Source: an optimization exercise on an open RTL-to-GDS flow (aim: small area). Production flows keep margins and buffers that such runs may drop. Where RTL was checked, it was by simulation tests only, not by an equivalence proof against the original. The series may have gaps, and a smaller design here may also do less where the tests do not look. Function not checked in runs 8 to 10 and 17: the RTL went through the layout flow alone.

==> flow/run.sh <==
#!/bin/bash
# synth_recipe.tcl (not shown) runs the flow's synth.tcl, then flattens the netlist and writes it again
# the make line also repeats each setting of config.mk as NAME=value (left out here)
make -C /OpenROAD-flow-scripts/flow DESIGN_CONFIG=/design/flow/config.mk WORK_HOME=/design/flow/orfs CLKGATE_MAP_FILE= SYNTH_SCRIPT=/design/flow/synth_recipe.tcl finish
==> flow/config.mk <==
export PLATFORM = sky130hd
export DESIGN_NAME = lcd_top
export DESIGN_NICKNAME = lcd_top
export VERILOG_FILES = /design/flow/design.v
export SDC_FILE = /design/flow/constraint.sdc
export NUM_CORES = 4
export LEC_CHECK = 0
export CAP_MARGIN = 20
export CORE_MARGIN = 2
export CORE_UTILIZATION = 40
export SLEW_MARGIN = 20
==> flow/constraint.sdc <==
create_clock -name core_clock -period 20.0 [get_ports {clk}]
set_input_delay 4.0000 -clock core_clock [delete_from_list [all_inputs] [get_ports {clk}]]
set_output_delay 4.0000 -clock core_clock [all_outputs]
set_load 0.01 [all_outputs]
==> flow/design.v <==
`timescale 1ns / 1ps
module lcd_controller(
    input clk,
    input rst,
    input en,
    input cmd,
    input [7:0] data,
    output reg [7:4] DB,
    output reg LCD_E,
    output reg LCD_RS,
    output LCD_RW,
    output reg busy
    );
	assign LCD_RW = 0;
  wire buffer_write;
  reg buffer_read;
  reg [7:0] buffer_data;
  reg buffer_cmd;
  wire buffer_full;
  wire buffer_empty;
  reg [8:0] memory [0:31];
  reg [4:0] head, tail;
  always @ (negedge clk, posedge rst)
    if (rst)
      tail <= 0;
    else
      if (buffer_write)
        tail <= tail + 1;
  always @ (posedge clk)
    if (buffer_write)
      memory[tail - 5'd1] <= {cmd, data};
  always @ (negedge clk, posedge rst)
    if (rst)
      head <= 0;
    else
      if (buffer_read)
        head <= head + 1;
  always @ (posedge clk, posedge rst)
    if (rst)
      {buffer_cmd, buffer_data} <= 0;
    else
      if (buffer_read)
        {buffer_cmd, buffer_data} <= memory[head - 5'd1];
  reg [6:0] count;
  always @ (posedge clk, posedge rst)
    if (rst)
      count <= 0;
    else
      case ({buffer_write, buffer_read})
        2'b10: count <= count + 1;
        2'b01: count <= count - 1;
      endcase
  assign buffer_empty = (count == 0) ? 1'b1 : 0;
  assign buffer_full = (count == 7'd31) ? 1'b1 : 0;
  reg [24:0] init_seq_count;
  reg [3:0] init_seq_state;
	reg mode_state;
	parameter INIT_MODE = 1'b0;
	parameter NORMAL_MODE = 1'b1;
  reg [7:0] data_init;
  parameter IDLE = 4'd0;
  parameter FIFTEENMS = 4'd1;
  parameter ONE = 4'd2;
  parameter TWO = 4'd3;
  parameter THREE = 4'd4;
  parameter FOUR = 4'd5;
  parameter FIVE = 4'd6;
  parameter SIX = 4'd7;
  parameter SEVEN = 4'd8;
  parameter EIGHT = 4'd9;
  parameter DONE_POWER_INIT = 4'd10;
  always @ (posedge clk, posedge rst)
    if (rst)
      init_seq_state <= IDLE;
    else
      case (init_seq_state)
        IDLE: init_seq_state <= FIFTEENMS;
        FIFTEENMS:
          if (init_seq_count == (25'd750000 - 25'd1)) init_seq_state <= ONE;
          else init_seq_state <= FIFTEENMS;
        ONE:
          if (init_seq_count == (25'd12 - 25'd1)) init_seq_state <= TWO;
          else init_seq_state <= ONE;
        TWO:
          if (init_seq_count == (25'd205000 - 25'd1)) init_seq_state <= THREE;
          else init_seq_state <= TWO;
        THREE:
          if (init_seq_count == (25'd12 - 25'd1)) init_seq_state <= FOUR;
          else init_seq_state <= THREE;
        FOUR:
          if (init_seq_count == (25'd5000 - 25'd1)) init_seq_state <= FIVE;
          else init_seq_state <= FOUR;
        FIVE:
          if (init_seq_count == (25'd12 - 25'd1)) init_seq_state <= SIX;
          else init_seq_state <= FIVE;
        SIX:
          if (init_seq_count == (25'd2000 - 25'd1)) init_seq_state <= SEVEN;
          else init_seq_state <= SIX;
        SEVEN:
          if (init_seq_count == (25'd12 - 25'd1)) init_seq_state <= EIGHT;
          else init_seq_state <= SEVEN;
        EIGHT:
          if (init_seq_count == (25'd2000 - 25'd1)) init_seq_state <= DONE_POWER_INIT;
          else init_seq_state <= EIGHT;
        default: init_seq_state <= DONE_POWER_INIT;
      endcase
  always @ (posedge clk, posedge rst)
    if (rst)
      init_seq_count <= 0;
    else
      case (init_seq_state)
        FIFTEENMS:
          if (init_seq_count == (25'd750000 - 25'd1)) init_seq_count <= 0;
          else init_seq_count <= init_seq_count + 1;
        ONE, THREE, FIVE, SEVEN:
          if (init_seq_count == (25'd12 - 25'd1)) init_seq_count <= 0;
          else init_seq_count <= init_seq_count + 1;
        TWO:
          if (init_seq_count == (25'd205000 - 25'd1)) init_seq_count <= 0;
          else init_seq_count <= init_seq_count + 1;
        FOUR:
          if (init_seq_count == (25'd5000 - 25'd1)) init_seq_count <= 0;
          else init_seq_count <= init_seq_count + 1;
        SIX, EIGHT:
          if (init_seq_count == (25'd2000 - 25'd1)) init_seq_count <= 0;
          else init_seq_count <= init_seq_count + 1;
      endcase
  reg [3:0] timing_seq_state;
  reg [16:0] timing_count;
  parameter INIT_TIMING = 4'd0;
  parameter HIGH_SETUP = 4'd1;
  parameter HIGH_HOLD = 4'd2;
  parameter ONEUS = 4'd3;
  parameter LOW_SETUP = 4'd4;
  parameter LOW_HOLD = 4'd5;
  parameter FORTYUS = 4'd6;
  parameter CLEAR_HOME_PAUSE = 4'd7;
  parameter DONE_WRITE = 4'd8;
  parameter CLEAR_CMD = 8'h01;
  parameter HOME_CMD = 7'h01;
	reg tx_init;
  always @ (posedge clk, posedge rst)
    if (rst)
      timing_seq_state <= 0;
    else
      case (timing_seq_state)
        INIT_TIMING:
          if (tx_init) timing_seq_state <= HIGH_SETUP;
          else timing_seq_state <= INIT_TIMING;
        HIGH_SETUP:
          if (timing_count == 17'd2 - 17'd1) timing_seq_state <= HIGH_HOLD;
          else timing_seq_state <= HIGH_SETUP;
        HIGH_HOLD:
          if (timing_count == 17'd12 - 17'd1) timing_seq_state <= ONEUS;
          else timing_seq_state <= HIGH_HOLD;
        ONEUS:
          if (timing_count == 17'd50 - 17'd1) timing_seq_state <= LOW_SETUP;
          else timing_seq_state <= ONEUS;
        LOW_SETUP:
          if (timing_count == 17'd2 - 17'd1) timing_seq_state <= LOW_HOLD;
          else timing_seq_state <= LOW_SETUP;
        LOW_HOLD:
          if (timing_count == 17'd12 - 17'd1) timing_seq_state <= FORTYUS;
          else timing_seq_state <= LOW_HOLD;
        FORTYUS:
          if (timing_count == 17'd2000 - 17'd1)
            case (mode_state)
              INIT_MODE:
                if ( (data_init == CLEAR_CMD) || (data_init[7:1] == HOME_CMD) )
                  timing_seq_state <= CLEAR_HOME_PAUSE;
                else
                  timing_seq_state <= DONE_WRITE;
              NORMAL_MODE:
                if ( (buffer_data == CLEAR_CMD ) || (buffer_data[7:1] == HOME_CMD) )
                  timing_seq_state <= CLEAR_HOME_PAUSE;
                else
                  timing_seq_state <= DONE_WRITE;
              default: timing_seq_state <= DONE_WRITE;
            endcase
          else
            timing_seq_state <= FORTYUS;
        CLEAR_HOME_PAUSE:
          if (timing_count == 17'd82000 - 17'd1) timing_seq_state <= DONE_WRITE;
          else timing_seq_state <= CLEAR_HOME_PAUSE;
        DONE_WRITE: timing_seq_state <= INIT_TIMING;
      endcase
  always @ (posedge clk, posedge rst)
    if (rst)
      timing_count <= 0;
    else
      case (timing_seq_state)
        HIGH_SETUP, LOW_SETUP:
          if (timing_count == 17'd2 - 17'd1) timing_count <= 0;
          else timing_count <= timing_count + 1;
        HIGH_HOLD, LOW_HOLD:
          if (timing_count == 17'd12 - 17'd1) timing_count <= 0;
          else timing_count <= timing_count + 1;
        ONEUS:
          if (timing_count == 17'd50 - 17'd1) timing_count <= 0;
          else timing_count <= timing_count + 1;
        FORTYUS:
          if (timing_count == 17'd2000 - 17'd1) timing_count <= 0;
          else timing_count <= timing_count + 1;
        CLEAR_HOME_PAUSE:
          if (timing_count == 17'd82000 - 17'd1) timing_count <= 0;
          else timing_count <= timing_count + 1;
      endcase
  reg [5:0] init_mode_state;
  reg [25:0] main_counter;
  parameter INIT = 6'd0;
  parameter FUNCTION_SET = 6'd1;
  parameter ENTRY_SET = 6'd2;
  parameter SET_DISPLAY = 6'd3;
  parameter CLEAR_DISPLAY = 6'd4;
  parameter SET_ADDR = 6'd5;
  parameter CHAR_L = 6'd6;
  parameter CHAR_C = 6'd7;
  parameter CHAR_D1 = 6'd8;
  parameter CHAR_SPACE = 6'd9;
  parameter CHAR_R = 6'd10;
  parameter CHAR_E = 6'd11;
  parameter CHAR_A = 6'd12;
  parameter CHAR_D2 = 6'd13;
  parameter CHAR_Y = 6'd14;
  parameter ONESEC = 6'd15;
  parameter CLEAR_LCD_READY = 6'd16;
  parameter DONE_INIT_MODE = 6'd17;
  parameter TIMEONESEC = 26'd500000;
  always @ (posedge clk, posedge rst)
    if (rst)
      init_mode_state <= 0;
    else
      case (init_mode_state)
        INIT:
          if (init_seq_state == DONE_POWER_INIT) init_mode_state <= FUNCTION_SET;
          else init_mode_state <= INIT;
        FUNCTION_SET:
          if (timing_seq_state == DONE_WRITE) init_mode_state <= ENTRY_SET;
          else init_mode_state <= FUNCTION_SET;
        ENTRY_SET:
          if (timing_seq_state == DONE_WRITE) init_mode_state <= SET_DISPLAY;
          else init_mode_state <= ENTRY_SET;
        SET_DISPLAY:
          if (timing_seq_state == DONE_WRITE) init_mode_state <= CLEAR_DISPLAY;
          else init_mode_state <= SET_DISPLAY;
        CLEAR_DISPLAY:
          if (timing_seq_state == DONE_WRITE) init_mode_state <= SET_ADDR;
          else init_mode_state <= CLEAR_DISPLAY;
        SET_ADDR:
          if (timing_seq_state == DONE_WRITE) init_mode_state <= CHAR_L;
          else init_mode_state <= SET_ADDR;
        CHAR_L:
          if (timing_seq_state == DONE_WRITE) init_mode_state <= CHAR_C;
          else init_mode_state <= CHAR_L;
        CHAR_C:
          if (timing_seq_state == DONE_WRITE) init_mode_state <= CHAR_D1;
          else init_mode_state <= CHAR_C;
        CHAR_D1:
          if (timing_seq_state == DONE_WRITE) init_mode_state <= CHAR_SPACE;
          else init_mode_state <= CHAR_D1;
        CHAR_SPACE:
          if (timing_seq_state == DONE_WRITE) init_mode_state <= CHAR_R;
          else init_mode_state <= CHAR_SPACE;
        CHAR_R:
          if (timing_seq_state == DONE_WRITE) init_mode_state <= CHAR_E;
          else init_mode_state <= CHAR_R;
        CHAR_E:
          if (timing_seq_state == DONE_WRITE) init_mode_state <= CHAR_A;
          else init_mode_state <= CHAR_E;
        CHAR_A:
          if (timing_seq_state == DONE_WRITE) init_mode_state <= CHAR_D2;
          else init_mode_state <= CHAR_A;
        CHAR_D2:
          if (timing_seq_state == DONE_WRITE) init_mode_state <= CHAR_Y;
          else init_mode_state <= CHAR_D2;
        CHAR_Y:
          if (timing_seq_state == DONE_WRITE) init_mode_state <= ONESEC;
          else init_mode_state <= CHAR_Y;
        ONESEC:
          if (main_counter == TIMEONESEC - 26'd1) init_mode_state <= CLEAR_LCD_READY;
          else init_mode_state <= ONESEC;
        CLEAR_LCD_READY:
          if (timing_seq_state == DONE_WRITE) init_mode_state <= DONE_INIT_MODE;
          else init_mode_state <= CLEAR_LCD_READY;
        default:
          init_mode_state <= DONE_INIT_MODE;
      endcase
  always @ (posedge clk, posedge rst)
    if (rst)
      main_counter <= 0;
    else
      case (init_mode_state)
        ONESEC:
          if (main_counter == TIMEONESEC - 26'd1) main_counter <= 0;
          else main_counter <= main_counter + 1;
        default: main_counter <= 0;
      endcase
	always @ (posedge clk, posedge rst)
		if (rst)
			mode_state <= 0;
		else
			case (mode_state)
				INIT_MODE:
					if (init_mode_state == DONE_INIT_MODE) mode_state <= NORMAL_MODE;
					else mode_state <= INIT_MODE;
				default: mode_state <= NORMAL_MODE;
			endcase
	reg normal_mode_state;
  parameter NORMAL_MODE_IDLE = 1'd0;
  parameter WRITE_DATA = 1'd1;
  always @ (posedge clk, posedge rst)
    if (rst)
      normal_mode_state <= 0;
    else
      case (normal_mode_state)
        NORMAL_MODE_IDLE:
          if (!buffer_empty)
            normal_mode_state <= WRITE_DATA;
          else
            normal_mode_state <= NORMAL_MODE_IDLE;
        WRITE_DATA:
          if (timing_seq_state == DONE_WRITE) normal_mode_state <= NORMAL_MODE_IDLE;
          else normal_mode_state <= WRITE_DATA;
        default: normal_mode_state <= NORMAL_MODE_IDLE;
      endcase
  always @ (*) begin
  	case (mode_state)
  		INIT_MODE:
        case (init_mode_state)
          FUNCTION_SET, ENTRY_SET, SET_DISPLAY, CLEAR_DISPLAY, SET_ADDR,
          CHAR_L, CHAR_C, CHAR_D1, CHAR_SPACE, CHAR_R, CHAR_E, CHAR_A, CHAR_D2,
          CHAR_Y, CLEAR_LCD_READY:
            tx_init <= 1'b1;
          default:
            tx_init <= 0;
        endcase
  		NORMAL_MODE:
  			case (normal_mode_state)
          WRITE_DATA:
  					tx_init <= 1'b1;
  				default:
  					tx_init <= 0;
  			endcase
  	endcase
  end
  always @ (*)
		case (mode_state)
			INIT_MODE:
				case (init_mode_state)
				  CHAR_L, CHAR_C, CHAR_D1, CHAR_SPACE, CHAR_R, CHAR_E, CHAR_A,
				  CHAR_D2, CHAR_Y:
            LCD_RS <= 1'b1;
				  default:
            LCD_RS <= 0;
				endcase
			NORMAL_MODE:
				case (normal_mode_state)
          WRITE_DATA:
            LCD_RS <= ~buffer_cmd;
					default:
            LCD_RS <= 0;
				endcase
		endcase
  always @ (*)
		case (init_mode_state)
		  FUNCTION_SET: data_init <= 8'h28;
		  ENTRY_SET: data_init <= 8'h06;
		  SET_DISPLAY: data_init <= 8'h0D;
		  CLEAR_DISPLAY, CLEAR_LCD_READY: data_init <= 8'h01;
		  SET_ADDR: data_init <= 8'h80;
		  CHAR_L: data_init <= 8'h4C;
		  CHAR_C: data_init <= 8'h43;
		  CHAR_D1: data_init <= 8'h44;
		  CHAR_SPACE: data_init <= 8'h20;
		  CHAR_R: data_init <= 8'h72;
		  CHAR_E: data_init <= 8'h65;
		  CHAR_A: data_init <= 8'h61;
		  CHAR_D2: data_init <= 8'h64;
		  CHAR_Y: data_init <= 8'h79;
		  default: data_init <= 0;
		endcase
  always @ (*)
		case (mode_state)
			INIT_MODE:
				case (init_mode_state)
				  INIT:
            case (init_seq_state)
              ONE, THREE, FIVE:
                DB <= 4'h3;
              SEVEN:
                DB <= 4'h2;
              default: DB <= 0;
            endcase
				  default:
            case (timing_seq_state)
              HIGH_SETUP, HIGH_HOLD: DB <= data_init[7:4];
              LOW_SETUP, LOW_HOLD: DB <= data_init[3:0];
              default: DB <= 0;
            endcase
				endcase
			NORMAL_MODE:
        case (normal_mode_state)
          WRITE_DATA:
            case (timing_seq_state)
              HIGH_SETUP, HIGH_HOLD: DB <= buffer_data[7:4];
              LOW_SETUP, LOW_HOLD: DB <= buffer_data[3:0];
              default: DB <= 0;
            endcase
          default: DB <= 0;
        endcase
		endcase
  always @ (*)
		case (mode_state)
			INIT_MODE:
				case (init_mode_state)
				  INIT:
            case (init_seq_state)
              ONE, THREE, FIVE, SEVEN:
                LCD_E <= 1'b1;
              default: LCD_E <= 0;
            endcase
				  default:
            case (timing_seq_state)
              HIGH_SETUP, LOW_SETUP: LCD_E <= 0;
              HIGH_HOLD, LOW_HOLD: LCD_E <= 1'b1;
              default: LCD_E <= 0;
            endcase
				endcase
			NORMAL_MODE:
				case (timing_seq_state)
					HIGH_SETUP, LOW_SETUP: LCD_E <= 0;
					HIGH_HOLD, LOW_HOLD: LCD_E <= 1'b1;
					default: LCD_E <= 0;
				 endcase
		endcase
  always @ (*)
		case (mode_state)
			INIT_MODE:
				case (init_mode_state)
				  DONE_INIT_MODE: busy <= 1'b0;
				  default: busy <= 1'b1;
				endcase
			NORMAL_MODE:
        if (buffer_full) busy <= 1'b1;
        else busy <= 1'b0;
		endcase
  assign buffer_write = ((en) && (!buffer_full)) ? 1'b1 : 0;
  always @ (posedge clk, posedge rst)
    if (rst)
      buffer_read <= 0;
    else
      case (mode_state)
        NORMAL_MODE:
          case (normal_mode_state)
            NORMAL_MODE_IDLE:
              if (!buffer_empty) buffer_read <= 1'b1;
              else buffer_read <= 0;
            default: buffer_read <= 0;
          endcase
        default:
          buffer_read <= 0;
      endcase
endmodule
`timescale 1ns / 1ps
module snaptest(
  input clk,
  input rst,
  input busy,
  input PS2_CLK,
  input PS2_DATA,
  output reg en,
  output reg cmd,
  output reg [7:0] data,
  output reg [7:0] LED
  );
  reg ps2cf;
  reg ps2df;
  wire en_sr_clk_filter;
  wire en_sr_data_filter;
  wire [7:0] ps2_clk_filter;
  wire [7:0] ps2_data_filter;
  shift_register_8bit S1 (
    .clk(clk),
    .rst(rst),
    .en(en_sr_clk_filter),
    .din(PS2_CLK),
    .sr(ps2_clk_filter)
    );
  shift_register_8bit S2 (
    .clk(clk),
    .rst(rst),
    .en(en_sr_data_filter),
    .din(PS2_DATA),
    .sr(ps2_data_filter)
    );
  assign en_sr_clk_filter = 1'b1;
  always @ (posedge clk, posedge rst)
    if (rst)
      ps2cf <= 1'b1;   
    else
      if (ps2_clk_filter == 8'hff) ps2cf <= 1'b1;
      else if (ps2_clk_filter == 8'h00) ps2cf <= 0;
  assign en_sr_data_filter = 1'b1;
  always @ (posedge clk, posedge rst)
    if (rst)
      ps2df <= 1'b1;   
    else
      if (ps2_data_filter == 8'hff) ps2df <= 1'b1;
      else if (ps2_data_filter == 8'h00) ps2df <= 0;
  wire en_sr_keyval1;
  wire en_sr_keyval2;
  wire en_sr_keyval3;
  wire [10:0] sr_val1;
  wire [10:0] sr_val2;
  wire [10:0] sr_val3;
  reg [7:0] keyval1;
  reg [7:0] keyval2;
  reg [7:0] keyval3;
  shift_register_11bit SE1 (
    .clk(clk),
    .rst(rst),
    .en(en_sr_keyval1),
    .din(ps2df),
    .sr(sr_val1)
    );
  shift_register_11bit SE2 (
    .clk(clk),
    .rst(rst),
    .en(en_sr_keyval2),
    .din(ps2df),
    .sr(sr_val2)
    );
  shift_register_11bit SE3 (
    .clk(clk),
    .rst(rst),
    .en(en_sr_keyval3),
    .din(ps2df),
    .sr(sr_val3)
    );
  reg [4:0] state;
  reg [3:0] bit_count;
  parameter IDLE = 5'd0;
  parameter WTCLKLO1 = 5'd1;
  parameter SHIFT1_IN = 5'd2;
  parameter WTCLKHI1 = 5'd3;
  parameter GETKEY1 = 5'd4;
  parameter WTCLKLO2 = 5'd5;
  parameter SHIFT2_IN = 5'd6;
  parameter WTCLKHI2 = 5'd7;
  parameter GETKEY2 = 5'd8;
  parameter BREAKEY = 5'd9;
  parameter WTCLKLO3 = 5'd10;
  parameter SHIFT3_IN = 5'd11;
  parameter WTCLKHI3 = 5'd12;
  parameter GETKEY3 = 5'd13;
  parameter SENDDATA = 5'd14;
  parameter SENDASCII = 5'd15;
  parameter SENDBACKSPACE = 5'd16;
  parameter SENDARROWKEY = 5'd17;
  parameter SENDCAPSLOCK = 5'd18;
  always @ (posedge clk, posedge rst) begin
    if (rst) begin
      state <= 0;
    end
    else begin
      case (state)
        IDLE:
          if (ps2df) state <= IDLE;
          else state <= WTCLKLO1;
        WTCLKLO1:
          case (ps2cf)
            1'b0: state <= SHIFT1_IN;
            1'b1:
              if (bit_count == 11) state <= GETKEY1;
              else state <= WTCLKLO1;
          endcase
        SHIFT1_IN: state <= WTCLKHI1;
        WTCLKHI1:
          if (ps2cf) state <= WTCLKLO1;
          else state <= WTCLKHI1;
        GETKEY1: state <= WTCLKLO2;
		    WTCLKLO2:
          case (ps2cf)
            1'b0: state <= SHIFT2_IN;
            1'b1:
              if (bit_count == 11) state <= GETKEY2;
              else state <= WTCLKLO2;
          endcase
        SHIFT2_IN: state <= WTCLKHI2;
        WTCLKHI2:
          if (ps2cf) state <= WTCLKLO2;
          else state <= WTCLKHI2;
        GETKEY2: state <= BREAKEY;
        BREAKEY:
          if (keyval2 == 8'hF0)
            state <= WTCLKLO3;
          else if (keyval1 == 8'hE0)
            state <= WTCLKLO1;
          else if ((keyval1 == 8'hF0) && ((keyval2 == 8'h12) || (keyval2 == 8'h59)))  
            state <= IDLE;
          else
            state <= WTCLKLO2;
        WTCLKLO3:
          case (ps2cf)
            1'b0: state <= SHIFT3_IN;
            1'b1:
              if (bit_count == 11) state <= GETKEY3;
              else state <= WTCLKLO3;
          endcase
        SHIFT3_IN: state <= WTCLKHI3;
        WTCLKHI3:
          if (ps2cf) state <= WTCLKLO3;
          else state <= WTCLKHI3;
        GETKEY3: state <= SENDDATA;
		    SENDDATA:
    			case (keyval3)
    				8'h66: state <= SENDBACKSPACE;
    				8'h75, 8'h6B, 8'h72, 8'h74: state <= SENDARROWKEY;
            8'h12, 8'h59: state <= IDLE;  
            8'h58: state <= SENDCAPSLOCK;
    				default: state <= SENDASCII;
    			endcase
        SENDASCII:
          if (keyval1 == 8'h12)
            state <= WTCLKLO2;
          else
            state <= IDLE;
		    SENDARROWKEY, SENDBACKSPACE, SENDCAPSLOCK: state <= IDLE;
		endcase
    end
  end
  always @ (posedge clk, posedge rst) begin
    if (rst) begin
      bit_count <= 0;
    end
    else begin
      case (state)
        WTCLKHI1, WTCLKHI2, WTCLKHI3:
          if (ps2cf) bit_count <= bit_count + 1;
        GETKEY1, GETKEY2, GETKEY3:
          bit_count <= 0;
        default:
          bit_count <= bit_count;
      endcase
    end
  end
  assign en_sr_keyval1 = (state == SHIFT1_IN) ? 1'b1 : 0;
  assign en_sr_keyval2 = (state == SHIFT2_IN) ? 1'b1 : 0;
  assign en_sr_keyval3 = (state == SHIFT3_IN) ? 1'b1 : 0;
  always @ (posedge clk, posedge rst) begin
    if (rst)
      keyval1 <= 0;
    else
      if (state == GETKEY1)
        keyval1 <= sr_val1[9:1];
  end
  always @ (posedge clk, posedge rst) begin
    if (rst)
      keyval2 <= 0;
    else
      if (state == GETKEY2)
        keyval2 <= sr_val2[9:1];
  end
  always @ (posedge clk, posedge rst) begin
    if (rst)
      keyval3 <= 0;
    else
      if (state == GETKEY3)
        keyval3 <= sr_val3[9:1];
  end
	reg data_ready;
	always @ (*)
		if (state == SENDDATA)
			data_ready <= 1'b1;
		else
			data_ready <= 0;
	reg [7:0] ascii;
	reg ascii_read;
	reg backspace_read;
	reg arrowkey_read;
  reg shiftkey_read;
  reg capslock_read;
  always @ (*)
    if (state == SENDCAPSLOCK)
      capslock_read <= 1'b1;
    else
      capslock_read <= 0;
  always @ (*)
    if ((state == SENDASCII) && ((keyval1 == 8'h12) || (keyval1 == 8'h59)))
      shiftkey_read <= 1'b1;
    else
      shiftkey_read <= 0;
  always @ (*)
    if (state == SENDASCII)
      ascii_read <= 1'b1;
    else
      ascii_read <= 0;
  always @ (*)
    if (state == SENDBACKSPACE)
      backspace_read <= 1'b1;
    else
      backspace_read <= 0;
  always @ (*)
    if (state == SENDARROWKEY)
      arrowkey_read <= 1'b1;
    else
      arrowkey_read <= 0;
  parameter caps_small_base = 8'h61;
	parameter caps_large_base = 8'h41;
	reg [7:0] caps_base;
	always @ (posedge clk, posedge rst)
    if (rst)
      caps_base <= caps_small_base;
    else
      if (capslock_read)
        case (caps_base)
          caps_small_base:
            if (keyval3 == 8'h58) caps_base <= caps_large_base;
            else caps_base <= caps_small_base;
          caps_large_base:
            if (keyval3 == 8'h58) caps_base <= caps_small_base;
            else caps_base <= caps_large_base;
        endcase
	always @ (posedge clk, posedge rst) begin
		if (rst) begin
			ascii <= 0;
		end
		else begin
			if (state == SENDASCII) begin
				case (keyval3)
					8'h1C:
            if (shiftkey_read)
              case (caps_base)
                caps_small_base: ascii <= (caps_large_base + 0);
                caps_large_base: ascii <= (caps_small_base + 0);
              endcase
            else
              ascii <= (caps_base + 0);	 
					8'h32:
            if (shiftkey_read)
              case (caps_base)
                caps_small_base: ascii <= (caps_large_base + 1);
                caps_large_base: ascii <= (caps_small_base + 1);
              endcase
            else
              ascii <= (caps_base + 1);	 
					8'h21:
            if (shiftkey_read)
              case (caps_base)
                caps_small_base: ascii <= (caps_large_base + 2);
                caps_large_base: ascii <= (caps_small_base + 2);
              endcase
            else
              ascii <= (caps_base + 2);	 
					8'h23:
            if (shiftkey_read)
              case (caps_base)
                caps_small_base: ascii <= (caps_large_base + 3);
                caps_large_base: ascii <= (caps_small_base + 3);
              endcase
            else
              ascii <= (caps_base + 3);	 
					8'h24:
            if (shiftkey_read)
              case (caps_base)
                caps_small_base: ascii <= (caps_large_base + 4);
                caps_large_base: ascii <= (caps_small_base + 4);
              endcase
            else
              ascii <= (caps_base + 4);	 
					8'h2B:
            if (shiftkey_read)
              case (caps_base)
                caps_small_base: ascii <= (caps_large_base + 5);
                caps_large_base: ascii <= (caps_small_base + 5);
              endcase
            else
              ascii <= (caps_base + 5);	 
					8'h34:
            if (shiftkey_read)
              case (caps_base)
                caps_small_base: ascii <= (caps_large_base + 6);
                caps_large_base: ascii <= (caps_small_base + 6);
              endcase
            else
              ascii <= (caps_base + 6);	 
					8'h33:
            if (shiftkey_read)
              case (caps_base)
                caps_small_base: ascii <= (caps_large_base + 7);
                caps_large_base: ascii <= (caps_small_base + 7);
              endcase
            else
              ascii <= (caps_base + 7);	 
					8'h43:
            if (shiftkey_read)
              case (caps_base)
                caps_small_base: ascii <= (caps_large_base + 8);
                caps_large_base: ascii <= (caps_small_base + 8);
              endcase
            else
              ascii <= (caps_base + 8);	 
					8'h3B:
            if (shiftkey_read)
              case (caps_base)
                caps_small_base: ascii <= (caps_large_base + 9);
                caps_large_base: ascii <= (caps_small_base + 9);
              endcase
            else
              ascii <= (caps_base + 9);	 
					8'h42:
            if (shiftkey_read)
              case (caps_base)
                caps_small_base: ascii <= (caps_large_base + 10);
                caps_large_base: ascii <= (caps_small_base + 10);
              endcase
            else
              ascii <= (caps_base + 10);	 
					8'h4B:
            if (shiftkey_read)
              case (caps_base)
                caps_small_base: ascii <= (caps_large_base + 11);
                caps_large_base: ascii <= (caps_small_base + 11);
              endcase
            else
              ascii <= (caps_base + 11);	 
					8'h3A:
            if (shiftkey_read)
              case (caps_base)
                caps_small_base: ascii <= (caps_large_base + 12);
                caps_large_base: ascii <= (caps_small_base + 12);
              endcase
            else
              ascii <= (caps_base + 12);	 
					8'h31:
            if (shiftkey_read)
              case (caps_base)
                caps_small_base: ascii <= (caps_large_base + 13);
                caps_large_base: ascii <= (caps_small_base + 13);
              endcase
            else
              ascii <= (caps_base + 13);	 
					8'h44:
            if (shiftkey_read)
              case (caps_base)
                caps_small_base: ascii <= (caps_large_base + 14);
                caps_large_base: ascii <= (caps_small_base + 14);
              endcase
            else
              ascii <= (caps_base + 14);	 
					8'h4D:
            if (shiftkey_read)
              case (caps_base)
                caps_small_base: ascii <= (caps_large_base + 15);
                caps_large_base: ascii <= (caps_small_base + 15);
              endcase
            else
              ascii <= (caps_base + 15);	 
					8'h15:
            if (shiftkey_read)
              case (caps_base)
                caps_small_base: ascii <= (caps_large_base + 16);
                caps_large_base: ascii <= (caps_small_base + 16);
              endcase
            else
              ascii <= (caps_base + 16);	 
					8'h2D:
            if (shiftkey_read)
              case (caps_base)
                caps_small_base: ascii <= (caps_large_base + 17);
                caps_large_base: ascii <= (caps_small_base + 17);
              endcase
            else
              ascii <= (caps_base + 17);	 
					8'h1B:
            if (shiftkey_read)
              case (caps_base)
                caps_small_base: ascii <= (caps_large_base + 18);
                caps_large_base: ascii <= (caps_small_base + 18);
              endcase
            else
              ascii <= (caps_base + 18);	 
					8'h2C:
            if (shiftkey_read)
              case (caps_base)
                caps_small_base: ascii <= (caps_large_base + 19);
                caps_large_base: ascii <= (caps_small_base + 19);
              endcase
            else
              ascii <= (caps_base + 19);	 
					8'h3C:
            if (shiftkey_read)
              case (caps_base)
                caps_small_base: ascii <= (caps_large_base + 20);
                caps_large_base: ascii <= (caps_small_base + 20);
              endcase
            else
              ascii <= (caps_base + 20);	 
					8'h2A:
            if (shiftkey_read)
              case (caps_base)
                caps_small_base: ascii <= (caps_large_base + 21);
                caps_large_base: ascii <= (caps_small_base + 21);
              endcase
            else
              ascii <= (caps_base + 21);	 
					8'h1D:
            if (shiftkey_read)
              case (caps_base)
                caps_small_base: ascii <= (caps_large_base + 22);
                caps_large_base: ascii <= (caps_small_base + 22);
              endcase
            else
              ascii <= (caps_base + 22);	 
					8'h22:
            if (shiftkey_read)
              case (caps_base)
                caps_small_base: ascii <= (caps_large_base + 23);
                caps_large_base: ascii <= (caps_small_base + 23);
              endcase
            else
              ascii <= (caps_base + 23);	 
					8'h35:
            if (shiftkey_read)
              case (caps_base)
                caps_small_base: ascii <= (caps_large_base + 24);
                caps_large_base: ascii <= (caps_small_base + 24);
              endcase
            else
              ascii <= (caps_base + 24);	 
					8'h1A:
            if (shiftkey_read)
              case (caps_base)
                caps_small_base: ascii <= (caps_large_base + 25);
                caps_large_base: ascii <= (caps_small_base + 25);
              endcase
            else
              ascii <= (caps_base + 25);	 
					8'h45, 8'h70: ascii <= 8'h30;	 
					8'h16, 8'h69: ascii <= 8'h31;	 
					8'h1E, 8'h72: ascii <= 8'h32;	 
					8'h26, 8'h7A: ascii <= 8'h33;	 
					8'h25, 8'h6B: ascii <= 8'h34;	 
					8'h2E, 8'h73: ascii <= 8'h35;	 
					8'h36, 8'h74: ascii <= 8'h36;	 
					8'h3D, 8'h6C: ascii <= 8'h37;	 
					8'h3E, 8'h75: ascii <= 8'h38;	 
					8'h46, 8'h7D: ascii <= 8'h39;	 
					8'h29: ascii <= 8'h20;
					default: ascii <= 8'h41;
				endcase
			end
		end
	end
	assign caps_lock_make_code = (keyval3 == 8'h58) ? 1'b1 : 0;
  parameter S_IDLE = 5'd0;
  parameter S_2 = 5'd2;
  parameter S_ASCII = 5'd3;
  parameter S_WRASCII1 = 5'd4;
  parameter S_WRASCII2 = 5'd5;
  parameter S_WRASCII3 = 5'd6;
  parameter S_CNT16 = 5'd7;
  parameter S_CNT32 = 5'd8;
  parameter S_BACKSPACE = 5'd9;
  parameter S_MOVEADDRLOWRIGHTA = 5'd10;
  parameter S_MOVEADDRLOWRIGHTB = 5'd11;
  parameter S_MOVEADDRLEFTA = 5'd12;
  parameter S_WRSPACE = 5'd13;
  parameter S_MOVEADDRLEFTB = 5'd14;
  parameter S_ARROWKEY = 5'd15;
  parameter S_MOVEADDRARWUP = 5'd16;
  parameter S_MOVEADDRARWDOWN = 5'd17;
  parameter S_MOVEADDRARWLEFT = 5'd18;
  parameter S_MOVEADDRARWRIGHT = 5'd19;
  reg [4:0] data_controller_state;
  reg [5:0] char_count;
  always @ (posedge clk, posedge rst)
    if (rst)
      data_controller_state <= S_IDLE;
    else
      case(data_controller_state)
        S_IDLE:
    			if (!caps_lock_make_code)
            if (char_count == 6'd32)
              data_controller_state <= S_CNT32;
            else
      				case ({busy, data_ready})
      					2'b10: data_controller_state <= S_IDLE;
      					2'b01: data_controller_state <= S_2;
      					default: data_controller_state <= S_IDLE;
      				endcase
    			else
    				data_controller_state <= S_IDLE;
        S_2:
    			if (backspace_read)
    				data_controller_state <= S_BACKSPACE;
    			else if (ascii_read)
    				data_controller_state <= S_ASCII;
    			else if (arrowkey_read)
    				data_controller_state <= S_ARROWKEY;
        S_ASCII:
          if (char_count == 6'd16)
            data_controller_state <= S_CNT16;
          else
            data_controller_state <= S_WRASCII1;
  		  S_WRASCII1: data_controller_state <= S_WRASCII2;
  		  S_WRASCII2:
    			if (!busy)
    				data_controller_state <= S_WRASCII3;
    			else
    				data_controller_state <= S_WRASCII2;
  		  S_WRASCII3: data_controller_state <= S_IDLE;
  		  S_CNT16: data_controller_state <= S_WRASCII1;
  		  S_CNT32: data_controller_state <= S_IDLE;
  		  S_BACKSPACE:
    			if (char_count == 0)
    				data_controller_state <= S_MOVEADDRLOWRIGHTA;
    			else
    				data_controller_state <= S_MOVEADDRLEFTA;
  		  S_MOVEADDRLEFTA: data_controller_state <= S_WRSPACE;
  		  S_MOVEADDRLOWRIGHTA: data_controller_state <= S_WRSPACE;
  		  S_WRSPACE:
    			if (char_count == 0)
    				data_controller_state <= S_MOVEADDRLOWRIGHTB;
    			else
    				data_controller_state <= S_MOVEADDRLEFTB;
  		  S_MOVEADDRLEFTB: data_controller_state <= S_IDLE;
  		  S_MOVEADDRLOWRIGHTB: data_controller_state <= S_IDLE;
  		  S_ARROWKEY:
          case (keyval3)
            8'h75: data_controller_state <= S_MOVEADDRARWUP;
            8'h72: data_controller_state <= S_MOVEADDRARWDOWN;
            8'h6B: data_controller_state <= S_MOVEADDRARWLEFT;
            8'h74: data_controller_state <= S_MOVEADDRARWRIGHT;
          endcase
        S_MOVEADDRARWUP: data_controller_state <= S_IDLE;
        S_MOVEADDRARWDOWN: data_controller_state <= S_IDLE;
        S_MOVEADDRARWLEFT: data_controller_state <= S_IDLE;
        S_MOVEADDRARWRIGHT: data_controller_state <= S_IDLE;
		endcase
  reg [5:0] char_count_sub;
  reg line_bit;
	always @ (*)
    if (char_count <= 6'd16)
      line_bit <= 0;
    else
      line_bit <= 1'b1;
	always @ (*)
    if (char_count <= 6'd16)
      char_count_sub <= 6'd1;
    else
      char_count_sub <= 6'd17;
  always @ (posedge clk, posedge rst)
    if (rst)
      {cmd,data} <= 0;
    else
  		case (data_controller_state)
  			S_WRASCII3: {cmd,data} <= {1'b0, ascii};
  			S_CNT16: {cmd,data} <= {1'b1, 8'hC0};
  			S_CNT32: {cmd,data} <= {1'b1, 8'h80};
  			S_MOVEADDRLEFTA,
        S_MOVEADDRLEFTB:
          {cmd, data} <= {1'b1, 1'b1, line_bit, char_count[5:0] - char_count_sub};
  			S_WRSPACE: {cmd, data} <= {1'b0, 8'h20};
  			S_MOVEADDRLOWRIGHTA, S_MOVEADDRLOWRIGHTB:
  				{cmd, data} <= {1'b1, 8'hCF};
        S_MOVEADDRARWUP, S_MOVEADDRARWDOWN:
          if (line_bit)
            {cmd, data} <= {1'b1, 1'b1, ~line_bit, char_count[5:0] - char_count_sub + 6'd1};
          else
            {cmd, data} <= {1'b1, 1'b1, ~line_bit, char_count[5:0]};
        S_MOVEADDRARWLEFT:
          if (char_count == 6'd16)
            {cmd, data} <= {1'b1, 8'h8F};
          else if (char_count == 6'd0)
            {cmd, data} <= {1'b1, 8'hCF};
          else
            {cmd, data} <= {1'b1, 1'b1, line_bit, char_count[5:0] - char_count_sub};
        S_MOVEADDRARWRIGHT:
          if (char_count == 6'd15)
            {cmd, data} <= {1'b1, 8'hC0};
          else if (char_count == 6'd31)
            {cmd, data} <= {1'b1, 8'h80};
          else
            {cmd, data} <= {1'b1, 1'b1, line_bit, char_count[5:0] - char_count_sub + 6'd2};
  		endcase
  always @ (posedge clk)
    if (rst)
      en <= 0;
    else
  		case (data_controller_state)
  			S_WRASCII3,
        S_CNT16,
        S_CNT32,
        S_MOVEADDRLEFTA,
        S_MOVEADDRLEFTB,
  			S_WRSPACE,
        S_MOVEADDRLOWRIGHTA,
        S_MOVEADDRLOWRIGHTB,
        S_MOVEADDRARWUP,
        S_MOVEADDRARWDOWN,
        S_MOVEADDRARWLEFT,
        S_MOVEADDRARWRIGHT:
  				en <= 1'b1;
  			default:
  				en <= 0;
		  endcase
	always @ (posedge clk, posedge rst) begin
		if (rst)
			char_count <= 0;
		else
			case (data_controller_state)
				S_WRASCII3: char_count <= char_count + 1;
				S_CNT32: char_count <= 0;
				S_MOVEADDRLEFTB: char_count <= char_count - 1;
        S_MOVEADDRLOWRIGHTB: char_count <= 6'd31;
        S_MOVEADDRARWUP,
        S_MOVEADDRARWDOWN:
          if (char_count > 16)
            char_count <= char_count - 6'd16;
          else
            char_count <= char_count + 6'd16;
        S_MOVEADDRARWLEFT:
          if (char_count == 6'd0)
            char_count <= 6'd31;
          else
            char_count <= char_count - 1;
        S_MOVEADDRARWRIGHT:
          if (char_count == 6'd31)
            char_count <= 0;
          else
            char_count <= char_count + 1;
			endcase
	end
	always @ (posedge clk, posedge rst) begin
    if (rst)
      LED <= 0;
    else
		  LED <= keyval1;
  end
endmodule
module shift_register_11bit(
  input clk,
  input rst,
  input en,
  input din,
  output reg [10:0] sr
  );
  always @ (posedge clk, posedge rst)
    if (rst)
      sr <= 0;
    else
      if (en)
        sr <= {din, sr[10:1]};
endmodule
module shift_register_8bit(
  input clk,
  input rst,
  input en,
  input din,
  output reg [7:0] sr
  );
  always @ (posedge clk, posedge rst)
    if (rst)
      sr <= 8'hff;
    else
      if (en)
        sr <= {din, sr[7:1]};
endmodule
`timescale 1ns / 1ps
module lcd_top(
  input clk,
  input rst,
  input PS2_CLK,
  input PS2_DATA,
  output [7:4] DB,
  output LCD_E,
  output LCD_RS,
  output LCD_RW,
  output [7:0] LED
  );
  wire busy;
  wire cmd;
  wire en;
  wire [7:0] data;
  snaptest LD1 (
    .clk(clk),
    .rst(rst),
    .busy(busy),
	 .PS2_CLK(PS2_CLK),
	 .PS2_DATA(PS2_DATA),
    .cmd(cmd),
    .en(en),
    .data(data),
	 .LED(LED)
    );
  lcd_controller LC1 (
    .clk(clk),
    .rst(rst),
    .en(en),
    .cmd(cmd),
    .data(data),
    .DB(DB),
    .LCD_E(LCD_E),
    .LCD_RS(LCD_RS),
    .LCD_RW(LCD_RW),
    .busy(busy)
    );
endmodule
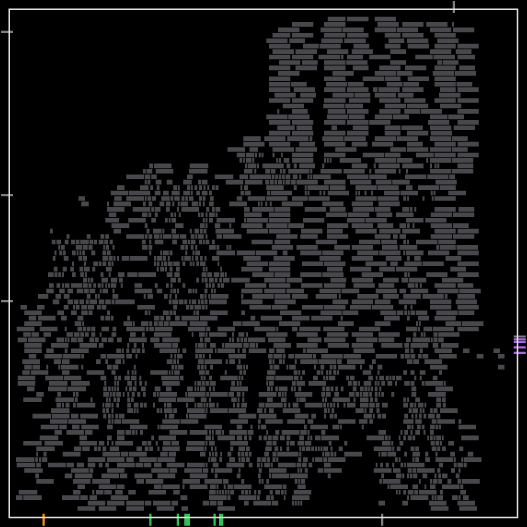
Figure 1: run 1, pin placement.
(2 px per um) Pins as bars across the die edge, other pins in gray.
| color | port | pins | direction | edge |
|---|---|---|---|---|
| green | `LED` | 8 | output | south |
| orange | `PS2_DATA` | 1 | input | south |
| purple | `DB` | 4 | output | east |
all pins by edge: 10 south, 5 east, 3 west, 1 north

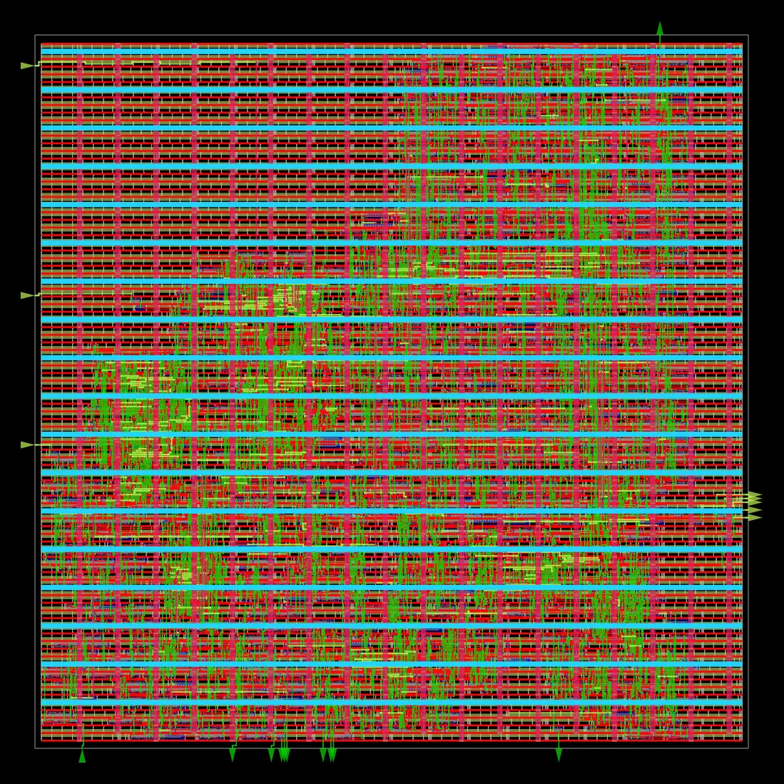
Figure 2: run 1, full-chip view from the flow's report step.
Die Area: 0.0642 mm^2
die height: 253 um
Horiz. Die Dim: 253 um

==> results.cfg, run 1 <==
[outcome]
status = finished clean

[layout]
clk_share = 0.0656
synthToLayoutAreaGrowth_pct = 11.0
layout_common_cells = 288 x edfxtp_1, 214 x nor2_1, 189 x dfrtp_1, 148 x nand2_1, 90 x mux4_2
multi_input_area_mm2 = 0.00989
nNetsFinal = 2017
drive_gt1_frac = 0.150
largestClassByArea = sequential cells
multi_input_cells = 1327
layout_commonest_cell = edfxtp_1
clkbuf_count = 67
regMostFlops = LC1.memory
antennaDiodeCount = 1
flops_and_latches = 516

[routing]
detail_route.wl_per_cell_um = 18.3
vias = 16100
wl_met2_um = 24800
drtAntennaViolNets = 0
m1WireLength_um = 23300
drt_iter0_drc = 1467
drc = 0

[setup_path]
critPathRequiredTime_ns = 10.68
cpPeakStageDelay_ns = 0.61
crit_slowest_cell = inv_8
worstReg2RegStart = LC1.head[0]
endpoint_kind = asynchronous set/reset pin
endpoint = LC1.head[1]
worstPathMaxFanout = 121
crit_path_start = rst
reg2reg_to = LC1.buffer_data[6]
crit_path_start_kind = input port

[clocking]
cts_tree = yes
cts_resized = 0
cts_buffers = 53
cts_buffer_depth = 3
clock-sinks = 516
clockRootBuffer = clkbuf_16
htree_levels = 2

[global_routing]
busiest_layer = met2
grt_max_degree = 122
grt_use_total = 0.166
grtUsageMet1 = 0.228
use_met2 = 0.269
grt_pass1_wl_um = 86400

[logic_synthesis]
synth_cell_types = 93
synth_cells = 2003
synth_edf_count = 288
synth.most_common_cell = edfxtp_1
syn_area_mm2 = 0.0249
ys_warn_count = 5
synth_seq_cells = 516
synthTopCellsByCount = 288 x edfxtp_1, 214 x nor2_1, 198 x dfrtp_1
yosys.area.top_type_share = 0.348

[timing]
fin_ws_ns = 5.45
maxSlewViolCount = 0
tns_ns = 0
skew_ns = 0.0462
tightestPinTransition_ns = 1.00
timing.slew.headroom = 0.334
setup_viol_count_final = 0
finalHoldViolations = 0

[placement]
pre_cts_ws_ns = 4.78
hpwlAfterDp_um = 34800
portBuffers = 17

[floorplanning]
nWellTaps = 837
rows = 91
ios = 19

[min_path]
min_from = LD1.S2.sr[4]
hp-class = reg -> reg
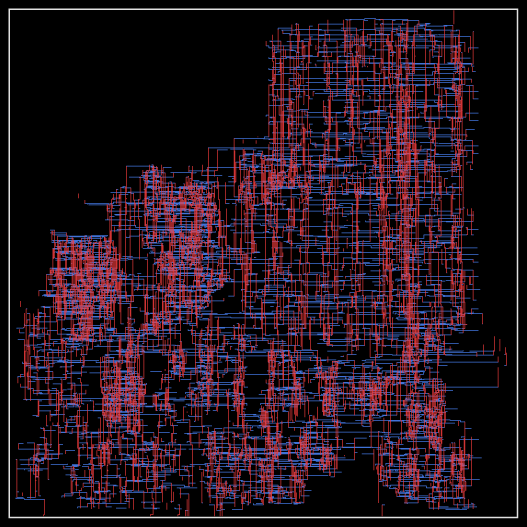
Figure 3: run 1, metal layers overlaid.
(2 px per um) Two of the layers only.
| color | layer | wire length |
|---|---|---|
| red | met2 | 24.8 mm |
| blue | met1 | 23.3 mm |

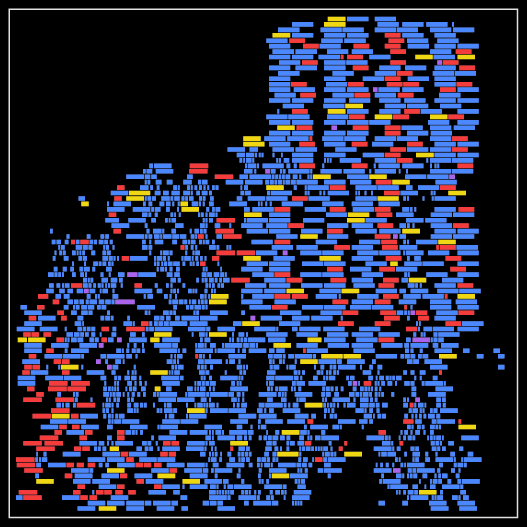
Figure 4: run 1, drive-strength map.
(2 px per um)
| color | size | cells |
|---|---|---|
| red | drive 2 | 213 |
| blue | drive 1 or less | 1717 |
| purple | drive 3 to 4 | 20 |
| yellow | drive 6 and up | 70 |
design area: 0.0276 mm^2
Signal buffers: 28

## run 1: per-stage QoR
stage          instances  instance area, um^2   util  hold slack, ns
2_1_floorplan       2003                24900      -           0.352
5_1_grt             2857                27600  0.448           0.371
4_1_cts             2856                27600  0.448           0.367
3_3_place_gp        2758                25700  0.418           0.359
3_5_place_dp        2758                25800  0.418           0.356
6_report            2858                27600  0.448           0.365
## run 1: worst register-to-register path, cell delays in order (launching register included)
cell and delay, ns:
dfrtn_1 0.43, buf_12 0.47, inv_1 0.22, ha_4 0.97
mux4_2 0.49, mux4_2 0.52, mux2i_1 0.20, a21oi_1 0.10
## run 1: cell families (layout without fill, tap and decap cells)
logic type               after synthesis  count (layout)  synth area share
multiplexers                         166             166             0.115
buffers and inverters                160             177            0.0263
XOR/XNOR                              89              89            0.0313
AND/OR/NAND/NOR                      705             705             0.142
other                                  1               2          0.000151
AO/OA/AOI/OAI                        329             329            0.0880
flip-flops                           516             516             0.578
adder cells (fa/ha/maj)               37              37            0.0188
Figure 5. Where the registers sit (run 1).
(2 px per um)
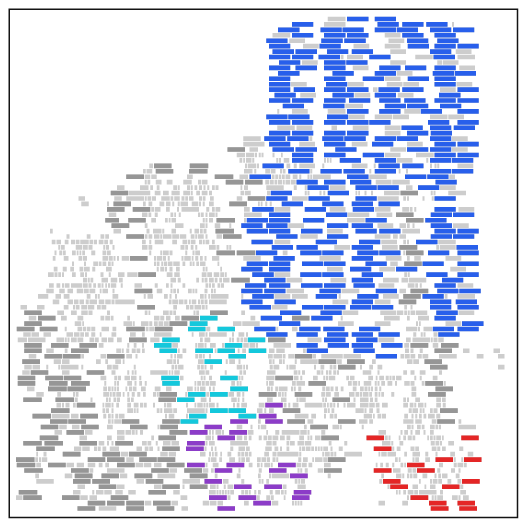

==> run 2: a larger rewrite; changed files in full <==
==> flow/design.v <==
`timescale 1ns / 1ps
module lcd_controller(
    input clk,
    input rst,
    input en,
    input [6:0] code,
    output reg [7:4] DB,
    output reg LCD_E,
    output reg LCD_RS,
    output LCD_RW,
    output reg busy
    );
  assign LCD_RW = 1'b0;
  reg [216:0] fifo;
  reg [4:0] idx;         
  wire empty = &idx;
  wire full = (idx == 5'd30);
  wire wr = en && !full;
  wire rd;
  always @ (posedge clk)
    if (wr)
      fifo <= {fifo[209:0], code};
  always @ (posedge clk, posedge rst)
    if (rst)
      idx <= 5'd31;
    else if (wr && !rd)
      idx <= idx + 5'd1;
    else if (rd && !wr)
      idx <= idx - 5'd1;
  reg [6:0] rdat;
  integer ri;
  always @ (*) begin
    rdat = 7'h00;
    for (ri = 0; ri < 31; ri = ri + 1)
      rdat = rdat | (fifo[ri*7 +: 7] & {7{idx == ri}});
  end
  reg [6:5] bhi;
  reg [4:0] blo;
  always @ (posedge clk, posedge rst)
    if (rst)
      bhi <= 2'b11;
    else if (rd)
      bhi <= rdat[6:5];
  always @ (posedge clk)
    if (rd)
      blo <= rdat[4:0];
  wire [6:0] bc = {bhi, blo};
  wire bsp91 = !bc[6] && bc[5] && !bc[4] && bc[0];           
  wire bspD0 = bc[6] && !bc[5] && (bc[4:0] == 5'd0);         
  wire bcmd = (!bc[6] && !bc[5]) || bsp91 || bspD0;
  wire [3:0] bdhi = (!bc[6] && !bc[5]) ? {1'b1, bc[4], 2'b00} :
                    bsp91 ? 4'b1001 :
                    bspD0 ? 4'b1101 :
                    {1'b0, bc[6:4]};
  localparam P_IDLE     = 5'd0;
  localparam P_15MS     = 5'd1;
  localparam P_ONE      = 5'd2;
  localparam P_TWO      = 5'd3;
  localparam P_THREE    = 5'd4;
  localparam P_FOUR     = 5'd5;
  localparam P_FIVE     = 5'd6;
  localparam P_SIX      = 5'd7;
  localparam P_SEVEN    = 5'd8;
  localparam P_EIGHT    = 5'd9;
  localparam P_PDONE    = 5'd10;
  localparam P_ONESEC   = 5'd11;
  localparam P_DONEINIT = 5'd12;
  localparam P_NIDLE    = 5'd13;
  localparam P_NREAD    = 5'd15;
  localparam P_FUNCSET  = 5'd16;
  localparam P_ENTRY    = 5'd17;
  localparam P_DISPLAY  = 5'd18;
  localparam P_CLEAR    = 5'd19;
  localparam P_ADDR     = 5'd20;
  localparam P_CHL      = 5'd21;
  localparam P_CHC      = 5'd22;
  localparam P_CHD1     = 5'd23;
  localparam P_CHSP     = 5'd24;
  localparam P_CHR      = 5'd25;
  localparam P_CHE      = 5'd26;
  localparam P_CHA      = 5'd27;
  localparam P_CHD2     = 5'd28;
  localparam P_CHY      = 5'd29;
  localparam P_CLRRDY   = 5'd30;
  localparam P_NWRITE   = 5'd31;
  localparam T_INIT  = 4'b0000;
  localparam T_HS    = 4'b0001;
  localparam T_HH    = 4'b0011;
  localparam T_ONEUS = 4'b0010;
  localparam T_LS    = 4'b0101;
  localparam T_LH    = 4'b0111;
  localparam T_40US  = 4'b0110;
  localparam T_CHP   = 4'b0100;
  localparam T_DONE  = 4'b1000;
  reg [4:0] P;
  reg [3:0] T;
  reg [19:0] cnt;
  wire c11     = &(cnt | ~20'd11);
  wire c1      = cnt[0];
  wire c49     = &(cnt | ~20'd49);
  wire c1999   = &(cnt | ~20'd1999);
  wire c4999   = &(cnt | ~20'd4999);
  wire c81999  = &(cnt | ~20'd81999);
  wire c204999 = &(cnt | ~20'd204999);
  wire c499999 = &(cnt | ~20'd499999);
  wire c749999 = &(cnt | ~20'd749999);
  reg pterm;
  always @ (*)
    case (P)
      P_15MS: pterm = c749999;
      P_ONE, P_THREE, P_FIVE, P_SEVEN: pterm = c11;
      P_TWO: pterm = c204999;
      P_FOUR: pterm = c4999;
      P_SIX, P_EIGHT: pterm = c1999;
      P_ONESEC: pterm = c499999;
      default: pterm = 1'b0;
    endcase
  reg tterm;
  always @ (*)
    case (T)
      T_HS, T_LS: tterm = c1;
      T_HH, T_LH: tterm = c11;
      T_ONEUS: tterm = c49;
      T_40US: tterm = c1999;
      T_CHP: tterm = c81999;
      default: tterm = 1'b0;
    endcase
  wire pcount = ((P >= P_15MS) && (P <= P_EIGHT)) || (P == P_ONESEC);
  wire tcount = (T[2:0] != 3'b000);
  always @ (posedge clk, posedge rst)
    if (rst)
      cnt <= 0;
    else if ((pcount && !pterm) || (tcount && !tterm))
      cnt <= cnt + 20'd1;
    else
      cnt <= 0;
  wire tdone = T[3];
  wire tx_init = P[4] || (P == P_NREAD);
  wire clear_home = (P == P_CLEAR) || (P == P_CLRRDY);
  always @ (posedge clk, posedge rst)
    if (rst)
      T <= T_INIT;
    else
      case (T)
        T_INIT: if (tx_init) T <= T_HS;
        T_HS: if (tterm) T <= T_HH;
        T_HH: if (tterm) T <= T_ONEUS;
        T_ONEUS: if (tterm) T <= T_LS;
        T_LS: if (tterm) T <= T_LH;
        T_LH: if (tterm) T <= T_40US;
        T_40US: if (tterm) T <= clear_home ? T_CHP : T_DONE;
        T_CHP: if (tterm) T <= T_DONE;
        default: T <= T_INIT;
      endcase
  assign rd = (P == P_NREAD);
  always @ (posedge clk, posedge rst)
    if (rst)
      P <= P_IDLE;
    else
      case (P)
        P_IDLE: P <= P_15MS;
        P_15MS, P_ONE, P_TWO, P_THREE, P_FOUR, P_FIVE, P_SIX, P_SEVEN, P_EIGHT:
          if (pterm) P <= P + 5'd1;
        P_PDONE: P <= P_FUNCSET;
        P_CHY: if (tdone) P <= P_ONESEC;
        P_ONESEC: if (pterm) P <= P_CLRRDY;
        P_CLRRDY: if (tdone) P <= P_DONEINIT;
        P_DONEINIT: P <= P_NIDLE;
        P_NIDLE: if (!empty) P <= P_NREAD;
        P_NREAD: P <= P_NWRITE;
        P_NWRITE: if (tdone) P <= P_NIDLE;
        default: if (tdone) P <= P + 5'd1;    
      endcase
  reg [7:0] data_init;
  always @ (*)
    case (P)
      P_FUNCSET: data_init = 8'h28;
      P_ENTRY: data_init = 8'h06;
      P_DISPLAY: data_init = 8'h0D;
      P_CLEAR, P_CLRRDY: data_init = 8'h01;
      P_ADDR: data_init = 8'h80;
      P_CHL: data_init = 8'h4C;
      P_CHC: data_init = 8'h43;
      P_CHD1: data_init = 8'h44;
      P_CHSP: data_init = 8'h20;
      P_CHR: data_init = 8'h72;
      P_CHE: data_init = 8'h65;
      P_CHA: data_init = 8'h61;
      P_CHD2: data_init = 8'h64;
      P_CHY: data_init = 8'h79;
      default: data_init = 8'h00;
    endcase
  wire normal = (P == P_NIDLE) || (P == P_NREAD) || (P == P_NWRITE);
  wire [3:0] nib_hi = normal ? bdhi : data_init[7:4];
  wire [3:0] nib_lo = normal ? bc[3:0] : data_init[3:0];
  always @ (*) begin
    if ((P == P_ONE) || (P == P_THREE) || (P == P_FIVE))
      DB = 4'h3;
    else if (P == P_SEVEN)
      DB = 4'h2;
    else if ((T == T_HS) || (T == T_HH))
      DB = nib_hi;
    else if ((T == T_LS) || (T == T_LH))
      DB = nib_lo;
    else
      DB = 4'h0;
  end
  always @ (*)
    LCD_E = (P == P_ONE) || (P == P_THREE) || (P == P_FIVE) || (P == P_SEVEN) ||
            (T == T_HH) || (T == T_LH);
  always @ (*)
    LCD_RS = ((P >= P_CHL) && (P <= P_CHY)) ||
             (((P == P_NREAD) || (P == P_NWRITE)) && !bcmd);
  always @ (*)
    busy = (P != P_DONEINIT) && (!normal || full);
endmodule
`timescale 1ns / 1ps
module snaptest(
  input clk,
  input rst,
  input busy,
  input PS2_CLK,
  input PS2_DATA,
  output reg en,
  output reg [6:0] code,
  output reg [7:0] LED
  );
  reg cv, dv;
  reg [2:0] cr, dr;
  reg ps2cf, ps2df;
  always @ (posedge clk, posedge rst)
    if (rst) begin
      cv <= 1'b1;
      cr <= 3'd7;
      ps2cf <= 1'b1;
    end
    else begin
      if (&cr) ps2cf <= cv;
      if (PS2_CLK != cv) cr <= 3'd0;
      else if (!(&cr)) cr <= cr + 3'd1;
      cv <= PS2_CLK;
    end
  always @ (posedge clk, posedge rst)
    if (rst) begin
      dv <= 1'b1;
      dr <= 3'd7;
      ps2df <= 1'b1;
    end
    else begin
      if (&dr) ps2df <= dv;
      if (PS2_DATA != dv) dr <= 3'd0;
      else if (!(&dr)) dr <= dr + 3'd1;
      dv <= PS2_DATA;
    end
  localparam IDLE      = 5'd0;
  localparam WTCLKLO1  = 5'd4;
  localparam SHIFT1_IN = 5'd5;
  localparam WTCLKHI1  = 5'd6;
  localparam GETKEY1   = 5'd7;
  localparam WTCLKLO2  = 5'd8;
  localparam SHIFT2_IN = 5'd9;
  localparam WTCLKHI2  = 5'd10;
  localparam GETKEY2   = 5'd11;
  localparam WTCLKLO3  = 5'd12;
  localparam SHIFT3_IN = 5'd13;
  localparam WTCLKHI3  = 5'd14;
  localparam GETKEY3   = 5'd15;
  localparam WTCLKLO2A = 5'd24;    
  localparam BREAKEY   = 5'd16;
  localparam SENDDATA  = 5'd17;
  localparam SENDASCII = 5'd18;
  localparam SENDBACKSPACE = 5'd19;
  localparam SENDARROWKEY  = 5'd20;
  localparam SENDCAPSLOCK  = 5'd21;
  reg [4:0] state;
  reg [3:0] bit_count;
  reg [7:0] sh;
  reg kv3_58;    
  always @ (posedge clk, posedge rst)
    if (rst)
      state <= IDLE;
    else
      case (state)
        IDLE:
          if (!ps2df) state <= WTCLKLO1;
        WTCLKLO1:
          if (!ps2cf) state <= SHIFT1_IN;
          else if (bit_count == 4'd11) state <= GETKEY1;
        SHIFT1_IN: state <= WTCLKHI1;
        WTCLKHI1:
          if (ps2cf) state <= WTCLKLO1;
        GETKEY1: state <= WTCLKLO2A;
        WTCLKLO2A, WTCLKLO2:
          if (!ps2cf) state <= SHIFT2_IN;
          else if (bit_count == 4'd11) state <= GETKEY2;
          else state <= WTCLKLO2;
        SHIFT2_IN: state <= WTCLKHI2;
        WTCLKHI2:
          if (ps2cf) state <= WTCLKLO2;
        GETKEY2: state <= BREAKEY;
        BREAKEY:
          if (sh == 8'hF0)
            state <= WTCLKLO3;
          else if (LED == 8'hE0)
            state <= WTCLKLO1;
          else if ((LED == 8'hF0) && ((sh == 8'h12) || (sh == 8'h59)))
            state <= IDLE;
          else
            state <= WTCLKLO2;
        WTCLKLO3:
          if (!ps2cf) state <= SHIFT3_IN;
          else if (bit_count == 4'd11) state <= GETKEY3;
        SHIFT3_IN: state <= WTCLKHI3;
        WTCLKHI3:
          if (ps2cf) state <= WTCLKLO3;
        GETKEY3: state <= SENDDATA;
        SENDDATA:
          case (sh)
            8'h66: state <= SENDBACKSPACE;
            8'h75, 8'h6B, 8'h72, 8'h74: state <= SENDARROWKEY;
            8'h12, 8'h59: state <= IDLE;
            8'h58: state <= SENDCAPSLOCK;
            default: state <= SENDASCII;
          endcase
        SENDASCII:
          if (LED == 8'h12) state <= WTCLKLO2;
          else state <= IDLE;
        default: state <= IDLE;
      endcase
  wire hi_st = (state == WTCLKHI1) || (state == WTCLKHI2) || (state == WTCLKHI3);
  wire get_st = (state == GETKEY1) || (state == GETKEY2) || (state == GETKEY3);
  wire shift_st = (state == SHIFT1_IN) || (state == SHIFT2_IN) || (state == SHIFT3_IN);
  always @ (posedge clk, posedge rst)
    if (rst)
      bit_count <= 0;
    else if (get_st)
      bit_count <= 0;
    else if (hi_st && ps2cf)
      bit_count <= bit_count + 4'd1;
  always @ (posedge clk)
    if (shift_st && (bit_count != 4'd0) && (bit_count <= 4'd8))
      sh <= {ps2df, sh[7:1]};
  always @ (posedge clk, posedge rst)
    if (rst)
      LED <= 0;
    else if (state == WTCLKLO2A)
      LED <= sh;
  always @ (posedge clk, posedge rst)
    if (rst)
      kv3_58 <= 1'b0;
    else if (state == GETKEY3)
      kv3_58 <= (sh == 8'h58);
  reg caps;    
  always @ (posedge clk, posedge rst)
    if (rst)
      caps <= 1'b0;
    else if (state == SENDCAPSLOCK)
      caps <= ~caps;
  wire shift_held = (LED == 8'h12) || (LED == 8'h59);
  wire upper = caps ^ shift_held;
  reg [4:0] letter;
  reg [6:0] ascii_next;
  always @ (*) begin
    letter = 5'd0;
    case (sh)
      8'h1C: letter = 5'd1;
      8'h32: letter = 5'd2;
      8'h21: letter = 5'd3;
      8'h23: letter = 5'd4;
      8'h24: letter = 5'd5;
      8'h2B: letter = 5'd6;
      8'h34: letter = 5'd7;
      8'h33: letter = 5'd8;
      8'h43: letter = 5'd9;
      8'h3B: letter = 5'd10;
      8'h42: letter = 5'd11;
      8'h4B: letter = 5'd12;
      8'h3A: letter = 5'd13;
      8'h31: letter = 5'd14;
      8'h44: letter = 5'd15;
      8'h4D: letter = 5'd16;
      8'h15: letter = 5'd17;
      8'h2D: letter = 5'd18;
      8'h1B: letter = 5'd19;
      8'h2C: letter = 5'd20;
      8'h3C: letter = 5'd21;
      8'h2A: letter = 5'd22;
      8'h1D: letter = 5'd23;
      8'h22: letter = 5'd24;
      8'h35: letter = 5'd25;
      8'h1A: letter = 5'd26;
      default: letter = 5'd0;
    endcase
    case (sh)
      8'h45, 8'h70: ascii_next = 7'h30;
      8'h16, 8'h69: ascii_next = 7'h31;
      8'h1E, 8'h72: ascii_next = 7'h32;
      8'h26, 8'h7A: ascii_next = 7'h33;
      8'h25, 8'h6B: ascii_next = 7'h34;
      8'h2E, 8'h73: ascii_next = 7'h35;
      8'h36, 8'h74: ascii_next = 7'h36;
      8'h3D, 8'h6C: ascii_next = 7'h37;
      8'h3E, 8'h75: ascii_next = 7'h38;
      8'h46, 8'h7D: ascii_next = 7'h39;
      8'h29: ascii_next = 7'h20;
      default:
        if (letter != 5'd0) ascii_next = {1'b1, ~upper, letter};
        else ascii_next = 7'h41;
    endcase
  end
  reg [6:0] ascii;
  always @ (posedge clk)
    if (state == SENDASCII)
      ascii <= ascii_next;
  localparam S_IDLE      = 4'd0;
  localparam S_2         = 4'd1;
  localparam S_ASCII     = 4'd2;
  localparam S_WRASCII1  = 4'd3;
  localparam S_WRASCII2  = 4'd4;
  localparam S_WRASCII3  = 4'd5;
  localparam S_CNT16     = 4'd6;
  localparam S_CNT32     = 4'd7;
  localparam S_BACKSPACE = 4'd8;
  localparam S_MOVEA     = 4'd9;     
  localparam S_WRSPACE   = 4'd10;
  localparam S_MOVEB     = 4'd11;    
  localparam S_ARROWKEY  = 4'd12;
  localparam S_ARWUPDOWN = 4'd13;
  localparam S_ARWLEFT   = 4'd14;
  localparam S_ARWRIGHT  = 4'd15;
  reg [3:0] dstate;
  reg [5:0] char_count;
  always @ (posedge clk, posedge rst)
    if (rst)
      dstate <= S_IDLE;
    else
      case (dstate)
        S_IDLE:
          if (!kv3_58) begin
            if (char_count == 6'd32)
              dstate <= S_CNT32;
            else if (!busy && (state == SENDDATA))
              dstate <= S_2;
          end
        S_2:
          if (state == SENDBACKSPACE)
            dstate <= S_BACKSPACE;
          else if (state == SENDASCII)
            dstate <= S_ASCII;
          else if (state == SENDARROWKEY)
            dstate <= S_ARROWKEY;
        S_ASCII:
          if (char_count == 6'd16)
            dstate <= S_CNT16;
          else
            dstate <= S_WRASCII1;
        S_WRASCII1: dstate <= S_WRASCII2;
        S_WRASCII2:
          if (!busy) dstate <= S_WRASCII3;
        S_WRASCII3: dstate <= S_IDLE;
        S_CNT16: dstate <= S_WRASCII1;
        S_CNT32: dstate <= S_IDLE;
        S_BACKSPACE: dstate <= S_MOVEA;
        S_MOVEA: dstate <= S_WRSPACE;
        S_WRSPACE: dstate <= S_MOVEB;
        S_MOVEB: dstate <= S_IDLE;
        S_ARROWKEY:
          case (sh[1:0])
            2'b01, 2'b10: dstate <= S_ARWUPDOWN;
            2'b11: dstate <= S_ARWLEFT;
            default: dstate <= S_ARWRIGHT;
          endcase
        default: dstate <= S_IDLE;
      endcase
  wire line_bit = (char_count > 6'd16);
  wire [5:0] cc_dec = char_count - 6'd1;
  wire [5:0] cc_inc = char_count + 6'd1;
  wire cc_zero = (char_count == 6'd0);
  wire cc_16 = (char_count == 6'd16);
  always @ (posedge clk)
    case (dstate)
      S_CNT16: code <= 7'h10;
      S_CNT32: code <= 7'h00;
      S_MOVEA, S_MOVEB, S_ARWLEFT:
        if (cc_zero) code <= 7'h1F;
        else code <= {2'b00, line_bit, cc_dec[3:0]};
      S_WRSPACE: code <= 7'h20;
      S_ARWUPDOWN:
        if (cc_16) code <= 7'h40;
        else code <= {2'b00, ~line_bit, char_count[3:0]};
      S_ARWRIGHT:
        if (cc_16) code <= 7'h21;
        else code <= {2'b00, line_bit ^ (&char_count[3:0]), cc_inc[3:0]};
      default: code <= ascii;
    endcase
  always @ (posedge clk)
    if (rst)
      en <= 0;
    else
      case (dstate)
        S_WRASCII3, S_CNT16, S_CNT32, S_MOVEA, S_WRSPACE, S_MOVEB,
        S_ARWUPDOWN, S_ARWLEFT, S_ARWRIGHT:
          en <= 1'b1;
        default:
          en <= 1'b0;
      endcase
  always @ (posedge clk, posedge rst)
    if (rst)
      char_count <= 0;
    else
      case (dstate)
        S_WRASCII3: char_count <= cc_inc;
        S_CNT32: char_count <= 0;
        S_MOVEB, S_ARWLEFT: char_count <= {1'b0, cc_dec[4:0]};
        S_ARWUPDOWN:
          if (line_bit) char_count <= char_count - 6'd16;
          else char_count <= char_count + 6'd16;
        S_ARWRIGHT: char_count <= {1'b0, cc_inc[4:0]};
        default: ;
      endcase
endmodule
`timescale 1ns / 1ps
module lcd_top(
  input clk,
  input rst,
  input PS2_CLK,
  input PS2_DATA,
  output [7:4] DB,
  output LCD_E,
  output LCD_RS,
  output LCD_RW,
  output [7:0] LED
  );
  wire busy;
  wire en;
  wire [6:0] code;
  snaptest LD1 (
    .clk(clk),
    .rst(rst),
    .busy(busy),
    .PS2_CLK(PS2_CLK),
    .PS2_DATA(PS2_DATA),
    .en(en),
    .code(code),
    .LED(LED)
    );
  lcd_controller LC1 (
    .clk(clk),
    .rst(rst),
    .en(en),
    .code(code),
    .DB(DB),
    .LCD_E(LCD_E),
    .LCD_RS(LCD_RS),
    .LCD_RW(LCD_RW),
    .busy(busy)
    );
endmodule
==> flow/config.mk <==
export PLATFORM = sky130hd
export DESIGN_NAME = lcd_top
export DESIGN_NICKNAME = lcd_top
export VERILOG_FILES = /design/flow/design.v
export SDC_FILE = /design/flow/constraint.sdc
export NUM_CORES = 4
export LEC_CHECK = 0
export ABC_AREA = 1
export CAP_MARGIN = 20
export CORE_MARGIN = 2
export CORE_UTILIZATION = 60
export CTS_BUF_LIST = sky130_fd_sc_hd__clkbuf_2 sky130_fd_sc_hd__clkbuf_4
export CTS_CLUSTER_SIZE = 30
export SLEW_MARGIN = 20
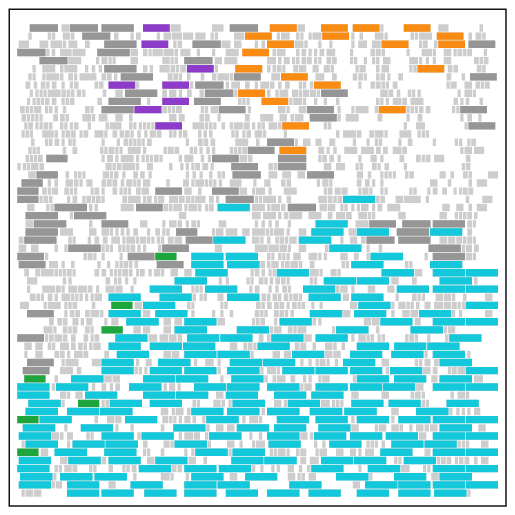
Figure 6: run 2, where the registers sit.
(3 px per um)
| color | netlist name | placed flops |
|---|---|---|
| green | `LD1.code` | 7 |
| purple | `LD1.LED` | 8 |
| cyan | `LC1.fifo` | 217 |
| orange | `LC1.cnt` | 20 |
not colored: 73
Core Util, Final: 0.680
Seq/total area: 0.539
FF/Latch Area: 0.00928 mm^2

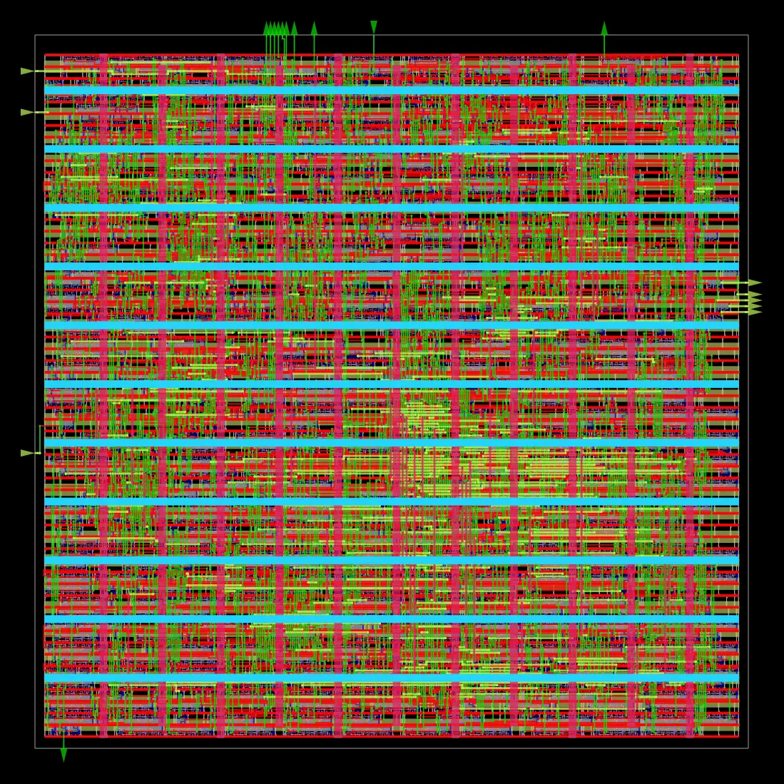
Figure 7: run 2, full-chip view from the flow's report step.
Horiz. Die Dim: 165 um
io pins: 19
design area: 0.0172 mm^2
fin cells: 2101

==> results.cfg, run 2 <==
[layout]
multi_input_cells = 1082
antennaDiodeCount = 1
layout_commonest_cell = nand2_1
flops_and_latches = 325
nNetsFinal = 1746
regMostFlops = LC1.fifo
largestClassByArea = sequential cells
clk_share = 0.0628
drive_gt1_frac = 0.113
layout_common_cells = 436 x nand2_1, 237 x edfxtp_1, 181 x inv_1, 155 x nor2_1, 129 x clkbuf_4
synthToLayoutAreaGrowth_pct = 10.5

[logic_synthesis]
synthTopCellsByCount = 436 x nand2_1, 237 x edfxtp_1, 182 x inv_1
synth_edf_count = 237
synth.most_common_cell = nand2_1
yosys.area.top_type_share = 0.457
synth_cell_types = 56
synthesis.nets = 1650
synth_cells = 1608
syn_area_mm2 = 0.0156

[setup_path]
cpPeakStageDelay_ns = 0.56
worstPathMaxFanout = 11
crit_slowest_cell = clkdlybuf4s50_1
reg2reg_to = LC1.fifo[158]
crit_path_start_kind = register
endpoint_kind = output port

[clocking]
htree_levels = 3
cts_resized = 0
clock-sinks = 325
cts_buffer_depth = 3
clockRootBuffer = clkbuf_4

[min_path]
min_from = LC1.fifo[160]
hp-class = reg -> reg

[global_routing]
busiest_layer = met2
use_met2 = 0.448
grt_max_degree = 83
grt_pass1_wl_um = 60600
grtUsageMet1 = 0.413

[timing]
period_needed_ns = 7.75
holdWs_ns = 0.407
fin_ws_ns = 12.25
tns_ns = 0
skew_ns = 0.0773
finalHoldViolations = 0
maxSlewViolCount = 0
setup_viol_count_final = 0
timing.slew.headroom = 0.313
tightestPinTransition_ns = 1.03

[placement]
dp.cells = 1949
placed_area_mm2 = 0.0161
pre_cts_ws_ns = 12.93
hpwlAfterDp_um = 26700

[routing]
drtAntennaViolNets = 0
drc = 0
vias = 12100
drt_iter0_drc = 1198
m1WireLength_um = 16600

[floorplanning]
rows = 58

[outcome]
status = finished clean
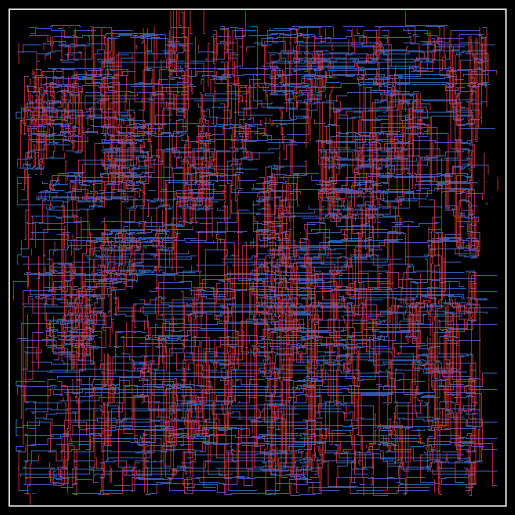
Figure 8: run 2, metal layers overlaid.
(3 px per um) Two of the layers only.
| color | layer | wire length |
|---|---|---|
| red | met2 | 17400 um |
| blue | met1 | 16600 um |
GR Util All Layers: 0.291
WL per Instance: 18.3 um
WL final: 38500 um

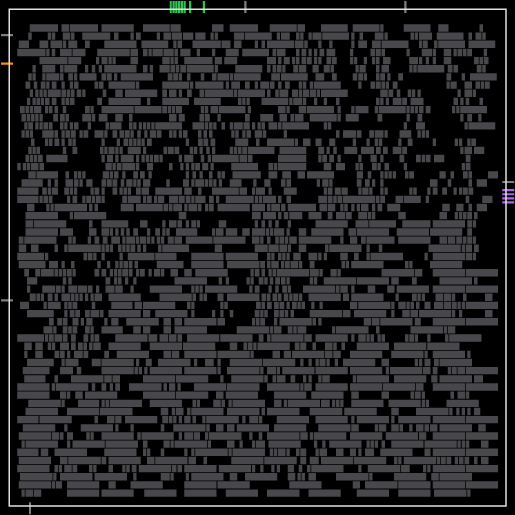
Figure 9: run 2, pin placement.
(3 px per um) Pins as bars across the die edge, other pins in gray.
| color | port | pins | direction | edge |
|---|---|---|---|---|
| orange | `PS2_DATA` | 1 | input | west |
| green | `LED` | 8 | output | north |
| purple | `DB` | 4 | output | east |
all pins by edge: 10 north, 5 east, 3 west, 1 south
Buffers on Ports: 17
die height: 165 um

[run 2: changes by cell type after synthesis, sizes merged, moves of 52 or more]
cell,before,now
clkbuf,80,3
nor2,215,163
mux2,63,4
inv,51,187
nand2,148,440
dfrtp,198,58
mux4,90,0
[run 2: cell families (layout without fill, tap and decap cells)]
logic type      after synthesis  in the layout  synth area share
compound gates              192            192            0.0778
xor+xnor                     34             34            0.0191
fa+ha+maj                    38             38            0.0305
buf+inv                     201            363            0.0511
flops                       325            325             0.596
mux                           4              4           0.00289
other cells                   1              2          0.000241
simple gates                813            813             0.223
[run 2: worst max-delay path: cells and delay by family, from the launching register on]
kind / cells / cell delay [ns]
and+or+nand+nor: 6 / 0.85
DFF: 1 / 0.44
adders and majority gates: 2 / 0.77
AOI/OAI and AO/OA: 1 / 0.04
buffers and inverters: 4 / 1.00
[run 2: worst max-delay path by stage]
stage / from / endpoint / cells past startpoint
after detailed placement: LC1.P[1] / DB[7] / 13
after global placement: LC1.P[0] / DB[4] / 14
after floorplan: LC1.idx[0] / LC1.idx[3] / 11
final: LC1.P[1] / DB[7] / 13
after CTS: LC1.P[1] / DB[7] / 13
after global routing: LC1.P[1] / DB[7] / 13
Figure 10. Drive-strength map (run 2).
(3 px per um)
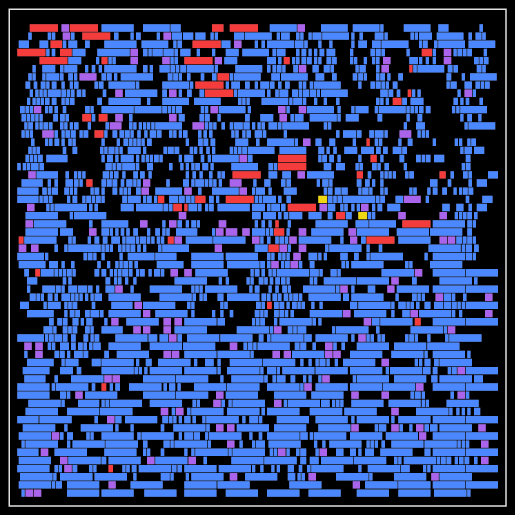

## Run 3: what changed since run 2
--- a/flow/config.mk
+++ b/flow/config.mk
@@ -8,7 +8,6 @@
 export ABC_AREA = 1
 export CAP_MARGIN = 20
 export CORE_MARGIN = 2
-export CORE_UTILIZATION = 60
-export CTS_BUF_LIST = sky130_fd_sc_hd__clkbuf_2 sky130_fd_sc_hd__clkbuf_4
-export CTS_CLUSTER_SIZE = 30
+export CORE_UTILIZATION = 40
+export CTS_BUF_LIST = sky130_fd_sc_hd__clkbuf_4
 export SLEW_MARGIN = 20
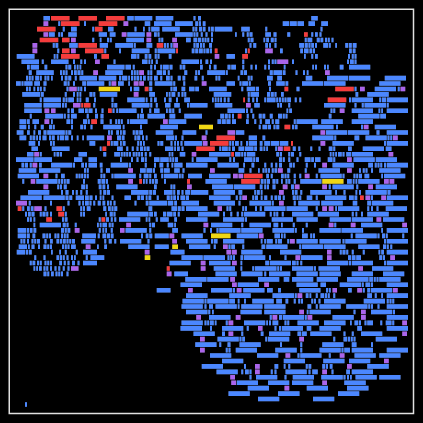
Figure 11: run 3, drive-strength map.
(2 px per um)
| color | size | cells |
|---|---|---|
| blue | drive 1 or less | 1581 |
| yellow | drive 6 and up | 6 |
| purple | drive 3 to 4 | 139 |
| red | drive 2 | 50 |

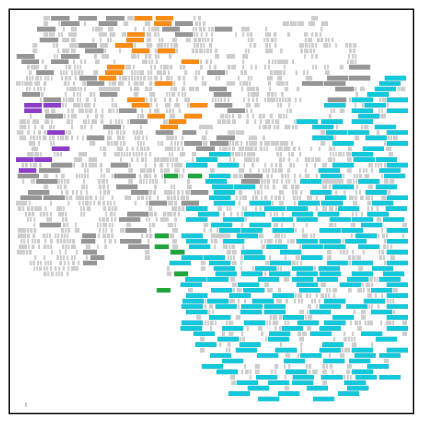
Figure 12: run 3, where the registers sit.
(2 px per um)
| color | netlist name | placed flops |
|---|---|---|
| cyan | `LC1.fifo` | 217 |
| purple | `LD1.LED` | 8 |
| orange | `LC1.cnt` | 20 |
| green | `LD1.code` | 7 |
Seq/total area: 0.529
Core Util, Final: 0.455

==> results.cfg, run 3 <==
[clocking]
cts_resized = 0
cts_tree = yes
clock-sinks = 325
cts_buffers = 88
cts_buffer_depth = 3
clockRootBuffer = clkbuf_4

[timing]
period_needed_ns = 7.90
tightestPinTransition_ns = 0.947
maxSlewViolCount = 0
finalHoldViolations = 0
tns_ns = 0
setup_viol_count_final = 0
timing.slew.headroom = 0.366

[logic_synthesis]
synth_cell_types = 56
syn_area_mm2 = 0.0156
synth_xor_area_frac = 0.0191
synth_edf_count = 237
muxShareOfSynthArea = 0.00289
synth_top_family_by_area = simple AND/OR/NAND/NOR gates
synth.most_common_cell = nand2_1
synthAdderAreaFrac = 0.0305
synth_simple_gate_area_frac = 0.223
yosys.area.top_type_share = 0.457
synth_compound_area_frac = 0.0778

[layout]
drive_gt1_frac = 0.110
layout_commonest_cell = nand2_1
layout_common_cells = 436 x nand2_1, 237 x edfxtp_1, 181 x inv_1, 155 x nor2_1, 125 x clkbuf_4
nNetsFinal = 1751
synthToLayoutAreaGrowth_pct = 12.6

[placement]
placed_area_mm2 = 0.0164
hpwlAfterDp_um = 27100
pre_cts_ws_ns = 12.87
portBuffers = 17

[floorplanning]
ios = 19
coreArea_mm2 = 0.0386

[setup_path]
reg2reg_to = LD1.dstate[1]
path_delay_family = simple AND/OR/NAND/NOR gates
worstPathMaxFanout = 12
worstReg2RegStart = LC1.P[2]
crit_slowest_cell = dfrtp_1
critPathRequiredTime_ns = 16.00
path_buf_inv = 3
cpPeakStageDelay_ns = 0.64
crit_path_start_kind = register

[routing]
vias = 11900
drtAntennaViolNets = 0
wl_met2_um = 18000
drt_iter0_drc = 920
drc = 0

[outcome]
status = finished clean

[global_routing]
grt_max_degree = 218
busiest_layer = met2
grt_pass1_wl_um = 62500
grt_use_total = 0.197
use_met2 = 0.306
grtUsageMet1 = 0.263

[min_path]
hp-class = reg -> reg
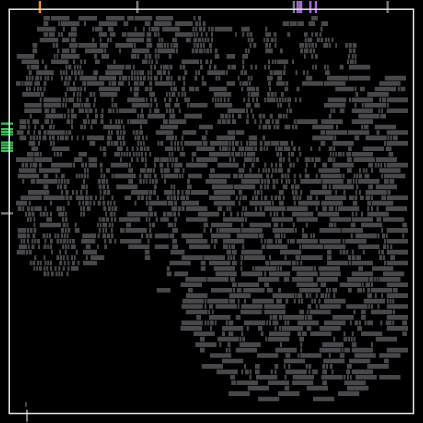
Figure 13: run 3, pin placement.
(2 px per um) Pins as bars across the die edge, other pins in gray.
| color | port | pins | direction | edge |
|---|---|---|---|---|
| orange | `PS2_DATA` | 1 | input | north |
| purple | `DB` | 4 | output | north |
| green | `LED` | 8 | output | west |
die height: 201 um
Horiz. Die Dim: 201 um

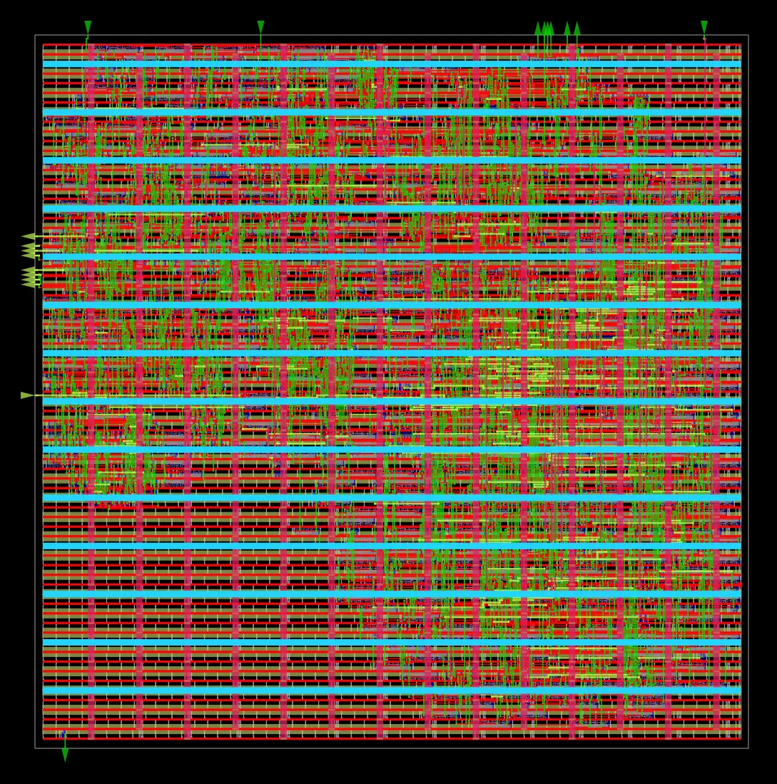
Figure 14: run 3, full-chip view from the flow's report step.
design area: 0.0175 mm^2
fin cells: 2297
Die Area: 0.0405 mm^2
WL final: 39700 um
# rows: 72

run 3: cell counts after synthesis:
Identical to the previous run, type by type.
run 3: layout make-up:
cell class | count | area [um^2] | share of cell area
diodes | 3 | 7.51 | 0.000428
clock buffers | 125 | 938 | 0.0535
clock inverters | 32 | 193 | 0.0110
inverters | 188 | 707 | 0.0403
multi-input cells | 1082 | 5510 | 0.314
flip-flops and latches | 325 | 9280 | 0.529
well taps | 518 | 648 | 0.0370
repair buffers | 24 | 255 | 0.0146
run 3: per-stage QoR:
step / utilization / hold slack [ns]
2_1_floorplan: - / 0.386
3_3_place_gp: 0.425 / 0.387
3_5_place_dp: 0.425 / 0.390
4_1_cts: 0.454 / 0.350
5_1_grt: 0.455 / 0.366
6_report: 0.455 / 0.351
run 3: how the worst max path moves through the flow:
stage	slack, ns	depth (start not counted)	endpoint	from
floorplan	7.85	11	LC1.idx[3]	LC1.idx[0]
global placement	12.82	13	DB[4]	LC1.P[3]
detailed placement	12.87	11	DB[6]	LC1.P[3]
CTS	12.00	11	DB[6]	LC1.P[2]
global route	11.54	14	DB[4]	LC1.P[1]
finish	12.10	12	DB[7]	LC1.P[2]
Figure 15. Metal layers overlaid (run 3).
(2 px per um) Two of the layers only.
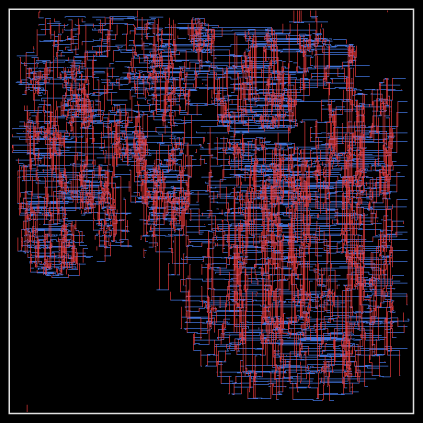

## Run 4: what changed since run 3
--- a/flow/config.mk
+++ b/flow/config.mk
@@ -8,6 +8,8 @@
 export ABC_AREA = 1
 export CAP_MARGIN = 20
 export CORE_MARGIN = 2
-export CORE_UTILIZATION = 40
+export CORE_UTILIZATION = 60
 export CTS_BUF_LIST = sky130_fd_sc_hd__clkbuf_4
+export CTS_CLUSTER_DIAMETER = 60
+export CTS_CLUSTER_SIZE = 10
 export SLEW_MARGIN = 20
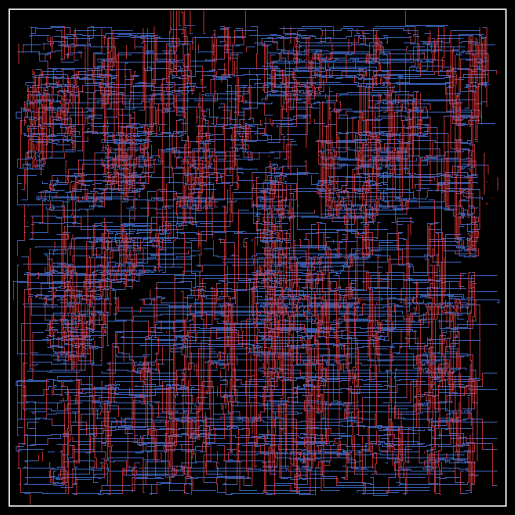
Figure 16: run 4, metal layers overlaid.
(3 px per um) Two of the layers only.
| color | layer | wire length |
|---|---|---|
| red | met2 | 16900 um |
| blue | met1 | 16900 um |
GR Util All Layers: 0.283
DR vias: 11700
WL final: 37800 um
WL per Instance: 18.8 um

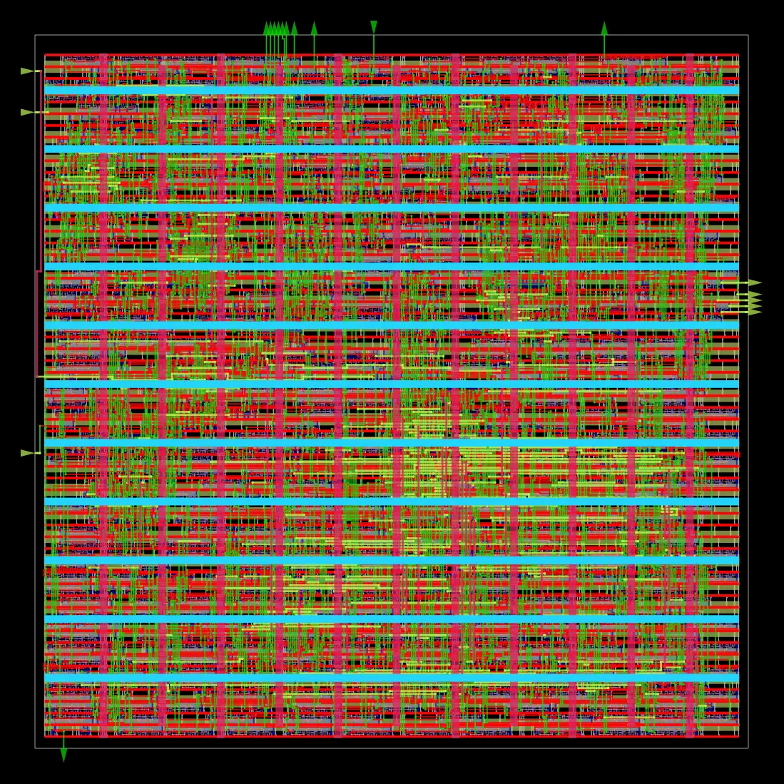
Figure 17: run 4, full-chip view from the flow's report step.
Core Util, Final: 0.657
design area: 0.0166 mm^2
die height: 165 um
Horiz. Die Dim: 165 um

==> results.cfg, run 4 <==
[clocking]
cts_tree = yes
cts_buffer_depth = 3
cts_buffers = 39
htree_levels = 2
clock-sinks = 325
path_clk_slew_ns = 0.11
cts_resized = 0

[layout]
antennaDiodeCount = 1
seq_share = 0.558
flops_and_latches = 325
multi_input_area_share = 0.332
buffers = 24
regMostFlops = LC1.fifo
inverters_excl_clock = 188
synthToLayoutAreaGrowth_pct = 6.82
clkbuf_count = 56
nNetsFinal = 1702
largestClassByArea = sequential cells
multi_input_area_mm2 = 0.00552
layout_common_cells = 436 x nand2_1, 237 x edfxtp_1, 181 x inv_1, 155 x nor2_1, 109 x nand3_1
stdcell_count = 2012
clk_share = 0.0301
layout_commonest_cell = nand2_1
multi_input_cells = 1082
drive_gt1_frac = 0.0720
regArea_mm2 = 0.00928
buf_share = 0.0134
nFillCells = 2078

[timing]
period_needed_ns = 7.77
skew_ns = 0.0408
holdWs_ns = 0.415
finalHoldViolations = 0
maxSlewViolCount = 0
tightestPinTransition_ns = 1.03
fin_crit_sh = 0.388
timing.slew.headroom = 0.314
setup_viol_count_final = 0
fin_ws_ns = 12.23

[global_routing]
grt_pass1_wl_um = 59200
busiest_layer = met2
grt_max_degree = 83
grtUsageMet1 = 0.414
use_met2 = 0.437

[routing]
drc = 0
wl_met2_um = 16900
drtAntennaViolNets = 0
m1WireLength_um = 16900
drt_iter0_drc = 1256

[setup_path]
crit_path_start_kind = register
reg2reg_to = LC1.fifo[130]
crit_path_cell_trace = ha_1 -> inv_1 -> nor2_1 -> ha_1 -> nor2_1 -> inv_1 -> nor2_1 -> inv_1 -> nand2_1 -> nand2_1 -> a21oi_1 -> nor3_1 -> clkdlybuf4s50_1
path_buf_inv = 4
crit_slowest_cell = clkdlybuf4s50_1
worstPathMaxFanout = 11
endpoint_kind = output port
critPathRequiredTime_ns = 16.00
path_delay_family = buffers and inverters
cpPeakStageDelay_ns = 0.56
worstReg2RegStart = LC1.idx[0]

[flow_run]
cap_violations = 0

[logic_synthesis]
synthesis.nets = 1650
synth_cell_types = 56
ys_warn_count = 2
synth_cells = 1608
yosys_most_used_dff = edfxtp_1
synthArstFlopShare = 0.231
synthTopCellsByCount = 436 x nand2_1, 237 x edfxtp_1, 182 x inv_1
synth_seq_cells = 325
syn_area_mm2 = 0.0156
yosys.area.top_type_share = 0.457
synth.most_common_cell = nand2_1
synth_edf_count = 237

[outcome]
status = finished clean

[min_path]
min_to = LC1.fifo[4]
hp-class = reg -> reg
min_from = LD1.code[4]

[placement]
gp_congestion = 0.910
portBuffers = 17
hpwlAfterDp_um = 26700
placed_area_mm2 = 0.0161
dp.cells = 1949
pre_cts_ws_ns = 12.93

[floorplanning]
coreArea_mm2 = 0.0253
nWellTaps = 330
ios = 19
dieArea_mm2 = 0.0273
rows = 58
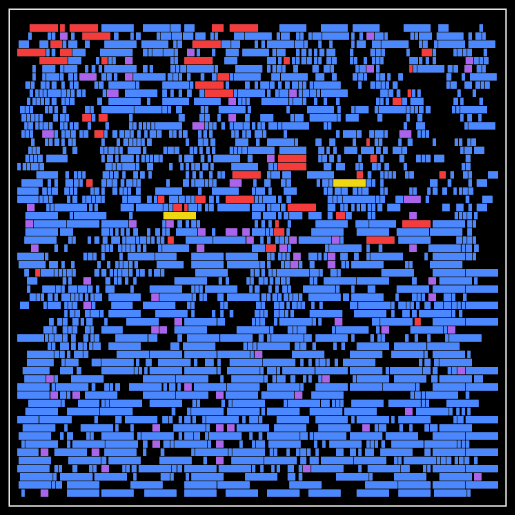
Figure 18: run 4, drive-strength map.
(3 px per um)
| color | size | cells |
|---|---|---|
| blue | drive 1 or less | 1560 |
| purple | drive 3 to 4 | 72 |
| yellow | drive 6 and up | 2 |
| red | drive 2 | 47 |

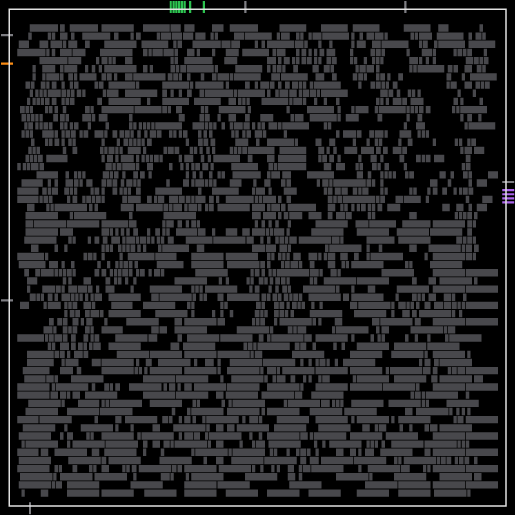
Figure 19: run 4, pin placement.
(3 px per um) Pins as bars across the die edge, other pins in gray.
| color | port | pins | direction | edge |
|---|---|---|---|---|
| green | `LED` | 8 | output | north |
| purple | `DB` | 4 | output | east |
| orange | `PS2_DATA` | 1 | input | west |
all pins by edge: 10 north, 5 east, 3 west, 1 south

==> run 4: worst max path at each step <==
stage               startpoint         end  slack (ns)  depth (start not counted)
CTS                   LC1.P[1]       DB[7]       12.19                         13
floorplan           LC1.idx[0]  LC1.idx[3]        7.85                         11
global route          LC1.P[1]       DB[7]       11.81                         13
global placement      LC1.P[0]       DB[4]       12.98                         14
detailed placement    LC1.P[1]       DB[7]       12.93                         13
finish                LC1.P[1]       DB[7]       12.23                         13
==> run 4: kinds of logic after synthesis <==
kind of cell | count (synthesis) | synth area share
other | 1 | 0.000241
buffers and inverters | 201 | 0.0511
AO/OA/AOI/OAI | 192 | 0.0778
multiplexers | 4 | 0.00289
flip-flops | 325 | 0.596
adder cells (fa/ha/maj) | 38 | 0.0305
AND/OR/NAND/NOR | 813 | 0.223
XOR/XNOR | 34 | 0.0191
Figure 20. Where the registers sit (run 4).
(3 px per um)
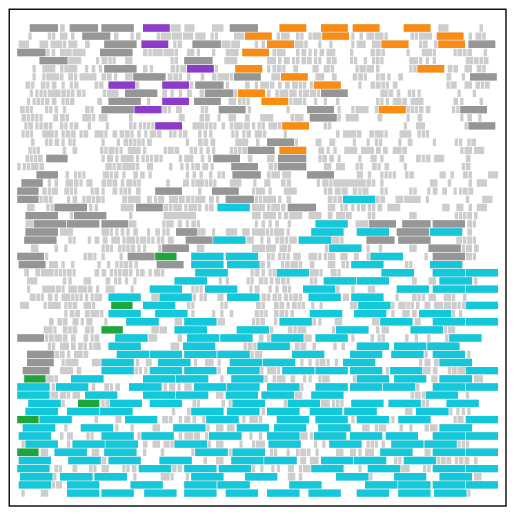

## Run 5: what changed since run 4
--- a/flow/config.mk
+++ b/flow/config.mk
@@ -9,7 +9,7 @@
 export CAP_MARGIN = 20
 export CORE_MARGIN = 2
 export CORE_UTILIZATION = 60
-export CTS_BUF_LIST = sky130_fd_sc_hd__clkbuf_4
-export CTS_CLUSTER_DIAMETER = 60
-export CTS_CLUSTER_SIZE = 10
+export CTS_BUF_LIST = sky130_fd_sc_hd__clkbuf_8
+export CTS_CLUSTER_DIAMETER = 80
+export CTS_CLUSTER_SIZE = 16
 export SLEW_MARGIN = 20
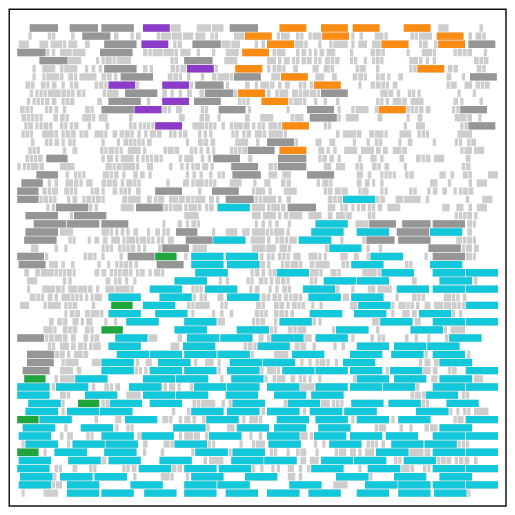
Figure 21: run 5, where the registers sit.
(3 px per um)
| color | netlist name | placed flops |
|---|---|---|
| cyan | `LC1.fifo` | 217 |
| orange | `LC1.cnt` | 20 |
| purple | `LD1.LED` | 8 |
| green | `LD1.code` | 7 |
not colored: 73

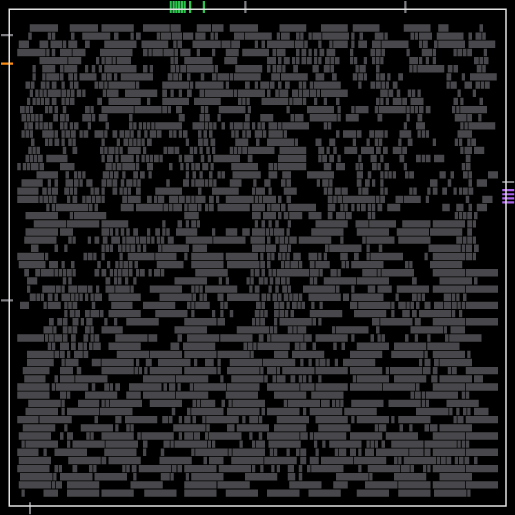
Figure 22: run 5, pin placement.
(3 px per um) Pins as bars across the die edge, other pins in gray.
| color | port | pins | direction | edge |
|---|---|---|---|---|
| green | `LED` | 8 | output | north |
| orange | `PS2_DATA` | 1 | input | west |
| purple | `DB` | 4 | output | east |
all pins by edge: 10 north, 5 east, 3 west, 1 south

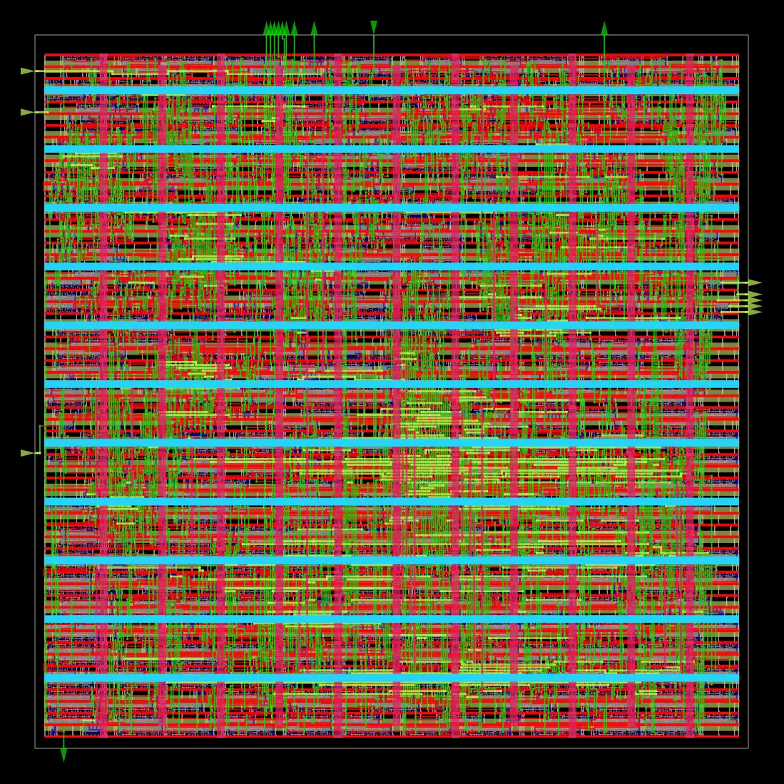
Figure 23: run 5, full-chip view from the flow's report step.
design area: 0.0166 mm^2
Die Area: 0.0273 mm^2
# rows: 58
WL final: 37600 um

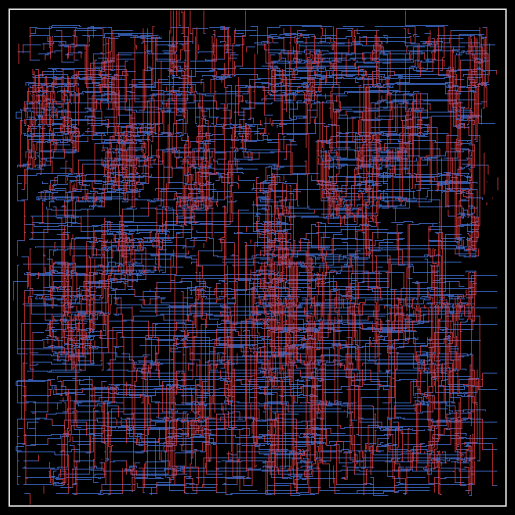
Figure 24: run 5, metal layers overlaid.
(3 px per um) Two of the layers only.
| color | layer | wire length |
|---|---|---|
| blue | met1 | 16800 um |
| red | met2 | 17000 um |

==> results.cfg, run 5 <==
[layout]
buf_share = 0.0135
clk_share = 0.0255
seq_share = 0.560
layout_common_cells = 436 x nand2_1, 237 x edfxtp_1, 199 x inv_1, 155 x nor2_1, 109 x nand3_1
regMostFlops = LC1.fifo
reg.largest.list = LC1.fifo: 217 flops, LC1.cnt: 20 flops
synthToLayoutAreaGrowth_pct = 6.31
layout_commonest_cell = nand2_1
flops_and_latches = 325
regArea_mm2 = 0.00928
multi_input_area_share = 0.333
drive_gt1_frac = 0.0523
inverters_excl_clock = 188
nFillCells = 2069
nNetsFinal = 1687
largestClassByArea = sequential cells
multi_input_cells = 1082
multi_input_area_mm2 = 0.00552
antennaDiodeCount = 0
largest_reg_flops = 217
clkbuf_count = 25
buffers = 24

[min_path]
min_to = LC1.fifo[4]
hp-class = reg -> reg
min_from = LD1.code[4]
hold_depth = 0

[logic_synthesis]
yosys.area.top_type_share = 0.457
ys_warn_count = 2
avgSynthCellArea_um2 = 9.69
synthArstFlopShare = 0.231
syn_area_mm2 = 0.0156
synthesis.nets = 1650
synth_edf_count = 237
synth.most_common_cell = nand2_1
synth_cells = 1608
synth_top_area_cell = edfxtp_1
synthTopCellsByCount = 436 x nand2_1, 237 x edfxtp_1, 182 x inv_1
synth_cell_types = 56
synth_seq_cells = 325
yosysSeqAreaShare = 0.596
yosys_most_used_dff = edfxtp_1
ys_top_cells_by_area = edfxtp_1 46%, nand2_1 11%, dfrtp_1 9.3%, inv_1 4.4%, nor2_1 3.8%

[timing]
tns_ns = 0
rsz0062_at_grt = false
tightestPinTransition_ns = 1.02
period_needed_ns = 7.71
maxSlewViolCount = 0
skew_ns = 0.0326
setup_viol_count_final = 0
timing.slew.headroom = 0.318
finalHoldViolations = 0
fmax_mhz = 130
holdWs_ns = 0.412
fin_crit_sh = 0.385
fin_ws_ns = 12.29

[routing]
top_layer_used = met4
vias_per_cell = 5.83
drt_iter0_drc = 1162
drtAntennaViolNets = 0
detail_route.wl_per_cell_um = 18.9
vias = 11600
drtPass1Iterations = 5
wl_met2_um = 17000
dr_wl_met3_um = 2950
drc = 0
m1WireLength_um = 16800

[global_routing]
grt_pass1_wl_um = 58600
grt_overflow = 0
grt_max_degree = 83
antenna_found_initial = 0
grt_pass1_vias = 11000
grt_use_total = 0.280

[setup_path]
worstReg2RegStart = LC1.idx[0]
path_buf_inv = 4
endpoint = DB[7]
crit_type = reg -> out
worst-r2r-cell-count = 8
crit_path_start_kind = register
rrSetupSlack_ns = 15.89
worstPathMaxFanout = 11
crit_path_start = LC1.P[1]
crit_path_cell_trace = ha_1 -> inv_1 -> nor2_1 -> ha_1 -> nor2_1 -> inv_1 -> nor2_1 -> inv_1 -> nand2_1 -> nand2_1 -> a21oi_1 -> nor3_1 -> clkdlybuf4s50_1
critPathRequiredTime_ns = 16.00
cp.depth = 13
arrival_ns = 3.71
crit_slowest_cell = clkdlybuf4s50_1
reg2reg_to = LC1.fifo[186]
path_delay_family = buffers and inverters
endpoint_kind = output port
cpPeakStageDelay_ns = 0.56

[clocking]
clockRootBuffer = clkbuf_8
htree_levels = 1
cts_tree = yes
post_cts_buffers = 0
insertion_delay_ns = 0.59
path_clk_slew_ns = 0.10
cts_buffers = 24
cts_buffer_depth = 3
clock-sinks = 325
holdBufCountCts = 0
cts_resized = 0

[floorplanning]
nWellTaps = 330
coreArea_mm2 = 0.0253
ios = 19
start_util = 0.615
die_y_um = 165
die_w_um = 165

[placement]
hpwlAfterDp_um = 26700
gp_congestion = 0.910
pre_cts_ws_ns = 12.93
portBuffers = 17

[outcome]
status = finished clean

[flow_run]
cap_violations = 0
run 5: stage by stage:
step	cells	utilization	instance area [um^2]
after floorplan	1608	-	15600
after global placement	1949	0.637	16100
after detailed placement	1949	0.637	16100
after CTS	1993	0.654	16600
after global routing	1993	0.654	16600
final	1993	0.654	16600
run 5: kinds of logic after synthesis:
family | synth area share
muxes | 0.00289
and+or+nand+nor | 0.223
xor gates and xnor gates | 0.0191
buffers and inverters | 0.0511
other | 0.000241
AOI/OAI and AO/OA | 0.0778
DFF | 0.596
adders and majority gates | 0.0305
run 5: metal layers:
metal / vias to the layer above / GRT usage
met1: 5544 / 0.410
met2: 454 / 0.438
li1: 5557 / -
met5: - / 0
met3: 63 / 0.0500
met4: 0 / 0.0700
Figure 25. Drive-strength map (run 5).
(3 px per um)
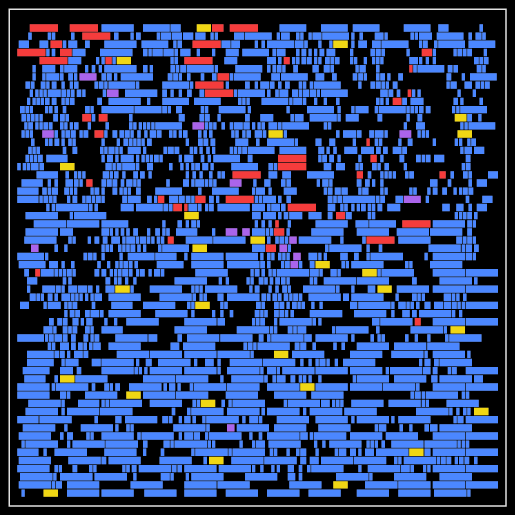

## Run 6: what changed since run 5
--- a/flow/design.v
+++ b/flow/design.v
@@ -27,23 +27,16 @@
       idx <= idx + 5'd1;
     else if (rd && !wr)
       idx <= idx - 5'd1;
-  reg [6:0] rdat;
-  integer ri;
-  always @ (*) begin
-    rdat = 7'h00;
-    for (ri = 0; ri < 31; ri = ri + 1)
-      rdat = rdat | (fifo[ri*7 +: 7] & {7{idx == ri}});
-  end
   reg [6:5] bhi;
   reg [4:0] blo;
   always @ (posedge clk, posedge rst)
     if (rst)
       bhi <= 2'b11;
     else if (rd)
-      bhi <= rdat[6:5];
+      bhi <= fifo[idx*7+5 +: 2];
   always @ (posedge clk)
     if (rd)
-      blo <= rdat[4:0];
+      blo <= fifo[idx*7 +: 5];
   wire [6:0] bc = {bhi, blo};
   wire bsp91 = !bc[6] && bc[5] && !bc[4] && bc[0];           
   wire bspD0 = bc[6] && !bc[5] && (bc[4:0] == 5'd0);         
==> flow/config.mk (replaced) <==
export PLATFORM = sky130hd
export DESIGN_NAME = lcd_top
export DESIGN_NICKNAME = lcd_top
export VERILOG_FILES = /design/flow/design.v
export SDC_FILE = /design/flow/constraint.sdc
export NUM_CORES = 4
export LEC_CHECK = 0
export CAP_MARGIN = 20
export CORE_MARGIN = 2
export CORE_UTILIZATION = 40
export SLEW_MARGIN = 20
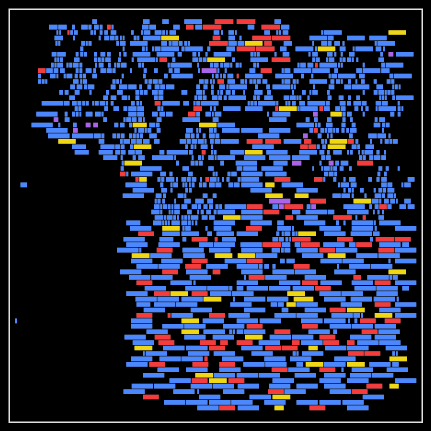
Figure 26: run 6, drive-strength map.
(2 px per um)
| color | size | cells |
|---|---|---|
| yellow | drive 6 and up | 48 |
| purple | drive 3 to 4 | 13 |
| blue | drive 1 or less | 1121 |
| red | drive 2 | 115 |

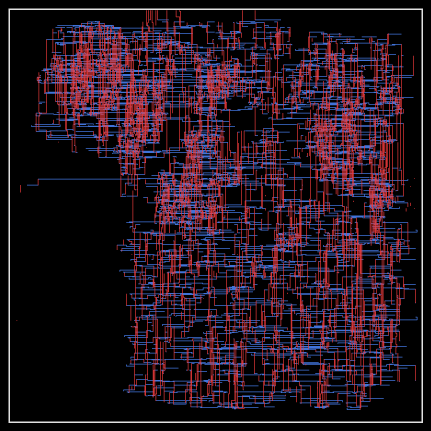
Figure 27: run 6, metal layers overlaid.
(2 px per um) Two of the layers only.
| color | layer | wire length |
|---|---|---|
| blue | met1 | 16400 um |
| red | met2 | 16400 um |
WL per Instance: 19.3 um
WL final: 35200 um
GR Util All Layers: 0.170
DR vias: 10700

==> results.cfg, run 6 <==
[layout]
drive_gt1_frac = 0.136
largest_reg_flops = 217
antennaDiodeCount = 0
layout_common_cells = 237 x edfxtp_1, 91 x nand2_1, 89 x nor2_1, 74 x o21ai_0, 62 x mux4_2
layout_commonest_cell = edfxtp_1
regMostFlops = LC1.fifo
reg.largest.list = LC1.fifo: 217 flops, LC1.cnt: 20 flops
nNetsFinal = 1307
synthToLayoutAreaGrowth_pct = 10.7

[logic_synthesis]
synth_seq_cells = 325
muxShareOfSynthArea = 0.110
synthesis.nets = 1323
ys_top_cells_by_area = edfxtp_1 44%, dfrtp_1 8.9%, mux4_2 8.6%, dfstp_2 2.7%, ha_1 2.6%
avgSynthCellArea_um2 = 12.7
synthArstFlopShare = 0.231
synthAdderAreaFrac = 0.0274
synth_top_area_cell = edfxtp_1
synth_top_family_by_area = simple AND/OR/NAND/NOR gates
yosys.area.top_type_share = 0.437
yosys_most_used_dff = edfxtp_1
synthTopCellsByCount = 237 x edfxtp_1, 91 x nand2_1, 89 x nor2_1
synth_xor_area_frac = 0.0225
syn_area_mm2 = 0.0163
synth_cell_types = 91
synth_simple_gate_area_frac = 0.124
synth_cells = 1284
synth.most_common_cell = edfxtp_1
synth_edf_count = 237

[placement]
hpwlAfterDp_um = 21900
placed_area_mm2 = 0.0168
portBuffers = 17
pre_cts_ws_ns = 12.58
dp.cells = 1753
gp_congestion = 0.893

[min_path]
hp-class = reg -> reg
min_from = LD1.code[2]
hold_depth = 0
min_to = LC1.fifo[2]

[setup_path]
path_delay_family = simple AND/OR/NAND/NOR gates
rrSetupSlack_ns = 16.48
endpoint_kind = output port
critPathRequiredTime_ns = 16.00
crit_slowest_cell = clkdlybuf4s50_1
endpoint = DB[4]
crit_type = reg -> out
crit_path_start_kind = register
arrival_ns = 3.96
crit_path_cell_trace = ha_1 -> and3_1 -> ha_1 -> nor2_1 -> nand2_1 -> a211oi_1 -> o22ai_1 -> o32ai_1 -> clkdlybuf4s50_1
worst-r2r-cell-count = 12
crit_path_start = LC1.P[0]
worstReg2RegStart = LD1.state[2]
cp.depth = 9
path_buf_inv = 1
worstPathMaxFanout = 12

[clocking]
htree_levels = 2
cts_tree = yes
cts_resized = 0
cts_buffers = 37
holdBufCountCts = 0
path_clk_slew_ns = 0.07
clockRootBuffer = clkbuf_16
post_cts_buffers = 0
insertion_delay_ns = 0.55
clock-sinks = 325
cts_buffer_depth = 3

[timing]
setup_viol_count_final = 0
timing.slew.headroom = 0.343
skew_ns = 0.0180
rsz0062_at_grt = false
fmax_mhz = 126
period_needed_ns = 7.96
holdWs_ns = 0.403
fin_crit_sh = 0.398
tns_ns = 0
finalHoldViolations = 0
fin_ws_ns = 12.04
maxSlewViolCount = 0

[outcome]
status = finished clean

[global_routing]
grt_pass1_vias = 10400
grt_pass1_wl_um = 57200
grt_overflow = 0
use_met2 = 0.262
grtUsageMet1 = 0.244
antenna_found_initial = 0
grt_max_degree = 218
met3_usage = 0.0279
busiest_layer = met2

[routing]
wl_met2_um = 16400
drt_iter0_drc = 1008
drtPass1Iterations = 5
dr_wl_met3_um = 1570
top_layer_used = met4
drc = 0
m1WireLength_um = 16400
vias_per_cell = 5.85
drtAntennaViolNets = 0

[floorplanning]
rows = 73
ios = 19
start_util = 0.408
coreArea_mm2 = 0.0399

[flow_run]
cap_violations = 0
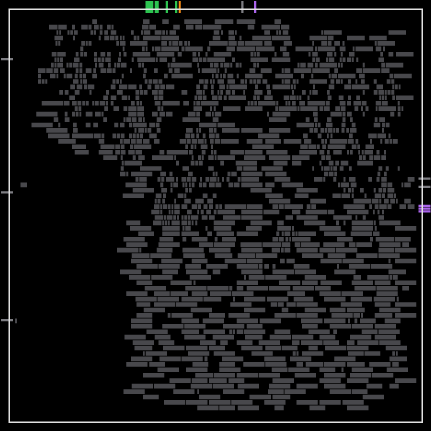
Figure 28: run 6, pin placement.
(2 px per um) Pins as bars across the die edge, other pins in gray.
| color | port | pins | direction | edge |
|---|---|---|---|---|
| orange | `PS2_DATA` | 1 | input | north |
| green | `LED` | 8 | output | north |
| purple | `DB` | 4 | output | 3 east, 1 north |
Horiz. Die Dim: 206 um
die height: 206 um

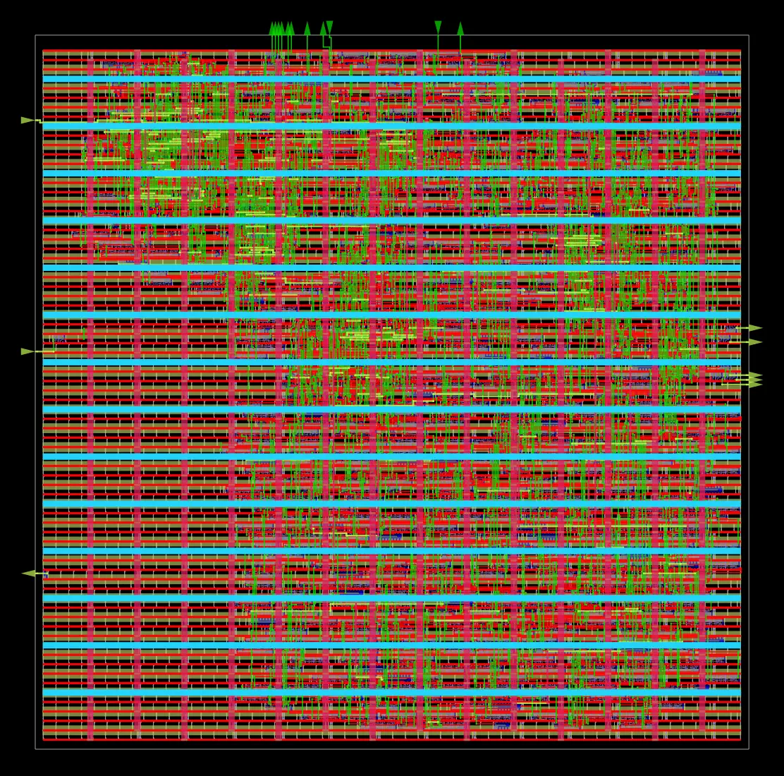
Figure 29: run 6, full-chip view from the flow's report step.
design area: 0.0180 mm^2
Die Area: 0.0423 mm^2
Core Util, Final: 0.451
fin cells: 1822

==> run 6: cell count changes in the layout (fill, tap and decap cells not counted), sizes merged, moves of 14 or more <==
| cell | change |
|---|---|
| xnor2 | +14 |
| nand2b | +16 |
| nor3 | -16 |
| mux2i | +22 |
| mux4 | +62 |
| a21oi | +15 |
| nand2 | -347 |
| nor2 | -74 |
| clkbuf | +29 |
| nand3 | -75 |
| inv | -168 |
| nor2b | +24 |
| nand4 | -22 |
==> run 6: layout make-up <==
class / count / area, um^2
Inverter: 38 / 144
Timing Repair Buffer: 28 / 289
Clock buffer: 54 / 1060
Sequential cell: 325 / 9280
Fill cell: 3511 / 21900
Multi-Input combinational cell: 838 / 6490
Tap cell: 525 / 657
Clock inverter: 14 / 96.3
==> run 6: worst reg2reg max path: stages (launching register included) <==
cell,delay (ns)
dfrtp_1,0.66
nor2_1,0.22
nor4_4,0.56
nand2_2,0.39
nand2_1,0.16
nand2_1,0.10
inv_1,0.09
ha_1,0.39
mux2_2,0.22
o21ai_0,0.07
nand3_1,0.10
nand2_1,0.08
o31ai_1,0.34
Figure 30. Where the registers sit (run 6).
(2 px per um)
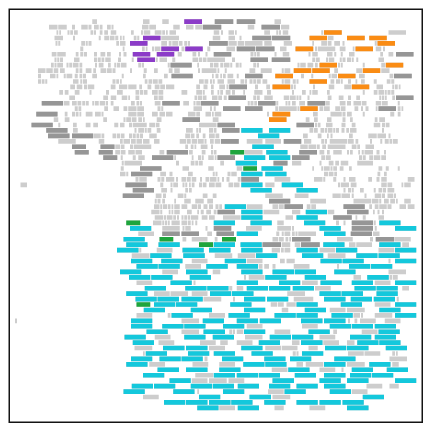

## Run 7: what changed since run 6
--- a/flow/design.v
+++ b/flow/design.v
@@ -27,16 +27,23 @@
       idx <= idx + 5'd1;
     else if (rd && !wr)
       idx <= idx - 5'd1;
+  reg [6:0] rdat;
+  integer ri;
+  always @ (*) begin
+    rdat = 7'h00;
+    for (ri = 0; ri < 31; ri = ri + 1)
+      rdat = rdat | (fifo[ri*7 +: 7] & {7{idx == ri}});
+  end
   reg [6:5] bhi;
   reg [4:0] blo;
   always @ (posedge clk, posedge rst)
     if (rst)
       bhi <= 2'b11;
     else if (rd)
-      bhi <= fifo[idx*7+5 +: 2];
+      bhi <= rdat[6:5];
   always @ (posedge clk)
     if (rd)
-      blo <= fifo[idx*7 +: 5];
+      blo <= rdat[4:0];
   wire [6:0] bc = {bhi, blo};
   wire bsp91 = !bc[6] && bc[5] && !bc[4] && bc[0];           
   wire bspD0 = bc[6] && !bc[5] && (bc[4:0] == 5'd0);         
==> flow/flow/run.sh (new file) <==
#!/bin/bash
# Layout flow: the standard synthesis, then the combinational logic of the
# synthesized netlist is mapped again with a stronger ABC script (registers
# are kept as they are), then the standard layout steps.
set -euo pipefail
W=$PWD
FD=$W/flow
R=$W/orfs/results/$FLOW_PLATFORM/lcd_top/base
LIB=$FLOW_HOME/platforms/$FLOW_PLATFORM/lib/sky130_fd_sc_hd__tt_025C_1v80.lib
YOSYS=$FLOW_HOME/../tools/install/yosys/bin/yosys
[ -x "$YOSYS" ] || YOSYS=yosys

# 1. standard synthesis
bash standard.sh synth > $W/flow_synth.log 2>&1

# 2. remap the combinational logic
cp $R/1_2_yosys.v $W/synth_standard.v
SEQ=$(grep -o "sky130_fd_sc_hd__[a-z0-9_]*" $W/synth_standard.v | sort -u | grep -E "__(df|edf|sdf|dl|conb)" | tr '\n' ' ')
sed "s#@LIB@#$LIB#g; s#@SEQ@#$SEQ#g; s#@IN@#$W/synth_standard.v#g; s#@OUT@#$W/synth_remapped.v#g; s#@ABC@#$FD/remap.abc#g" \
  $FD/remap.ys > $W/remap.ys
ok=0
if $YOSYS -s $W/remap.ys > $W/yosys_remap.log 2>&1; then
  sed "s#@LIB@#$LIB#g; s#@GOLD@#$W/synth_standard.v#g; s#@GATE@#$W/synth_remapped.v#g" $FD/equiv.ys > $W/equiv.ys
  if $YOSYS -s $W/equiv.ys > $W/yosys_equiv.log 2>&1; then ok=1; fi
fi
if [ $ok = 1 ]; then
  cp $W/synth_remapped.v $R/1_2_yosys.v
  rm -f $R/1_synth.odb $R/1_synth.sdc
  echo "remapped netlist in use" > $W/remap_status.txt
else
  echo "remap failed; standard netlist in use" > $W/remap_status.txt
fi

# 3. standard layout steps
bash standard.sh "BUFFER_PORTS_ARGS=-buffer_cell sky130_fd_sc_hd__buf_1" \
  "CTS_ARGS=$(cat $FD/cts_args.txt)" finish > $W/flow_layout.log 2>&1
==> flow/flow/cts_args.txt (new file) <==
-sink_clustering_enable -repair_clock_nets -dont_use_dummy_load -sink_clustering_size 16 -sink_clustering_max_diameter 80 -buf_list sky130_fd_sc_hd__clkbuf_8
==> flow/flow/equiv.ys (new file) <==
read_liberty -ignore_miss_func @LIB@
read_verilog -sv @GOLD@
rename lcd_top gold
read_verilog -sv @GATE@
rename lcd_top gate
flatten gold gate
opt_clean
async2sync
equiv_make gold gate eq
hierarchy -top eq
equiv_simple -seq 2
equiv_induct
equiv_status -assert
==> flow/flow/remap.abc (new file) <==
strash; &get -n; &deepsyn -T 20; &dch -f; &nf -a -R 1000; &put; topo
==> flow/flow/remap.ys (new file) <==
read_liberty -ignore_miss_func @LIB@
blackbox @SEQ@
read_verilog -sv @IN@
hierarchy -top lcd_top
flatten
opt_clean
abc -liberty @LIB@ -dont_use *lpflow* -dont_use *probe* -script @ABC@
opt_clean -purge
stat -liberty @LIB@
write_verilog -noattr -noexpr -nohex -nodec @OUT@
==> flow/standard.sh (new file) <==
#!/bin/bash
# synth_recipe.tcl (not shown) runs the flow's synth.tcl, then flattens the netlist and writes it again
# the make line also repeats each setting of config.mk as NAME=value (left out here)
make -C /OpenROAD-flow-scripts/flow DESIGN_CONFIG=/design/flow/config.mk WORK_HOME=/design/flow/orfs CLKGATE_MAP_FILE= SYNTH_SCRIPT=/design/flow/synth_recipe.tcl "${@:-finish}"
--- a/flow/config.mk
+++ b/flow/config.mk
@@ -5,7 +5,8 @@
 export SDC_FILE = /design/flow/constraint.sdc
 export NUM_CORES = 4
 export LEC_CHECK = 0
+export ABC_AREA = 1
 export CAP_MARGIN = 20
 export CORE_MARGIN = 2
-export CORE_UTILIZATION = 40
+export CORE_UTILIZATION = 60
 export SLEW_MARGIN = 20
removed: flow/run.sh
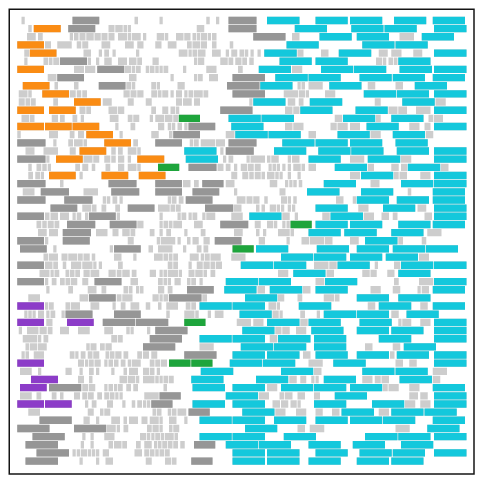
Figure 31: run 7, where the registers sit.
(3 px per um)
| color | netlist name | placed flops |
|---|---|---|
| cyan | `LC1.fifo` | 217 |
| green | `LD1.code` | 7 |
| orange | `LC1.cnt` | 20 |
| purple | `LD1.LED` | 8 |
not colored: 73
Seq/total area: 0.642

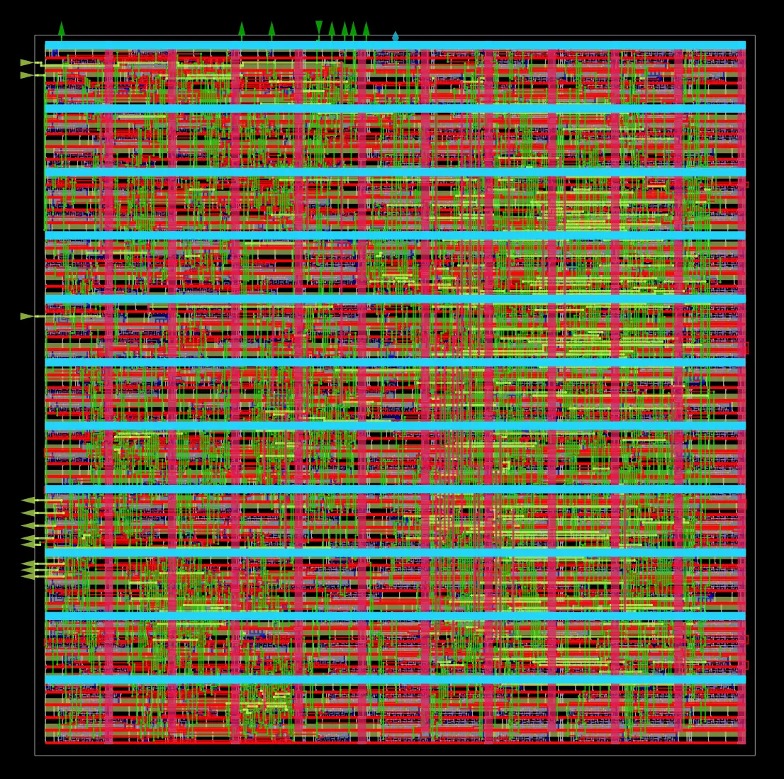
Figure 32: run 7, full-chip view from the flow's report step.
fin cells: 1400
Die Area: 0.0239 mm^2
die height: 154 um
Horiz. Die Dim: 154 um

==> results.cfg, run 7 <==
[timing]
tns_ns = 0
holdWs_ns = 0.393
period_needed_ns = 6.45
fmax_mhz = 155
setup_viol_count_final = 0
timing.slew.headroom = 0.223
maxSlewViolCount = 0
rsz0062_at_grt = false
finalHoldViolations = 0
tightestPinTransition_ns = 1.16
fin_ws_ns = 13.55
skew_ns = 0.0646

[setup_path]
cpPeakStageDelay_ns = 0.56
path_buf_inv = 1
crit_slowest_cell = dfrtp_1
worstReg2RegStart = LC1.idx[0]
path_delay_family = simple AND/OR/NAND/NOR gates
crit_path_cell_trace = and2_0 -> nand2_1 -> o211ai_1 -> a21oi_1 -> or2_0 -> nand3b_1 -> a31oi_1 -> buf_1
critPathRequiredTime_ns = 16.00
endpoint_kind = output port
crit_path_start = LC1.P[3]
crit_type = reg -> out
crit_path_start_kind = register
worstPathMaxFanout = 17
arrival_ns = 2.45

[routing]
drtAntennaViolNets = 0
vias = 9208
vias_per_cell = 6.58
drc = 0
wl_um = 32900
drtPass1Iterations = 8
detail_route.wl_per_cell_um = 23.5
drt_iter0_drc = 1109

[placement]
placed_area_mm2 = 0.0141
hpwlAfterDp_um = 21900
gp_congestion = 0.892
dp.cells = 1376
portBuffers = 17

[layout]
drive_gt1_frac = 0.0511
finish.instance_area_mm2 = 0.0144
synthToLayoutAreaGrowth_pct = 6.38
layout_common_cells = 237 x edfxtp_1, 121 x nor2_1, 88 x nand2_1, 67 x a21oi_1, 58 x dfrtp_1
layout_commonest_cell = edfxtp_1
antennaDiodeCount = 0
regMostFlops = LC1.fifo
fin_util = 0.644
reg.largest.list = LC1.fifo: 217 flops, LC1.cnt: 20 flops
nNetsFinal = 1121

[global_routing]
antenna_found_initial = 0
grt_max_degree = 95
grt_pass1_vias = 8870
grt_pass1_wl_um = 50700
grt_overflow = 0
grt_use_total = 0.277

[logic_synthesis]
syn_area_mm2 = 0.0136
avgSynthCellArea_um2 = 12.8
ys_warn_count = 2
synthesis.nets = 1065
synth_cells = 1061

[min_path]
hp-class = reg -> reg
min_from = LD1.code[2]

[floorplanning]
start_util = 0.605
rows = 55
coreArea_mm2 = 0.0224

[clocking]
holdBufCountCts = 0
cts_tree = yes
clockRootBuffer = clkbuf_8
clock-sinks = 325
insertion_delay_ns = 0.57
path_clk_slew_ns = 0.11
cts_resized = 0
htree_levels = 1
cts_buffer_depth = 3
post_cts_buffers = 0

[outcome]
status = finished clean

[flow_run]
cap_violations = 0
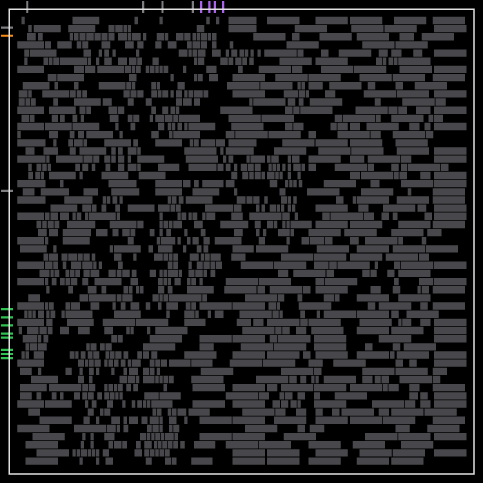
Figure 33: run 7, pin placement.
(3 px per um) Pins as bars across the die edge, other pins in gray.
| color | port | pins | direction | edge |
|---|---|---|---|---|
| green | `LED` | 8 | output | west |
| purple | `DB` | 4 | output | north |
| orange | `PS2_DATA` | 1 | input | west |
all pins by edge: 11 west, 8 north

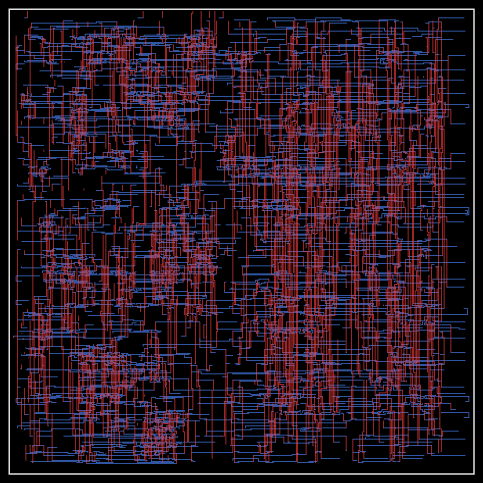
Figure 34: run 7, metal layers overlaid.
(3 px per um) Two of the layers only.
| color | layer | wire length |
|---|---|---|
| red | met2 | 15600 um |
| blue | met1 | 13400 um |

run 7: layer usage:
metal | track usage | share of wire | vias up
li1 | - | - | 4263
met1 | 0.388 | 0.41 | 4442
met2 | 0.453 | 0.47 | 428
met3 | 0.0426 | 0.082 | 75
met4 | 0.0899 | 0.036 | 0
met5 | 0 | 0 | -
run 7: final cells by class:
cell class              instances  area, um^2
well taps                     285         357
multi-input cells             720        4260
clock buffers                  24         330
fillers                      1713        7990
repair buffers                 30         169
flip-flops and latches        325        9280
inverters                      16        61.3
run 7: path summary, 6_finish.rpt:
check / to / slack, ns / cells after the start
worst max-delay path: DB[6] / 13.55 / 8
worst min-delay path: LC1.fifo[2] / 0.39 / 0
worst max register to register: LC1.fifo[10] / 16.46 / 5
worst min register to register: LC1.fifo[2] / 0.39 / 0
max in group asynchronous: LD1.LED[0] / 15.57 / 3
min in group asynchronous: LC1.P[1] / 3.42 / 2
Figure 35. Drive-strength map (run 7).
(3 px per um)
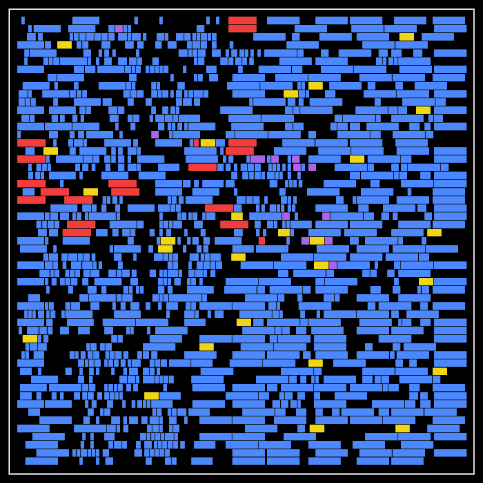

## Run 8: what changed since run 7
--- a/flow/design.v
+++ b/flow/design.v
@@ -12,9 +12,10 @@
     );
   assign LCD_RW = 1'b0;
   reg [216:0] fifo;
-  reg [4:0] idx;         
-  wire empty = &idx;
-  wire full = (idx == 5'd30);
+  reg [4:0] nidx;        
+  wire [4:0] idx = ~nidx;
+  wire empty = (nidx == 5'd0);
+  wire full = (nidx == 5'd1);
   wire wr = en && !full;
   wire rd;
   always @ (posedge clk)
@@ -22,11 +23,11 @@
       fifo <= {fifo[209:0], code};
   always @ (posedge clk, posedge rst)
     if (rst)
-      idx <= 5'd31;
+      nidx <= 5'd0;
     else if (wr && !rd)
-      idx <= idx + 5'd1;
+      nidx <= nidx - 5'd1;
     else if (rd && !wr)
-      idx <= idx - 5'd1;
+      nidx <= nidx + 5'd1;
   reg [6:0] rdat;
   integer ri;
   always @ (*) begin
@@ -34,16 +35,17 @@
     for (ri = 0; ri < 31; ri = ri + 1)
       rdat = rdat | (fifo[ri*7 +: 7] & {7{idx == ri}});
   end
-  reg [6:5] bhi;
+  reg [6:5] nbhi;
   reg [4:0] blo;
   always @ (posedge clk, posedge rst)
     if (rst)
-      bhi <= 2'b11;
+      nbhi <= 2'b00;
     else if (rd)
-      bhi <= rdat[6:5];
+      nbhi <= ~rdat[6:5];
   always @ (posedge clk)
     if (rd)
       blo <= rdat[4:0];
+  wire [6:5] bhi = ~nbhi;
   wire [6:0] bc = {bhi, blo};
   wire bsp91 = !bc[6] && bc[5] && !bc[4] && bc[0];           
   wire bspD0 = bc[6] && !bc[5] && (bc[4:0] == 5'd0);         
@@ -127,10 +129,8 @@
     endcase
   wire pcount = ((P >= P_15MS) && (P <= P_EIGHT)) || (P == P_ONESEC);
   wire tcount = (T[2:0] != 3'b000);
-  always @ (posedge clk, posedge rst)
-    if (rst)
-      cnt <= 0;
-    else if ((pcount && !pterm) || (tcount && !tterm))
+  always @ (posedge clk)
+    if (!rst && ((pcount && !pterm) || (tcount && !tterm)))
       cnt <= cnt + 20'd1;
     else
       cnt <= 0;
@@ -222,35 +222,37 @@
   input PS2_CLK,
   input PS2_DATA,
   output reg en,
-  output reg [6:0] code,
+  output [6:0] entry,
   output reg [7:0] LED
   );
-  reg cv, dv;
-  reg [2:0] cr, dr;
-  reg ps2cf, ps2df;
+  reg ncv, ndv;           
+  reg [2:0] ncr, ndr;     
+  reg nps2cf, nps2df;     
+  wire ps2cf = !nps2cf;
+  wire ps2df = !nps2df;
   always @ (posedge clk, posedge rst)
     if (rst) begin
-      cv <= 1'b1;
-      cr <= 3'd7;
-      ps2cf <= 1'b1;
+      ncv <= 1'b0;
+      ncr <= 3'd0;
+      nps2cf <= 1'b0;
     end
     else begin
-      if (&cr) ps2cf <= cv;
-      if (PS2_CLK != cv) cr <= 3'd0;
-      else if (!(&cr)) cr <= cr + 3'd1;
-      cv <= PS2_CLK;
+      if (ncr == 3'd0) nps2cf <= ncv;
+      if (PS2_CLK == ncv) ncr <= 3'd7;
+      else if (ncr != 3'd0) ncr <= ncr - 3'd1;
+      ncv <= !PS2_CLK;
     end
   always @ (posedge clk, posedge rst)
     if (rst) begin
-      dv <= 1'b1;
-      dr <= 3'd7;
-      ps2df <= 1'b1;
+      ndv <= 1'b0;
+      ndr <= 3'd0;
+      nps2df <= 1'b0;
     end
     else begin
-      if (&dr) ps2df <= dv;
-      if (PS2_DATA != dv) dr <= 3'd0;
-      else if (!(&dr)) dr <= dr + 3'd1;
-      dv <= PS2_DATA;
+      if (ndr == 3'd0) nps2df <= ndv;
+      if (PS2_DATA == ndv) ndr <= 3'd7;
+      else if (ndr != 3'd0) ndr <= ndr - 3'd1;
+      ndv <= !PS2_DATA;
     end
   localparam IDLE      = 5'd0;
   localparam WTCLKLO1  = 5'd4;
@@ -330,10 +332,8 @@
   wire hi_st = (state == WTCLKHI1) || (state == WTCLKHI2) || (state == WTCLKHI3);
   wire get_st = (state == GETKEY1) || (state == GETKEY2) || (state == GETKEY3);
   wire shift_st = (state == SHIFT1_IN) || (state == SHIFT2_IN) || (state == SHIFT3_IN);
-  always @ (posedge clk, posedge rst)
-    if (rst)
-      bit_count <= 0;
-    else if (get_st)
+  always @ (posedge clk)
+    if (rst || get_st)
       bit_count <= 0;
     else if (hi_st && ps2cf)
       bit_count <= bit_count + 4'd1;
@@ -408,10 +408,6 @@
         else ascii_next = 7'h41;
     endcase
   end
-  reg [6:0] ascii;
-  always @ (posedge clk)
-    if (state == SENDASCII)
-      ascii <= ascii_next;
   localparam S_IDLE      = 4'd0;
   localparam S_2         = 4'd1;
   localparam S_ASCII     = 4'd2;
@@ -429,6 +425,7 @@
   localparam S_ARWLEFT   = 4'd14;
   localparam S_ARWRIGHT  = 4'd15;
   reg [3:0] dstate;
+  reg [6:0] code;
   reg [5:0] char_count;
   always @ (posedge clk, posedge rst)
     if (rst)
@@ -479,7 +476,6 @@
   wire cc_16 = (char_count == 6'd16);
   always @ (posedge clk)
     case (dstate)
-      S_CNT16: code <= 7'h10;
       S_CNT32: code <= 7'h00;
       S_MOVEA, S_MOVEB, S_ARWLEFT:
         if (cc_zero) code <= 7'h1F;
@@ -491,8 +487,11 @@
       S_ARWRIGHT:
         if (cc_16) code <= 7'h21;
         else code <= {2'b00, line_bit ^ (&char_count[3:0]), cc_inc[3:0]};
-      default: code <= ascii;
+      S_WRASCII3, S_CNT16: ;
+      default:
+        if (state == SENDASCII) code <= ascii_next;
     endcase
+  assign entry = (dstate == S_WRASCII1) ? 7'h10 : code;
   always @ (posedge clk)
     if (rst)
       en <= 0;
@@ -541,7 +540,7 @@
     .PS2_CLK(PS2_CLK),
     .PS2_DATA(PS2_DATA),
     .en(en),
-    .code(code),
+    .entry(code),
     .LED(LED)
     );
   lcd_controller LC1 (
--- a/flow/config.mk
+++ b/flow/config.mk
@@ -9,4 +9,6 @@
 export CAP_MARGIN = 20
 export CORE_MARGIN = 2
 export CORE_UTILIZATION = 60
+export GPL_ROUTABILITY_DRIVEN = 0
+export GPL_TIMING_DRIVEN = 0
 export SLEW_MARGIN = 20
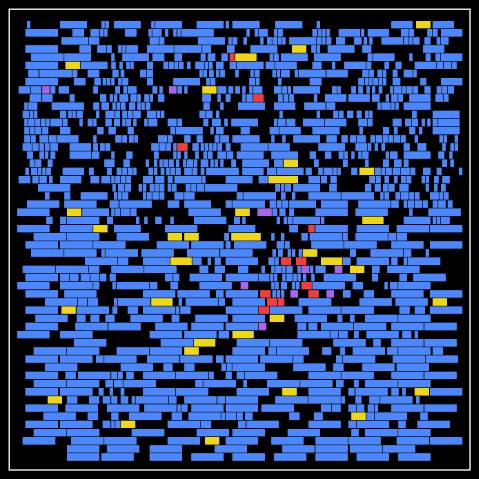
Figure 36: run 8, drive-strength map.
(3 px per um)
| color | size | cells |
|---|---|---|
| yellow | drive 6 and up | 32 |
| red | drive 2 | 12 |
| purple | drive 3 to 4 | 9 |
| blue | drive 1 or less | 1069 |
Signal buffers: 34
Area Growth Syn to Fin: 7.83%
Worst Setup Slack, final: 13.34 ns
design area: 0.0144 mm^2

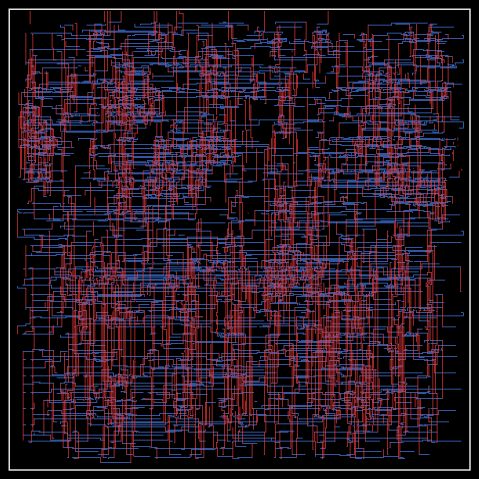
Figure 37: run 8, metal layers overlaid.
(3 px per um) Two of the layers only.
| color | layer | wire length |
|---|---|---|
| blue | met1 | 13900 um |
| red | met2 | 14100 um |
GR Util All Layers: 0.273
DR vias: 9406
WL per Instance: 23.2 um

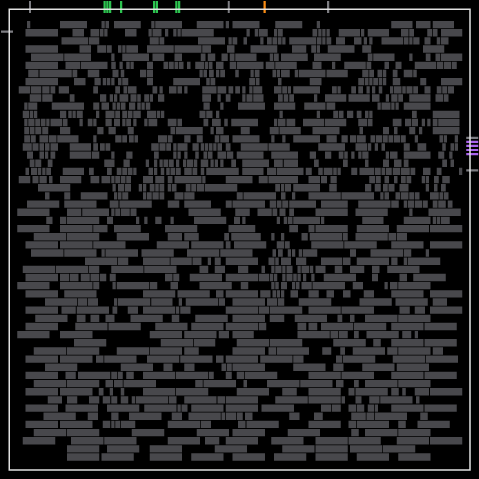
Figure 38: run 8, pin placement.
(3 px per um) Pins as bars across the die edge, other pins in gray.
| color | port | pins | direction | edge |
|---|---|---|---|---|
| green | `LED` | 8 | output | north |
| purple | `DB` | 4 | output | east |
| orange | `PS2_DATA` | 1 | input | north |

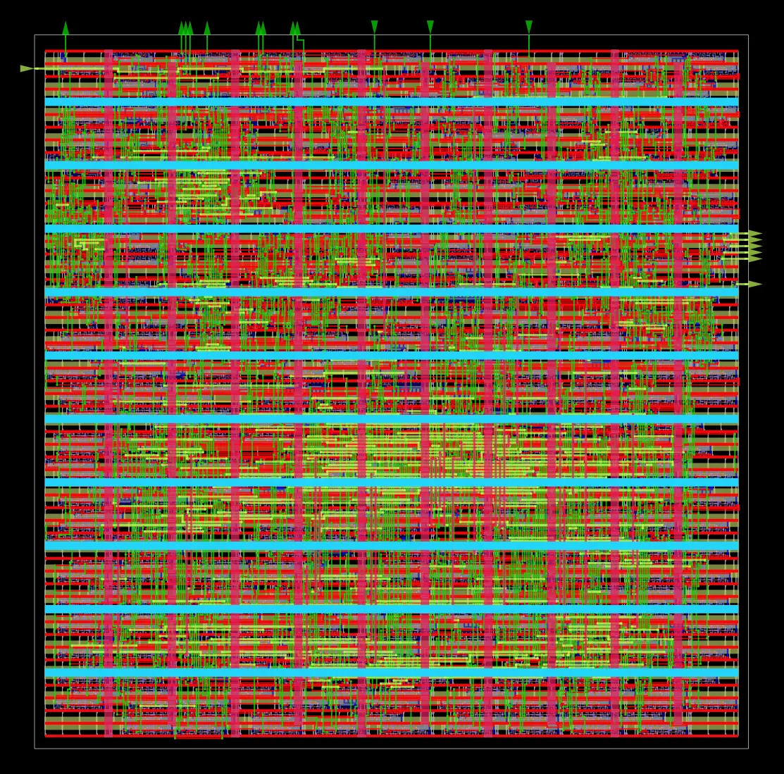
Figure 39: run 8, full-chip view from the flow's report step.
die height: 153 um
Die Area: 0.0234 mm^2
WL final: 32500 um
Core Util, Final: 0.659
fin cells: 1402

==> results.cfg, run 8 <==
[outcome]
status = finished clean

[placement]
pre_cts_ws_ns = 13.96
portBuffers = 17
hpwlAfterDp_um = 21800
placed_area_mm2 = 0.0141
dp.cells = 1379

[logic_synthesis]
synthesis.nets = 1069
syn_area_mm2 = 0.0133
avgSynthCellArea_um2 = 12.5
ys_warn_count = 2
synth_cells = 1065

[timing]
finalHoldViolations = 0
fmax_mhz = 150
skew_ns = 0.0286
timing.slew.headroom = 0.210
rsz0062_at_grt = false
tightestPinTransition_ns = 1.18
tns_ns = 0
setup_viol_count_final = 0
period_needed_ns = 6.66
fin_crit_sh = 0.333
maxSlewViolCount = 0
holdWs_ns = 0.446

[floorplanning]
die_w_um = 153
rows = 54
coreArea_mm2 = 0.0218
start_util = 0.611
ios = 19

[layout]
regMostFlops = LC1.fifo
antennaDiodeCount = 0
nNetsFinal = 1128
drive_gt1_frac = 0.0472
layout_common_cells = 237 x edfxtp_1, 112 x nand2_1, 108 x nor2_1, 59 x a21oi_1, 51 x dfrtp_1
largest_reg_flops = 217
reg.largest.list = LC1.fifo: 217 flops, LC1.cnt: 20 flops

[clocking]
cts_resized = 0
cts_buffers = 23
post_cts_buffers = 0
path_clk_slew_ns = 0.10
insertion_delay_ns = 0.57
cts_buffer_depth = 3
clock-sinks = 318
holdBufCountCts = 0
htree_levels = 1
clockRootBuffer = clkbuf_8
cts_tree = yes

[setup_path]
endpoint_kind = output port
crit_slowest_cell = dfrtp_1
crit_type = reg -> out
arrival_ns = 2.66
critPathRequiredTime_ns = 16.00
worstPathMaxFanout = 20
crit_path_start_kind = register
worst-r2r-cell-count = 12
crit_path_cell_trace = and3_1 -> nand2_1 -> a21o_1 -> a31oi_1 -> o311ai_0 -> o31ai_1 -> buf_1
cp.depth = 7

[global_routing]
grt_overflow = 0
antenna_found_initial = 0
grt_max_degree = 40
grt_pass1_wl_um = 49900
grt_pass1_vias = 8727

[flow_run]
cap_violations = 0

[routing]
drt_iter0_drc = 1303
drtPass1Iterations = 8
drc = 0
drtAntennaViolNets = 0

[min_path]
hold_depth = 0
hp-class = reg -> reg
==> run 8: per-layer routing <==
layer | vias up | global-route usage | part of all wire
met5 | - | 0 | 0
met3 | 66 | 0.0573 | 0.11
met1 | 4512 | 0.427 | 0.43
met4 | 0 | 0.0767 | 0.028
li1 | 4293 | - | -
met2 | 535 | 0.392 | 0.43
==> run 8: cell type report <==
cell class                      count  area, um^2
Clock buffer                       23         317
Fill cell                        1650        7440
Inverter                           17        65.1
Multi-Input combinational cell    730        4340
Sequential cell                   318        8990
Tap cell                          280         350
Timing Repair Buffer               34         319
==> run 8: path summary, 6_finish.rpt <==
kind | from | end | slack, ns
worst max register to register | LD1.state[4] | register | 16.79
max in group asynchronous | rst | LD1.char_count[1] | 16.09
min in group asynchronous | rst | LD1.LED[5] | 3.40
worst max-delay path | LC1.P[0] | DB[4] | 13.34
worst min-delay path | LC1.fifo[84] | LC1.fifo[91] | 0.45
worst min register to register | LC1.fifo[84] | LC1.fifo[91] | 0.45
Figure 40. Where the registers sit (run 8).
(3 px per um)
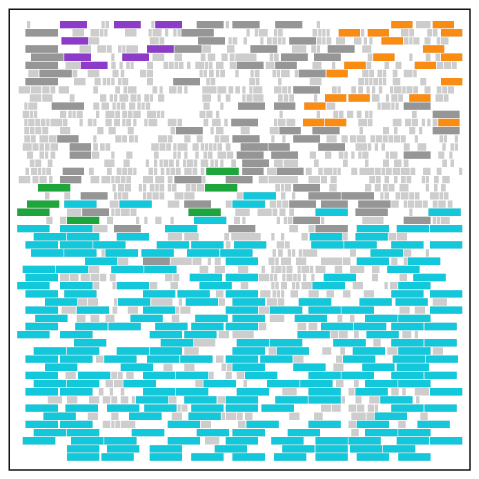

## Run 9: what changed since run 8
--- a/flow/config.mk
+++ b/flow/config.mk
@@ -6,9 +6,9 @@
 export NUM_CORES = 4
 export LEC_CHECK = 0
 export ABC_AREA = 1
-export CAP_MARGIN = 20
+export CAP_MARGIN = 0
 export CORE_MARGIN = 2
 export CORE_UTILIZATION = 60
 export GPL_ROUTABILITY_DRIVEN = 0
 export GPL_TIMING_DRIVEN = 0
-export SLEW_MARGIN = 20
+export SLEW_MARGIN = 0
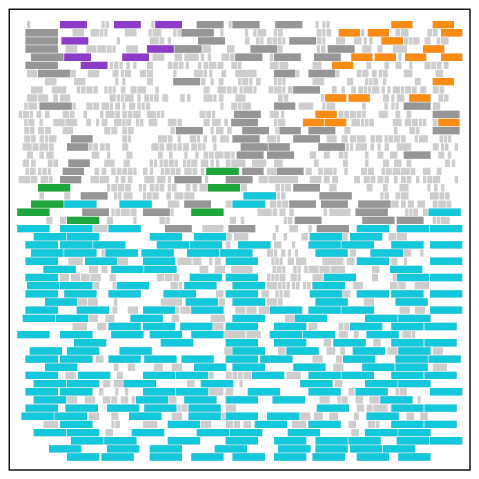
Figure 41: run 9, where the registers sit.
(3 px per um)
| color | netlist name | placed flops |
|---|---|---|
| purple | `LD1.LED` | 8 |
| green | `LD1.code` | 7 |
| cyan | `LC1.fifo` | 217 |
| orange | `LC1.cnt` | 20 |
not colored: 66

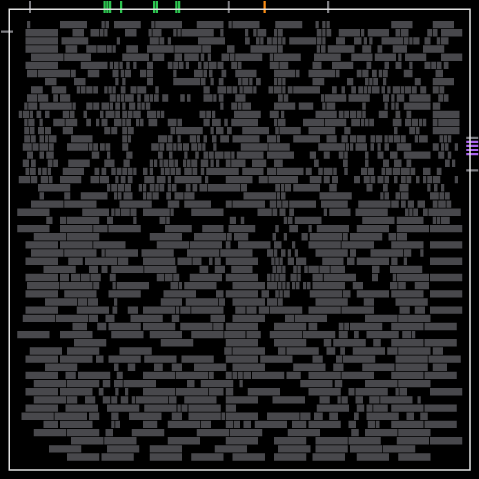
Figure 42: run 9, pin placement.
(3 px per um) Pins as bars across the die edge, other pins in gray.
| color | port | pins | direction | edge |
|---|---|---|---|---|
| green | `LED` | 8 | output | north |
| orange | `PS2_DATA` | 1 | input | north |
| purple | `DB` | 4 | output | east |
all pins by edge: 12 north, 6 east, 1 west
Horiz. Die Dim: 153 um

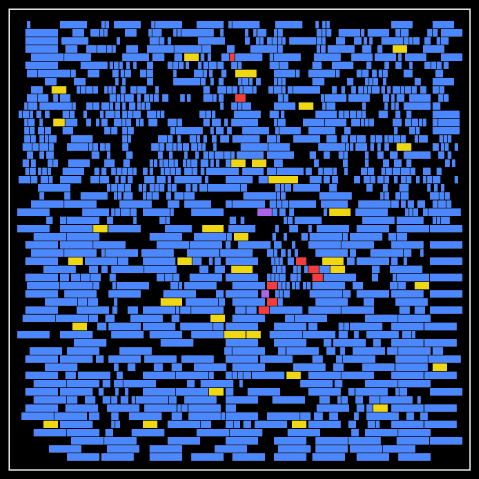
Figure 43: run 9, drive-strength map.
(3 px per um)
| color | size | cells |
|---|---|---|
| red | drive 2 | 8 |
| purple | drive 3 to 4 | 2 |
| yellow | drive 6 and up | 32 |
| blue | drive 1 or less | 1073 |

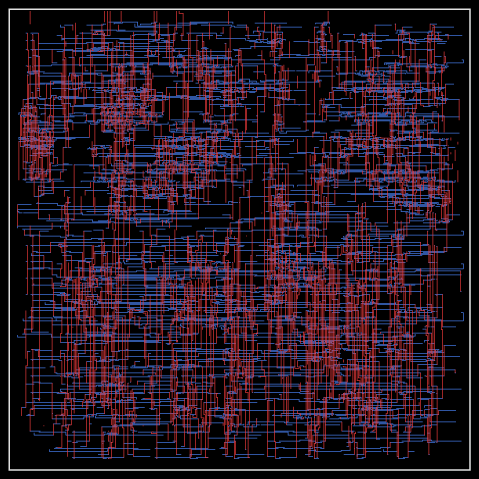
Figure 44: run 9, metal layers overlaid.
(3 px per um) Two of the layers only.
| color | layer | wire length |
|---|---|---|
| red | met2 | 13800 um |
| blue | met1 | 13900 um |
GR Util All Layers: 0.271
WL final: 31900 um
WL per Instance: 22.9 um
DR vias: 9259

==> results.cfg, run 9 <==
[outcome]
status = finished clean

[layout]
nFillCells = 1696
reg.largest.list = LC1.fifo: 217 flops, LC1.cnt: 20 flops
antennaDiodeCount = 0
drive_gt1_frac = 0.0377
finish.instance_area_mm2 = 0.0143
layout_commonest_cell = edfxtp_1
largest_reg_flops = 217
layout_common_cells = 237 x edfxtp_1, 112 x nand2_1, 110 x nor2_1, 59 x a21oi_1, 51 x dfrtp_1
stdcell_count = 1395
fin_util = 0.655
regMostFlops = LC1.fifo

[setup_path]
critPathRequiredTime_ns = 16.00
cpPeakStageDelay_ns = 0.69
worstPathMaxFanout = 20
crit_path_start_kind = register
crit_type = reg -> out
path_buf_inv = 1
endpoint_kind = output port
crit_path_cell_trace = and3_1 -> nand2_1 -> a21o_1 -> a31oi_1 -> o311ai_0 -> o31ai_1 -> buf_1
path_delay_family = flip-flops
arrival_ns = 2.64

[logic_synthesis]
ys_warn_count = 2

[timing]
rsz0062_at_grt = false
timing.slew.headroom = 0.0849
period_needed_ns = 6.64
tightestPinTransition_ns = 1.37
finalHoldViolations = 0
fin_crit_sh = 0.332
tns_ns = 0
fin_ws_ns = 13.36
setup_viol_count_final = 0
holdWs_ns = 0.399

[global_routing]
grt_pass1_vias = 8606
grt_max_degree = 41
met3_usage = 0.0576
antenna_found_initial = 0
grtUsageMet1 = 0.429
grt_pass1_wl_um = 49300
use_met2 = 0.381
grt_overflow = 0

[routing]
wl_met2_um = 13800
dr_wl_met3_um = 3340
drc = 0
m1WireLength_um = 13900
vias_per_cell = 6.64
drtAntennaViolNets = 0
drtPass1Iterations = 6

[floorplanning]
coreArea_mm2 = 0.0218
rows = 54
dieArea_mm2 = 0.0234
ios = 19
start_util = 0.611

[placement]
hpwlAfterDp_um = 21500
portBuffers = 17
dp.cells = 1372
pre_cts_ws_ns = 13.96
placed_area_mm2 = 0.0140

[clocking]
insertion_delay_ns = 0.59
cts_buffers = 23
holdBufCountCts = 0
cts_resized = 0
cts_tree = yes
htree_levels = 1
clock-sinks = 318

[flow_run]
cap_violations = 0

[min_path]
hp-class = reg -> reg
-- run 9: final cells by class --
type                            count  area (um^2)  share of cell area
Tap cell                          280          350              0.0245
Inverter                           17         65.1             0.00455
Sequential cell                   318         8990               0.629
Clock buffer                       23          317              0.0221
Multi-Input combinational cell    730         4320               0.302
Timing Repair Buffer               27          250              0.0175
-- run 9: worst register-to-register path, cell delays in order (launching register included) --
cell and delay, ns:
dfrtp_1 0.53, or3_1 0.48, nor2_1 1.06, o22ai_1 0.32
nand2_1 0.14, a21oi_1 0.07, o32ai_1 0.15, o21bai_1 0.25
a221oi_1 0.09, a31oi_1 0.15
-- run 9: worst paths after layout --
| kind | startpoint | cells after the start | to | slack [ns] |
|---|---|---|---|---|
| max | LC1.P[0] | 7 | DB[4] | 13.36 |
| min | LC1.fifo[89] | 0 | LC1.fifo[96] | 0.40 |
| max reg2reg | LC1.nidx[2] | 9 | LD1.dstate[0] | 16.67 |
| min reg2reg | LC1.fifo[89] | 0 | LC1.fifo[96] | 0.40 |
| max in group asynchronous | rst | 3 | LD1.ncr[2] | 16.05 |
| min in group asynchronous | rst | 2 | LD1.dstate[1] | 3.44 |
Figure 45. Full-chip view from the flow's report step (run 9).
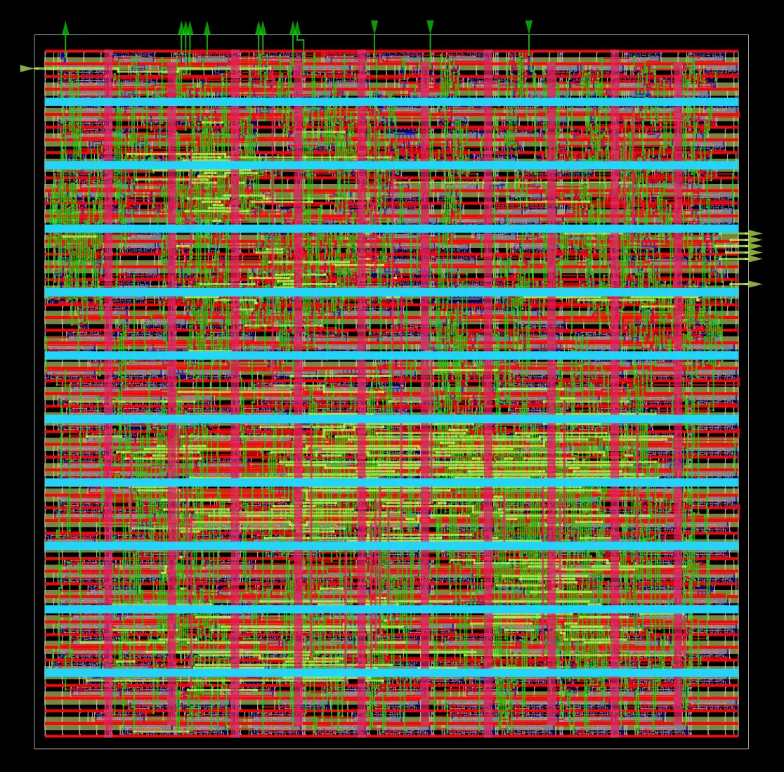

## Run 10: what changed since run 9
--- a/flow/config.mk
+++ b/flow/config.mk
@@ -9,6 +9,4 @@
 export CAP_MARGIN = 0
 export CORE_MARGIN = 2
 export CORE_UTILIZATION = 60
-export GPL_ROUTABILITY_DRIVEN = 0
-export GPL_TIMING_DRIVEN = 0
 export SLEW_MARGIN = 0
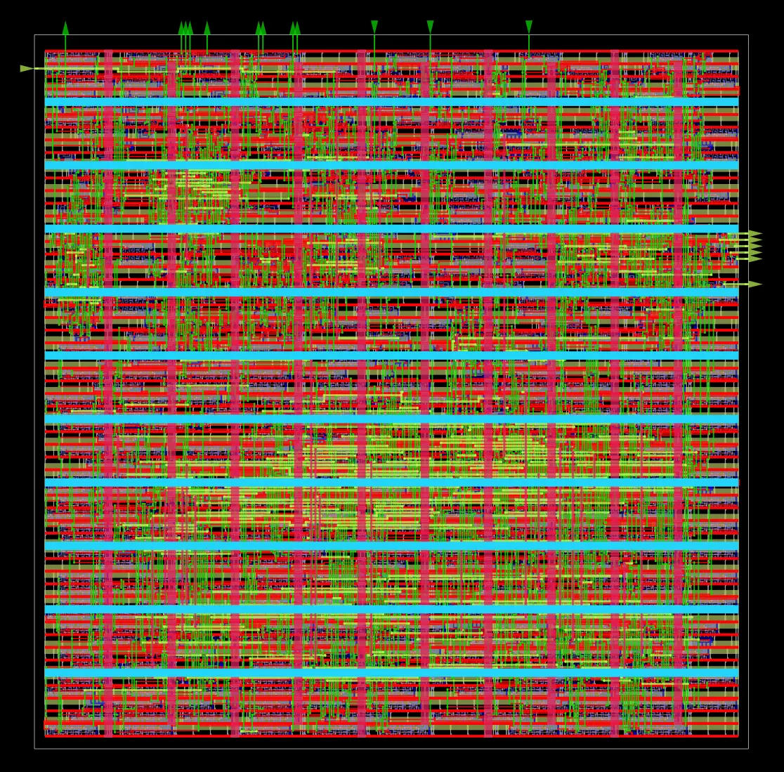
Figure 46: run 10, full-chip view from the flow's report step.
Core Util, Final: 0.650
WL final: 32500 um
fin cells: 1394
# rows: 54

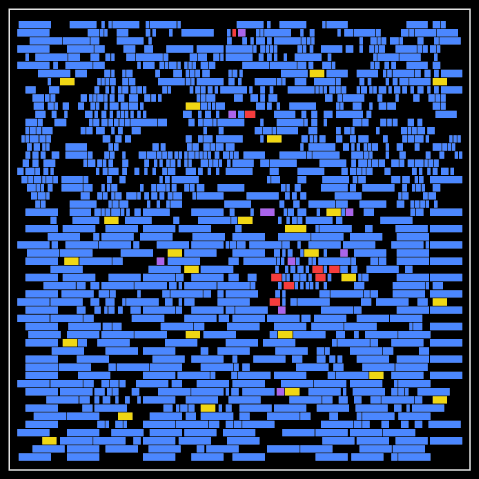
Figure 47: run 10, drive-strength map.
(3 px per um)
| color | size | cells |
|---|---|---|
| blue | drive 1 or less | 1073 |
| purple | drive 3 to 4 | 9 |
| red | drive 2 | 8 |
| yellow | drive 6 and up | 24 |

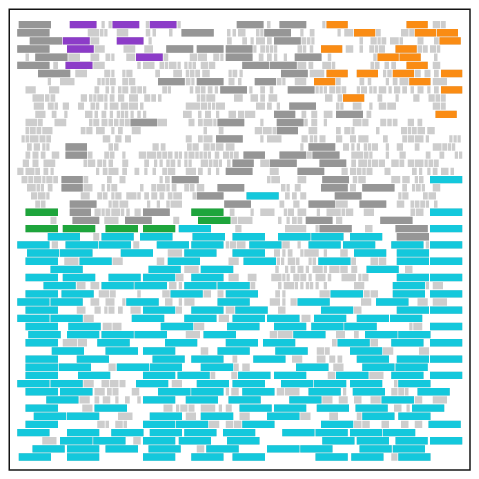
Figure 48: run 10, where the registers sit.
(3 px per um)
| color | netlist name | placed flops |
|---|---|---|
| cyan | `LC1.fifo` | 217 |
| purple | `LD1.LED` | 8 |
| orange | `LC1.cnt` | 20 |
| green | `LD1.code` | 7 |
not colored: 66
Seq/total area: 0.634
FF/Latch Area: 0.00899 mm^2

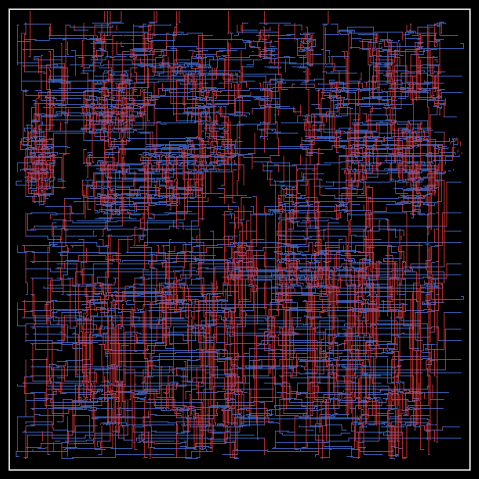
Figure 49: run 10, metal layers overlaid.
(3 px per um) Two of the layers only.
| color | layer | wire length |
|---|---|---|
| red | met2 | 13800 um |
| blue | met1 | 14200 um |
DR vias: 9353
WL per Instance: 23.3 um
GR Util All Layers: 0.272

==> results.cfg, run 10 <==
[setup_path]
critPathRequiredTime_ns = 16.00
crit_slowest_cell = dfrtp_1
reg2reg_to = LD1.code[1]
crit_path_cell_trace = and3_1 -> nand2_1 -> a21o_1 -> a31oi_1 -> o311ai_0 -> o31ai_1 -> buf_1
crit_path_start_kind = register
rrSetupSlack_ns = 16.76
arrival_ns = 2.62
worst-r2r-cell-count = 10
cpPeakStageDelay_ns = 0.70
worstReg2RegStart = LD1.dstate[3]
crit_type = reg -> out
endpoint = DB[4]
crit_path_start = LC1.P[0]
worstPathMaxFanout = 20
endpoint_kind = output port

[layout]
nFillCells = 1699
finish.instance_area_mm2 = 0.0142
drive_gt1_frac = 0.0368
largest_reg_flops = 217
regMostFlops = LC1.fifo
layout_commonest_cell = edfxtp_1
antennaDiodeCount = 0
layout_common_cells = 237 x edfxtp_1, 112 x nand2_1, 110 x nor2_1, 59 x a21oi_1, 51 x dfrtp_1
nNetsFinal = 1120
synthToLayoutAreaGrowth_pct = 6.40
reg.largest.list = LC1.fifo: 217 flops, LC1.cnt: 20 flops

[timing]
skew_ns = 0.0224
holdWs_ns = 0.446
finalHoldViolations = 0
fmax_mhz = 151
maxSlewViolCount = 0
tightestPinTransition_ns = 1.25
period_needed_ns = 6.62
fin_crit_sh = 0.331
tns_ns = 0
rsz0062_at_grt = false
fin_ws_ns = 13.38
setup_viol_count_final = 0
timing.slew.headroom = 0.162

[global_routing]
grt_overflow = 0
antenna_found_initial = 0
grt_pass1_wl_um = 49700
grt_pass1_vias = 8735
grt_max_degree = 218

[clocking]
path_clk_slew_ns = 0.10
clock-sinks = 318
clockRootBuffer = clkbuf_8
cts_buffer_depth = 3
insertion_delay_ns = 0.57
cts_tree = yes
htree_levels = 1
holdBufCountCts = 0
cts_buffers = 23
cts_resized = 0
post_cts_buffers = 0

[routing]
drtPass1Iterations = 6
drc = 0
vias_per_cell = 6.71
drt_iter0_drc = 1182
drtAntennaViolNets = 0

[placement]
gp_congestion = 0.887
portBuffers = 17
hpwlAfterDp_um = 21300
pre_cts_ws_ns = 14.02
placed_area_mm2 = 0.0139
dp.cells = 1371

[min_path]
min_from = LC1.fifo[172]
hold_depth = 0
hp-class = reg -> reg
min_to = LC1.fifo[179]

[logic_synthesis]
ys_warn_count = 2
avgSynthCellArea_um2 = 12.5
synth_cells = 1065
syn_area_mm2 = 0.0133
synthesis.nets = 1069

[floorplanning]
die_w_um = 153
start_util = 0.611
coreArea_mm2 = 0.0218
die_y_um = 153
dieArea_mm2 = 0.0234
ios = 19

[flow_run]
cap_violations = 0

[outcome]
status = finished clean
run 10: area by class of cell:
type | count | area, um^2 | area share
Clock buffer | 23 | 317 | 0.0223
Inverter | 17 | 63.8 | 0.00450
Multi-Input combinational cell | 730 | 4320 | 0.305
Sequential cell | 318 | 8990 | 0.634
Timing Repair Buffer | 26 | 144 | 0.0101
Tap cell | 280 | 350 | 0.0247
run 10: layer usage:
layer,GRT usage,share of wire,up-vias
met1,0.408,0.44,4542
met3,0.0689,0.11,62
met4,0.0692,0.027,0
met2,0.401,0.42,477
met5,0,0,-
li1,-,-,4272
run 10: critical path, delay by kind of cell, from the launching register on:
family,cells,cell delay (ns)
flip-flops,1,0.70
buffers and inverters,1,0.19
AO/OA/AOI/OAI,4,0.58
AND/OR/NAND/NOR,2,0.59
Figure 50. Pin placement (run 10).
(3 px per um) Pins as bars across the die edge, other pins in gray.
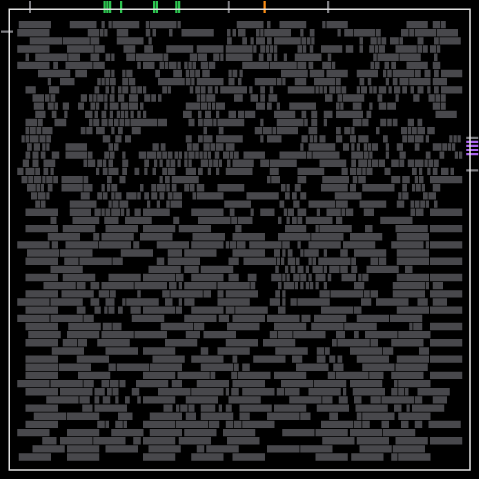

## Run 11: what changed since run 10
--- a/flow/design.v
+++ b/flow/design.v
@@ -11,16 +11,11 @@
     output reg busy
     );
   assign LCD_RW = 1'b0;
-  reg [216:0] fifo;
   reg [4:0] nidx;        
-  wire [4:0] idx = ~nidx;
   wire empty = (nidx == 5'd0);
   wire full = (nidx == 5'd1);
   wire wr = en && !full;
   wire rd;
-  always @ (posedge clk)
-    if (wr)
-      fifo <= {fifo[209:0], code};
   always @ (posedge clk, posedge rst)
     if (rst)
       nidx <= 5'd0;
@@ -28,28 +23,64 @@
       nidx <= nidx - 5'd1;
     else if (rd && !wr)
       nidx <= nidx + 5'd1;
-  reg [6:0] rdat;
-  integer ri;
-  always @ (*) begin
-    rdat = 7'h00;
-    for (ri = 0; ri < 31; ri = ri + 1)
-      rdat = rdat | (fifo[ri*7 +: 7] & {7{idx == ri}});
-  end
-  reg [6:5] nbhi;
-  reg [4:0] blo;
-  always @ (posedge clk, posedge rst)
-    if (rst)
-      nbhi <= 2'b00;
-    else if (rd)
-      nbhi <= ~rdat[6:5];
-  always @ (posedge clk)
-    if (rd)
-      blo <= rdat[4:0];
-  wire [6:5] bhi = ~nbhi;
-  wire [6:0] bc = {bhi, blo};
+  reg [223:0] ring;
+  wire [6:0] rlast = ring[223:217];
+  reg [4:0] pc, rh, rt;
+  wire rempty = (rh == rt);
+  reg [34:0] pend;
+  reg [2:0] pq;
+  reg [6:0] pend_old;
+  always @ (*)
+    case (pq)
+      3'd2: pend_old = pend[13:7];
+      3'd3: pend_old = pend[20:14];
+      3'd4: pend_old = pend[27:21];
+      3'd5: pend_old = pend[34:28];
+      default: pend_old = pend[6:0];
+    endcase
+  reg [6:0] bc;
+  reg bv;        
+  reg bcmd;      
+  wire bc_busy;
   wire bsp91 = !bc[6] && bc[5] && !bc[4] && bc[0];           
   wire bspD0 = bc[6] && !bc[5] && (bc[4:0] == 5'd0);         
-  wire bcmd = (!bc[6] && !bc[5]) || bsp91 || bspD0;
+  wire bc_cmd = (!bc[6] && !bc[5]) || bsp91 || bspD0;
+  wire fetch_ok = !bc_busy && !bv;
+  wire s_valid = (pq != 3'd0) || wr;
+  wire [6:0] s_val = (pq != 3'd0) ? pend_old : code;
+  wire f_ring = fetch_ok && !rempty && (pc == rh);
+  wire f_src = fetch_ok && rempty && s_valid;
+  wire ins = s_valid && !f_src && (pc == rt);
+  wire s_taken = f_src || ins;
+  wire pop = s_taken && (pq != 3'd0);
+  wire push = wr && !(s_taken && (pq == 3'd0));
+  always @ (posedge clk)
+    ring <= {ring[216:0], ins ? s_val : rlast};
+  always @ (posedge clk, posedge rst)
+    if (rst) begin
+      pc <= 5'd0;
+      rh <= 5'd0;
+      rt <= 5'd0;
+      pq <= 3'd0;
+      bv <= 1'b0;
+      bcmd <= 1'b0;
+    end
+    else begin
+      pc <= pc - 5'd1;
+      if (ins || rempty) rt <= rt - 5'd1;
+      if (f_ring || (rempty && !ins)) rh <= rh - 5'd1;
+      pq <= pq - {2'b0, pop} + {2'b0, push};
+      bv <= (bv && !rd) || f_ring || f_src;
+      if (rd) bcmd <= bc_cmd;
+    end
+  always @ (posedge clk)
+    if (push)
+      pend <= {pend[27:0], code};
+  always @ (posedge clk)
+    if (f_ring)
+      bc <= rlast;
+    else if (f_src)
+      bc <= s_val;
   wire [3:0] bdhi = (!bc[6] && !bc[5]) ? {1'b1, bc[4], 2'b00} :
                     bsp91 ? 4'b1001 :
                     bspD0 ? 4'b1101 :
@@ -153,6 +184,8 @@
         default: T <= T_INIT;
       endcase
   assign rd = (P == P_NREAD);
+  assign bc_busy = (P == P_NREAD) ||
+    ((P == P_NWRITE) && ((T == T_HS) || (T == T_HH) || (T == T_ONEUS) || (T == T_LS) || (T == T_LH)));
   always @ (posedge clk, posedge rst)
     if (rst)
       P <= P_IDLE;
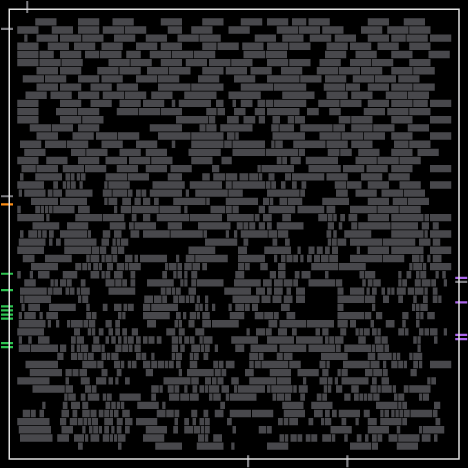
Figure 51: run 11, pin placement.
(3 px per um) Pins as bars across the die edge, other pins in gray.
| color | port | pins | direction | edge |
|---|---|---|---|---|
| green | `LED` | 8 | output | west |
| purple | `DB` | 4 | output | east |
| orange | `PS2_DATA` | 1 | input | west |
Horiz. Die Dim: 149 um
die height: 149 um

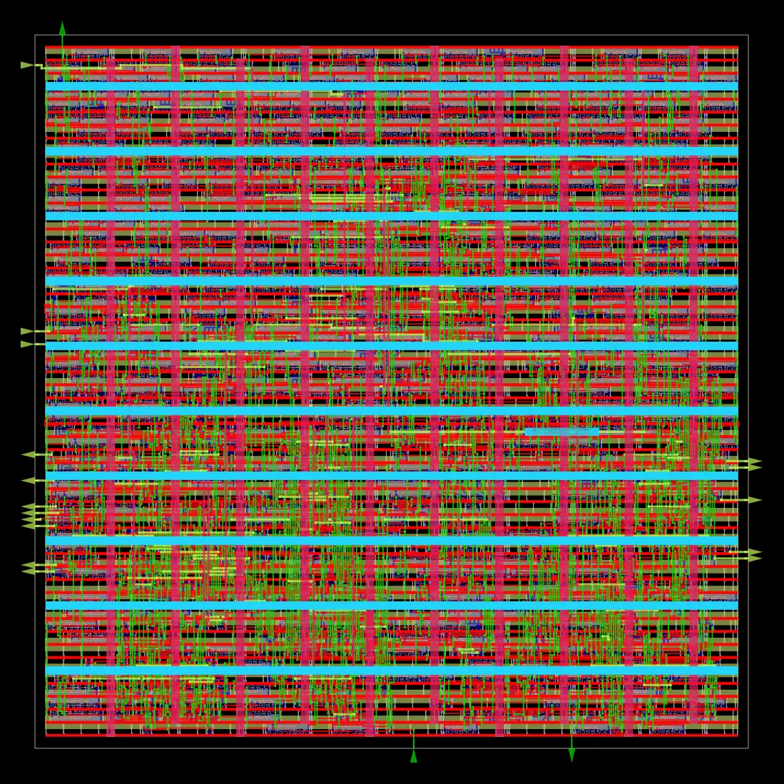
Figure 52: run 11, full-chip view from the flow's report step.
# rows: 53
Die Area: 0.0223 mm^2
fin cells: 1405
Core Util, Final: 0.646

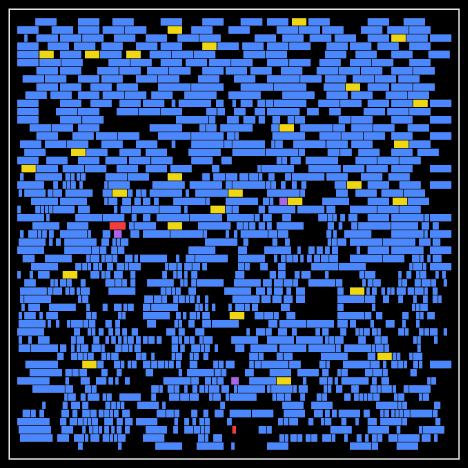
Figure 53: run 11, drive-strength map.
(3 px per um)
| color | size | cells |
|---|---|---|
| purple | drive 3 to 4 | 3 |
| red | drive 2 | 2 |
| blue | drive 1 or less | 1098 |
| yellow | drive 6 and up | 27 |
design area: 0.0135 mm^2
Signal buffers: 20
Worst Setup Slack, final: 13.26 ns
Area Growth Syn to Fin: 6.37%

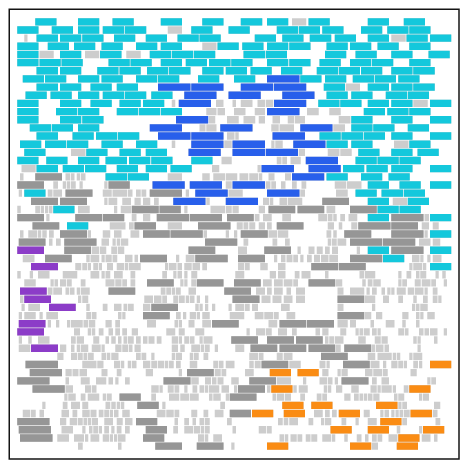
Figure 54: run 11, where the registers sit.
(3 px per um)
| color | netlist name | placed flops |
|---|---|---|
| orange | `LC1.cnt` | 20 |
| purple | `LD1.LED` | 8 |
| blue | `LC1.pend` | 35 |
| cyan | `LC1.ring` | 224 |
not colored: 93

==> results.cfg, run 11 <==
[outcome]
status = finished clean

[layout]
regMostFlops = LC1.ring
layout_common_cells = 254 x dfxtp_1, 91 x nand2_1, 89 x nor2_1, 69 x dfrtp_1, 57 x edfxtp_1
reg.largest.list = LC1.ring: 224 flops, LC1.pend: 35 flops, LC1.cnt: 20 flops
antennaDiodeCount = 0
drive_gt1_frac = 0.0283
nFillCells = 1678
regArea_mm2 = 0.00852
layout_commonest_cell = dfxtp_1

[routing]
drt_iter0_drc = 487
wl_um = 23400
drc = 0
vias_per_cell = 5.76
detail_route.wl_per_cell_um = 16.6
wl_met2_um = 10400
m1WireLength_um = 11100
drtPass1Iterations = 5
top_layer_used = met5

[placement]
gp_congestion = 0.932
portBuffers = 17
hpwlAfterDp_um = 15600
dp.cells = 1378

[timing]
period_needed_ns = 6.74
fin_crit_sh = 0.337
maxSlewViolCount = 0
setup_viol_count_final = 0
tns_ns = 0
tightestPinTransition_ns = 1.08
finalHoldViolations = 0
skew_ns = 0.0339
holdWs_ns = 0.320
timing.slew.headroom = 0.280
fmax_mhz = 148

[global_routing]
antenna_found_initial = 1
grt_pass1_wl_um = 39500
grt_max_degree = 67

[logic_synthesis]
avgSynthCellArea_um2 = 11.7
ys_warn_count = 2
synthesis.nets = 1087

[clocking]
cts_resized = 0
clock-sinks = 380
insertion_delay_ns = 0.57
post_cts_buffers = 0
cts_buffer_depth = 3
path_clk_slew_ns = 0.11
cts_tree = yes
cts_buffers = 27
htree_levels = 1
holdBufCountCts = 0

[min_path]
min_to = LC1.ring[169]
min_from = LC1.ring[162]
hp-class = reg -> reg

[setup_path]
crit_path_cell_trace = nor2b_1 -> nor2_1 -> nand2_1 -> a2111oi_0 -> a221oi_1 -> o21ai_0 -> buf_1
crit_path_start_kind = register
arrival_ns = 2.74
worst-r2r-cell-count = 12
crit_path_start = LC1.P[1]
crit_type = reg -> out
worstPathMaxFanout = 19
cpPeakStageDelay_ns = 0.71
worstReg2RegStart = LD1.state[2]

[flow_run]
cap_violations = 0

[floorplanning]
start_util = 0.608
coreArea_mm2 = 0.0209
==> run 11: routing by layer <==
metal	vias up	GRT usage
li1	3976	-
met1	3859	0.318
met2	206	0.338
met3	47	0.0284
met4	2	0.0710
met5	-	0
==> run 11: critical path: cells and delay by family (launching register included) <==
kind	cells	cell delay, ns
compound gates	3	0.76
simple gates	3	0.52
buf+inv	1	0.17
flops	1	0.71
==> run 11: final cells by class <==
cell class | count | area share
timing repair buffer | 20 | 0.00639
multi-input combinational | 682 | 0.304
inverter | 21 | 0.00584
tap | 275 | 0.0255
sequential | 380 | 0.631
clock buffer | 27 | 0.0275
==> run 11: how the worst max path moves through the flow <==
stage / endpoint / slack, ns / cells past startpoint
floorplan: LC1.cnt[15] / 13.13 / 4
detailed placement: DB[4] / 13.89 / 6
CTS: DB[4] / 13.24 / 6
global route: DB[4] / 12.98 / 7
finish: DB[4] / 13.26 / 7
global placement: DB[5] / 13.93 / 8
Figure 55. Metal layers overlaid (run 11).
(3 px per um) Two of the layers only.
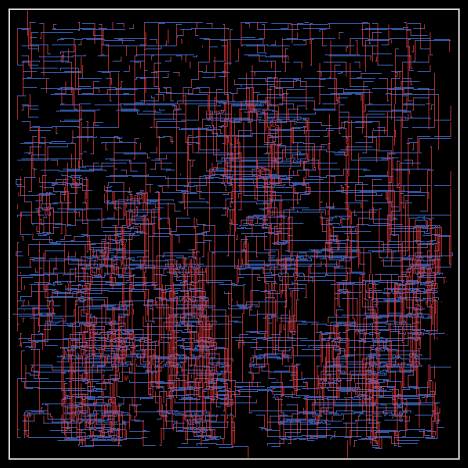

## Run 12: what changed since run 11
--- a/flow/design.v
+++ b/flow/design.v
@@ -11,22 +11,12 @@
     output reg busy
     );
   assign LCD_RW = 1'b0;
-  reg [4:0] nidx;        
-  wire empty = (nidx == 5'd0);
-  wire full = (nidx == 5'd1);
-  wire wr = en && !full;
+  wire wr;
   wire rd;
-  always @ (posedge clk, posedge rst)
-    if (rst)
-      nidx <= 5'd0;
-    else if (wr && !rd)
-      nidx <= nidx - 5'd1;
-    else if (rd && !wr)
-      nidx <= nidx + 5'd1;
   reg [223:0] ring;
   wire [6:0] rlast = ring[223:217];
-  reg [4:0] pc, rh, rt;
-  wire rempty = (rh == rt);
+  reg [4:0] eh, et;
+  wire rempty = (eh == et);
   reg [34:0] pend;
   reg [2:0] pq;
   reg [6:0] pend_old;
@@ -41,6 +31,10 @@
   reg [6:0] bc;
   reg bv;        
   reg bcmd;      
+  wire [4:0] rcount = eh - et;
+  wire empty = rempty && !bv && (pq == 3'd0);
+  wire full = ((rcount + {4'b0, bv} + {2'b0, pq}) == 5'd31);
+  assign wr = en && !full;
   wire bc_busy;
   wire bsp91 = !bc[6] && bc[5] && !bc[4] && bc[0];           
   wire bspD0 = bc[6] && !bc[5] && (bc[4:0] == 5'd0);         
@@ -48,9 +42,9 @@
   wire fetch_ok = !bc_busy && !bv;
   wire s_valid = (pq != 3'd0) || wr;
   wire [6:0] s_val = (pq != 3'd0) ? pend_old : code;
-  wire f_ring = fetch_ok && !rempty && (pc == rh);
+  wire f_ring = fetch_ok && !rempty && (eh == 5'd0);
   wire f_src = fetch_ok && rempty && s_valid;
-  wire ins = s_valid && !f_src && (pc == rt);
+  wire ins = s_valid && !f_src && (et == 5'd0);
   wire s_taken = f_src || ins;
   wire pop = s_taken && (pq != 3'd0);
   wire push = wr && !(s_taken && (pq == 3'd0));
@@ -58,17 +52,15 @@
     ring <= {ring[216:0], ins ? s_val : rlast};
   always @ (posedge clk, posedge rst)
     if (rst) begin
-      pc <= 5'd0;
-      rh <= 5'd0;
-      rt <= 5'd0;
+      eh <= 5'd0;
+      et <= 5'd0;
       pq <= 3'd0;
       bv <= 1'b0;
       bcmd <= 1'b0;
     end
     else begin
-      pc <= pc - 5'd1;
-      if (ins || rempty) rt <= rt - 5'd1;
-      if (f_ring || (rempty && !ins)) rh <= rh - 5'd1;
+      if (!(ins || rempty)) et <= et + 5'd1;
+      if (!(f_ring || (rempty && !ins))) eh <= eh + 5'd1;
       pq <= pq - {2'b0, pop} + {2'b0, push};
       bv <= (bv && !rd) || f_ring || f_src;
       if (rd) bcmd <= bc_cmd;
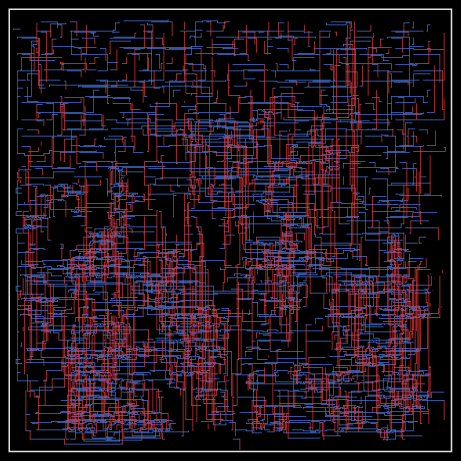
Figure 56: run 12, metal layers overlaid.
(3 px per um) Two of the layers only.
| color | layer | wire length |
|---|---|---|
| blue | met1 | 10600 um |
| red | met2 | 10300 um |
WL per Instance: 16.2 um
DR vias: 7997
WL final: 22500 um

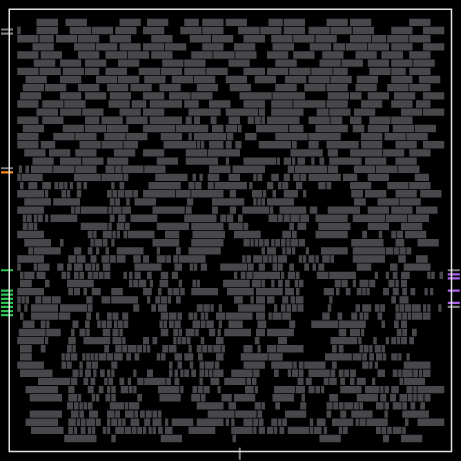
Figure 57: run 12, pin placement.
(3 px per um) Pins as bars across the die edge, other pins in gray.
| color | port | pins | direction | edge |
|---|---|---|---|---|
| purple | `DB` | 4 | output | east |
| green | `LED` | 8 | output | west |
| orange | `PS2_DATA` | 1 | input | west |
all pins by edge: 12 west, 6 east, 1 south

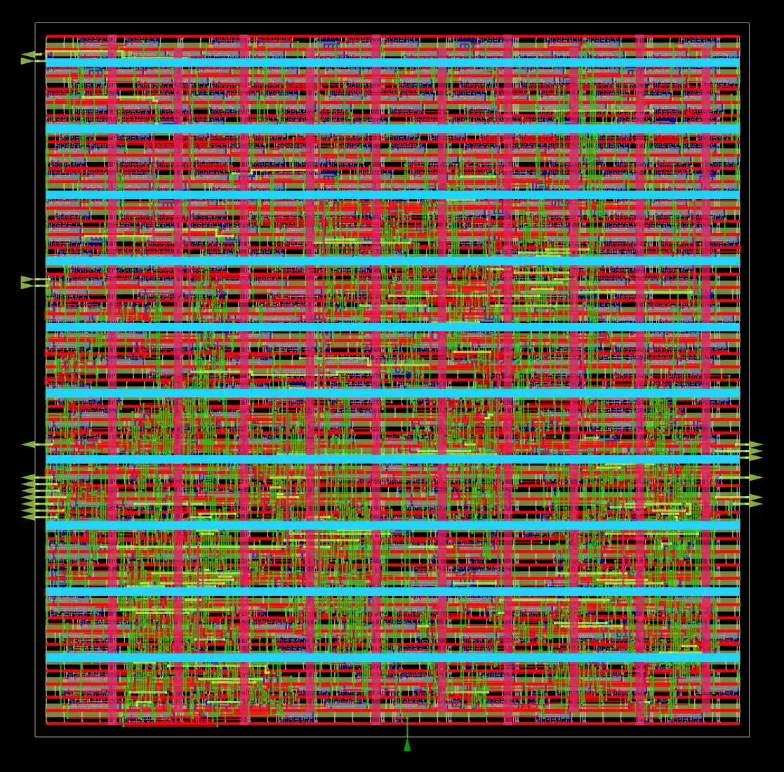
Figure 58: run 12, full-chip view from the flow's report step.
# rows: 52
design area: 0.0131 mm^2
Core Util, Final: 0.647
die height: 147 um
fin cells: 1391

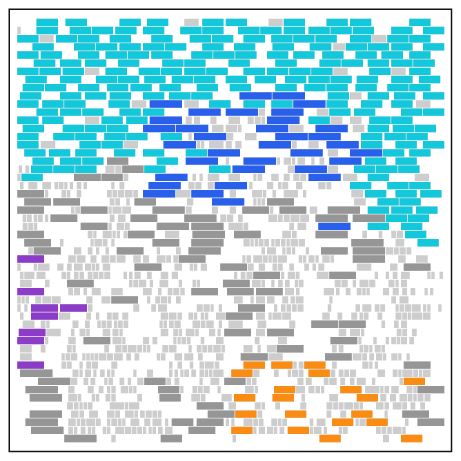
Figure 59: run 12, where the registers sit.
(3 px per um)
| color | netlist name | placed flops |
|---|---|---|
| cyan | `LC1.ring` | 224 |
| blue | `LC1.pend` | 35 |
| orange | `LC1.cnt` | 20 |
| purple | `LD1.LED` | 8 |
not colored: 83
FF/Latch Area: 0.00827 mm^2
Seq/total area: 0.634

==> results.cfg, run 12 <==
[clocking]
clock-sinks = 370
cts_buffer_depth = 3
clockRootBuffer = clkbuf_8
htree_levels = 1
holdBufCountCts = 0
cts_resized = 0
cts_tree = yes
insertion_delay_ns = 0.57
path_clk_slew_ns = 0.09
post_cts_buffers = 0
cts_buffers = 27

[setup_path]
rrSetupSlack_ns = 16.04
crit_slowest_cell = dfrtp_1
critPathRequiredTime_ns = 16.00
cp.depth = 5
worstReg2RegStart = LD1.state[3]
cpPeakStageDelay_ns = 0.72
arrival_ns = 2.49
endpoint_kind = output port
crit_type = reg -> out
crit_path_start = LC1.P[1]
path_buf_inv = 1
endpoint = LCD_RS
crit_path_cell_trace = nand2_1 -> nand3_1 -> o22ai_1 -> or4b_1 -> buf_1
worst-r2r-cell-count = 14
path_delay_family = simple AND/OR/NAND/NOR gates
crit_path_start_kind = register
worstPathMaxFanout = 19

[routing]
drt_iter0_drc = 612
vias_per_cell = 5.75
drtPass1Iterations = 5
drtAntennaViolNets = 0
drc = 0

[timing]
skew_ns = 0.0384
maxSlewViolCount = 0
tns_ns = 0
timing.slew.headroom = 0.437
setup_viol_count_final = 0
holdWs_ns = 0.316
period_needed_ns = 6.49
rsz0062_at_grt = false
fin_crit_sh = 0.324
tightestPinTransition_ns = 0.844
fmax_mhz = 154
fin_ws_ns = 13.51
finalHoldViolations = 0

[global_routing]
grt_use_total = 0.216
grt_pass1_vias = 7640
grt_max_degree = 58
antenna_found_initial = 0
grt_pass1_wl_um = 38500
grt_overflow = 0

[floorplanning]
coreArea_mm2 = 0.0202
nWellTaps = 270
die_w_um = 147
dieArea_mm2 = 0.0216
start_util = 0.608
ios = 19

[flow_run]
cap_violations = 0

[logic_synthesis]
synth_cells = 1074
synthesis.nets = 1078
avgSynthCellArea_um2 = 11.4
ys_warn_count = 2
syn_area_mm2 = 0.0123

[layout]
antennaDiodeCount = 0
reg.largest.list = LC1.ring: 224 flops, LC1.pend: 35 flops, LC1.cnt: 20 flops
nFillCells = 1633
layout_common_cells = 254 x dfxtp_1, 108 x nand2_1, 91 x nor2_1, 62 x a21oi_1, 59 x dfrtp_1
multi_input_area_share = 0.298
synthToLayoutAreaGrowth_pct = 6.52
layout_commonest_cell = dfxtp_1
drive_gt1_frac = 0.0285
multi_input_cells = 679
buf_share = 0.00661
largestClassByArea = sequential cells
largest_reg_flops = 224
multi_input_area_mm2 = 0.00389
nNetsFinal = 1127
flops_and_latches = 370
clk_share = 0.0285
clkbuf_count = 27
regMostFlops = LC1.ring
buffers = 20
inverters_excl_clock = 25

[placement]
hpwlAfterDp_um = 15100
gp_congestion = 0.895
portBuffers = 17
dp.cells = 1364
pre_cts_ws_ns = 14.12
placed_area_mm2 = 0.0127

[outcome]
status = finished clean

[min_path]
hp-class = reg -> reg
==> run 12: routing by layer <==
metal / part of all wire / up-vias / GRT usage
met4: 0.020 / 0 / 0.0490
met3: 0.047 / 37 / 0.0289
met1: 0.47 / 3810 / 0.316
li1: - / 3939 / -
met5: 0 / - / 0
met2: 0.46 / 211 / 0.347
==> run 12: worst min-delay path by stage <==
stage	from	end	slack, ns	depth (start not counted)
6_report	LC1.ring[61]	LC1.ring[68]	0.32	0
5_1_grt	LC1.ring[176]	LC1.ring[183]	0.33	0
4_1_cts	LC1.ring[15]	LC1.ring[22]	0.33	0
3_5_place_dp	LC1.ring[28]	LC1.ring[35]	0.31	0
3_3_place_gp	LC1.ring[205]	LC1.ring[212]	0.31	0
2_1_floorplan	LC1.ring[93]	LC1.ring[100]	0.31	0
Figure 60. Drive-strength map (run 12).
(3 px per um)
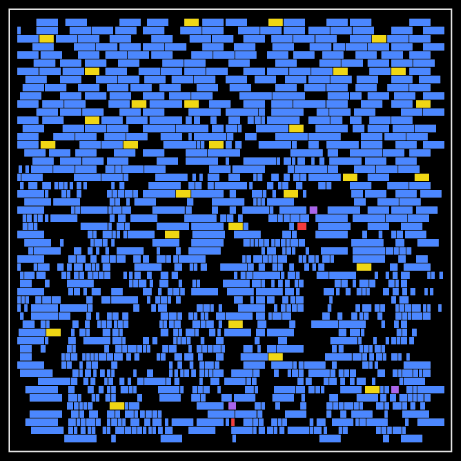

## Run 13: what changed since run 12
--- a/flow/design.v
+++ b/flow/design.v
@@ -17,57 +17,55 @@
   wire [6:0] rlast = ring[223:217];
   reg [4:0] eh, et;
   wire rempty = (eh == et);
-  reg [34:0] pend;
-  reg [2:0] pq;
+  reg [20:0] pend;
+  reg [1:0] pq;
   reg [6:0] pend_old;
   always @ (*)
     case (pq)
-      3'd2: pend_old = pend[13:7];
-      3'd3: pend_old = pend[20:14];
-      3'd4: pend_old = pend[27:21];
-      3'd5: pend_old = pend[34:28];
+      2'd2: pend_old = pend[13:7];
+      2'd3: pend_old = pend[20:14];
       default: pend_old = pend[6:0];
     endcase
   reg [6:0] bc;
   reg bv;        
   reg bcmd;      
   wire [4:0] rcount = eh - et;
-  wire empty = rempty && !bv && (pq == 3'd0);
-  wire full = ((rcount + {4'b0, bv} + {2'b0, pq}) == 5'd31);
+  wire empty = rempty && !bv && (pq == 2'd0);
+  wire full = ((rcount + {4'b0, bv} + {3'b0, pq}) == 5'd31);
   assign wr = en && !full;
   wire bc_busy;
   wire bsp91 = !bc[6] && bc[5] && !bc[4] && bc[0];           
   wire bspD0 = bc[6] && !bc[5] && (bc[4:0] == 5'd0);         
   wire bc_cmd = (!bc[6] && !bc[5]) || bsp91 || bspD0;
   wire fetch_ok = !bc_busy && !bv;
-  wire s_valid = (pq != 3'd0) || wr;
-  wire [6:0] s_val = (pq != 3'd0) ? pend_old : code;
+  wire s_valid = (pq != 2'd0) || wr;
+  wire [6:0] s_val = (pq != 2'd0) ? pend_old : code;
   wire f_ring = fetch_ok && !rempty && (eh == 5'd0);
   wire f_src = fetch_ok && rempty && s_valid;
   wire ins = s_valid && !f_src && (et == 5'd0);
   wire s_taken = f_src || ins;
-  wire pop = s_taken && (pq != 3'd0);
-  wire push = wr && !(s_taken && (pq == 3'd0));
+  wire pop = s_taken && (pq != 2'd0);
+  wire push = wr && !(s_taken && (pq == 2'd0));
   always @ (posedge clk)
     ring <= {ring[216:0], ins ? s_val : rlast};
   always @ (posedge clk, posedge rst)
     if (rst) begin
       eh <= 5'd0;
       et <= 5'd0;
-      pq <= 3'd0;
+      pq <= 2'd0;
       bv <= 1'b0;
       bcmd <= 1'b0;
     end
     else begin
       if (!(ins || rempty)) et <= et + 5'd1;
       if (!(f_ring || (rempty && !ins))) eh <= eh + 5'd1;
-      pq <= pq - {2'b0, pop} + {2'b0, push};
+      pq <= pq - {1'b0, pop} + {1'b0, push};
       bv <= (bv && !rd) || f_ring || f_src;
       if (rd) bcmd <= bc_cmd;
     end
   always @ (posedge clk)
     if (push)
-      pend <= {pend[27:0], code};
+      pend <= {pend[13:0], code};
   always @ (posedge clk)
     if (f_ring)
       bc <= rlast;
@@ -494,24 +492,20 @@
           endcase
         default: dstate <= S_IDLE;
       endcase
-  wire line_bit = (char_count > 6'd16);
-  wire [5:0] cc_dec = char_count - 6'd1;
-  wire [5:0] cc_inc = char_count + 6'd1;
-  wire cc_zero = (char_count == 6'd0);
+  wire [4:0] cc_dec = char_count[4:0] - 5'd1;
+  wire [4:0] cc_inc = char_count[4:0] + 5'd1;
   wire cc_16 = (char_count == 6'd16);
   always @ (posedge clk)
     case (dstate)
       S_CNT32: code <= 7'h00;
-      S_MOVEA, S_MOVEB, S_ARWLEFT:
-        if (cc_zero) code <= 7'h1F;
-        else code <= {2'b00, line_bit, cc_dec[3:0]};
+      S_MOVEA, S_MOVEB, S_ARWLEFT: code <= {2'b00, cc_dec};
       S_WRSPACE: code <= 7'h20;
       S_ARWUPDOWN:
         if (cc_16) code <= 7'h40;
-        else code <= {2'b00, ~line_bit, char_count[3:0]};
+        else code <= {2'b00, ~char_count[4], char_count[3:0]};
       S_ARWRIGHT:
         if (cc_16) code <= 7'h21;
-        else code <= {2'b00, line_bit ^ (&char_count[3:0]), cc_inc[3:0]};
+        else code <= {2'b00, cc_inc};
       S_WRASCII3, S_CNT16: ;
       default:
         if (state == SENDASCII) code <= ascii_next;
@@ -533,13 +527,13 @@
       char_count <= 0;
     else
       case (dstate)
-        S_WRASCII3: char_count <= cc_inc;
+        S_WRASCII3: char_count <= char_count + 6'd1;
         S_CNT32: char_count <= 0;
-        S_MOVEB, S_ARWLEFT: char_count <= {1'b0, cc_dec[4:0]};
+        S_MOVEB, S_ARWLEFT: char_count <= {1'b0, cc_dec};
         S_ARWUPDOWN:
-          if (line_bit) char_count <= char_count - 6'd16;
-          else char_count <= char_count + 6'd16;
-        S_ARWRIGHT: char_count <= {1'b0, cc_inc[4:0]};
+          if (cc_16) char_count <= 6'd32;
+          else char_count <= {1'b0, ~char_count[4], char_count[3:0]};
+        S_ARWRIGHT: char_count <= {1'b0, cc_inc};
         default: ;
       endcase
 endmodule
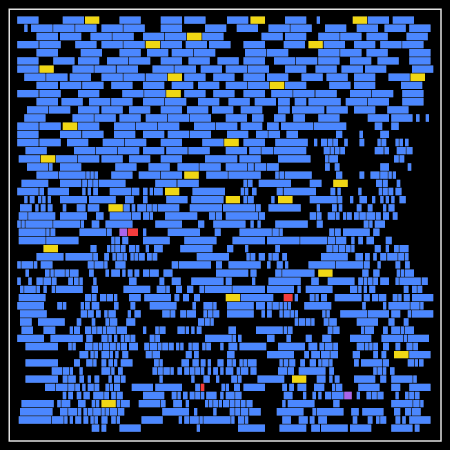
Figure 61: run 13, drive-strength map.
(3 px per um)
| color | size | cells |
|---|---|---|
| purple | drive 3 to 4 | 2 |
| blue | drive 1 or less | 1046 |
| yellow | drive 6 and up | 26 |
| red | drive 2 | 3 |

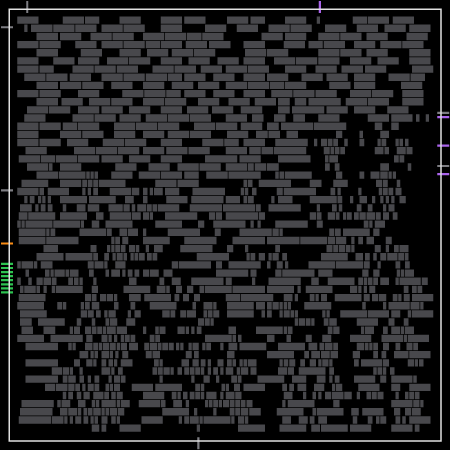
Figure 62: run 13, pin placement.
(3 px per um) Pins as bars across the die edge, other pins in gray.
| color | port | pins | direction | edge |
|---|---|---|---|---|
| green | `LED` | 8 | output | west |
| orange | `PS2_DATA` | 1 | input | west |
| purple | `DB` | 4 | output | 3 east, 1 north |
Horiz. Die Dim: 143 um
die height: 143 um

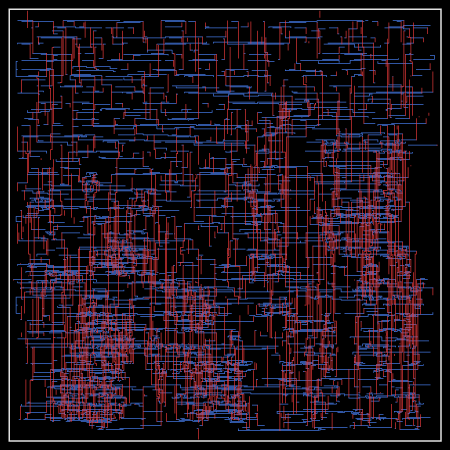
Figure 63: run 13, metal layers overlaid.
(3 px per um) Two of the layers only.
| color | layer | wire length |
|---|---|---|
| blue | met1 | 10000 um |
| red | met2 | 9670 um |
WL final: 21300 um
GR Util All Layers: 0.212
WL per Instance: 15.9 um
DR vias: 7541

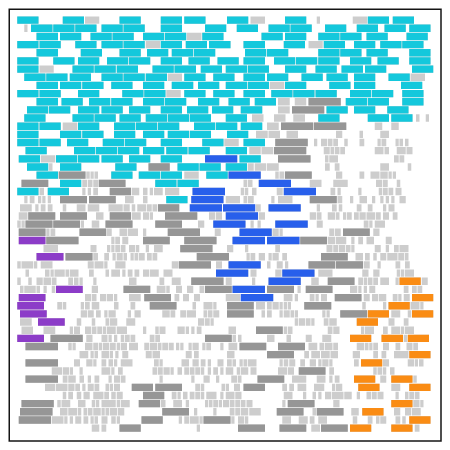
Figure 64: run 13, where the registers sit.
(3 px per um)
| color | netlist name | placed flops |
|---|---|---|
| blue | `LC1.pend` | 21 |
| orange | `LC1.cnt` | 20 |
| purple | `LD1.LED` | 8 |
| cyan | `LC1.ring` | 224 |
not colored: 82

==> results.cfg, run 13 <==
[clocking]
cts_buffers = 26
cts_resized = 0
htree_levels = 1
post_cts_buffers = 0
cts_tree = yes
clockRootBuffer = clkbuf_8
clock-sinks = 355
holdBufCountCts = 0
path_clk_slew_ns = 0.09
cts_buffer_depth = 3
insertion_delay_ns = 0.55

[global_routing]
grt_pass1_wl_um = 35300
antenna_found_initial = 0
busiest_layer = met2
grt_pass1_vias = 7156
met3_usage = 0.0287
use_met2 = 0.347
grtUsageMet1 = 0.295
grt_overflow = 0
grt_max_degree = 61

[timing]
timing.slew.headroom = 0.228
fin_crit_sh = 0.330
setup_viol_count_final = 0
skew_ns = 0.0370
tightestPinTransition_ns = 1.16
tns_ns = 0
finalHoldViolations = 0
fin_ws_ns = 13.40
fmax_mhz = 151
rsz0062_at_grt = false
maxSlewViolCount = 0
holdWs_ns = 0.311
period_needed_ns = 6.60

[floorplanning]
ios = 19
start_util = 0.606
coreArea_mm2 = 0.0193
rows = 51
dieArea_mm2 = 0.0206

[setup_path]
crit_type = reg -> out
crit_path_start_kind = register
crit_path_start = LC1.P[4]
worstReg2RegStart = LD1.state[3]
worst-r2r-cell-count = 13
arrival_ns = 2.60
endpoint = DB[4]
cpPeakStageDelay_ns = 0.57
crit_slowest_cell = dfrtp_1
crit_path_cell_trace = clkinv_1 -> nor2_1 -> nor2_1 -> o21ai_0 -> a21oi_1 -> a311oi_1 -> o21ai_0 -> buf_1
critPathRequiredTime_ns = 16.00
endpoint_kind = output port
rrSetupSlack_ns = 16.73
worstPathMaxFanout = 12

[layout]
layout_common_cells = 254 x dfxtp_1, 108 x nor2_1, 92 x nand2_1, 58 x dfrtp_1, 54 x a21oi_1
layout_commonest_cell = dfxtp_1
regArea_mm2 = 0.00783
nFillCells = 1555
multi_input_area_mm2 = 0.00377
fin_util = 0.646
regMostFlops = LC1.ring
reg.largest.list = LC1.ring: 224 flops, LC1.pend: 21 flops, LC1.cnt: 20 flops
antennaDiodeCount = 0
stdcell_count = 1342
nNetsFinal = 1083
synthToLayoutAreaGrowth_pct = 6.66
finish.instance_area_mm2 = 0.0124
largest_reg_flops = 224
drive_gt1_frac = 0.0288

[routing]
drt_iter0_drc = 430
vias_per_cell = 5.62
drtPass1Iterations = 5
drc = 0
drtAntennaViolNets = 0

[logic_synthesis]
syn_area_mm2 = 0.0117
synthesis.nets = 1036
synth_cells = 1032
ys_warn_count = 2
avgSynthCellArea_um2 = 11.3

[placement]
gp_congestion = 0.879
dp.cells = 1316
pre_cts_ws_ns = 13.96
portBuffers = 17
hpwlAfterDp_um = 14400
placed_area_mm2 = 0.0121

[min_path]
hold_depth = 0
hp-class = reg -> reg

[outcome]
status = finished clean

[flow_run]
cap_violations = 0
run 13: cell type report:
class,count,area share
sequential,355,0.629
multi-input combinational,655,0.303
clock buffer,26,0.0288
tap,265,0.0266
inverter,22,0.00664
timing repair buffer,19,0.00633
run 13: worst max-delay path: cells and delay by family (launching register included):
kind                   cells  cell delay (ns)
AOI/OAI and AO/OA          4             0.54
buffers and inverters      2             0.40
and+or+nand+nor            2             0.57
DFF                        1             0.57
run 13: how the worst min path moves through the flow:
stage	slack, ns	startpoint	endpoint
detailed placement	0.31	LC1.ring[169]	LC1.ring[176]
global route	0.33	LC1.ring[215]	LC1.ring[222]
finish	0.31	LC1.ring[100]	LC1.ring[107]
CTS	0.32	LC1.ring[215]	LC1.ring[222]
global placement	0.31	LC1.ring[78]	LC1.ring[85]
floorplan	0.31	LC1.ring[93]	LC1.ring[100]
run 13: layer usage:
layer / part of all wire / vias up
li1: - / 3756
met1: 0.47 / 3516
met2: 0.45 / 226
met3: 0.046 / 43
met4: 0.030 / 0
met5: 0 / -
Figure 65. Full-chip view from the flow's report step (run 13).
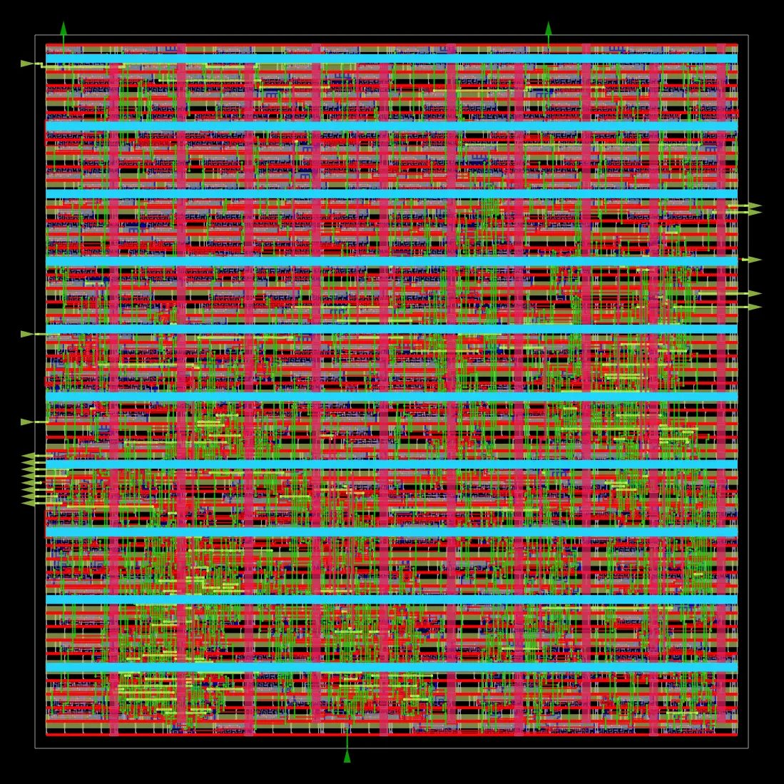

## Run 14: what changed since run 13
--- a/flow/design.v
+++ b/flow/design.v
@@ -17,35 +17,32 @@
   wire [6:0] rlast = ring[223:217];
   reg [4:0] eh, et;
   wire rempty = (eh == et);
-  reg [20:0] pend;
+  reg [13:0] pend;
   reg [1:0] pq;
-  reg [6:0] pend_old;
-  always @ (*)
-    case (pq)
-      2'd2: pend_old = pend[13:7];
-      2'd3: pend_old = pend[20:14];
-      default: pend_old = pend[6:0];
-    endcase
+  reg dup;
+  wire [6:0] pend_old = (pq == 2'd2) ? pend[13:7] : pend[6:0];
   reg [6:0] bc;
   reg bv;        
   reg bcmd;      
   wire [4:0] rcount = eh - et;
-  wire empty = rempty && !bv && (pq == 2'd0);
-  wire full = ((rcount + {4'b0, bv} + {3'b0, pq}) == 5'd31);
+  wire empty = rempty && !bv && (pq == 2'd0) && !dup;
+  wire full = ((rcount + {4'b0, bv} + {3'b0, pq} + {4'b0, dup}) == 5'd31);
   assign wr = en && !full;
   wire bc_busy;
   wire bsp91 = !bc[6] && bc[5] && !bc[4] && bc[0];           
   wire bspD0 = bc[6] && !bc[5] && (bc[4:0] == 5'd0);         
   wire bc_cmd = (!bc[6] && !bc[5]) || bsp91 || bspD0;
   wire fetch_ok = !bc_busy && !bv;
-  wire s_valid = (pq != 2'd0) || wr;
-  wire [6:0] s_val = (pq != 2'd0) ? pend_old : code;
+  wire s_valid = (pq != 2'd0) || dup || wr;
+  wire [6:0] s_val = (pq != 2'd0) ? pend_old : dup ? pend[13:7] : code;
   wire f_ring = fetch_ok && !rempty && (eh == 5'd0);
   wire f_src = fetch_ok && rempty && s_valid;
   wire ins = s_valid && !f_src && (et == 5'd0);
   wire s_taken = f_src || ins;
   wire pop = s_taken && (pq != 2'd0);
-  wire push = wr && !(s_taken && (pq == 2'd0));
+  wire undup = s_taken && (pq == 2'd0) && dup;
+  wire push = wr && !(s_taken && (pq == 2'd0) && !dup);
+  wire set_dup = push && (pq == 2'd2) && !pop;
   always @ (posedge clk)
     ring <= {ring[216:0], ins ? s_val : rlast};
   always @ (posedge clk, posedge rst)
@@ -53,19 +50,22 @@
       eh <= 5'd0;
       et <= 5'd0;
       pq <= 2'd0;
+      dup <= 1'b0;
       bv <= 1'b0;
       bcmd <= 1'b0;
     end
     else begin
       if (!(ins || rempty)) et <= et + 5'd1;
       if (!(f_ring || (rempty && !ins))) eh <= eh + 5'd1;
-      pq <= pq - {1'b0, pop} + {1'b0, push};
+      if (set_dup) dup <= 1'b1;
+      else if (undup) dup <= 1'b0;
+      if (!set_dup) pq <= pq - {1'b0, pop} + {1'b0, push};
       bv <= (bv && !rd) || f_ring || f_src;
       if (rd) bcmd <= bc_cmd;
     end
   always @ (posedge clk)
-    if (push)
-      pend <= {pend[13:0], code};
+    if (push && !set_dup)
+      pend <= {pend[6:0], code};
   always @ (posedge clk)
     if (f_ring)
       bc <= rlast;
==> flow/flow/cts_args.txt (replaced) <==
-sink_clustering_enable -repair_clock_nets -dont_use_dummy_load -sink_clustering_size 16 -sink_clustering_max_diameter 80 -buf_list {sky130_fd_sc_hd__clkbuf_4 sky130_fd_sc_hd__clkbuf_8}
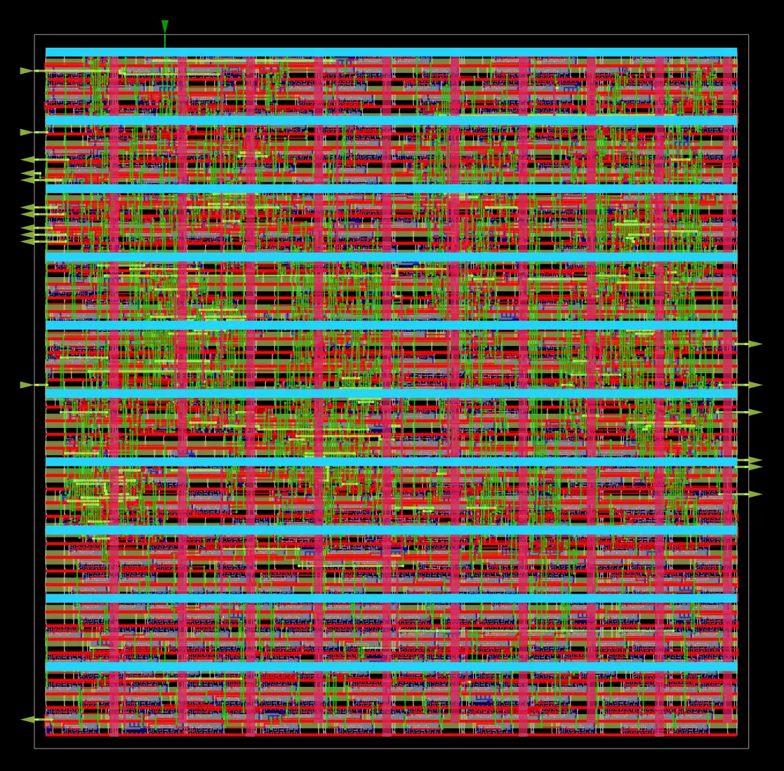
Figure 66: run 14, full-chip view from the flow's report step.
Die Area: 0.0202 mm^2
# rows: 50
die height: 142 um
fin cells: 1325
Core Util, Final: 0.651

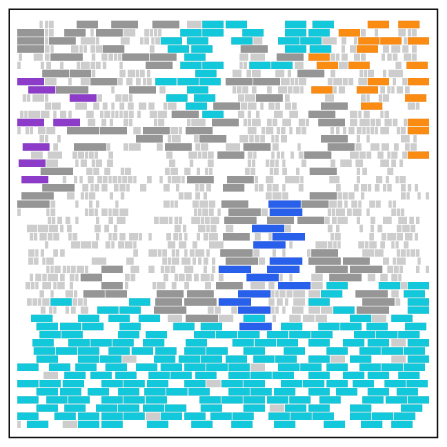
Figure 67: run 14, where the registers sit.
(3 px per um)
| color | netlist name | placed flops | where |
|---|---|---|---|
| orange | `LC1.cnt` | 20 | north-east |
| blue | `LC1.pend` | 14 | center |
| purple | `LD1.LED` | 8 | north-west |
| cyan | `LC1.ring` | 224 | widely spread |
not colored: 83

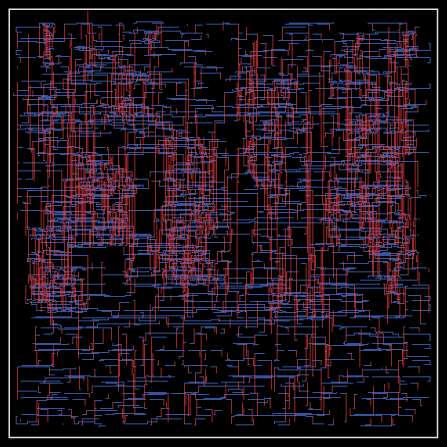
Figure 68: run 14, metal layers overlaid.
(3 px per um) Two of the layers only.
| color | layer | wire length |
|---|---|---|
| red | met2 | 9280 um |
| blue | met1 | 9940 um |

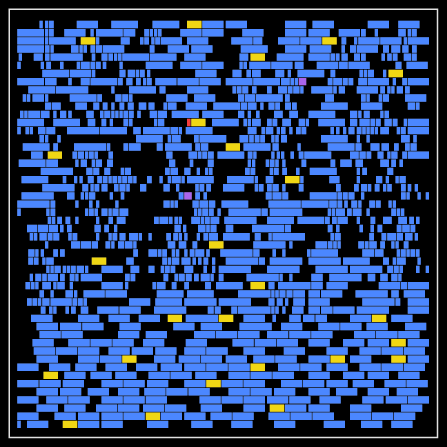
Figure 69: run 14, drive-strength map.
(3 px per um)
| color | size | cells |
|---|---|---|
| yellow | drive 6 and up | 25 |
| blue | drive 1 or less | 1063 |
| red | drive 2 | 1 |
| purple | drive 3 to 4 | 2 |

==> results.cfg, run 14 <==
[clocking]
cts_buffer_depth = 3
htree_levels = 1
insertion_delay_ns = 0.55
clock-sinks = 349
cts_tree = yes
cts_buffers = 25
holdBufCountCts = 0
cts_resized = 0
path_clk_slew_ns = 0.09
post_cts_buffers = 0
clockRootBuffer = clkbuf_8

[layout]
largest_reg_flops = 224
nNetsFinal = 1097
regMostFlops = LC1.ring
drive_gt1_frac = 0.0257
layout_commonest_cell = dfxtp_1
multi_input_area_mm2 = 0.00374
regArea_mm2 = 0.00764
reg.largest.list = LC1.ring: 224 flops, LC1.cnt: 20 flops, LC1.pend: 14 flops
finish.instance_area_mm2 = 0.0122
layout_common_cells = 254 x dfxtp_1, 129 x nor2_1, 119 x nand2_1, 59 x dfrtp_1, 51 x a21oi_1
antennaDiodeCount = 0
synthToLayoutAreaGrowth_pct = 6.24
nFillCells = 1506

[timing]
fmax_mhz = 145
finalHoldViolations = 0
tightestPinTransition_ns = 0.864
holdWs_ns = 0.319
fin_crit_sh = 0.346
setup_viol_count_final = 0
fin_ws_ns = 13.09
skew_ns = 0.0143
tns_ns = 0
period_needed_ns = 6.91
timing.slew.headroom = 0.424
maxSlewViolCount = 0
rsz0062_at_grt = false

[setup_path]
crit_path_start_kind = register
crit_type = reg -> out
arrival_ns = 2.91
rrSetupSlack_ns = 16.31
crit_path_start = LC1.P[2]
cpPeakStageDelay_ns = 0.67
worstPathMaxFanout = 17
critPathRequiredTime_ns = 16.00
crit_path_cell_trace = and2_0 -> nand2_1 -> nor2_1 -> o21ai_0 -> nand2_1 -> o21ai_0 -> nor2_1 -> buf_1
endpoint_kind = output port
crit_slowest_cell = dfrtp_1
worstReg2RegStart = LC1.P[2]

[placement]
portBuffers = 17
placed_area_mm2 = 0.0118
hpwlAfterDp_um = 14200
gp_congestion = 0.907
dp.cells = 1300
pre_cts_ws_ns = 13.70

[logic_synthesis]
syn_area_mm2 = 0.0115
ys_warn_count = 2
synthesis.nets = 1051
avgSynthCellArea_um2 = 10.9
synth_cells = 1047

[routing]
drc = 0
drtAntennaViolNets = 0
vias = 7569
dr_wl_met3_um = 957
wl_met2_um = 9280
vias_per_cell = 5.71
wl_um = 20600
m1WireLength_um = 9940
detail_route.wl_per_cell_um = 15.6
drt_iter0_drc = 446
drtPass1Iterations = 5
top_layer_used = met4

[floorplanning]
start_util = 0.613
ios = 19
coreArea_mm2 = 0.0187
die_w_um = 142

[global_routing]
grt_use_total = 0.209
busiest_layer = met2
grt_max_degree = 60
use_met2 = 0.333
grt_pass1_vias = 7121
grt_pass1_wl_um = 34500
met3_usage = 0.0273
grt_overflow = 0
antenna_found_initial = 0
grtUsageMet1 = 0.302

[min_path]
hp-class = reg -> reg
min_from = LC1.ring[119]

[flow_run]
cap_violations = 0

[outcome]
status = finished clean
run 14: cell count changes in the layout (fill, tap and decap cells not counted), sizes merged, moves of 9 or more:
| cell | previous run | this run |
|---|---|---|
| or2 | 11 | 2 |
| nand2 | 92 | 119 |
| nor2 | 108 | 129 |
| nor3 | 49 | 40 |
run 14: critical path, delay by kind of cell, from the launching register on:
kind / cells / cell delay [ns]
compound gates: 2 / 0.24
simple gates: 5 / 1.30
buf+inv: 1 / 0.15
flops: 1 / 0.67
run 14: area by class of cell:
| cell class | count | share of cell area |
|---|---|---|
| Multi-Input combinational cell | 678 | 0.307 |
| Inverter | 20 | 0.00617 |
| Tap cell | 234 | 0.0240 |
| Clock buffer | 25 | 0.0283 |
| Timing Repair Buffer | 19 | 0.00647 |
| Sequential cell | 349 | 0.628 |
run 14: path summary, 6_finish.rpt:
kind	to	cells past startpoint
worst max-delay path	DB[6]	8
worst min-delay path	LC1.ring[126]	0
worst max register to register	LC1.pend[9]	8
worst min register to register	LC1.ring[126]	0
max in group asynchronous	LD1.ncr[1]	3
min in group asynchronous	LC1.T[0]	3
Figure 70. Pin placement (run 14).
(3 px per um) Pins as bars across the die edge, other pins in gray.
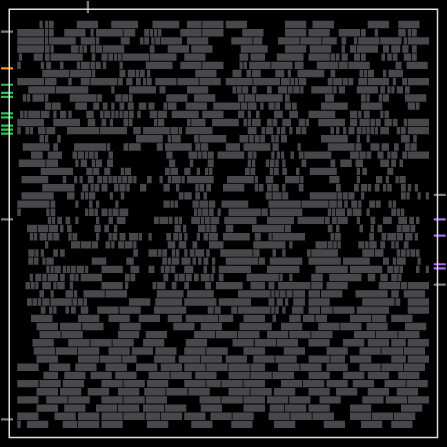

## Run 15: what changed since run 14
==> flow/flow/cts_args.txt (replaced) <==
-sink_clustering_enable -repair_clock_nets -dont_use_dummy_load -sink_clustering_size 20 -sink_clustering_max_diameter 90 -buf_list sky130_fd_sc_hd__clkbuf_8
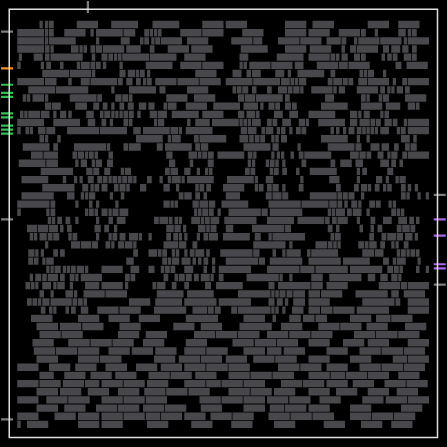
Figure 71: run 15, pin placement.
(3 px per um) Pins as bars across the die edge, other pins in gray.
| color | port | pins | direction | edge |
|---|---|---|---|---|
| orange | `PS2_DATA` | 1 | input | west |
| purple | `DB` | 4 | output | east |
| green | `LED` | 8 | output | west |
Horiz. Die Dim: 142 um

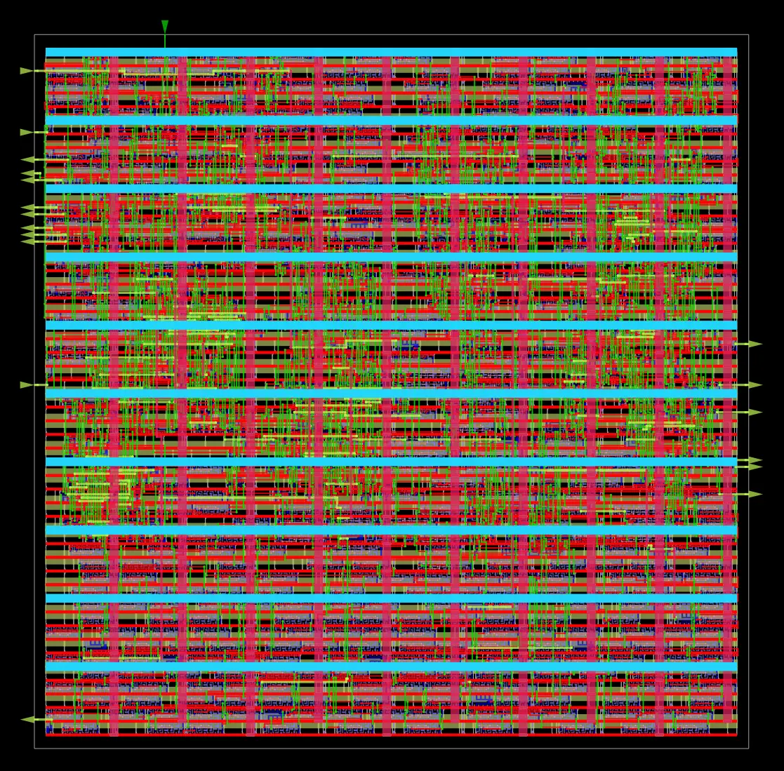
Figure 72: run 15, full-chip view from the flow's report step.
WL final: 20600 um
Core Util, Final: 0.648
design area: 0.0121 mm^2
fin cells: 1321

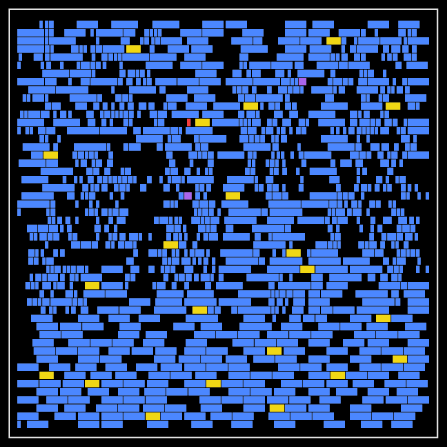
Figure 73: run 15, drive-strength map.
(3 px per um)
| color | size | cells |
|---|---|---|
| red | drive 2 | 1 |
| purple | drive 3 to 4 | 2 |
| blue | drive 1 or less | 1063 |
| yellow | drive 6 and up | 21 |
Signal buffers: 19
Area Growth Syn to Fin: 5.76%
Worst Setup Slack, final: 13.06 ns

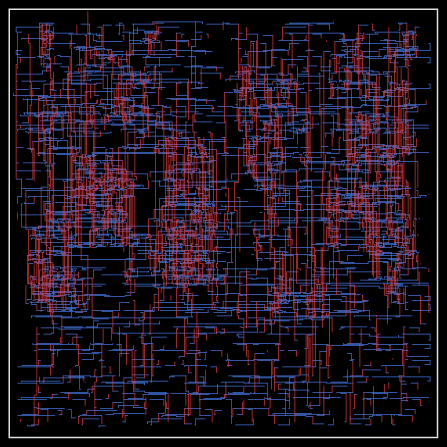
Figure 74: run 15, metal layers overlaid.
(3 px per um) Two of the layers only.
| color | layer | wire length |
|---|---|---|
| red | met2 | 9400 um |
| blue | met1 | 9760 um |
WL per Instance: 15.6 um
GR Util All Layers: 0.209

==> results.cfg, run 15 <==
[layout]
largest_reg_flops = 224
nNetsFinal = 1093
layout_common_cells = 254 x dfxtp_1, 129 x nor2_1, 119 x nand2_1, 59 x dfrtp_1, 51 x a21oi_1
drive_gt1_frac = 0.0221
reg.largest.list = LC1.ring: 224 flops, LC1.cnt: 20 flops, LC1.pend: 14 flops
antennaDiodeCount = 0
layout_commonest_cell = dfxtp_1
regMostFlops = LC1.ring
nFillCells = 1498

[timing]
fin_crit_sh = 0.347
skew_ns = 0.0254
timing.slew.headroom = 0.433
fmax_mhz = 144
tns_ns = 0
rsz0062_at_grt = false
maxSlewViolCount = 0
period_needed_ns = 6.94
finalHoldViolations = 0
tightestPinTransition_ns = 0.851
setup_viol_count_final = 0
holdWs_ns = 0.308

[clocking]
path_clk_slew_ns = 0.11
cts_buffer_depth = 3
htree_levels = 1
insertion_delay_ns = 0.55
cts_resized = 0
holdBufCountCts = 0
post_cts_buffers = 0
cts_buffers = 21
cts_tree = yes
clock-sinks = 349
clockRootBuffer = clkbuf_8

[global_routing]
busiest_layer = met2
antenna_found_initial = 0
grt_pass1_vias = 7088
grt_overflow = 0
grt_pass1_wl_um = 34400
grtUsageMet1 = 0.302
grt_max_degree = 60
met3_usage = 0.0293
use_met2 = 0.333

[placement]
placed_area_mm2 = 0.0118
hpwlAfterDp_um = 14200
gp_congestion = 0.907
pre_cts_ws_ns = 13.70
portBuffers = 17

[routing]
drc = 0
vias = 7554
drt_iter0_drc = 464
vias_per_cell = 5.72
drtPass1Iterations = 5
top_layer_used = met4
wl_met2_um = 9400
m1WireLength_um = 9760
dr_wl_met3_um = 1000
drtAntennaViolNets = 0

[setup_path]
critPathRequiredTime_ns = 16.00
cpPeakStageDelay_ns = 0.68
crit_path_cell_trace = and2_0 -> nand2_1 -> nor2_1 -> o21ai_0 -> nand2_1 -> o21ai_0 -> nor2_1 -> buf_1
worstPathMaxFanout = 17
crit_slowest_cell = dfrtp_1
worst-r2r-cell-count = 8
crit_path_start_kind = register
arrival_ns = 2.94
crit_type = reg -> out
endpoint_kind = output port

[logic_synthesis]
avgSynthCellArea_um2 = 10.9
synth_cells = 1047
ys_warn_count = 2
syn_area_mm2 = 0.0115
synthesis.nets = 1051

[min_path]
hp-class = reg -> reg
hold_depth = 0

[floorplanning]
ios = 19
dieArea_mm2 = 0.0202
coreArea_mm2 = 0.0187
rows = 50
start_util = 0.613

[outcome]
status = finished clean

[flow_run]
cap_violations = 0
[run 15: changes by cell type in the layout (fill, tap and decap cells not counted), sizes merged]
cell    previous run  this run
clkbuf            25        21
[run 15: stage by stage]
step	util	instances
2_1_floorplan	-	1047
3_3_place_gp	0.633	1300
3_5_place_dp	0.633	1300
4_1_cts	0.648	1321
5_1_grt	0.648	1321
6_report	0.648	1321
[run 15: worst max-delay path: cells and delay by family (launching register included)]
family,cells,cell delay (ns)
and+or+nand+nor,5,1.31
DFF,1,0.68
AOI/OAI and AO/OA,2,0.24
buffers and inverters,1,0.15
[run 15: final timing paths]
kind,startpoint,endpoint,slack [ns]
max reg2reg,LC1.P[2],LC1.pend[8],16.31
min,LC1.ring[82],LC1.ring[89],0.31
min in group asynchronous,rst,LC1.eh[4],3.86
min reg2reg,LC1.ring[82],LC1.ring[89],0.31
max in group asynchronous,rst,LC1.P[3],15.64
max,LC1.P[2],DB[6],13.06
[run 15: final cells by class]
cell class	instances	area [um^2]	share of cell area
multi-input combinational	678	3740	0.309
inverter	20	75.1	0.00619
timing repair buffer	19	78.8	0.00650
clock buffer	21	289	0.0238
sequential	349	7640	0.630
tap	234	293	0.0242
Figure 75. Where the registers sit (run 15).
(3 px per um)
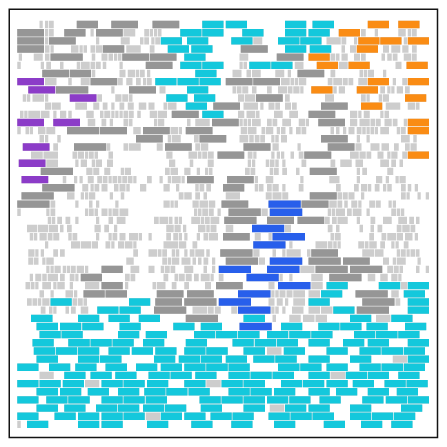

## Run 16: what changed since run 15
==> flow/flow/cts_args.txt (replaced) <==
-sink_clustering_enable -repair_clock_nets -dont_use_dummy_load -sink_clustering_size 16 -sink_clustering_max_diameter 80 -buf_list sky130_fd_sc_hd__clkbuf_8
==> flow/flow/remap.abc (replaced) <==
strash; &get -n; &deepsyn -I 2 -T 100; &dch -f; &nf -a -R 1000; &put; topo
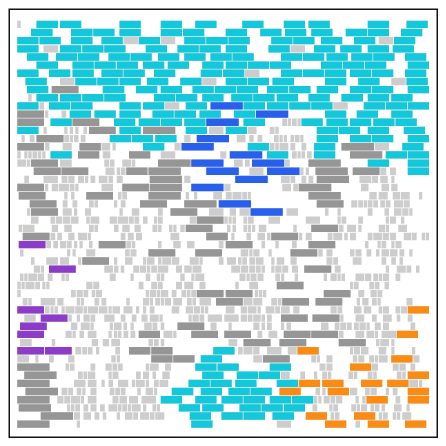
Figure 76: run 16, where the registers sit.
(3 px per um)
| color | netlist name | placed flops |
|---|---|---|
| cyan | `LC1.ring` | 224 |
| orange | `LC1.cnt` | 20 |
| purple | `LD1.LED` | 8 |
| blue | `LC1.pend` | 14 |
not colored: 83

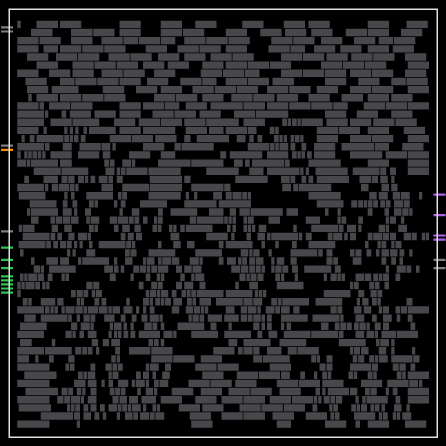
Figure 77: run 16, pin placement.
(3 px per um) Pins as bars across the die edge, other pins in gray.
| color | port | pins | direction | edge |
|---|---|---|---|---|
| orange | `PS2_DATA` | 1 | input | west |
| green | `LED` | 8 | output | west |
| purple | `DB` | 4 | output | east |
all pins by edge: 13 west, 6 east
die height: 142 um
Horiz. Die Dim: 142 um

==> results.cfg, run 16 <==
[placement]
hpwlAfterDp_um = 13800
pre_cts_ws_ns = 14.14
placed_area_mm2 = 0.0118
portBuffers = 17
dp.cells = 1282
gp_congestion = 0.891

[timing]
rsz0062_at_grt = false
fin_crit_sh = 0.322
maxSlewViolCount = 0
holdWs_ns = 0.318
skew_ns = 0.0240
finalHoldViolations = 0
tightestPinTransition_ns = 1.14
tns_ns = 0
setup_viol_count_final = 0
fmax_mhz = 155
timing.slew.headroom = 0.235
period_needed_ns = 6.43

[layout]
nNetsFinal = 1079
layout_commonest_cell = dfxtp_1
antennaDiodeCount = 0
regMostFlops = LC1.ring
reg.largest.list = LC1.ring: 224 flops, LC1.cnt: 20 flops, LC1.pend: 14 flops
drive_gt1_frac = 0.0270
layout_common_cells = 254 x dfxtp_1, 110 x nor2_1, 91 x nand2_1, 59 x dfrtp_1, 59 x a21oi_1
largest_reg_flops = 224
stdcell_count = 1307

[logic_synthesis]
syn_area_mm2 = 0.0114
synthesis.nets = 1033
avgSynthCellArea_um2 = 11.1
ys_warn_count = 2
synth_cells = 1029

[routing]
drtPass1Iterations = 6
drc = 0
wl_um = 20600
vias_per_cell = 5.67
vias = 7410
drt_iter0_drc = 447
drtAntennaViolNets = 0
detail_route.wl_per_cell_um = 15.8

[clocking]
cts_resized = 0
clock-sinks = 349
holdBufCountCts = 0
cts_buffers = 25
insertion_delay_ns = 0.55
cts_tree = yes
path_clk_slew_ns = 0.09
cts_buffer_depth = 3
htree_levels = 1
post_cts_buffers = 0
clockRootBuffer = clkbuf_8

[setup_path]
crit_slowest_cell = dfrtp_1
crit_path_start_kind = register
rrSetupSlack_ns = 15.91
crit_path_cell_trace = o21ai_0 -> a21oi_1 -> a41oi_1 -> a311oi_1 -> buf_1
path_delay_family = compound AO/OA/AOI/OAI gates
crit_path_start = LC1.P[0]
arrival_ns = 2.43
worstReg2RegStart = LD1.state[2]
endpoint_kind = output port
path_buf_inv = 1
cpPeakStageDelay_ns = 0.73
worstPathMaxFanout = 21
critPathRequiredTime_ns = 16.00
endpoint = DB[7]
cp.depth = 5
crit_type = reg -> out
worst-r2r-cell-count = 13

[global_routing]
grt_overflow = 0
antenna_found_initial = 0
grt_pass1_vias = 7028
grt_pass1_wl_um = 34500
grt_use_total = 0.210
grt_max_degree = 62

[floorplanning]
dieArea_mm2 = 0.0202
coreArea_mm2 = 0.0187
start_util = 0.612
ios = 19
rows = 50

[min_path]
hp-class = reg -> reg
min_to = LC1.ring[7]
hold_depth = 0
min_from = LC1.ring[0]

[outcome]
status = finished clean

[flow_run]
cap_violations = 0
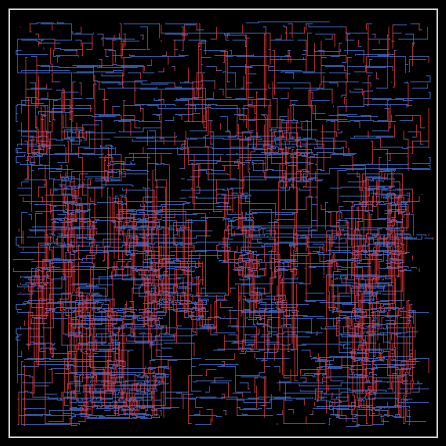
Figure 78: run 16, metal layers overlaid.
(3 px per um) Two of the layers only.
| color | layer | wire length |
|---|---|---|
| blue | met1 | 10100 um |
| red | met2 | 9160 um |

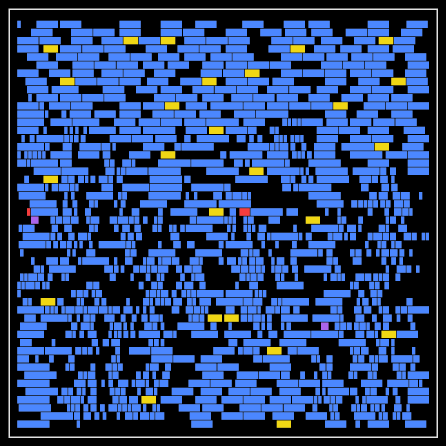
Figure 79: run 16, drive-strength map.
(3 px per um)
| color | size | cells |
|---|---|---|
| blue | drive 1 or less | 1044 |
| purple | drive 3 to 4 | 2 |
| yellow | drive 6 and up | 25 |
| red | drive 2 | 2 |
Worst Setup Slack, final: 13.57 ns
design area: 0.0122 mm^2
Area Growth Syn to Fin: 6.29%

==> run 16: layout make-up <==
| class | instances | area, um^2 |
|---|---|---|
| tap | 234 | 293 |
| inverter | 21 | 78.8 |
| timing repair buffer | 19 | 78.8 |
| sequential | 349 | 7640 |
| multi-input combinational | 659 | 3730 |
| clock buffer | 25 | 344 |
| fill | 1470 | 6540 |
==> run 16: worst reg2reg max path: stages (launching register included) <==
cell and delay [ns]:
dfrtp_1 0.44, nor2_1 0.15, or2_0 0.24, nand4bb_1 0.61, clkinv_1 0.53, nand2_1 0.23, a21boi_0 0.54, nand2_1 0.19
nor2_1 0.14, o221ai_1 0.14, o31a_1 0.33, o32ai_1 0.23, o21ai_0 0.12, o41ai_1 0.09
==> run 16: per-layer routing <==
layer | track usage | wire length [um]
met3 | 0.0276 | 944
met5 | 0 | 0
met4 | 0.0537 | 372
met1 | 0.308 | 10100
met2 | 0.332 | 9160
==> run 16: stage by stage <==
step	util
after floorplan	-
after global placement	0.632
after detailed placement	0.632
after CTS	0.651
after global routing	0.651
final	0.651
Figure 80. Full-chip view from the flow's report step (run 16).
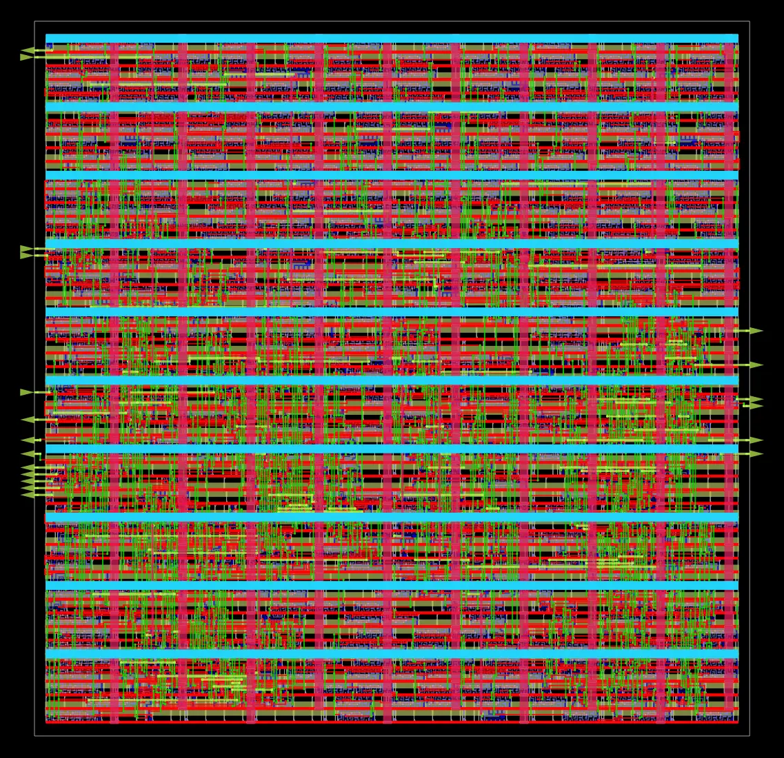

## Run 17: what changed since run 16
--- a/flow/design.v
+++ b/flow/design.v
@@ -13,8 +13,8 @@
   assign LCD_RW = 1'b0;
   wire wr;
   wire rd;
-  reg [223:0] ring;
-  wire [6:0] rlast = ring[223:217];
+  reg [216:0] ring;
+  wire [6:0] rlast = ring[216:210];
   reg [4:0] eh, et;
   wire rempty = (eh == et);
   reg [13:0] pend;
@@ -24,7 +24,8 @@
   reg [6:0] bc;
   reg bv;        
   reg bcmd;      
-  wire [4:0] rcount = eh - et;
+  wire [4:0] rdiff = eh - et;
+  wire [4:0] rcount = (eh >= et) ? rdiff : rdiff - 5'd1;    
   wire empty = rempty && !bv && (pq == 2'd0) && !dup;
   wire full = ((rcount + {4'b0, bv} + {3'b0, pq} + {4'b0, dup}) == 5'd31);
   assign wr = en && !full;
@@ -37,14 +38,14 @@
   wire [6:0] s_val = (pq != 2'd0) ? pend_old : dup ? pend[13:7] : code;
   wire f_ring = fetch_ok && !rempty && (eh == 5'd0);
   wire f_src = fetch_ok && rempty && s_valid;
-  wire ins = s_valid && !f_src && (et == 5'd0);
+  wire ins = s_valid && !f_src && (et == 5'd0) && (rcount != 5'd30);
   wire s_taken = f_src || ins;
   wire pop = s_taken && (pq != 2'd0);
   wire undup = s_taken && (pq == 2'd0) && dup;
   wire push = wr && !(s_taken && (pq == 2'd0) && !dup);
   wire set_dup = push && (pq == 2'd2) && !pop;
   always @ (posedge clk)
-    ring <= {ring[216:0], ins ? s_val : rlast};
+    ring <= {ring[209:0], ins ? s_val : rlast};
   always @ (posedge clk, posedge rst)
     if (rst) begin
       eh <= 5'd0;
@@ -55,8 +56,8 @@
       bcmd <= 1'b0;
     end
     else begin
-      if (!(ins || rempty)) et <= et + 5'd1;
-      if (!(f_ring || (rempty && !ins))) eh <= eh + 5'd1;
+      if (!(ins || rempty)) et <= (et == 5'd30) ? 5'd0 : et + 5'd1;
+      if (!(f_ring || (rempty && !ins))) eh <= (eh == 5'd30) ? 5'd0 : eh + 5'd1;
       if (set_dup) dup <= 1'b1;
       else if (undup) dup <= 1'b0;
       if (!set_dup) pq <= pq - {1'b0, pop} + {1'b0, push};
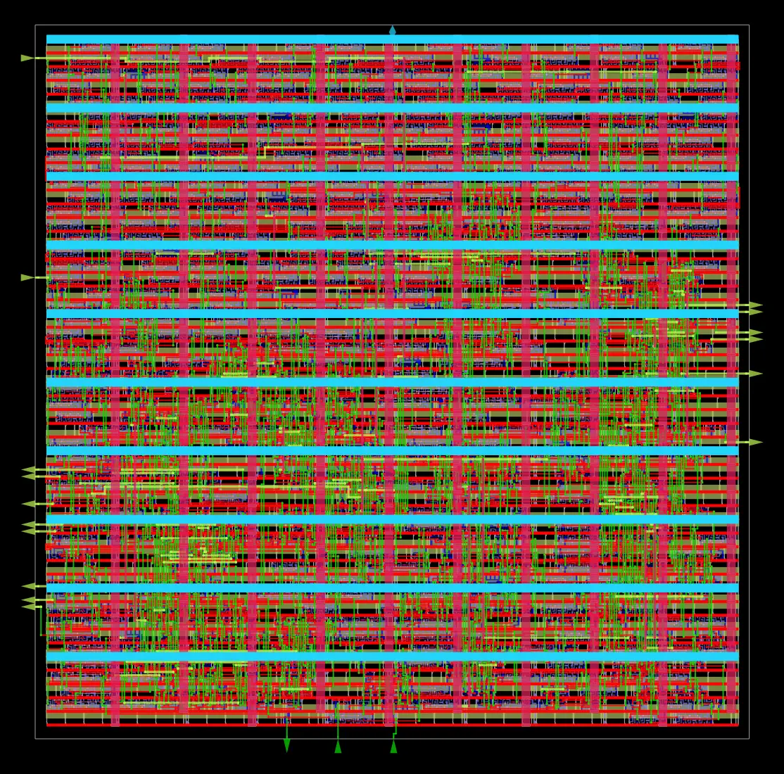
Figure 81: run 17, full-chip view from the flow's report step.
Die Area: 0.0200 mm^2
Core Util, Final: 0.648
die height: 142 um
WL final: 20800 um

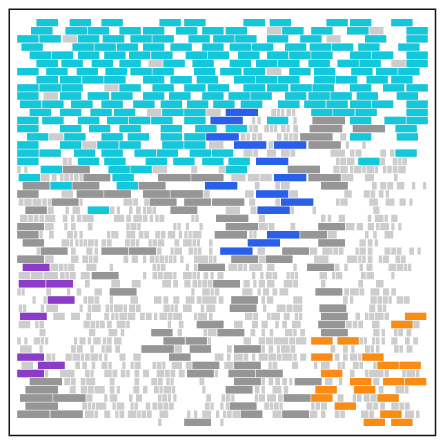
Figure 82: run 17, where the registers sit.
(3 px per um)
| color | netlist name | placed flops |
|---|---|---|
| purple | `LD1.LED` | 8 |
| orange | `LC1.cnt` | 20 |
| blue | `LC1.pend` | 14 |
| cyan | `LC1.ring` | 217 |
not colored: 83

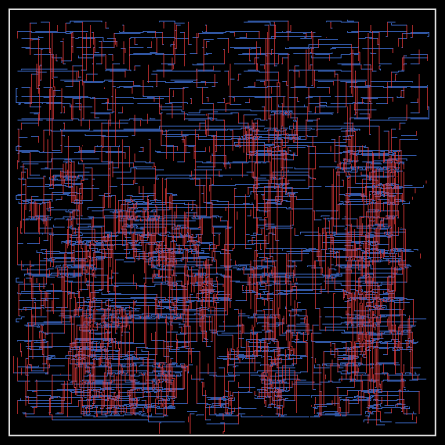
Figure 83: run 17, metal layers overlaid.
(3 px per um) Two of the layers only.
| color | layer | wire length |
|---|---|---|
| red | met2 | 9440 um |
| blue | met1 | 9950 um |
GR Util All Layers: 0.211
WL per Instance: 15.7 um

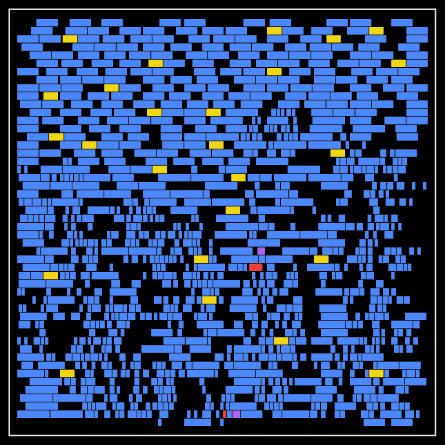
Figure 84: run 17, drive-strength map.
(3 px per um)
| color | size | cells |
|---|---|---|
| blue | drive 1 or less | 1058 |
| red | drive 2 | 2 |
| purple | drive 3 to 4 | 2 |
| yellow | drive 6 and up | 25 |

==> results.cfg, run 17 <==
[outcome]
status = finished clean

[setup_path]
crit_type = reg -> out
cpPeakStageDelay_ns = 0.71
path_buf_inv = 1
crit_path_start_kind = register
endpoint_kind = output port
worstPathMaxFanout = 20
crit_path_cell_trace = or2_0 -> nor2_1 -> a211o_1 -> o21ai_0 -> buf_1
critPathRequiredTime_ns = 16.00
crit_slowest_cell = dfrtp_1
arrival_ns = 2.40
path_delay_family = flip-flops

[layout]
reg.largest.list = LC1.ring: 217 flops, LC1.cnt: 20 flops, LC1.pend: 14 flops
largest_reg_flops = 217
drive_gt1_frac = 0.0267
antennaDiodeCount = 0
nNetsFinal = 1093
synthToLayoutAreaGrowth_pct = 6.35
stdcell_count = 1321
nFillCells = 1527
regMostFlops = LC1.ring
layout_commonest_cell = dfxtp_1
finish.instance_area_mm2 = 0.0121
layout_common_cells = 247 x dfxtp_1, 124 x nor2_1, 98 x nand2_1, 86 x a21oi_1, 59 x dfrtp_1

[placement]
gp_congestion = 0.906
pre_cts_ws_ns = 14.02
hpwlAfterDp_um = 14000
dp.cells = 1296
portBuffers = 17
placed_area_mm2 = 0.0117

[timing]
skew_ns = 0.0265
finalHoldViolations = 0
fin_ws_ns = 13.60
setup_viol_count_final = 0
fin_crit_sh = 0.320
maxSlewViolCount = 0
tns_ns = 0
tightestPinTransition_ns = 1.13
holdWs_ns = 0.311
rsz0062_at_grt = false
timing.slew.headroom = 0.238
fmax_mhz = 156
period_needed_ns = 6.40

[floorplanning]
coreArea_mm2 = 0.0186
ios = 19
rows = 50
start_util = 0.609
die_w_um = 142

[clocking]
holdBufCountCts = 0
clockRootBuffer = clkbuf_8
htree_levels = 1
cts_buffers = 25
cts_tree = yes
cts_buffer_depth = 3
post_cts_buffers = 0
cts_resized = 0
clock-sinks = 342
insertion_delay_ns = 0.55
path_clk_slew_ns = 0.09

[routing]
vias_per_cell = 5.63
drtAntennaViolNets = 0
drc = 0
vias = 7440
drtPass1Iterations = 5
drt_iter0_drc = 466

[global_routing]
grt_pass1_vias = 7003
grt_max_degree = 62
antenna_found_initial = 0
grt_overflow = 0
grt_pass1_wl_um = 34500

[logic_synthesis]
synth_cells = 1043
synthesis.nets = 1047
avgSynthCellArea_um2 = 10.9
ys_warn_count = 2
syn_area_mm2 = 0.0114

[flow_run]
cap_violations = 0

[min_path]
hp-class = reg -> reg
[run 17: per-layer routing]
metal	vias up	wire (um)	GRT usage
li1	3755	-	-
met1	3459	9950	0.304
met2	190	9440	0.338
met3	36	976	0.0334
met4	0	436	0.0579
met5	-	0	0
[run 17: area by class of cell]
cell class,count,area (um^2),share of cell area
clock buffer,25,344,0.0285
inverter,25,93.8,0.00777
multi-input combinational,676,3760,0.312
sequential,342,7500,0.621
tap,234,293,0.0242
timing repair buffer,19,78.8,0.00653
[run 17: final timing paths]
check,to,start,depth (start not counted),slack (ns)
min in group asynchronous,LD1.ndr[1],rst,3,3.66
max,DB[4],LC1.P[0],5,13.60
min,LC1.ring[194],LC1.ring[187],0,0.31
max reg2reg,register,LD1.state[2],15,16.16
min reg2reg,LC1.ring[194],LC1.ring[187],0,0.31
max in group asynchronous,LD1.LED[6],rst,3,15.81
Figure 85. Pin placement (run 17).
(3 px per um) Pins as bars across the die edge, other pins in gray.
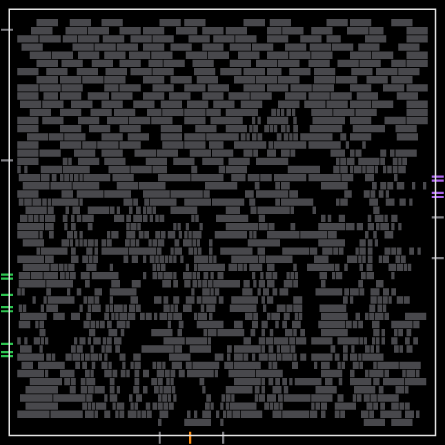

## Run 18: what changed since run 17
--- a/flow/design.v
+++ b/flow/design.v
@@ -119,15 +119,15 @@
   reg [4:0] P;
   reg [3:0] T;
   reg [19:0] cnt;
-  wire c11     = &(cnt | ~20'd11);
-  wire c1      = cnt[0];
-  wire c49     = &(cnt | ~20'd49);
-  wire c1999   = &(cnt | ~20'd1999);
-  wire c4999   = &(cnt | ~20'd4999);
-  wire c81999  = &(cnt | ~20'd81999);
-  wire c204999 = &(cnt | ~20'd204999);
-  wire c499999 = &(cnt | ~20'd499999);
-  wire c749999 = &(cnt | ~20'd749999);
+  wire c1      = ((cnt & 20'h00001) == 20'h00001);    
+  wire c11     = ((cnt & 20'h00400) == 20'h00400);    
+  wire c49     = ((cnt & 20'h09300) == 20'h08100);    
+  wire c1999   = ((cnt & 20'h1F8A0) == 20'h0B820);    
+  wire c4999   = ((cnt & 20'h320BE) == 20'h0002A);    
+  wire c81999  = ((cnt & 20'h9F3F7) == 20'h82170);    
+  wire c204999 = ((cnt & 20'hFDF3F) == 20'hB8D15);    
+  wire c499999 = ((cnt & 20'hFFEDF) == 20'h5928A);    
+  wire c749999 = ((cnt & 20'hDFFFF) == 20'h15248);    
   reg pterm;
   always @ (*)
     case (P)
@@ -153,7 +153,7 @@
   wire tcount = (T[2:0] != 3'b000);
   always @ (posedge clk)
     if (!rst && ((pcount && !pterm) || (tcount && !tterm)))
-      cnt <= cnt + 20'd1;
+      cnt <= {cnt[18:0], ~(cnt[19] ^ cnt[16])};
     else
       cnt <= 0;
   wire tdone = T[3];
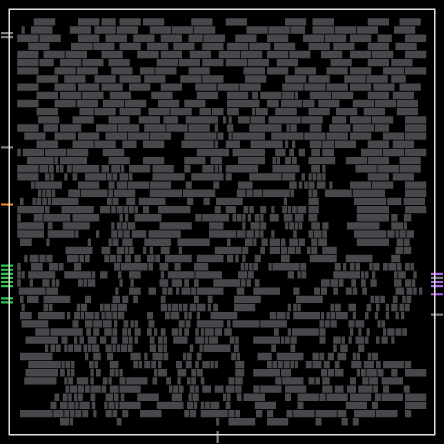
Figure 86: run 18, pin placement.
(3 px per um) Pins as bars across the die edge, other pins in gray.
| color | port | pins | direction | edge |
|---|---|---|---|---|
| green | `LED` | 8 | output | west |
| purple | `DB` | 4 | output | east |
| orange | `PS2_DATA` | 1 | input | west |
Horiz. Die Dim: 141 um
die height: 141 um

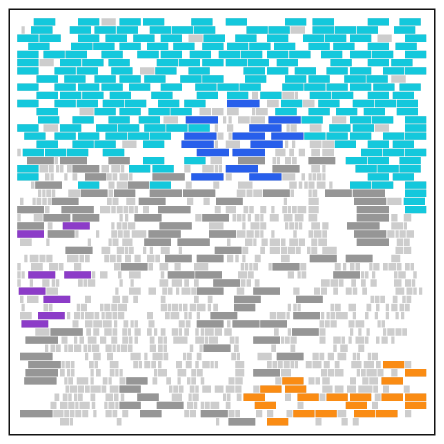
Figure 87: run 18, where the registers sit.
(3 px per um)
| color | netlist name | placed flops |
|---|---|---|
| blue | `LC1.pend` | 14 |
| purple | `LD1.LED` | 8 |
| orange | `LC1.cnt` | 20 |
| cyan | `LC1.ring` | 217 |
not colored: 83

==> results.cfg, run 18 <==
[outcome]
status = finished clean

[setup_path]
arrival_ns = 2.46
crit_type = reg -> out
worstReg2RegStart = LC1.et[0]
rrSetupSlack_ns = 15.39
crit_path_start = LC1.P[1]
critPathRequiredTime_ns = 16.00
path_buf_inv = 1
worst-r2r-cell-count = 12
reg2reg_to = LC1.pend[6]
crit_path_start_kind = register
endpoint_kind = output port
path_delay_family = compound AO/OA/AOI/OAI gates
path_common_cell = nand2_1
cpPeakStageDelay_ns = 0.57
crit_slowest_cell = dfrtp_1
crit_path_cell_trace = nand2_1 -> nor2_1 -> a2111oi_0 -> nand2_1 -> o22ai_1 -> buf_1
worstPathMaxFanout = 16

[placement]
portBuffers = 17
gp_congestion = 0.864
pre_cts_ws_ns = 14.14
dp.cells = 1250
hpwlAfterDp_um = 13600

[clocking]
path_clk_slew_ns = 0.10
cts_buffer_depth = 3
cts_resized = 0
clockRootBuffer = clkbuf_8
cts_buffers = 25
insertion_delay_ns = 0.55
cts_tree = yes
post_cts_buffers = 0
htree_levels = 1
clock-sinks = 342
holdBufCountCts = 0

[routing]
vias_per_cell = 5.77
wl_met2_um = 8870
drc = 0
m1WireLength_um = 10000
drtPass1Iterations = 5
top_layer_used = met4
drtAntennaViolNets = 0
drt_iter0_drc = 429
dr_wl_met3_um = 909

[logic_synthesis]
avgSynthCellArea_um2 = 11.3
synthesis.nets = 1002
ys_warn_count = 2
synth_cells = 998
syn_area_mm2 = 0.0113

[floorplanning]
ios = 19
start_util = 0.609
coreArea_mm2 = 0.0186
rows = 50

[layout]
drive_gt1_frac = 0.0269
layout_common_cells = 247 x dfxtp_1, 104 x nor2_1, 76 x nand2_1, 59 x dfrtp_1, 49 x o21ai_0
regMostFlops = LC1.ring
regArea_mm2 = 0.00750
nFillCells = 1467
reg.largest.list = LC1.ring: 217 flops, LC1.cnt: 20 flops, LC1.pend: 14 flops
antennaDiodeCount = 0
largest_reg_flops = 217
layout_commonest_cell = dfxtp_1
nNetsFinal = 1047
multi_input_area_mm2 = 0.00372
stdcell_count = 1275
synthToLayoutAreaGrowth_pct = 6.30

[timing]
setup_viol_count_final = 0
maxSlewViolCount = 0
tns_ns = 0
timing.slew.headroom = 0.250
finalHoldViolations = 0
period_needed_ns = 6.46
fin_crit_sh = 0.323
tightestPinTransition_ns = 1.13
fin_ws_ns = 13.54
rsz0062_at_grt = false
fmax_mhz = 155
skew_ns = 0.0298

[global_routing]
antenna_found_initial = 0
grt_max_degree = 60
grt_pass1_vias = 6940
grt_overflow = 0
grt_pass1_wl_um = 34700

[min_path]
hold_depth = 0
min_from = LC1.ring[163]
min_to = LC1.ring[170]
hp-class = reg -> reg

[flow_run]
cap_violations = 0
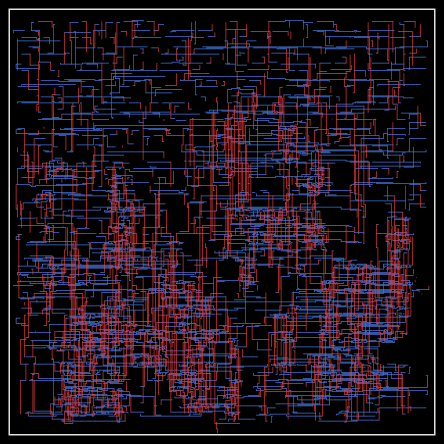
Figure 88: run 18, metal layers overlaid.
(3 px per um) Two of the layers only.
| color | layer | wire length |
|---|---|---|
| red | met2 | 8870 um |
| blue | met1 | 10000 um |
WL final: 20400 um
DR vias: 7351
WL per Instance: 16.0 um
GR Util All Layers: 0.212

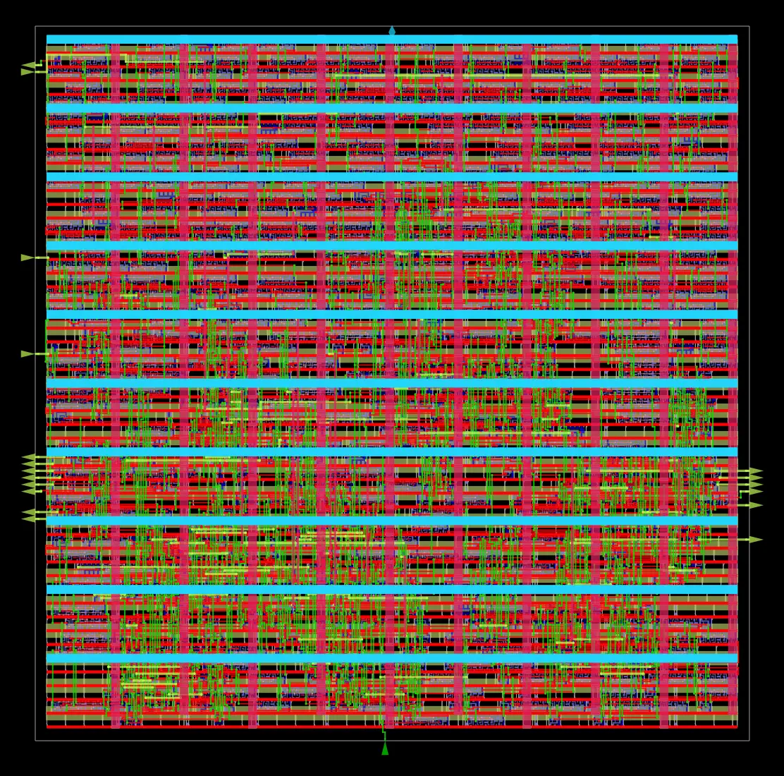
Figure 89: run 18, full-chip view from the flow's report step.
Die Area: 0.0200 mm^2
design area: 0.0120 mm^2
Core Util, Final: 0.647

## run 18: worst max-delay path by stage
stage	to	slack (ns)	depth (start not counted)
global placement	DB[4]	14.11	5
detailed placement	DB[4]	14.14	5
CTS	DB[4]	13.53	7
global route	DB[4]	13.33	6
floorplan	LD1.bit_count[2]	13.89	3
finish	DB[4]	13.54	6
## run 18: cell type report
type | instances | area share
clock buffers | 25 | 0.0286
inverters | 26 | 0.00811
multi-input cells | 630 | 0.309
flip-flops and latches | 342 | 0.624
well taps | 234 | 0.0243
repair buffers | 18 | 0.00593
## run 18: routing by layer
layer	GRT usage	vias up
met1	0.320	3502
met2	0.319	176
li1	-	3630
met5	0	-
met4	0.0679	0
met3	0.0321	43
## run 18: stage by stage
stage	hold WS (ns)	cell area, um^2
after floorplan	0.310	11300
after detailed placement	0.312	11700
after CTS	0.307	12000
after global placement	0.310	11700
final	0.317	12000
after global routing	0.309	12000

[afterwards: timing with drivers on the ports]
In the flow no input, the clock included, has a driving cell. The finished layouts below were timed again as built, in two steps. Step 1 (the two cells are an assumption about what drives the block):
set clk [get_ports {clk}]
set_driving_cell -lib_cell sky130_fd_sc_hd__clkbuf_16 $clk
set_driving_cell -lib_cell sky130_fd_sc_hd__buf_2 [delete_from_list [all_inputs] $clk]
Step 2 moves the port delays by t, midway between the first and last clock arrival at a register: inputs arrive t later, outputs are due t later. That takes back most of the time a late clock gives input paths. Slacks: no drivers / after step 1 / after step 2; pairs: no drivers / after step 1.
run	t, ns	setup slack, ns	hold WS [ns]
run 2	0.709	12.253 / 12.208 / 12.917	0.407 / 0.407 / 0.407
run 3	0.802	12.102 / 12.050 / 12.853	0.351 / 0.351 / 0.351
run 4	0.684	12.230 / 12.189 / 12.874	0.415 / 0.415 / 0.415
run 5	0.621	12.294 / 12.250 / 12.871	0.412 / 0.412 / 0.412
run 6	0.601	12.040 / 11.984 / 12.586	0.403 / 0.403 / 0.403
run 7	0.582	13.554 / 13.511 / 14.093	0.393 / 0.393 / 0.393
run 8	0.594	13.340 / 13.297 / 13.891	0.446 / 0.446 / 0.446
run 9	0.598	13.362 / 13.318 / 13.916	0.399 / 0.399 / 0.399
run 10	0.598	13.378 / 13.335 / 13.933	0.446 / 0.446 / 0.446
run 11	0.588	13.260 / 13.221 / 13.809	0.320 / 0.320 / 0.320
run 12	0.591	13.510 / 13.468 / 14.059	0.316 / 0.316 / 0.316
run 13	0.575	13.398 / 13.358 / 13.933	0.311 / 0.311 / 0.311
run 14	0.583	13.085 / 13.041 / 13.624	0.319 / 0.319 / 0.319
run 15	0.574	13.063 / 13.023 / 13.596	0.308 / 0.308 / 0.308
run 16	0.579	13.568 / 13.529 / 14.107	0.318 / 0.318 / 0.318
run 17	0.574	13.604 / 13.565 / 14.107	0.311 / 0.311 / 0.311
run 18	0.578	13.544 / 13.503 / 14.080	0.317 / 0.317 / 0.317
After both steps setup and hold are still met in every run listed.
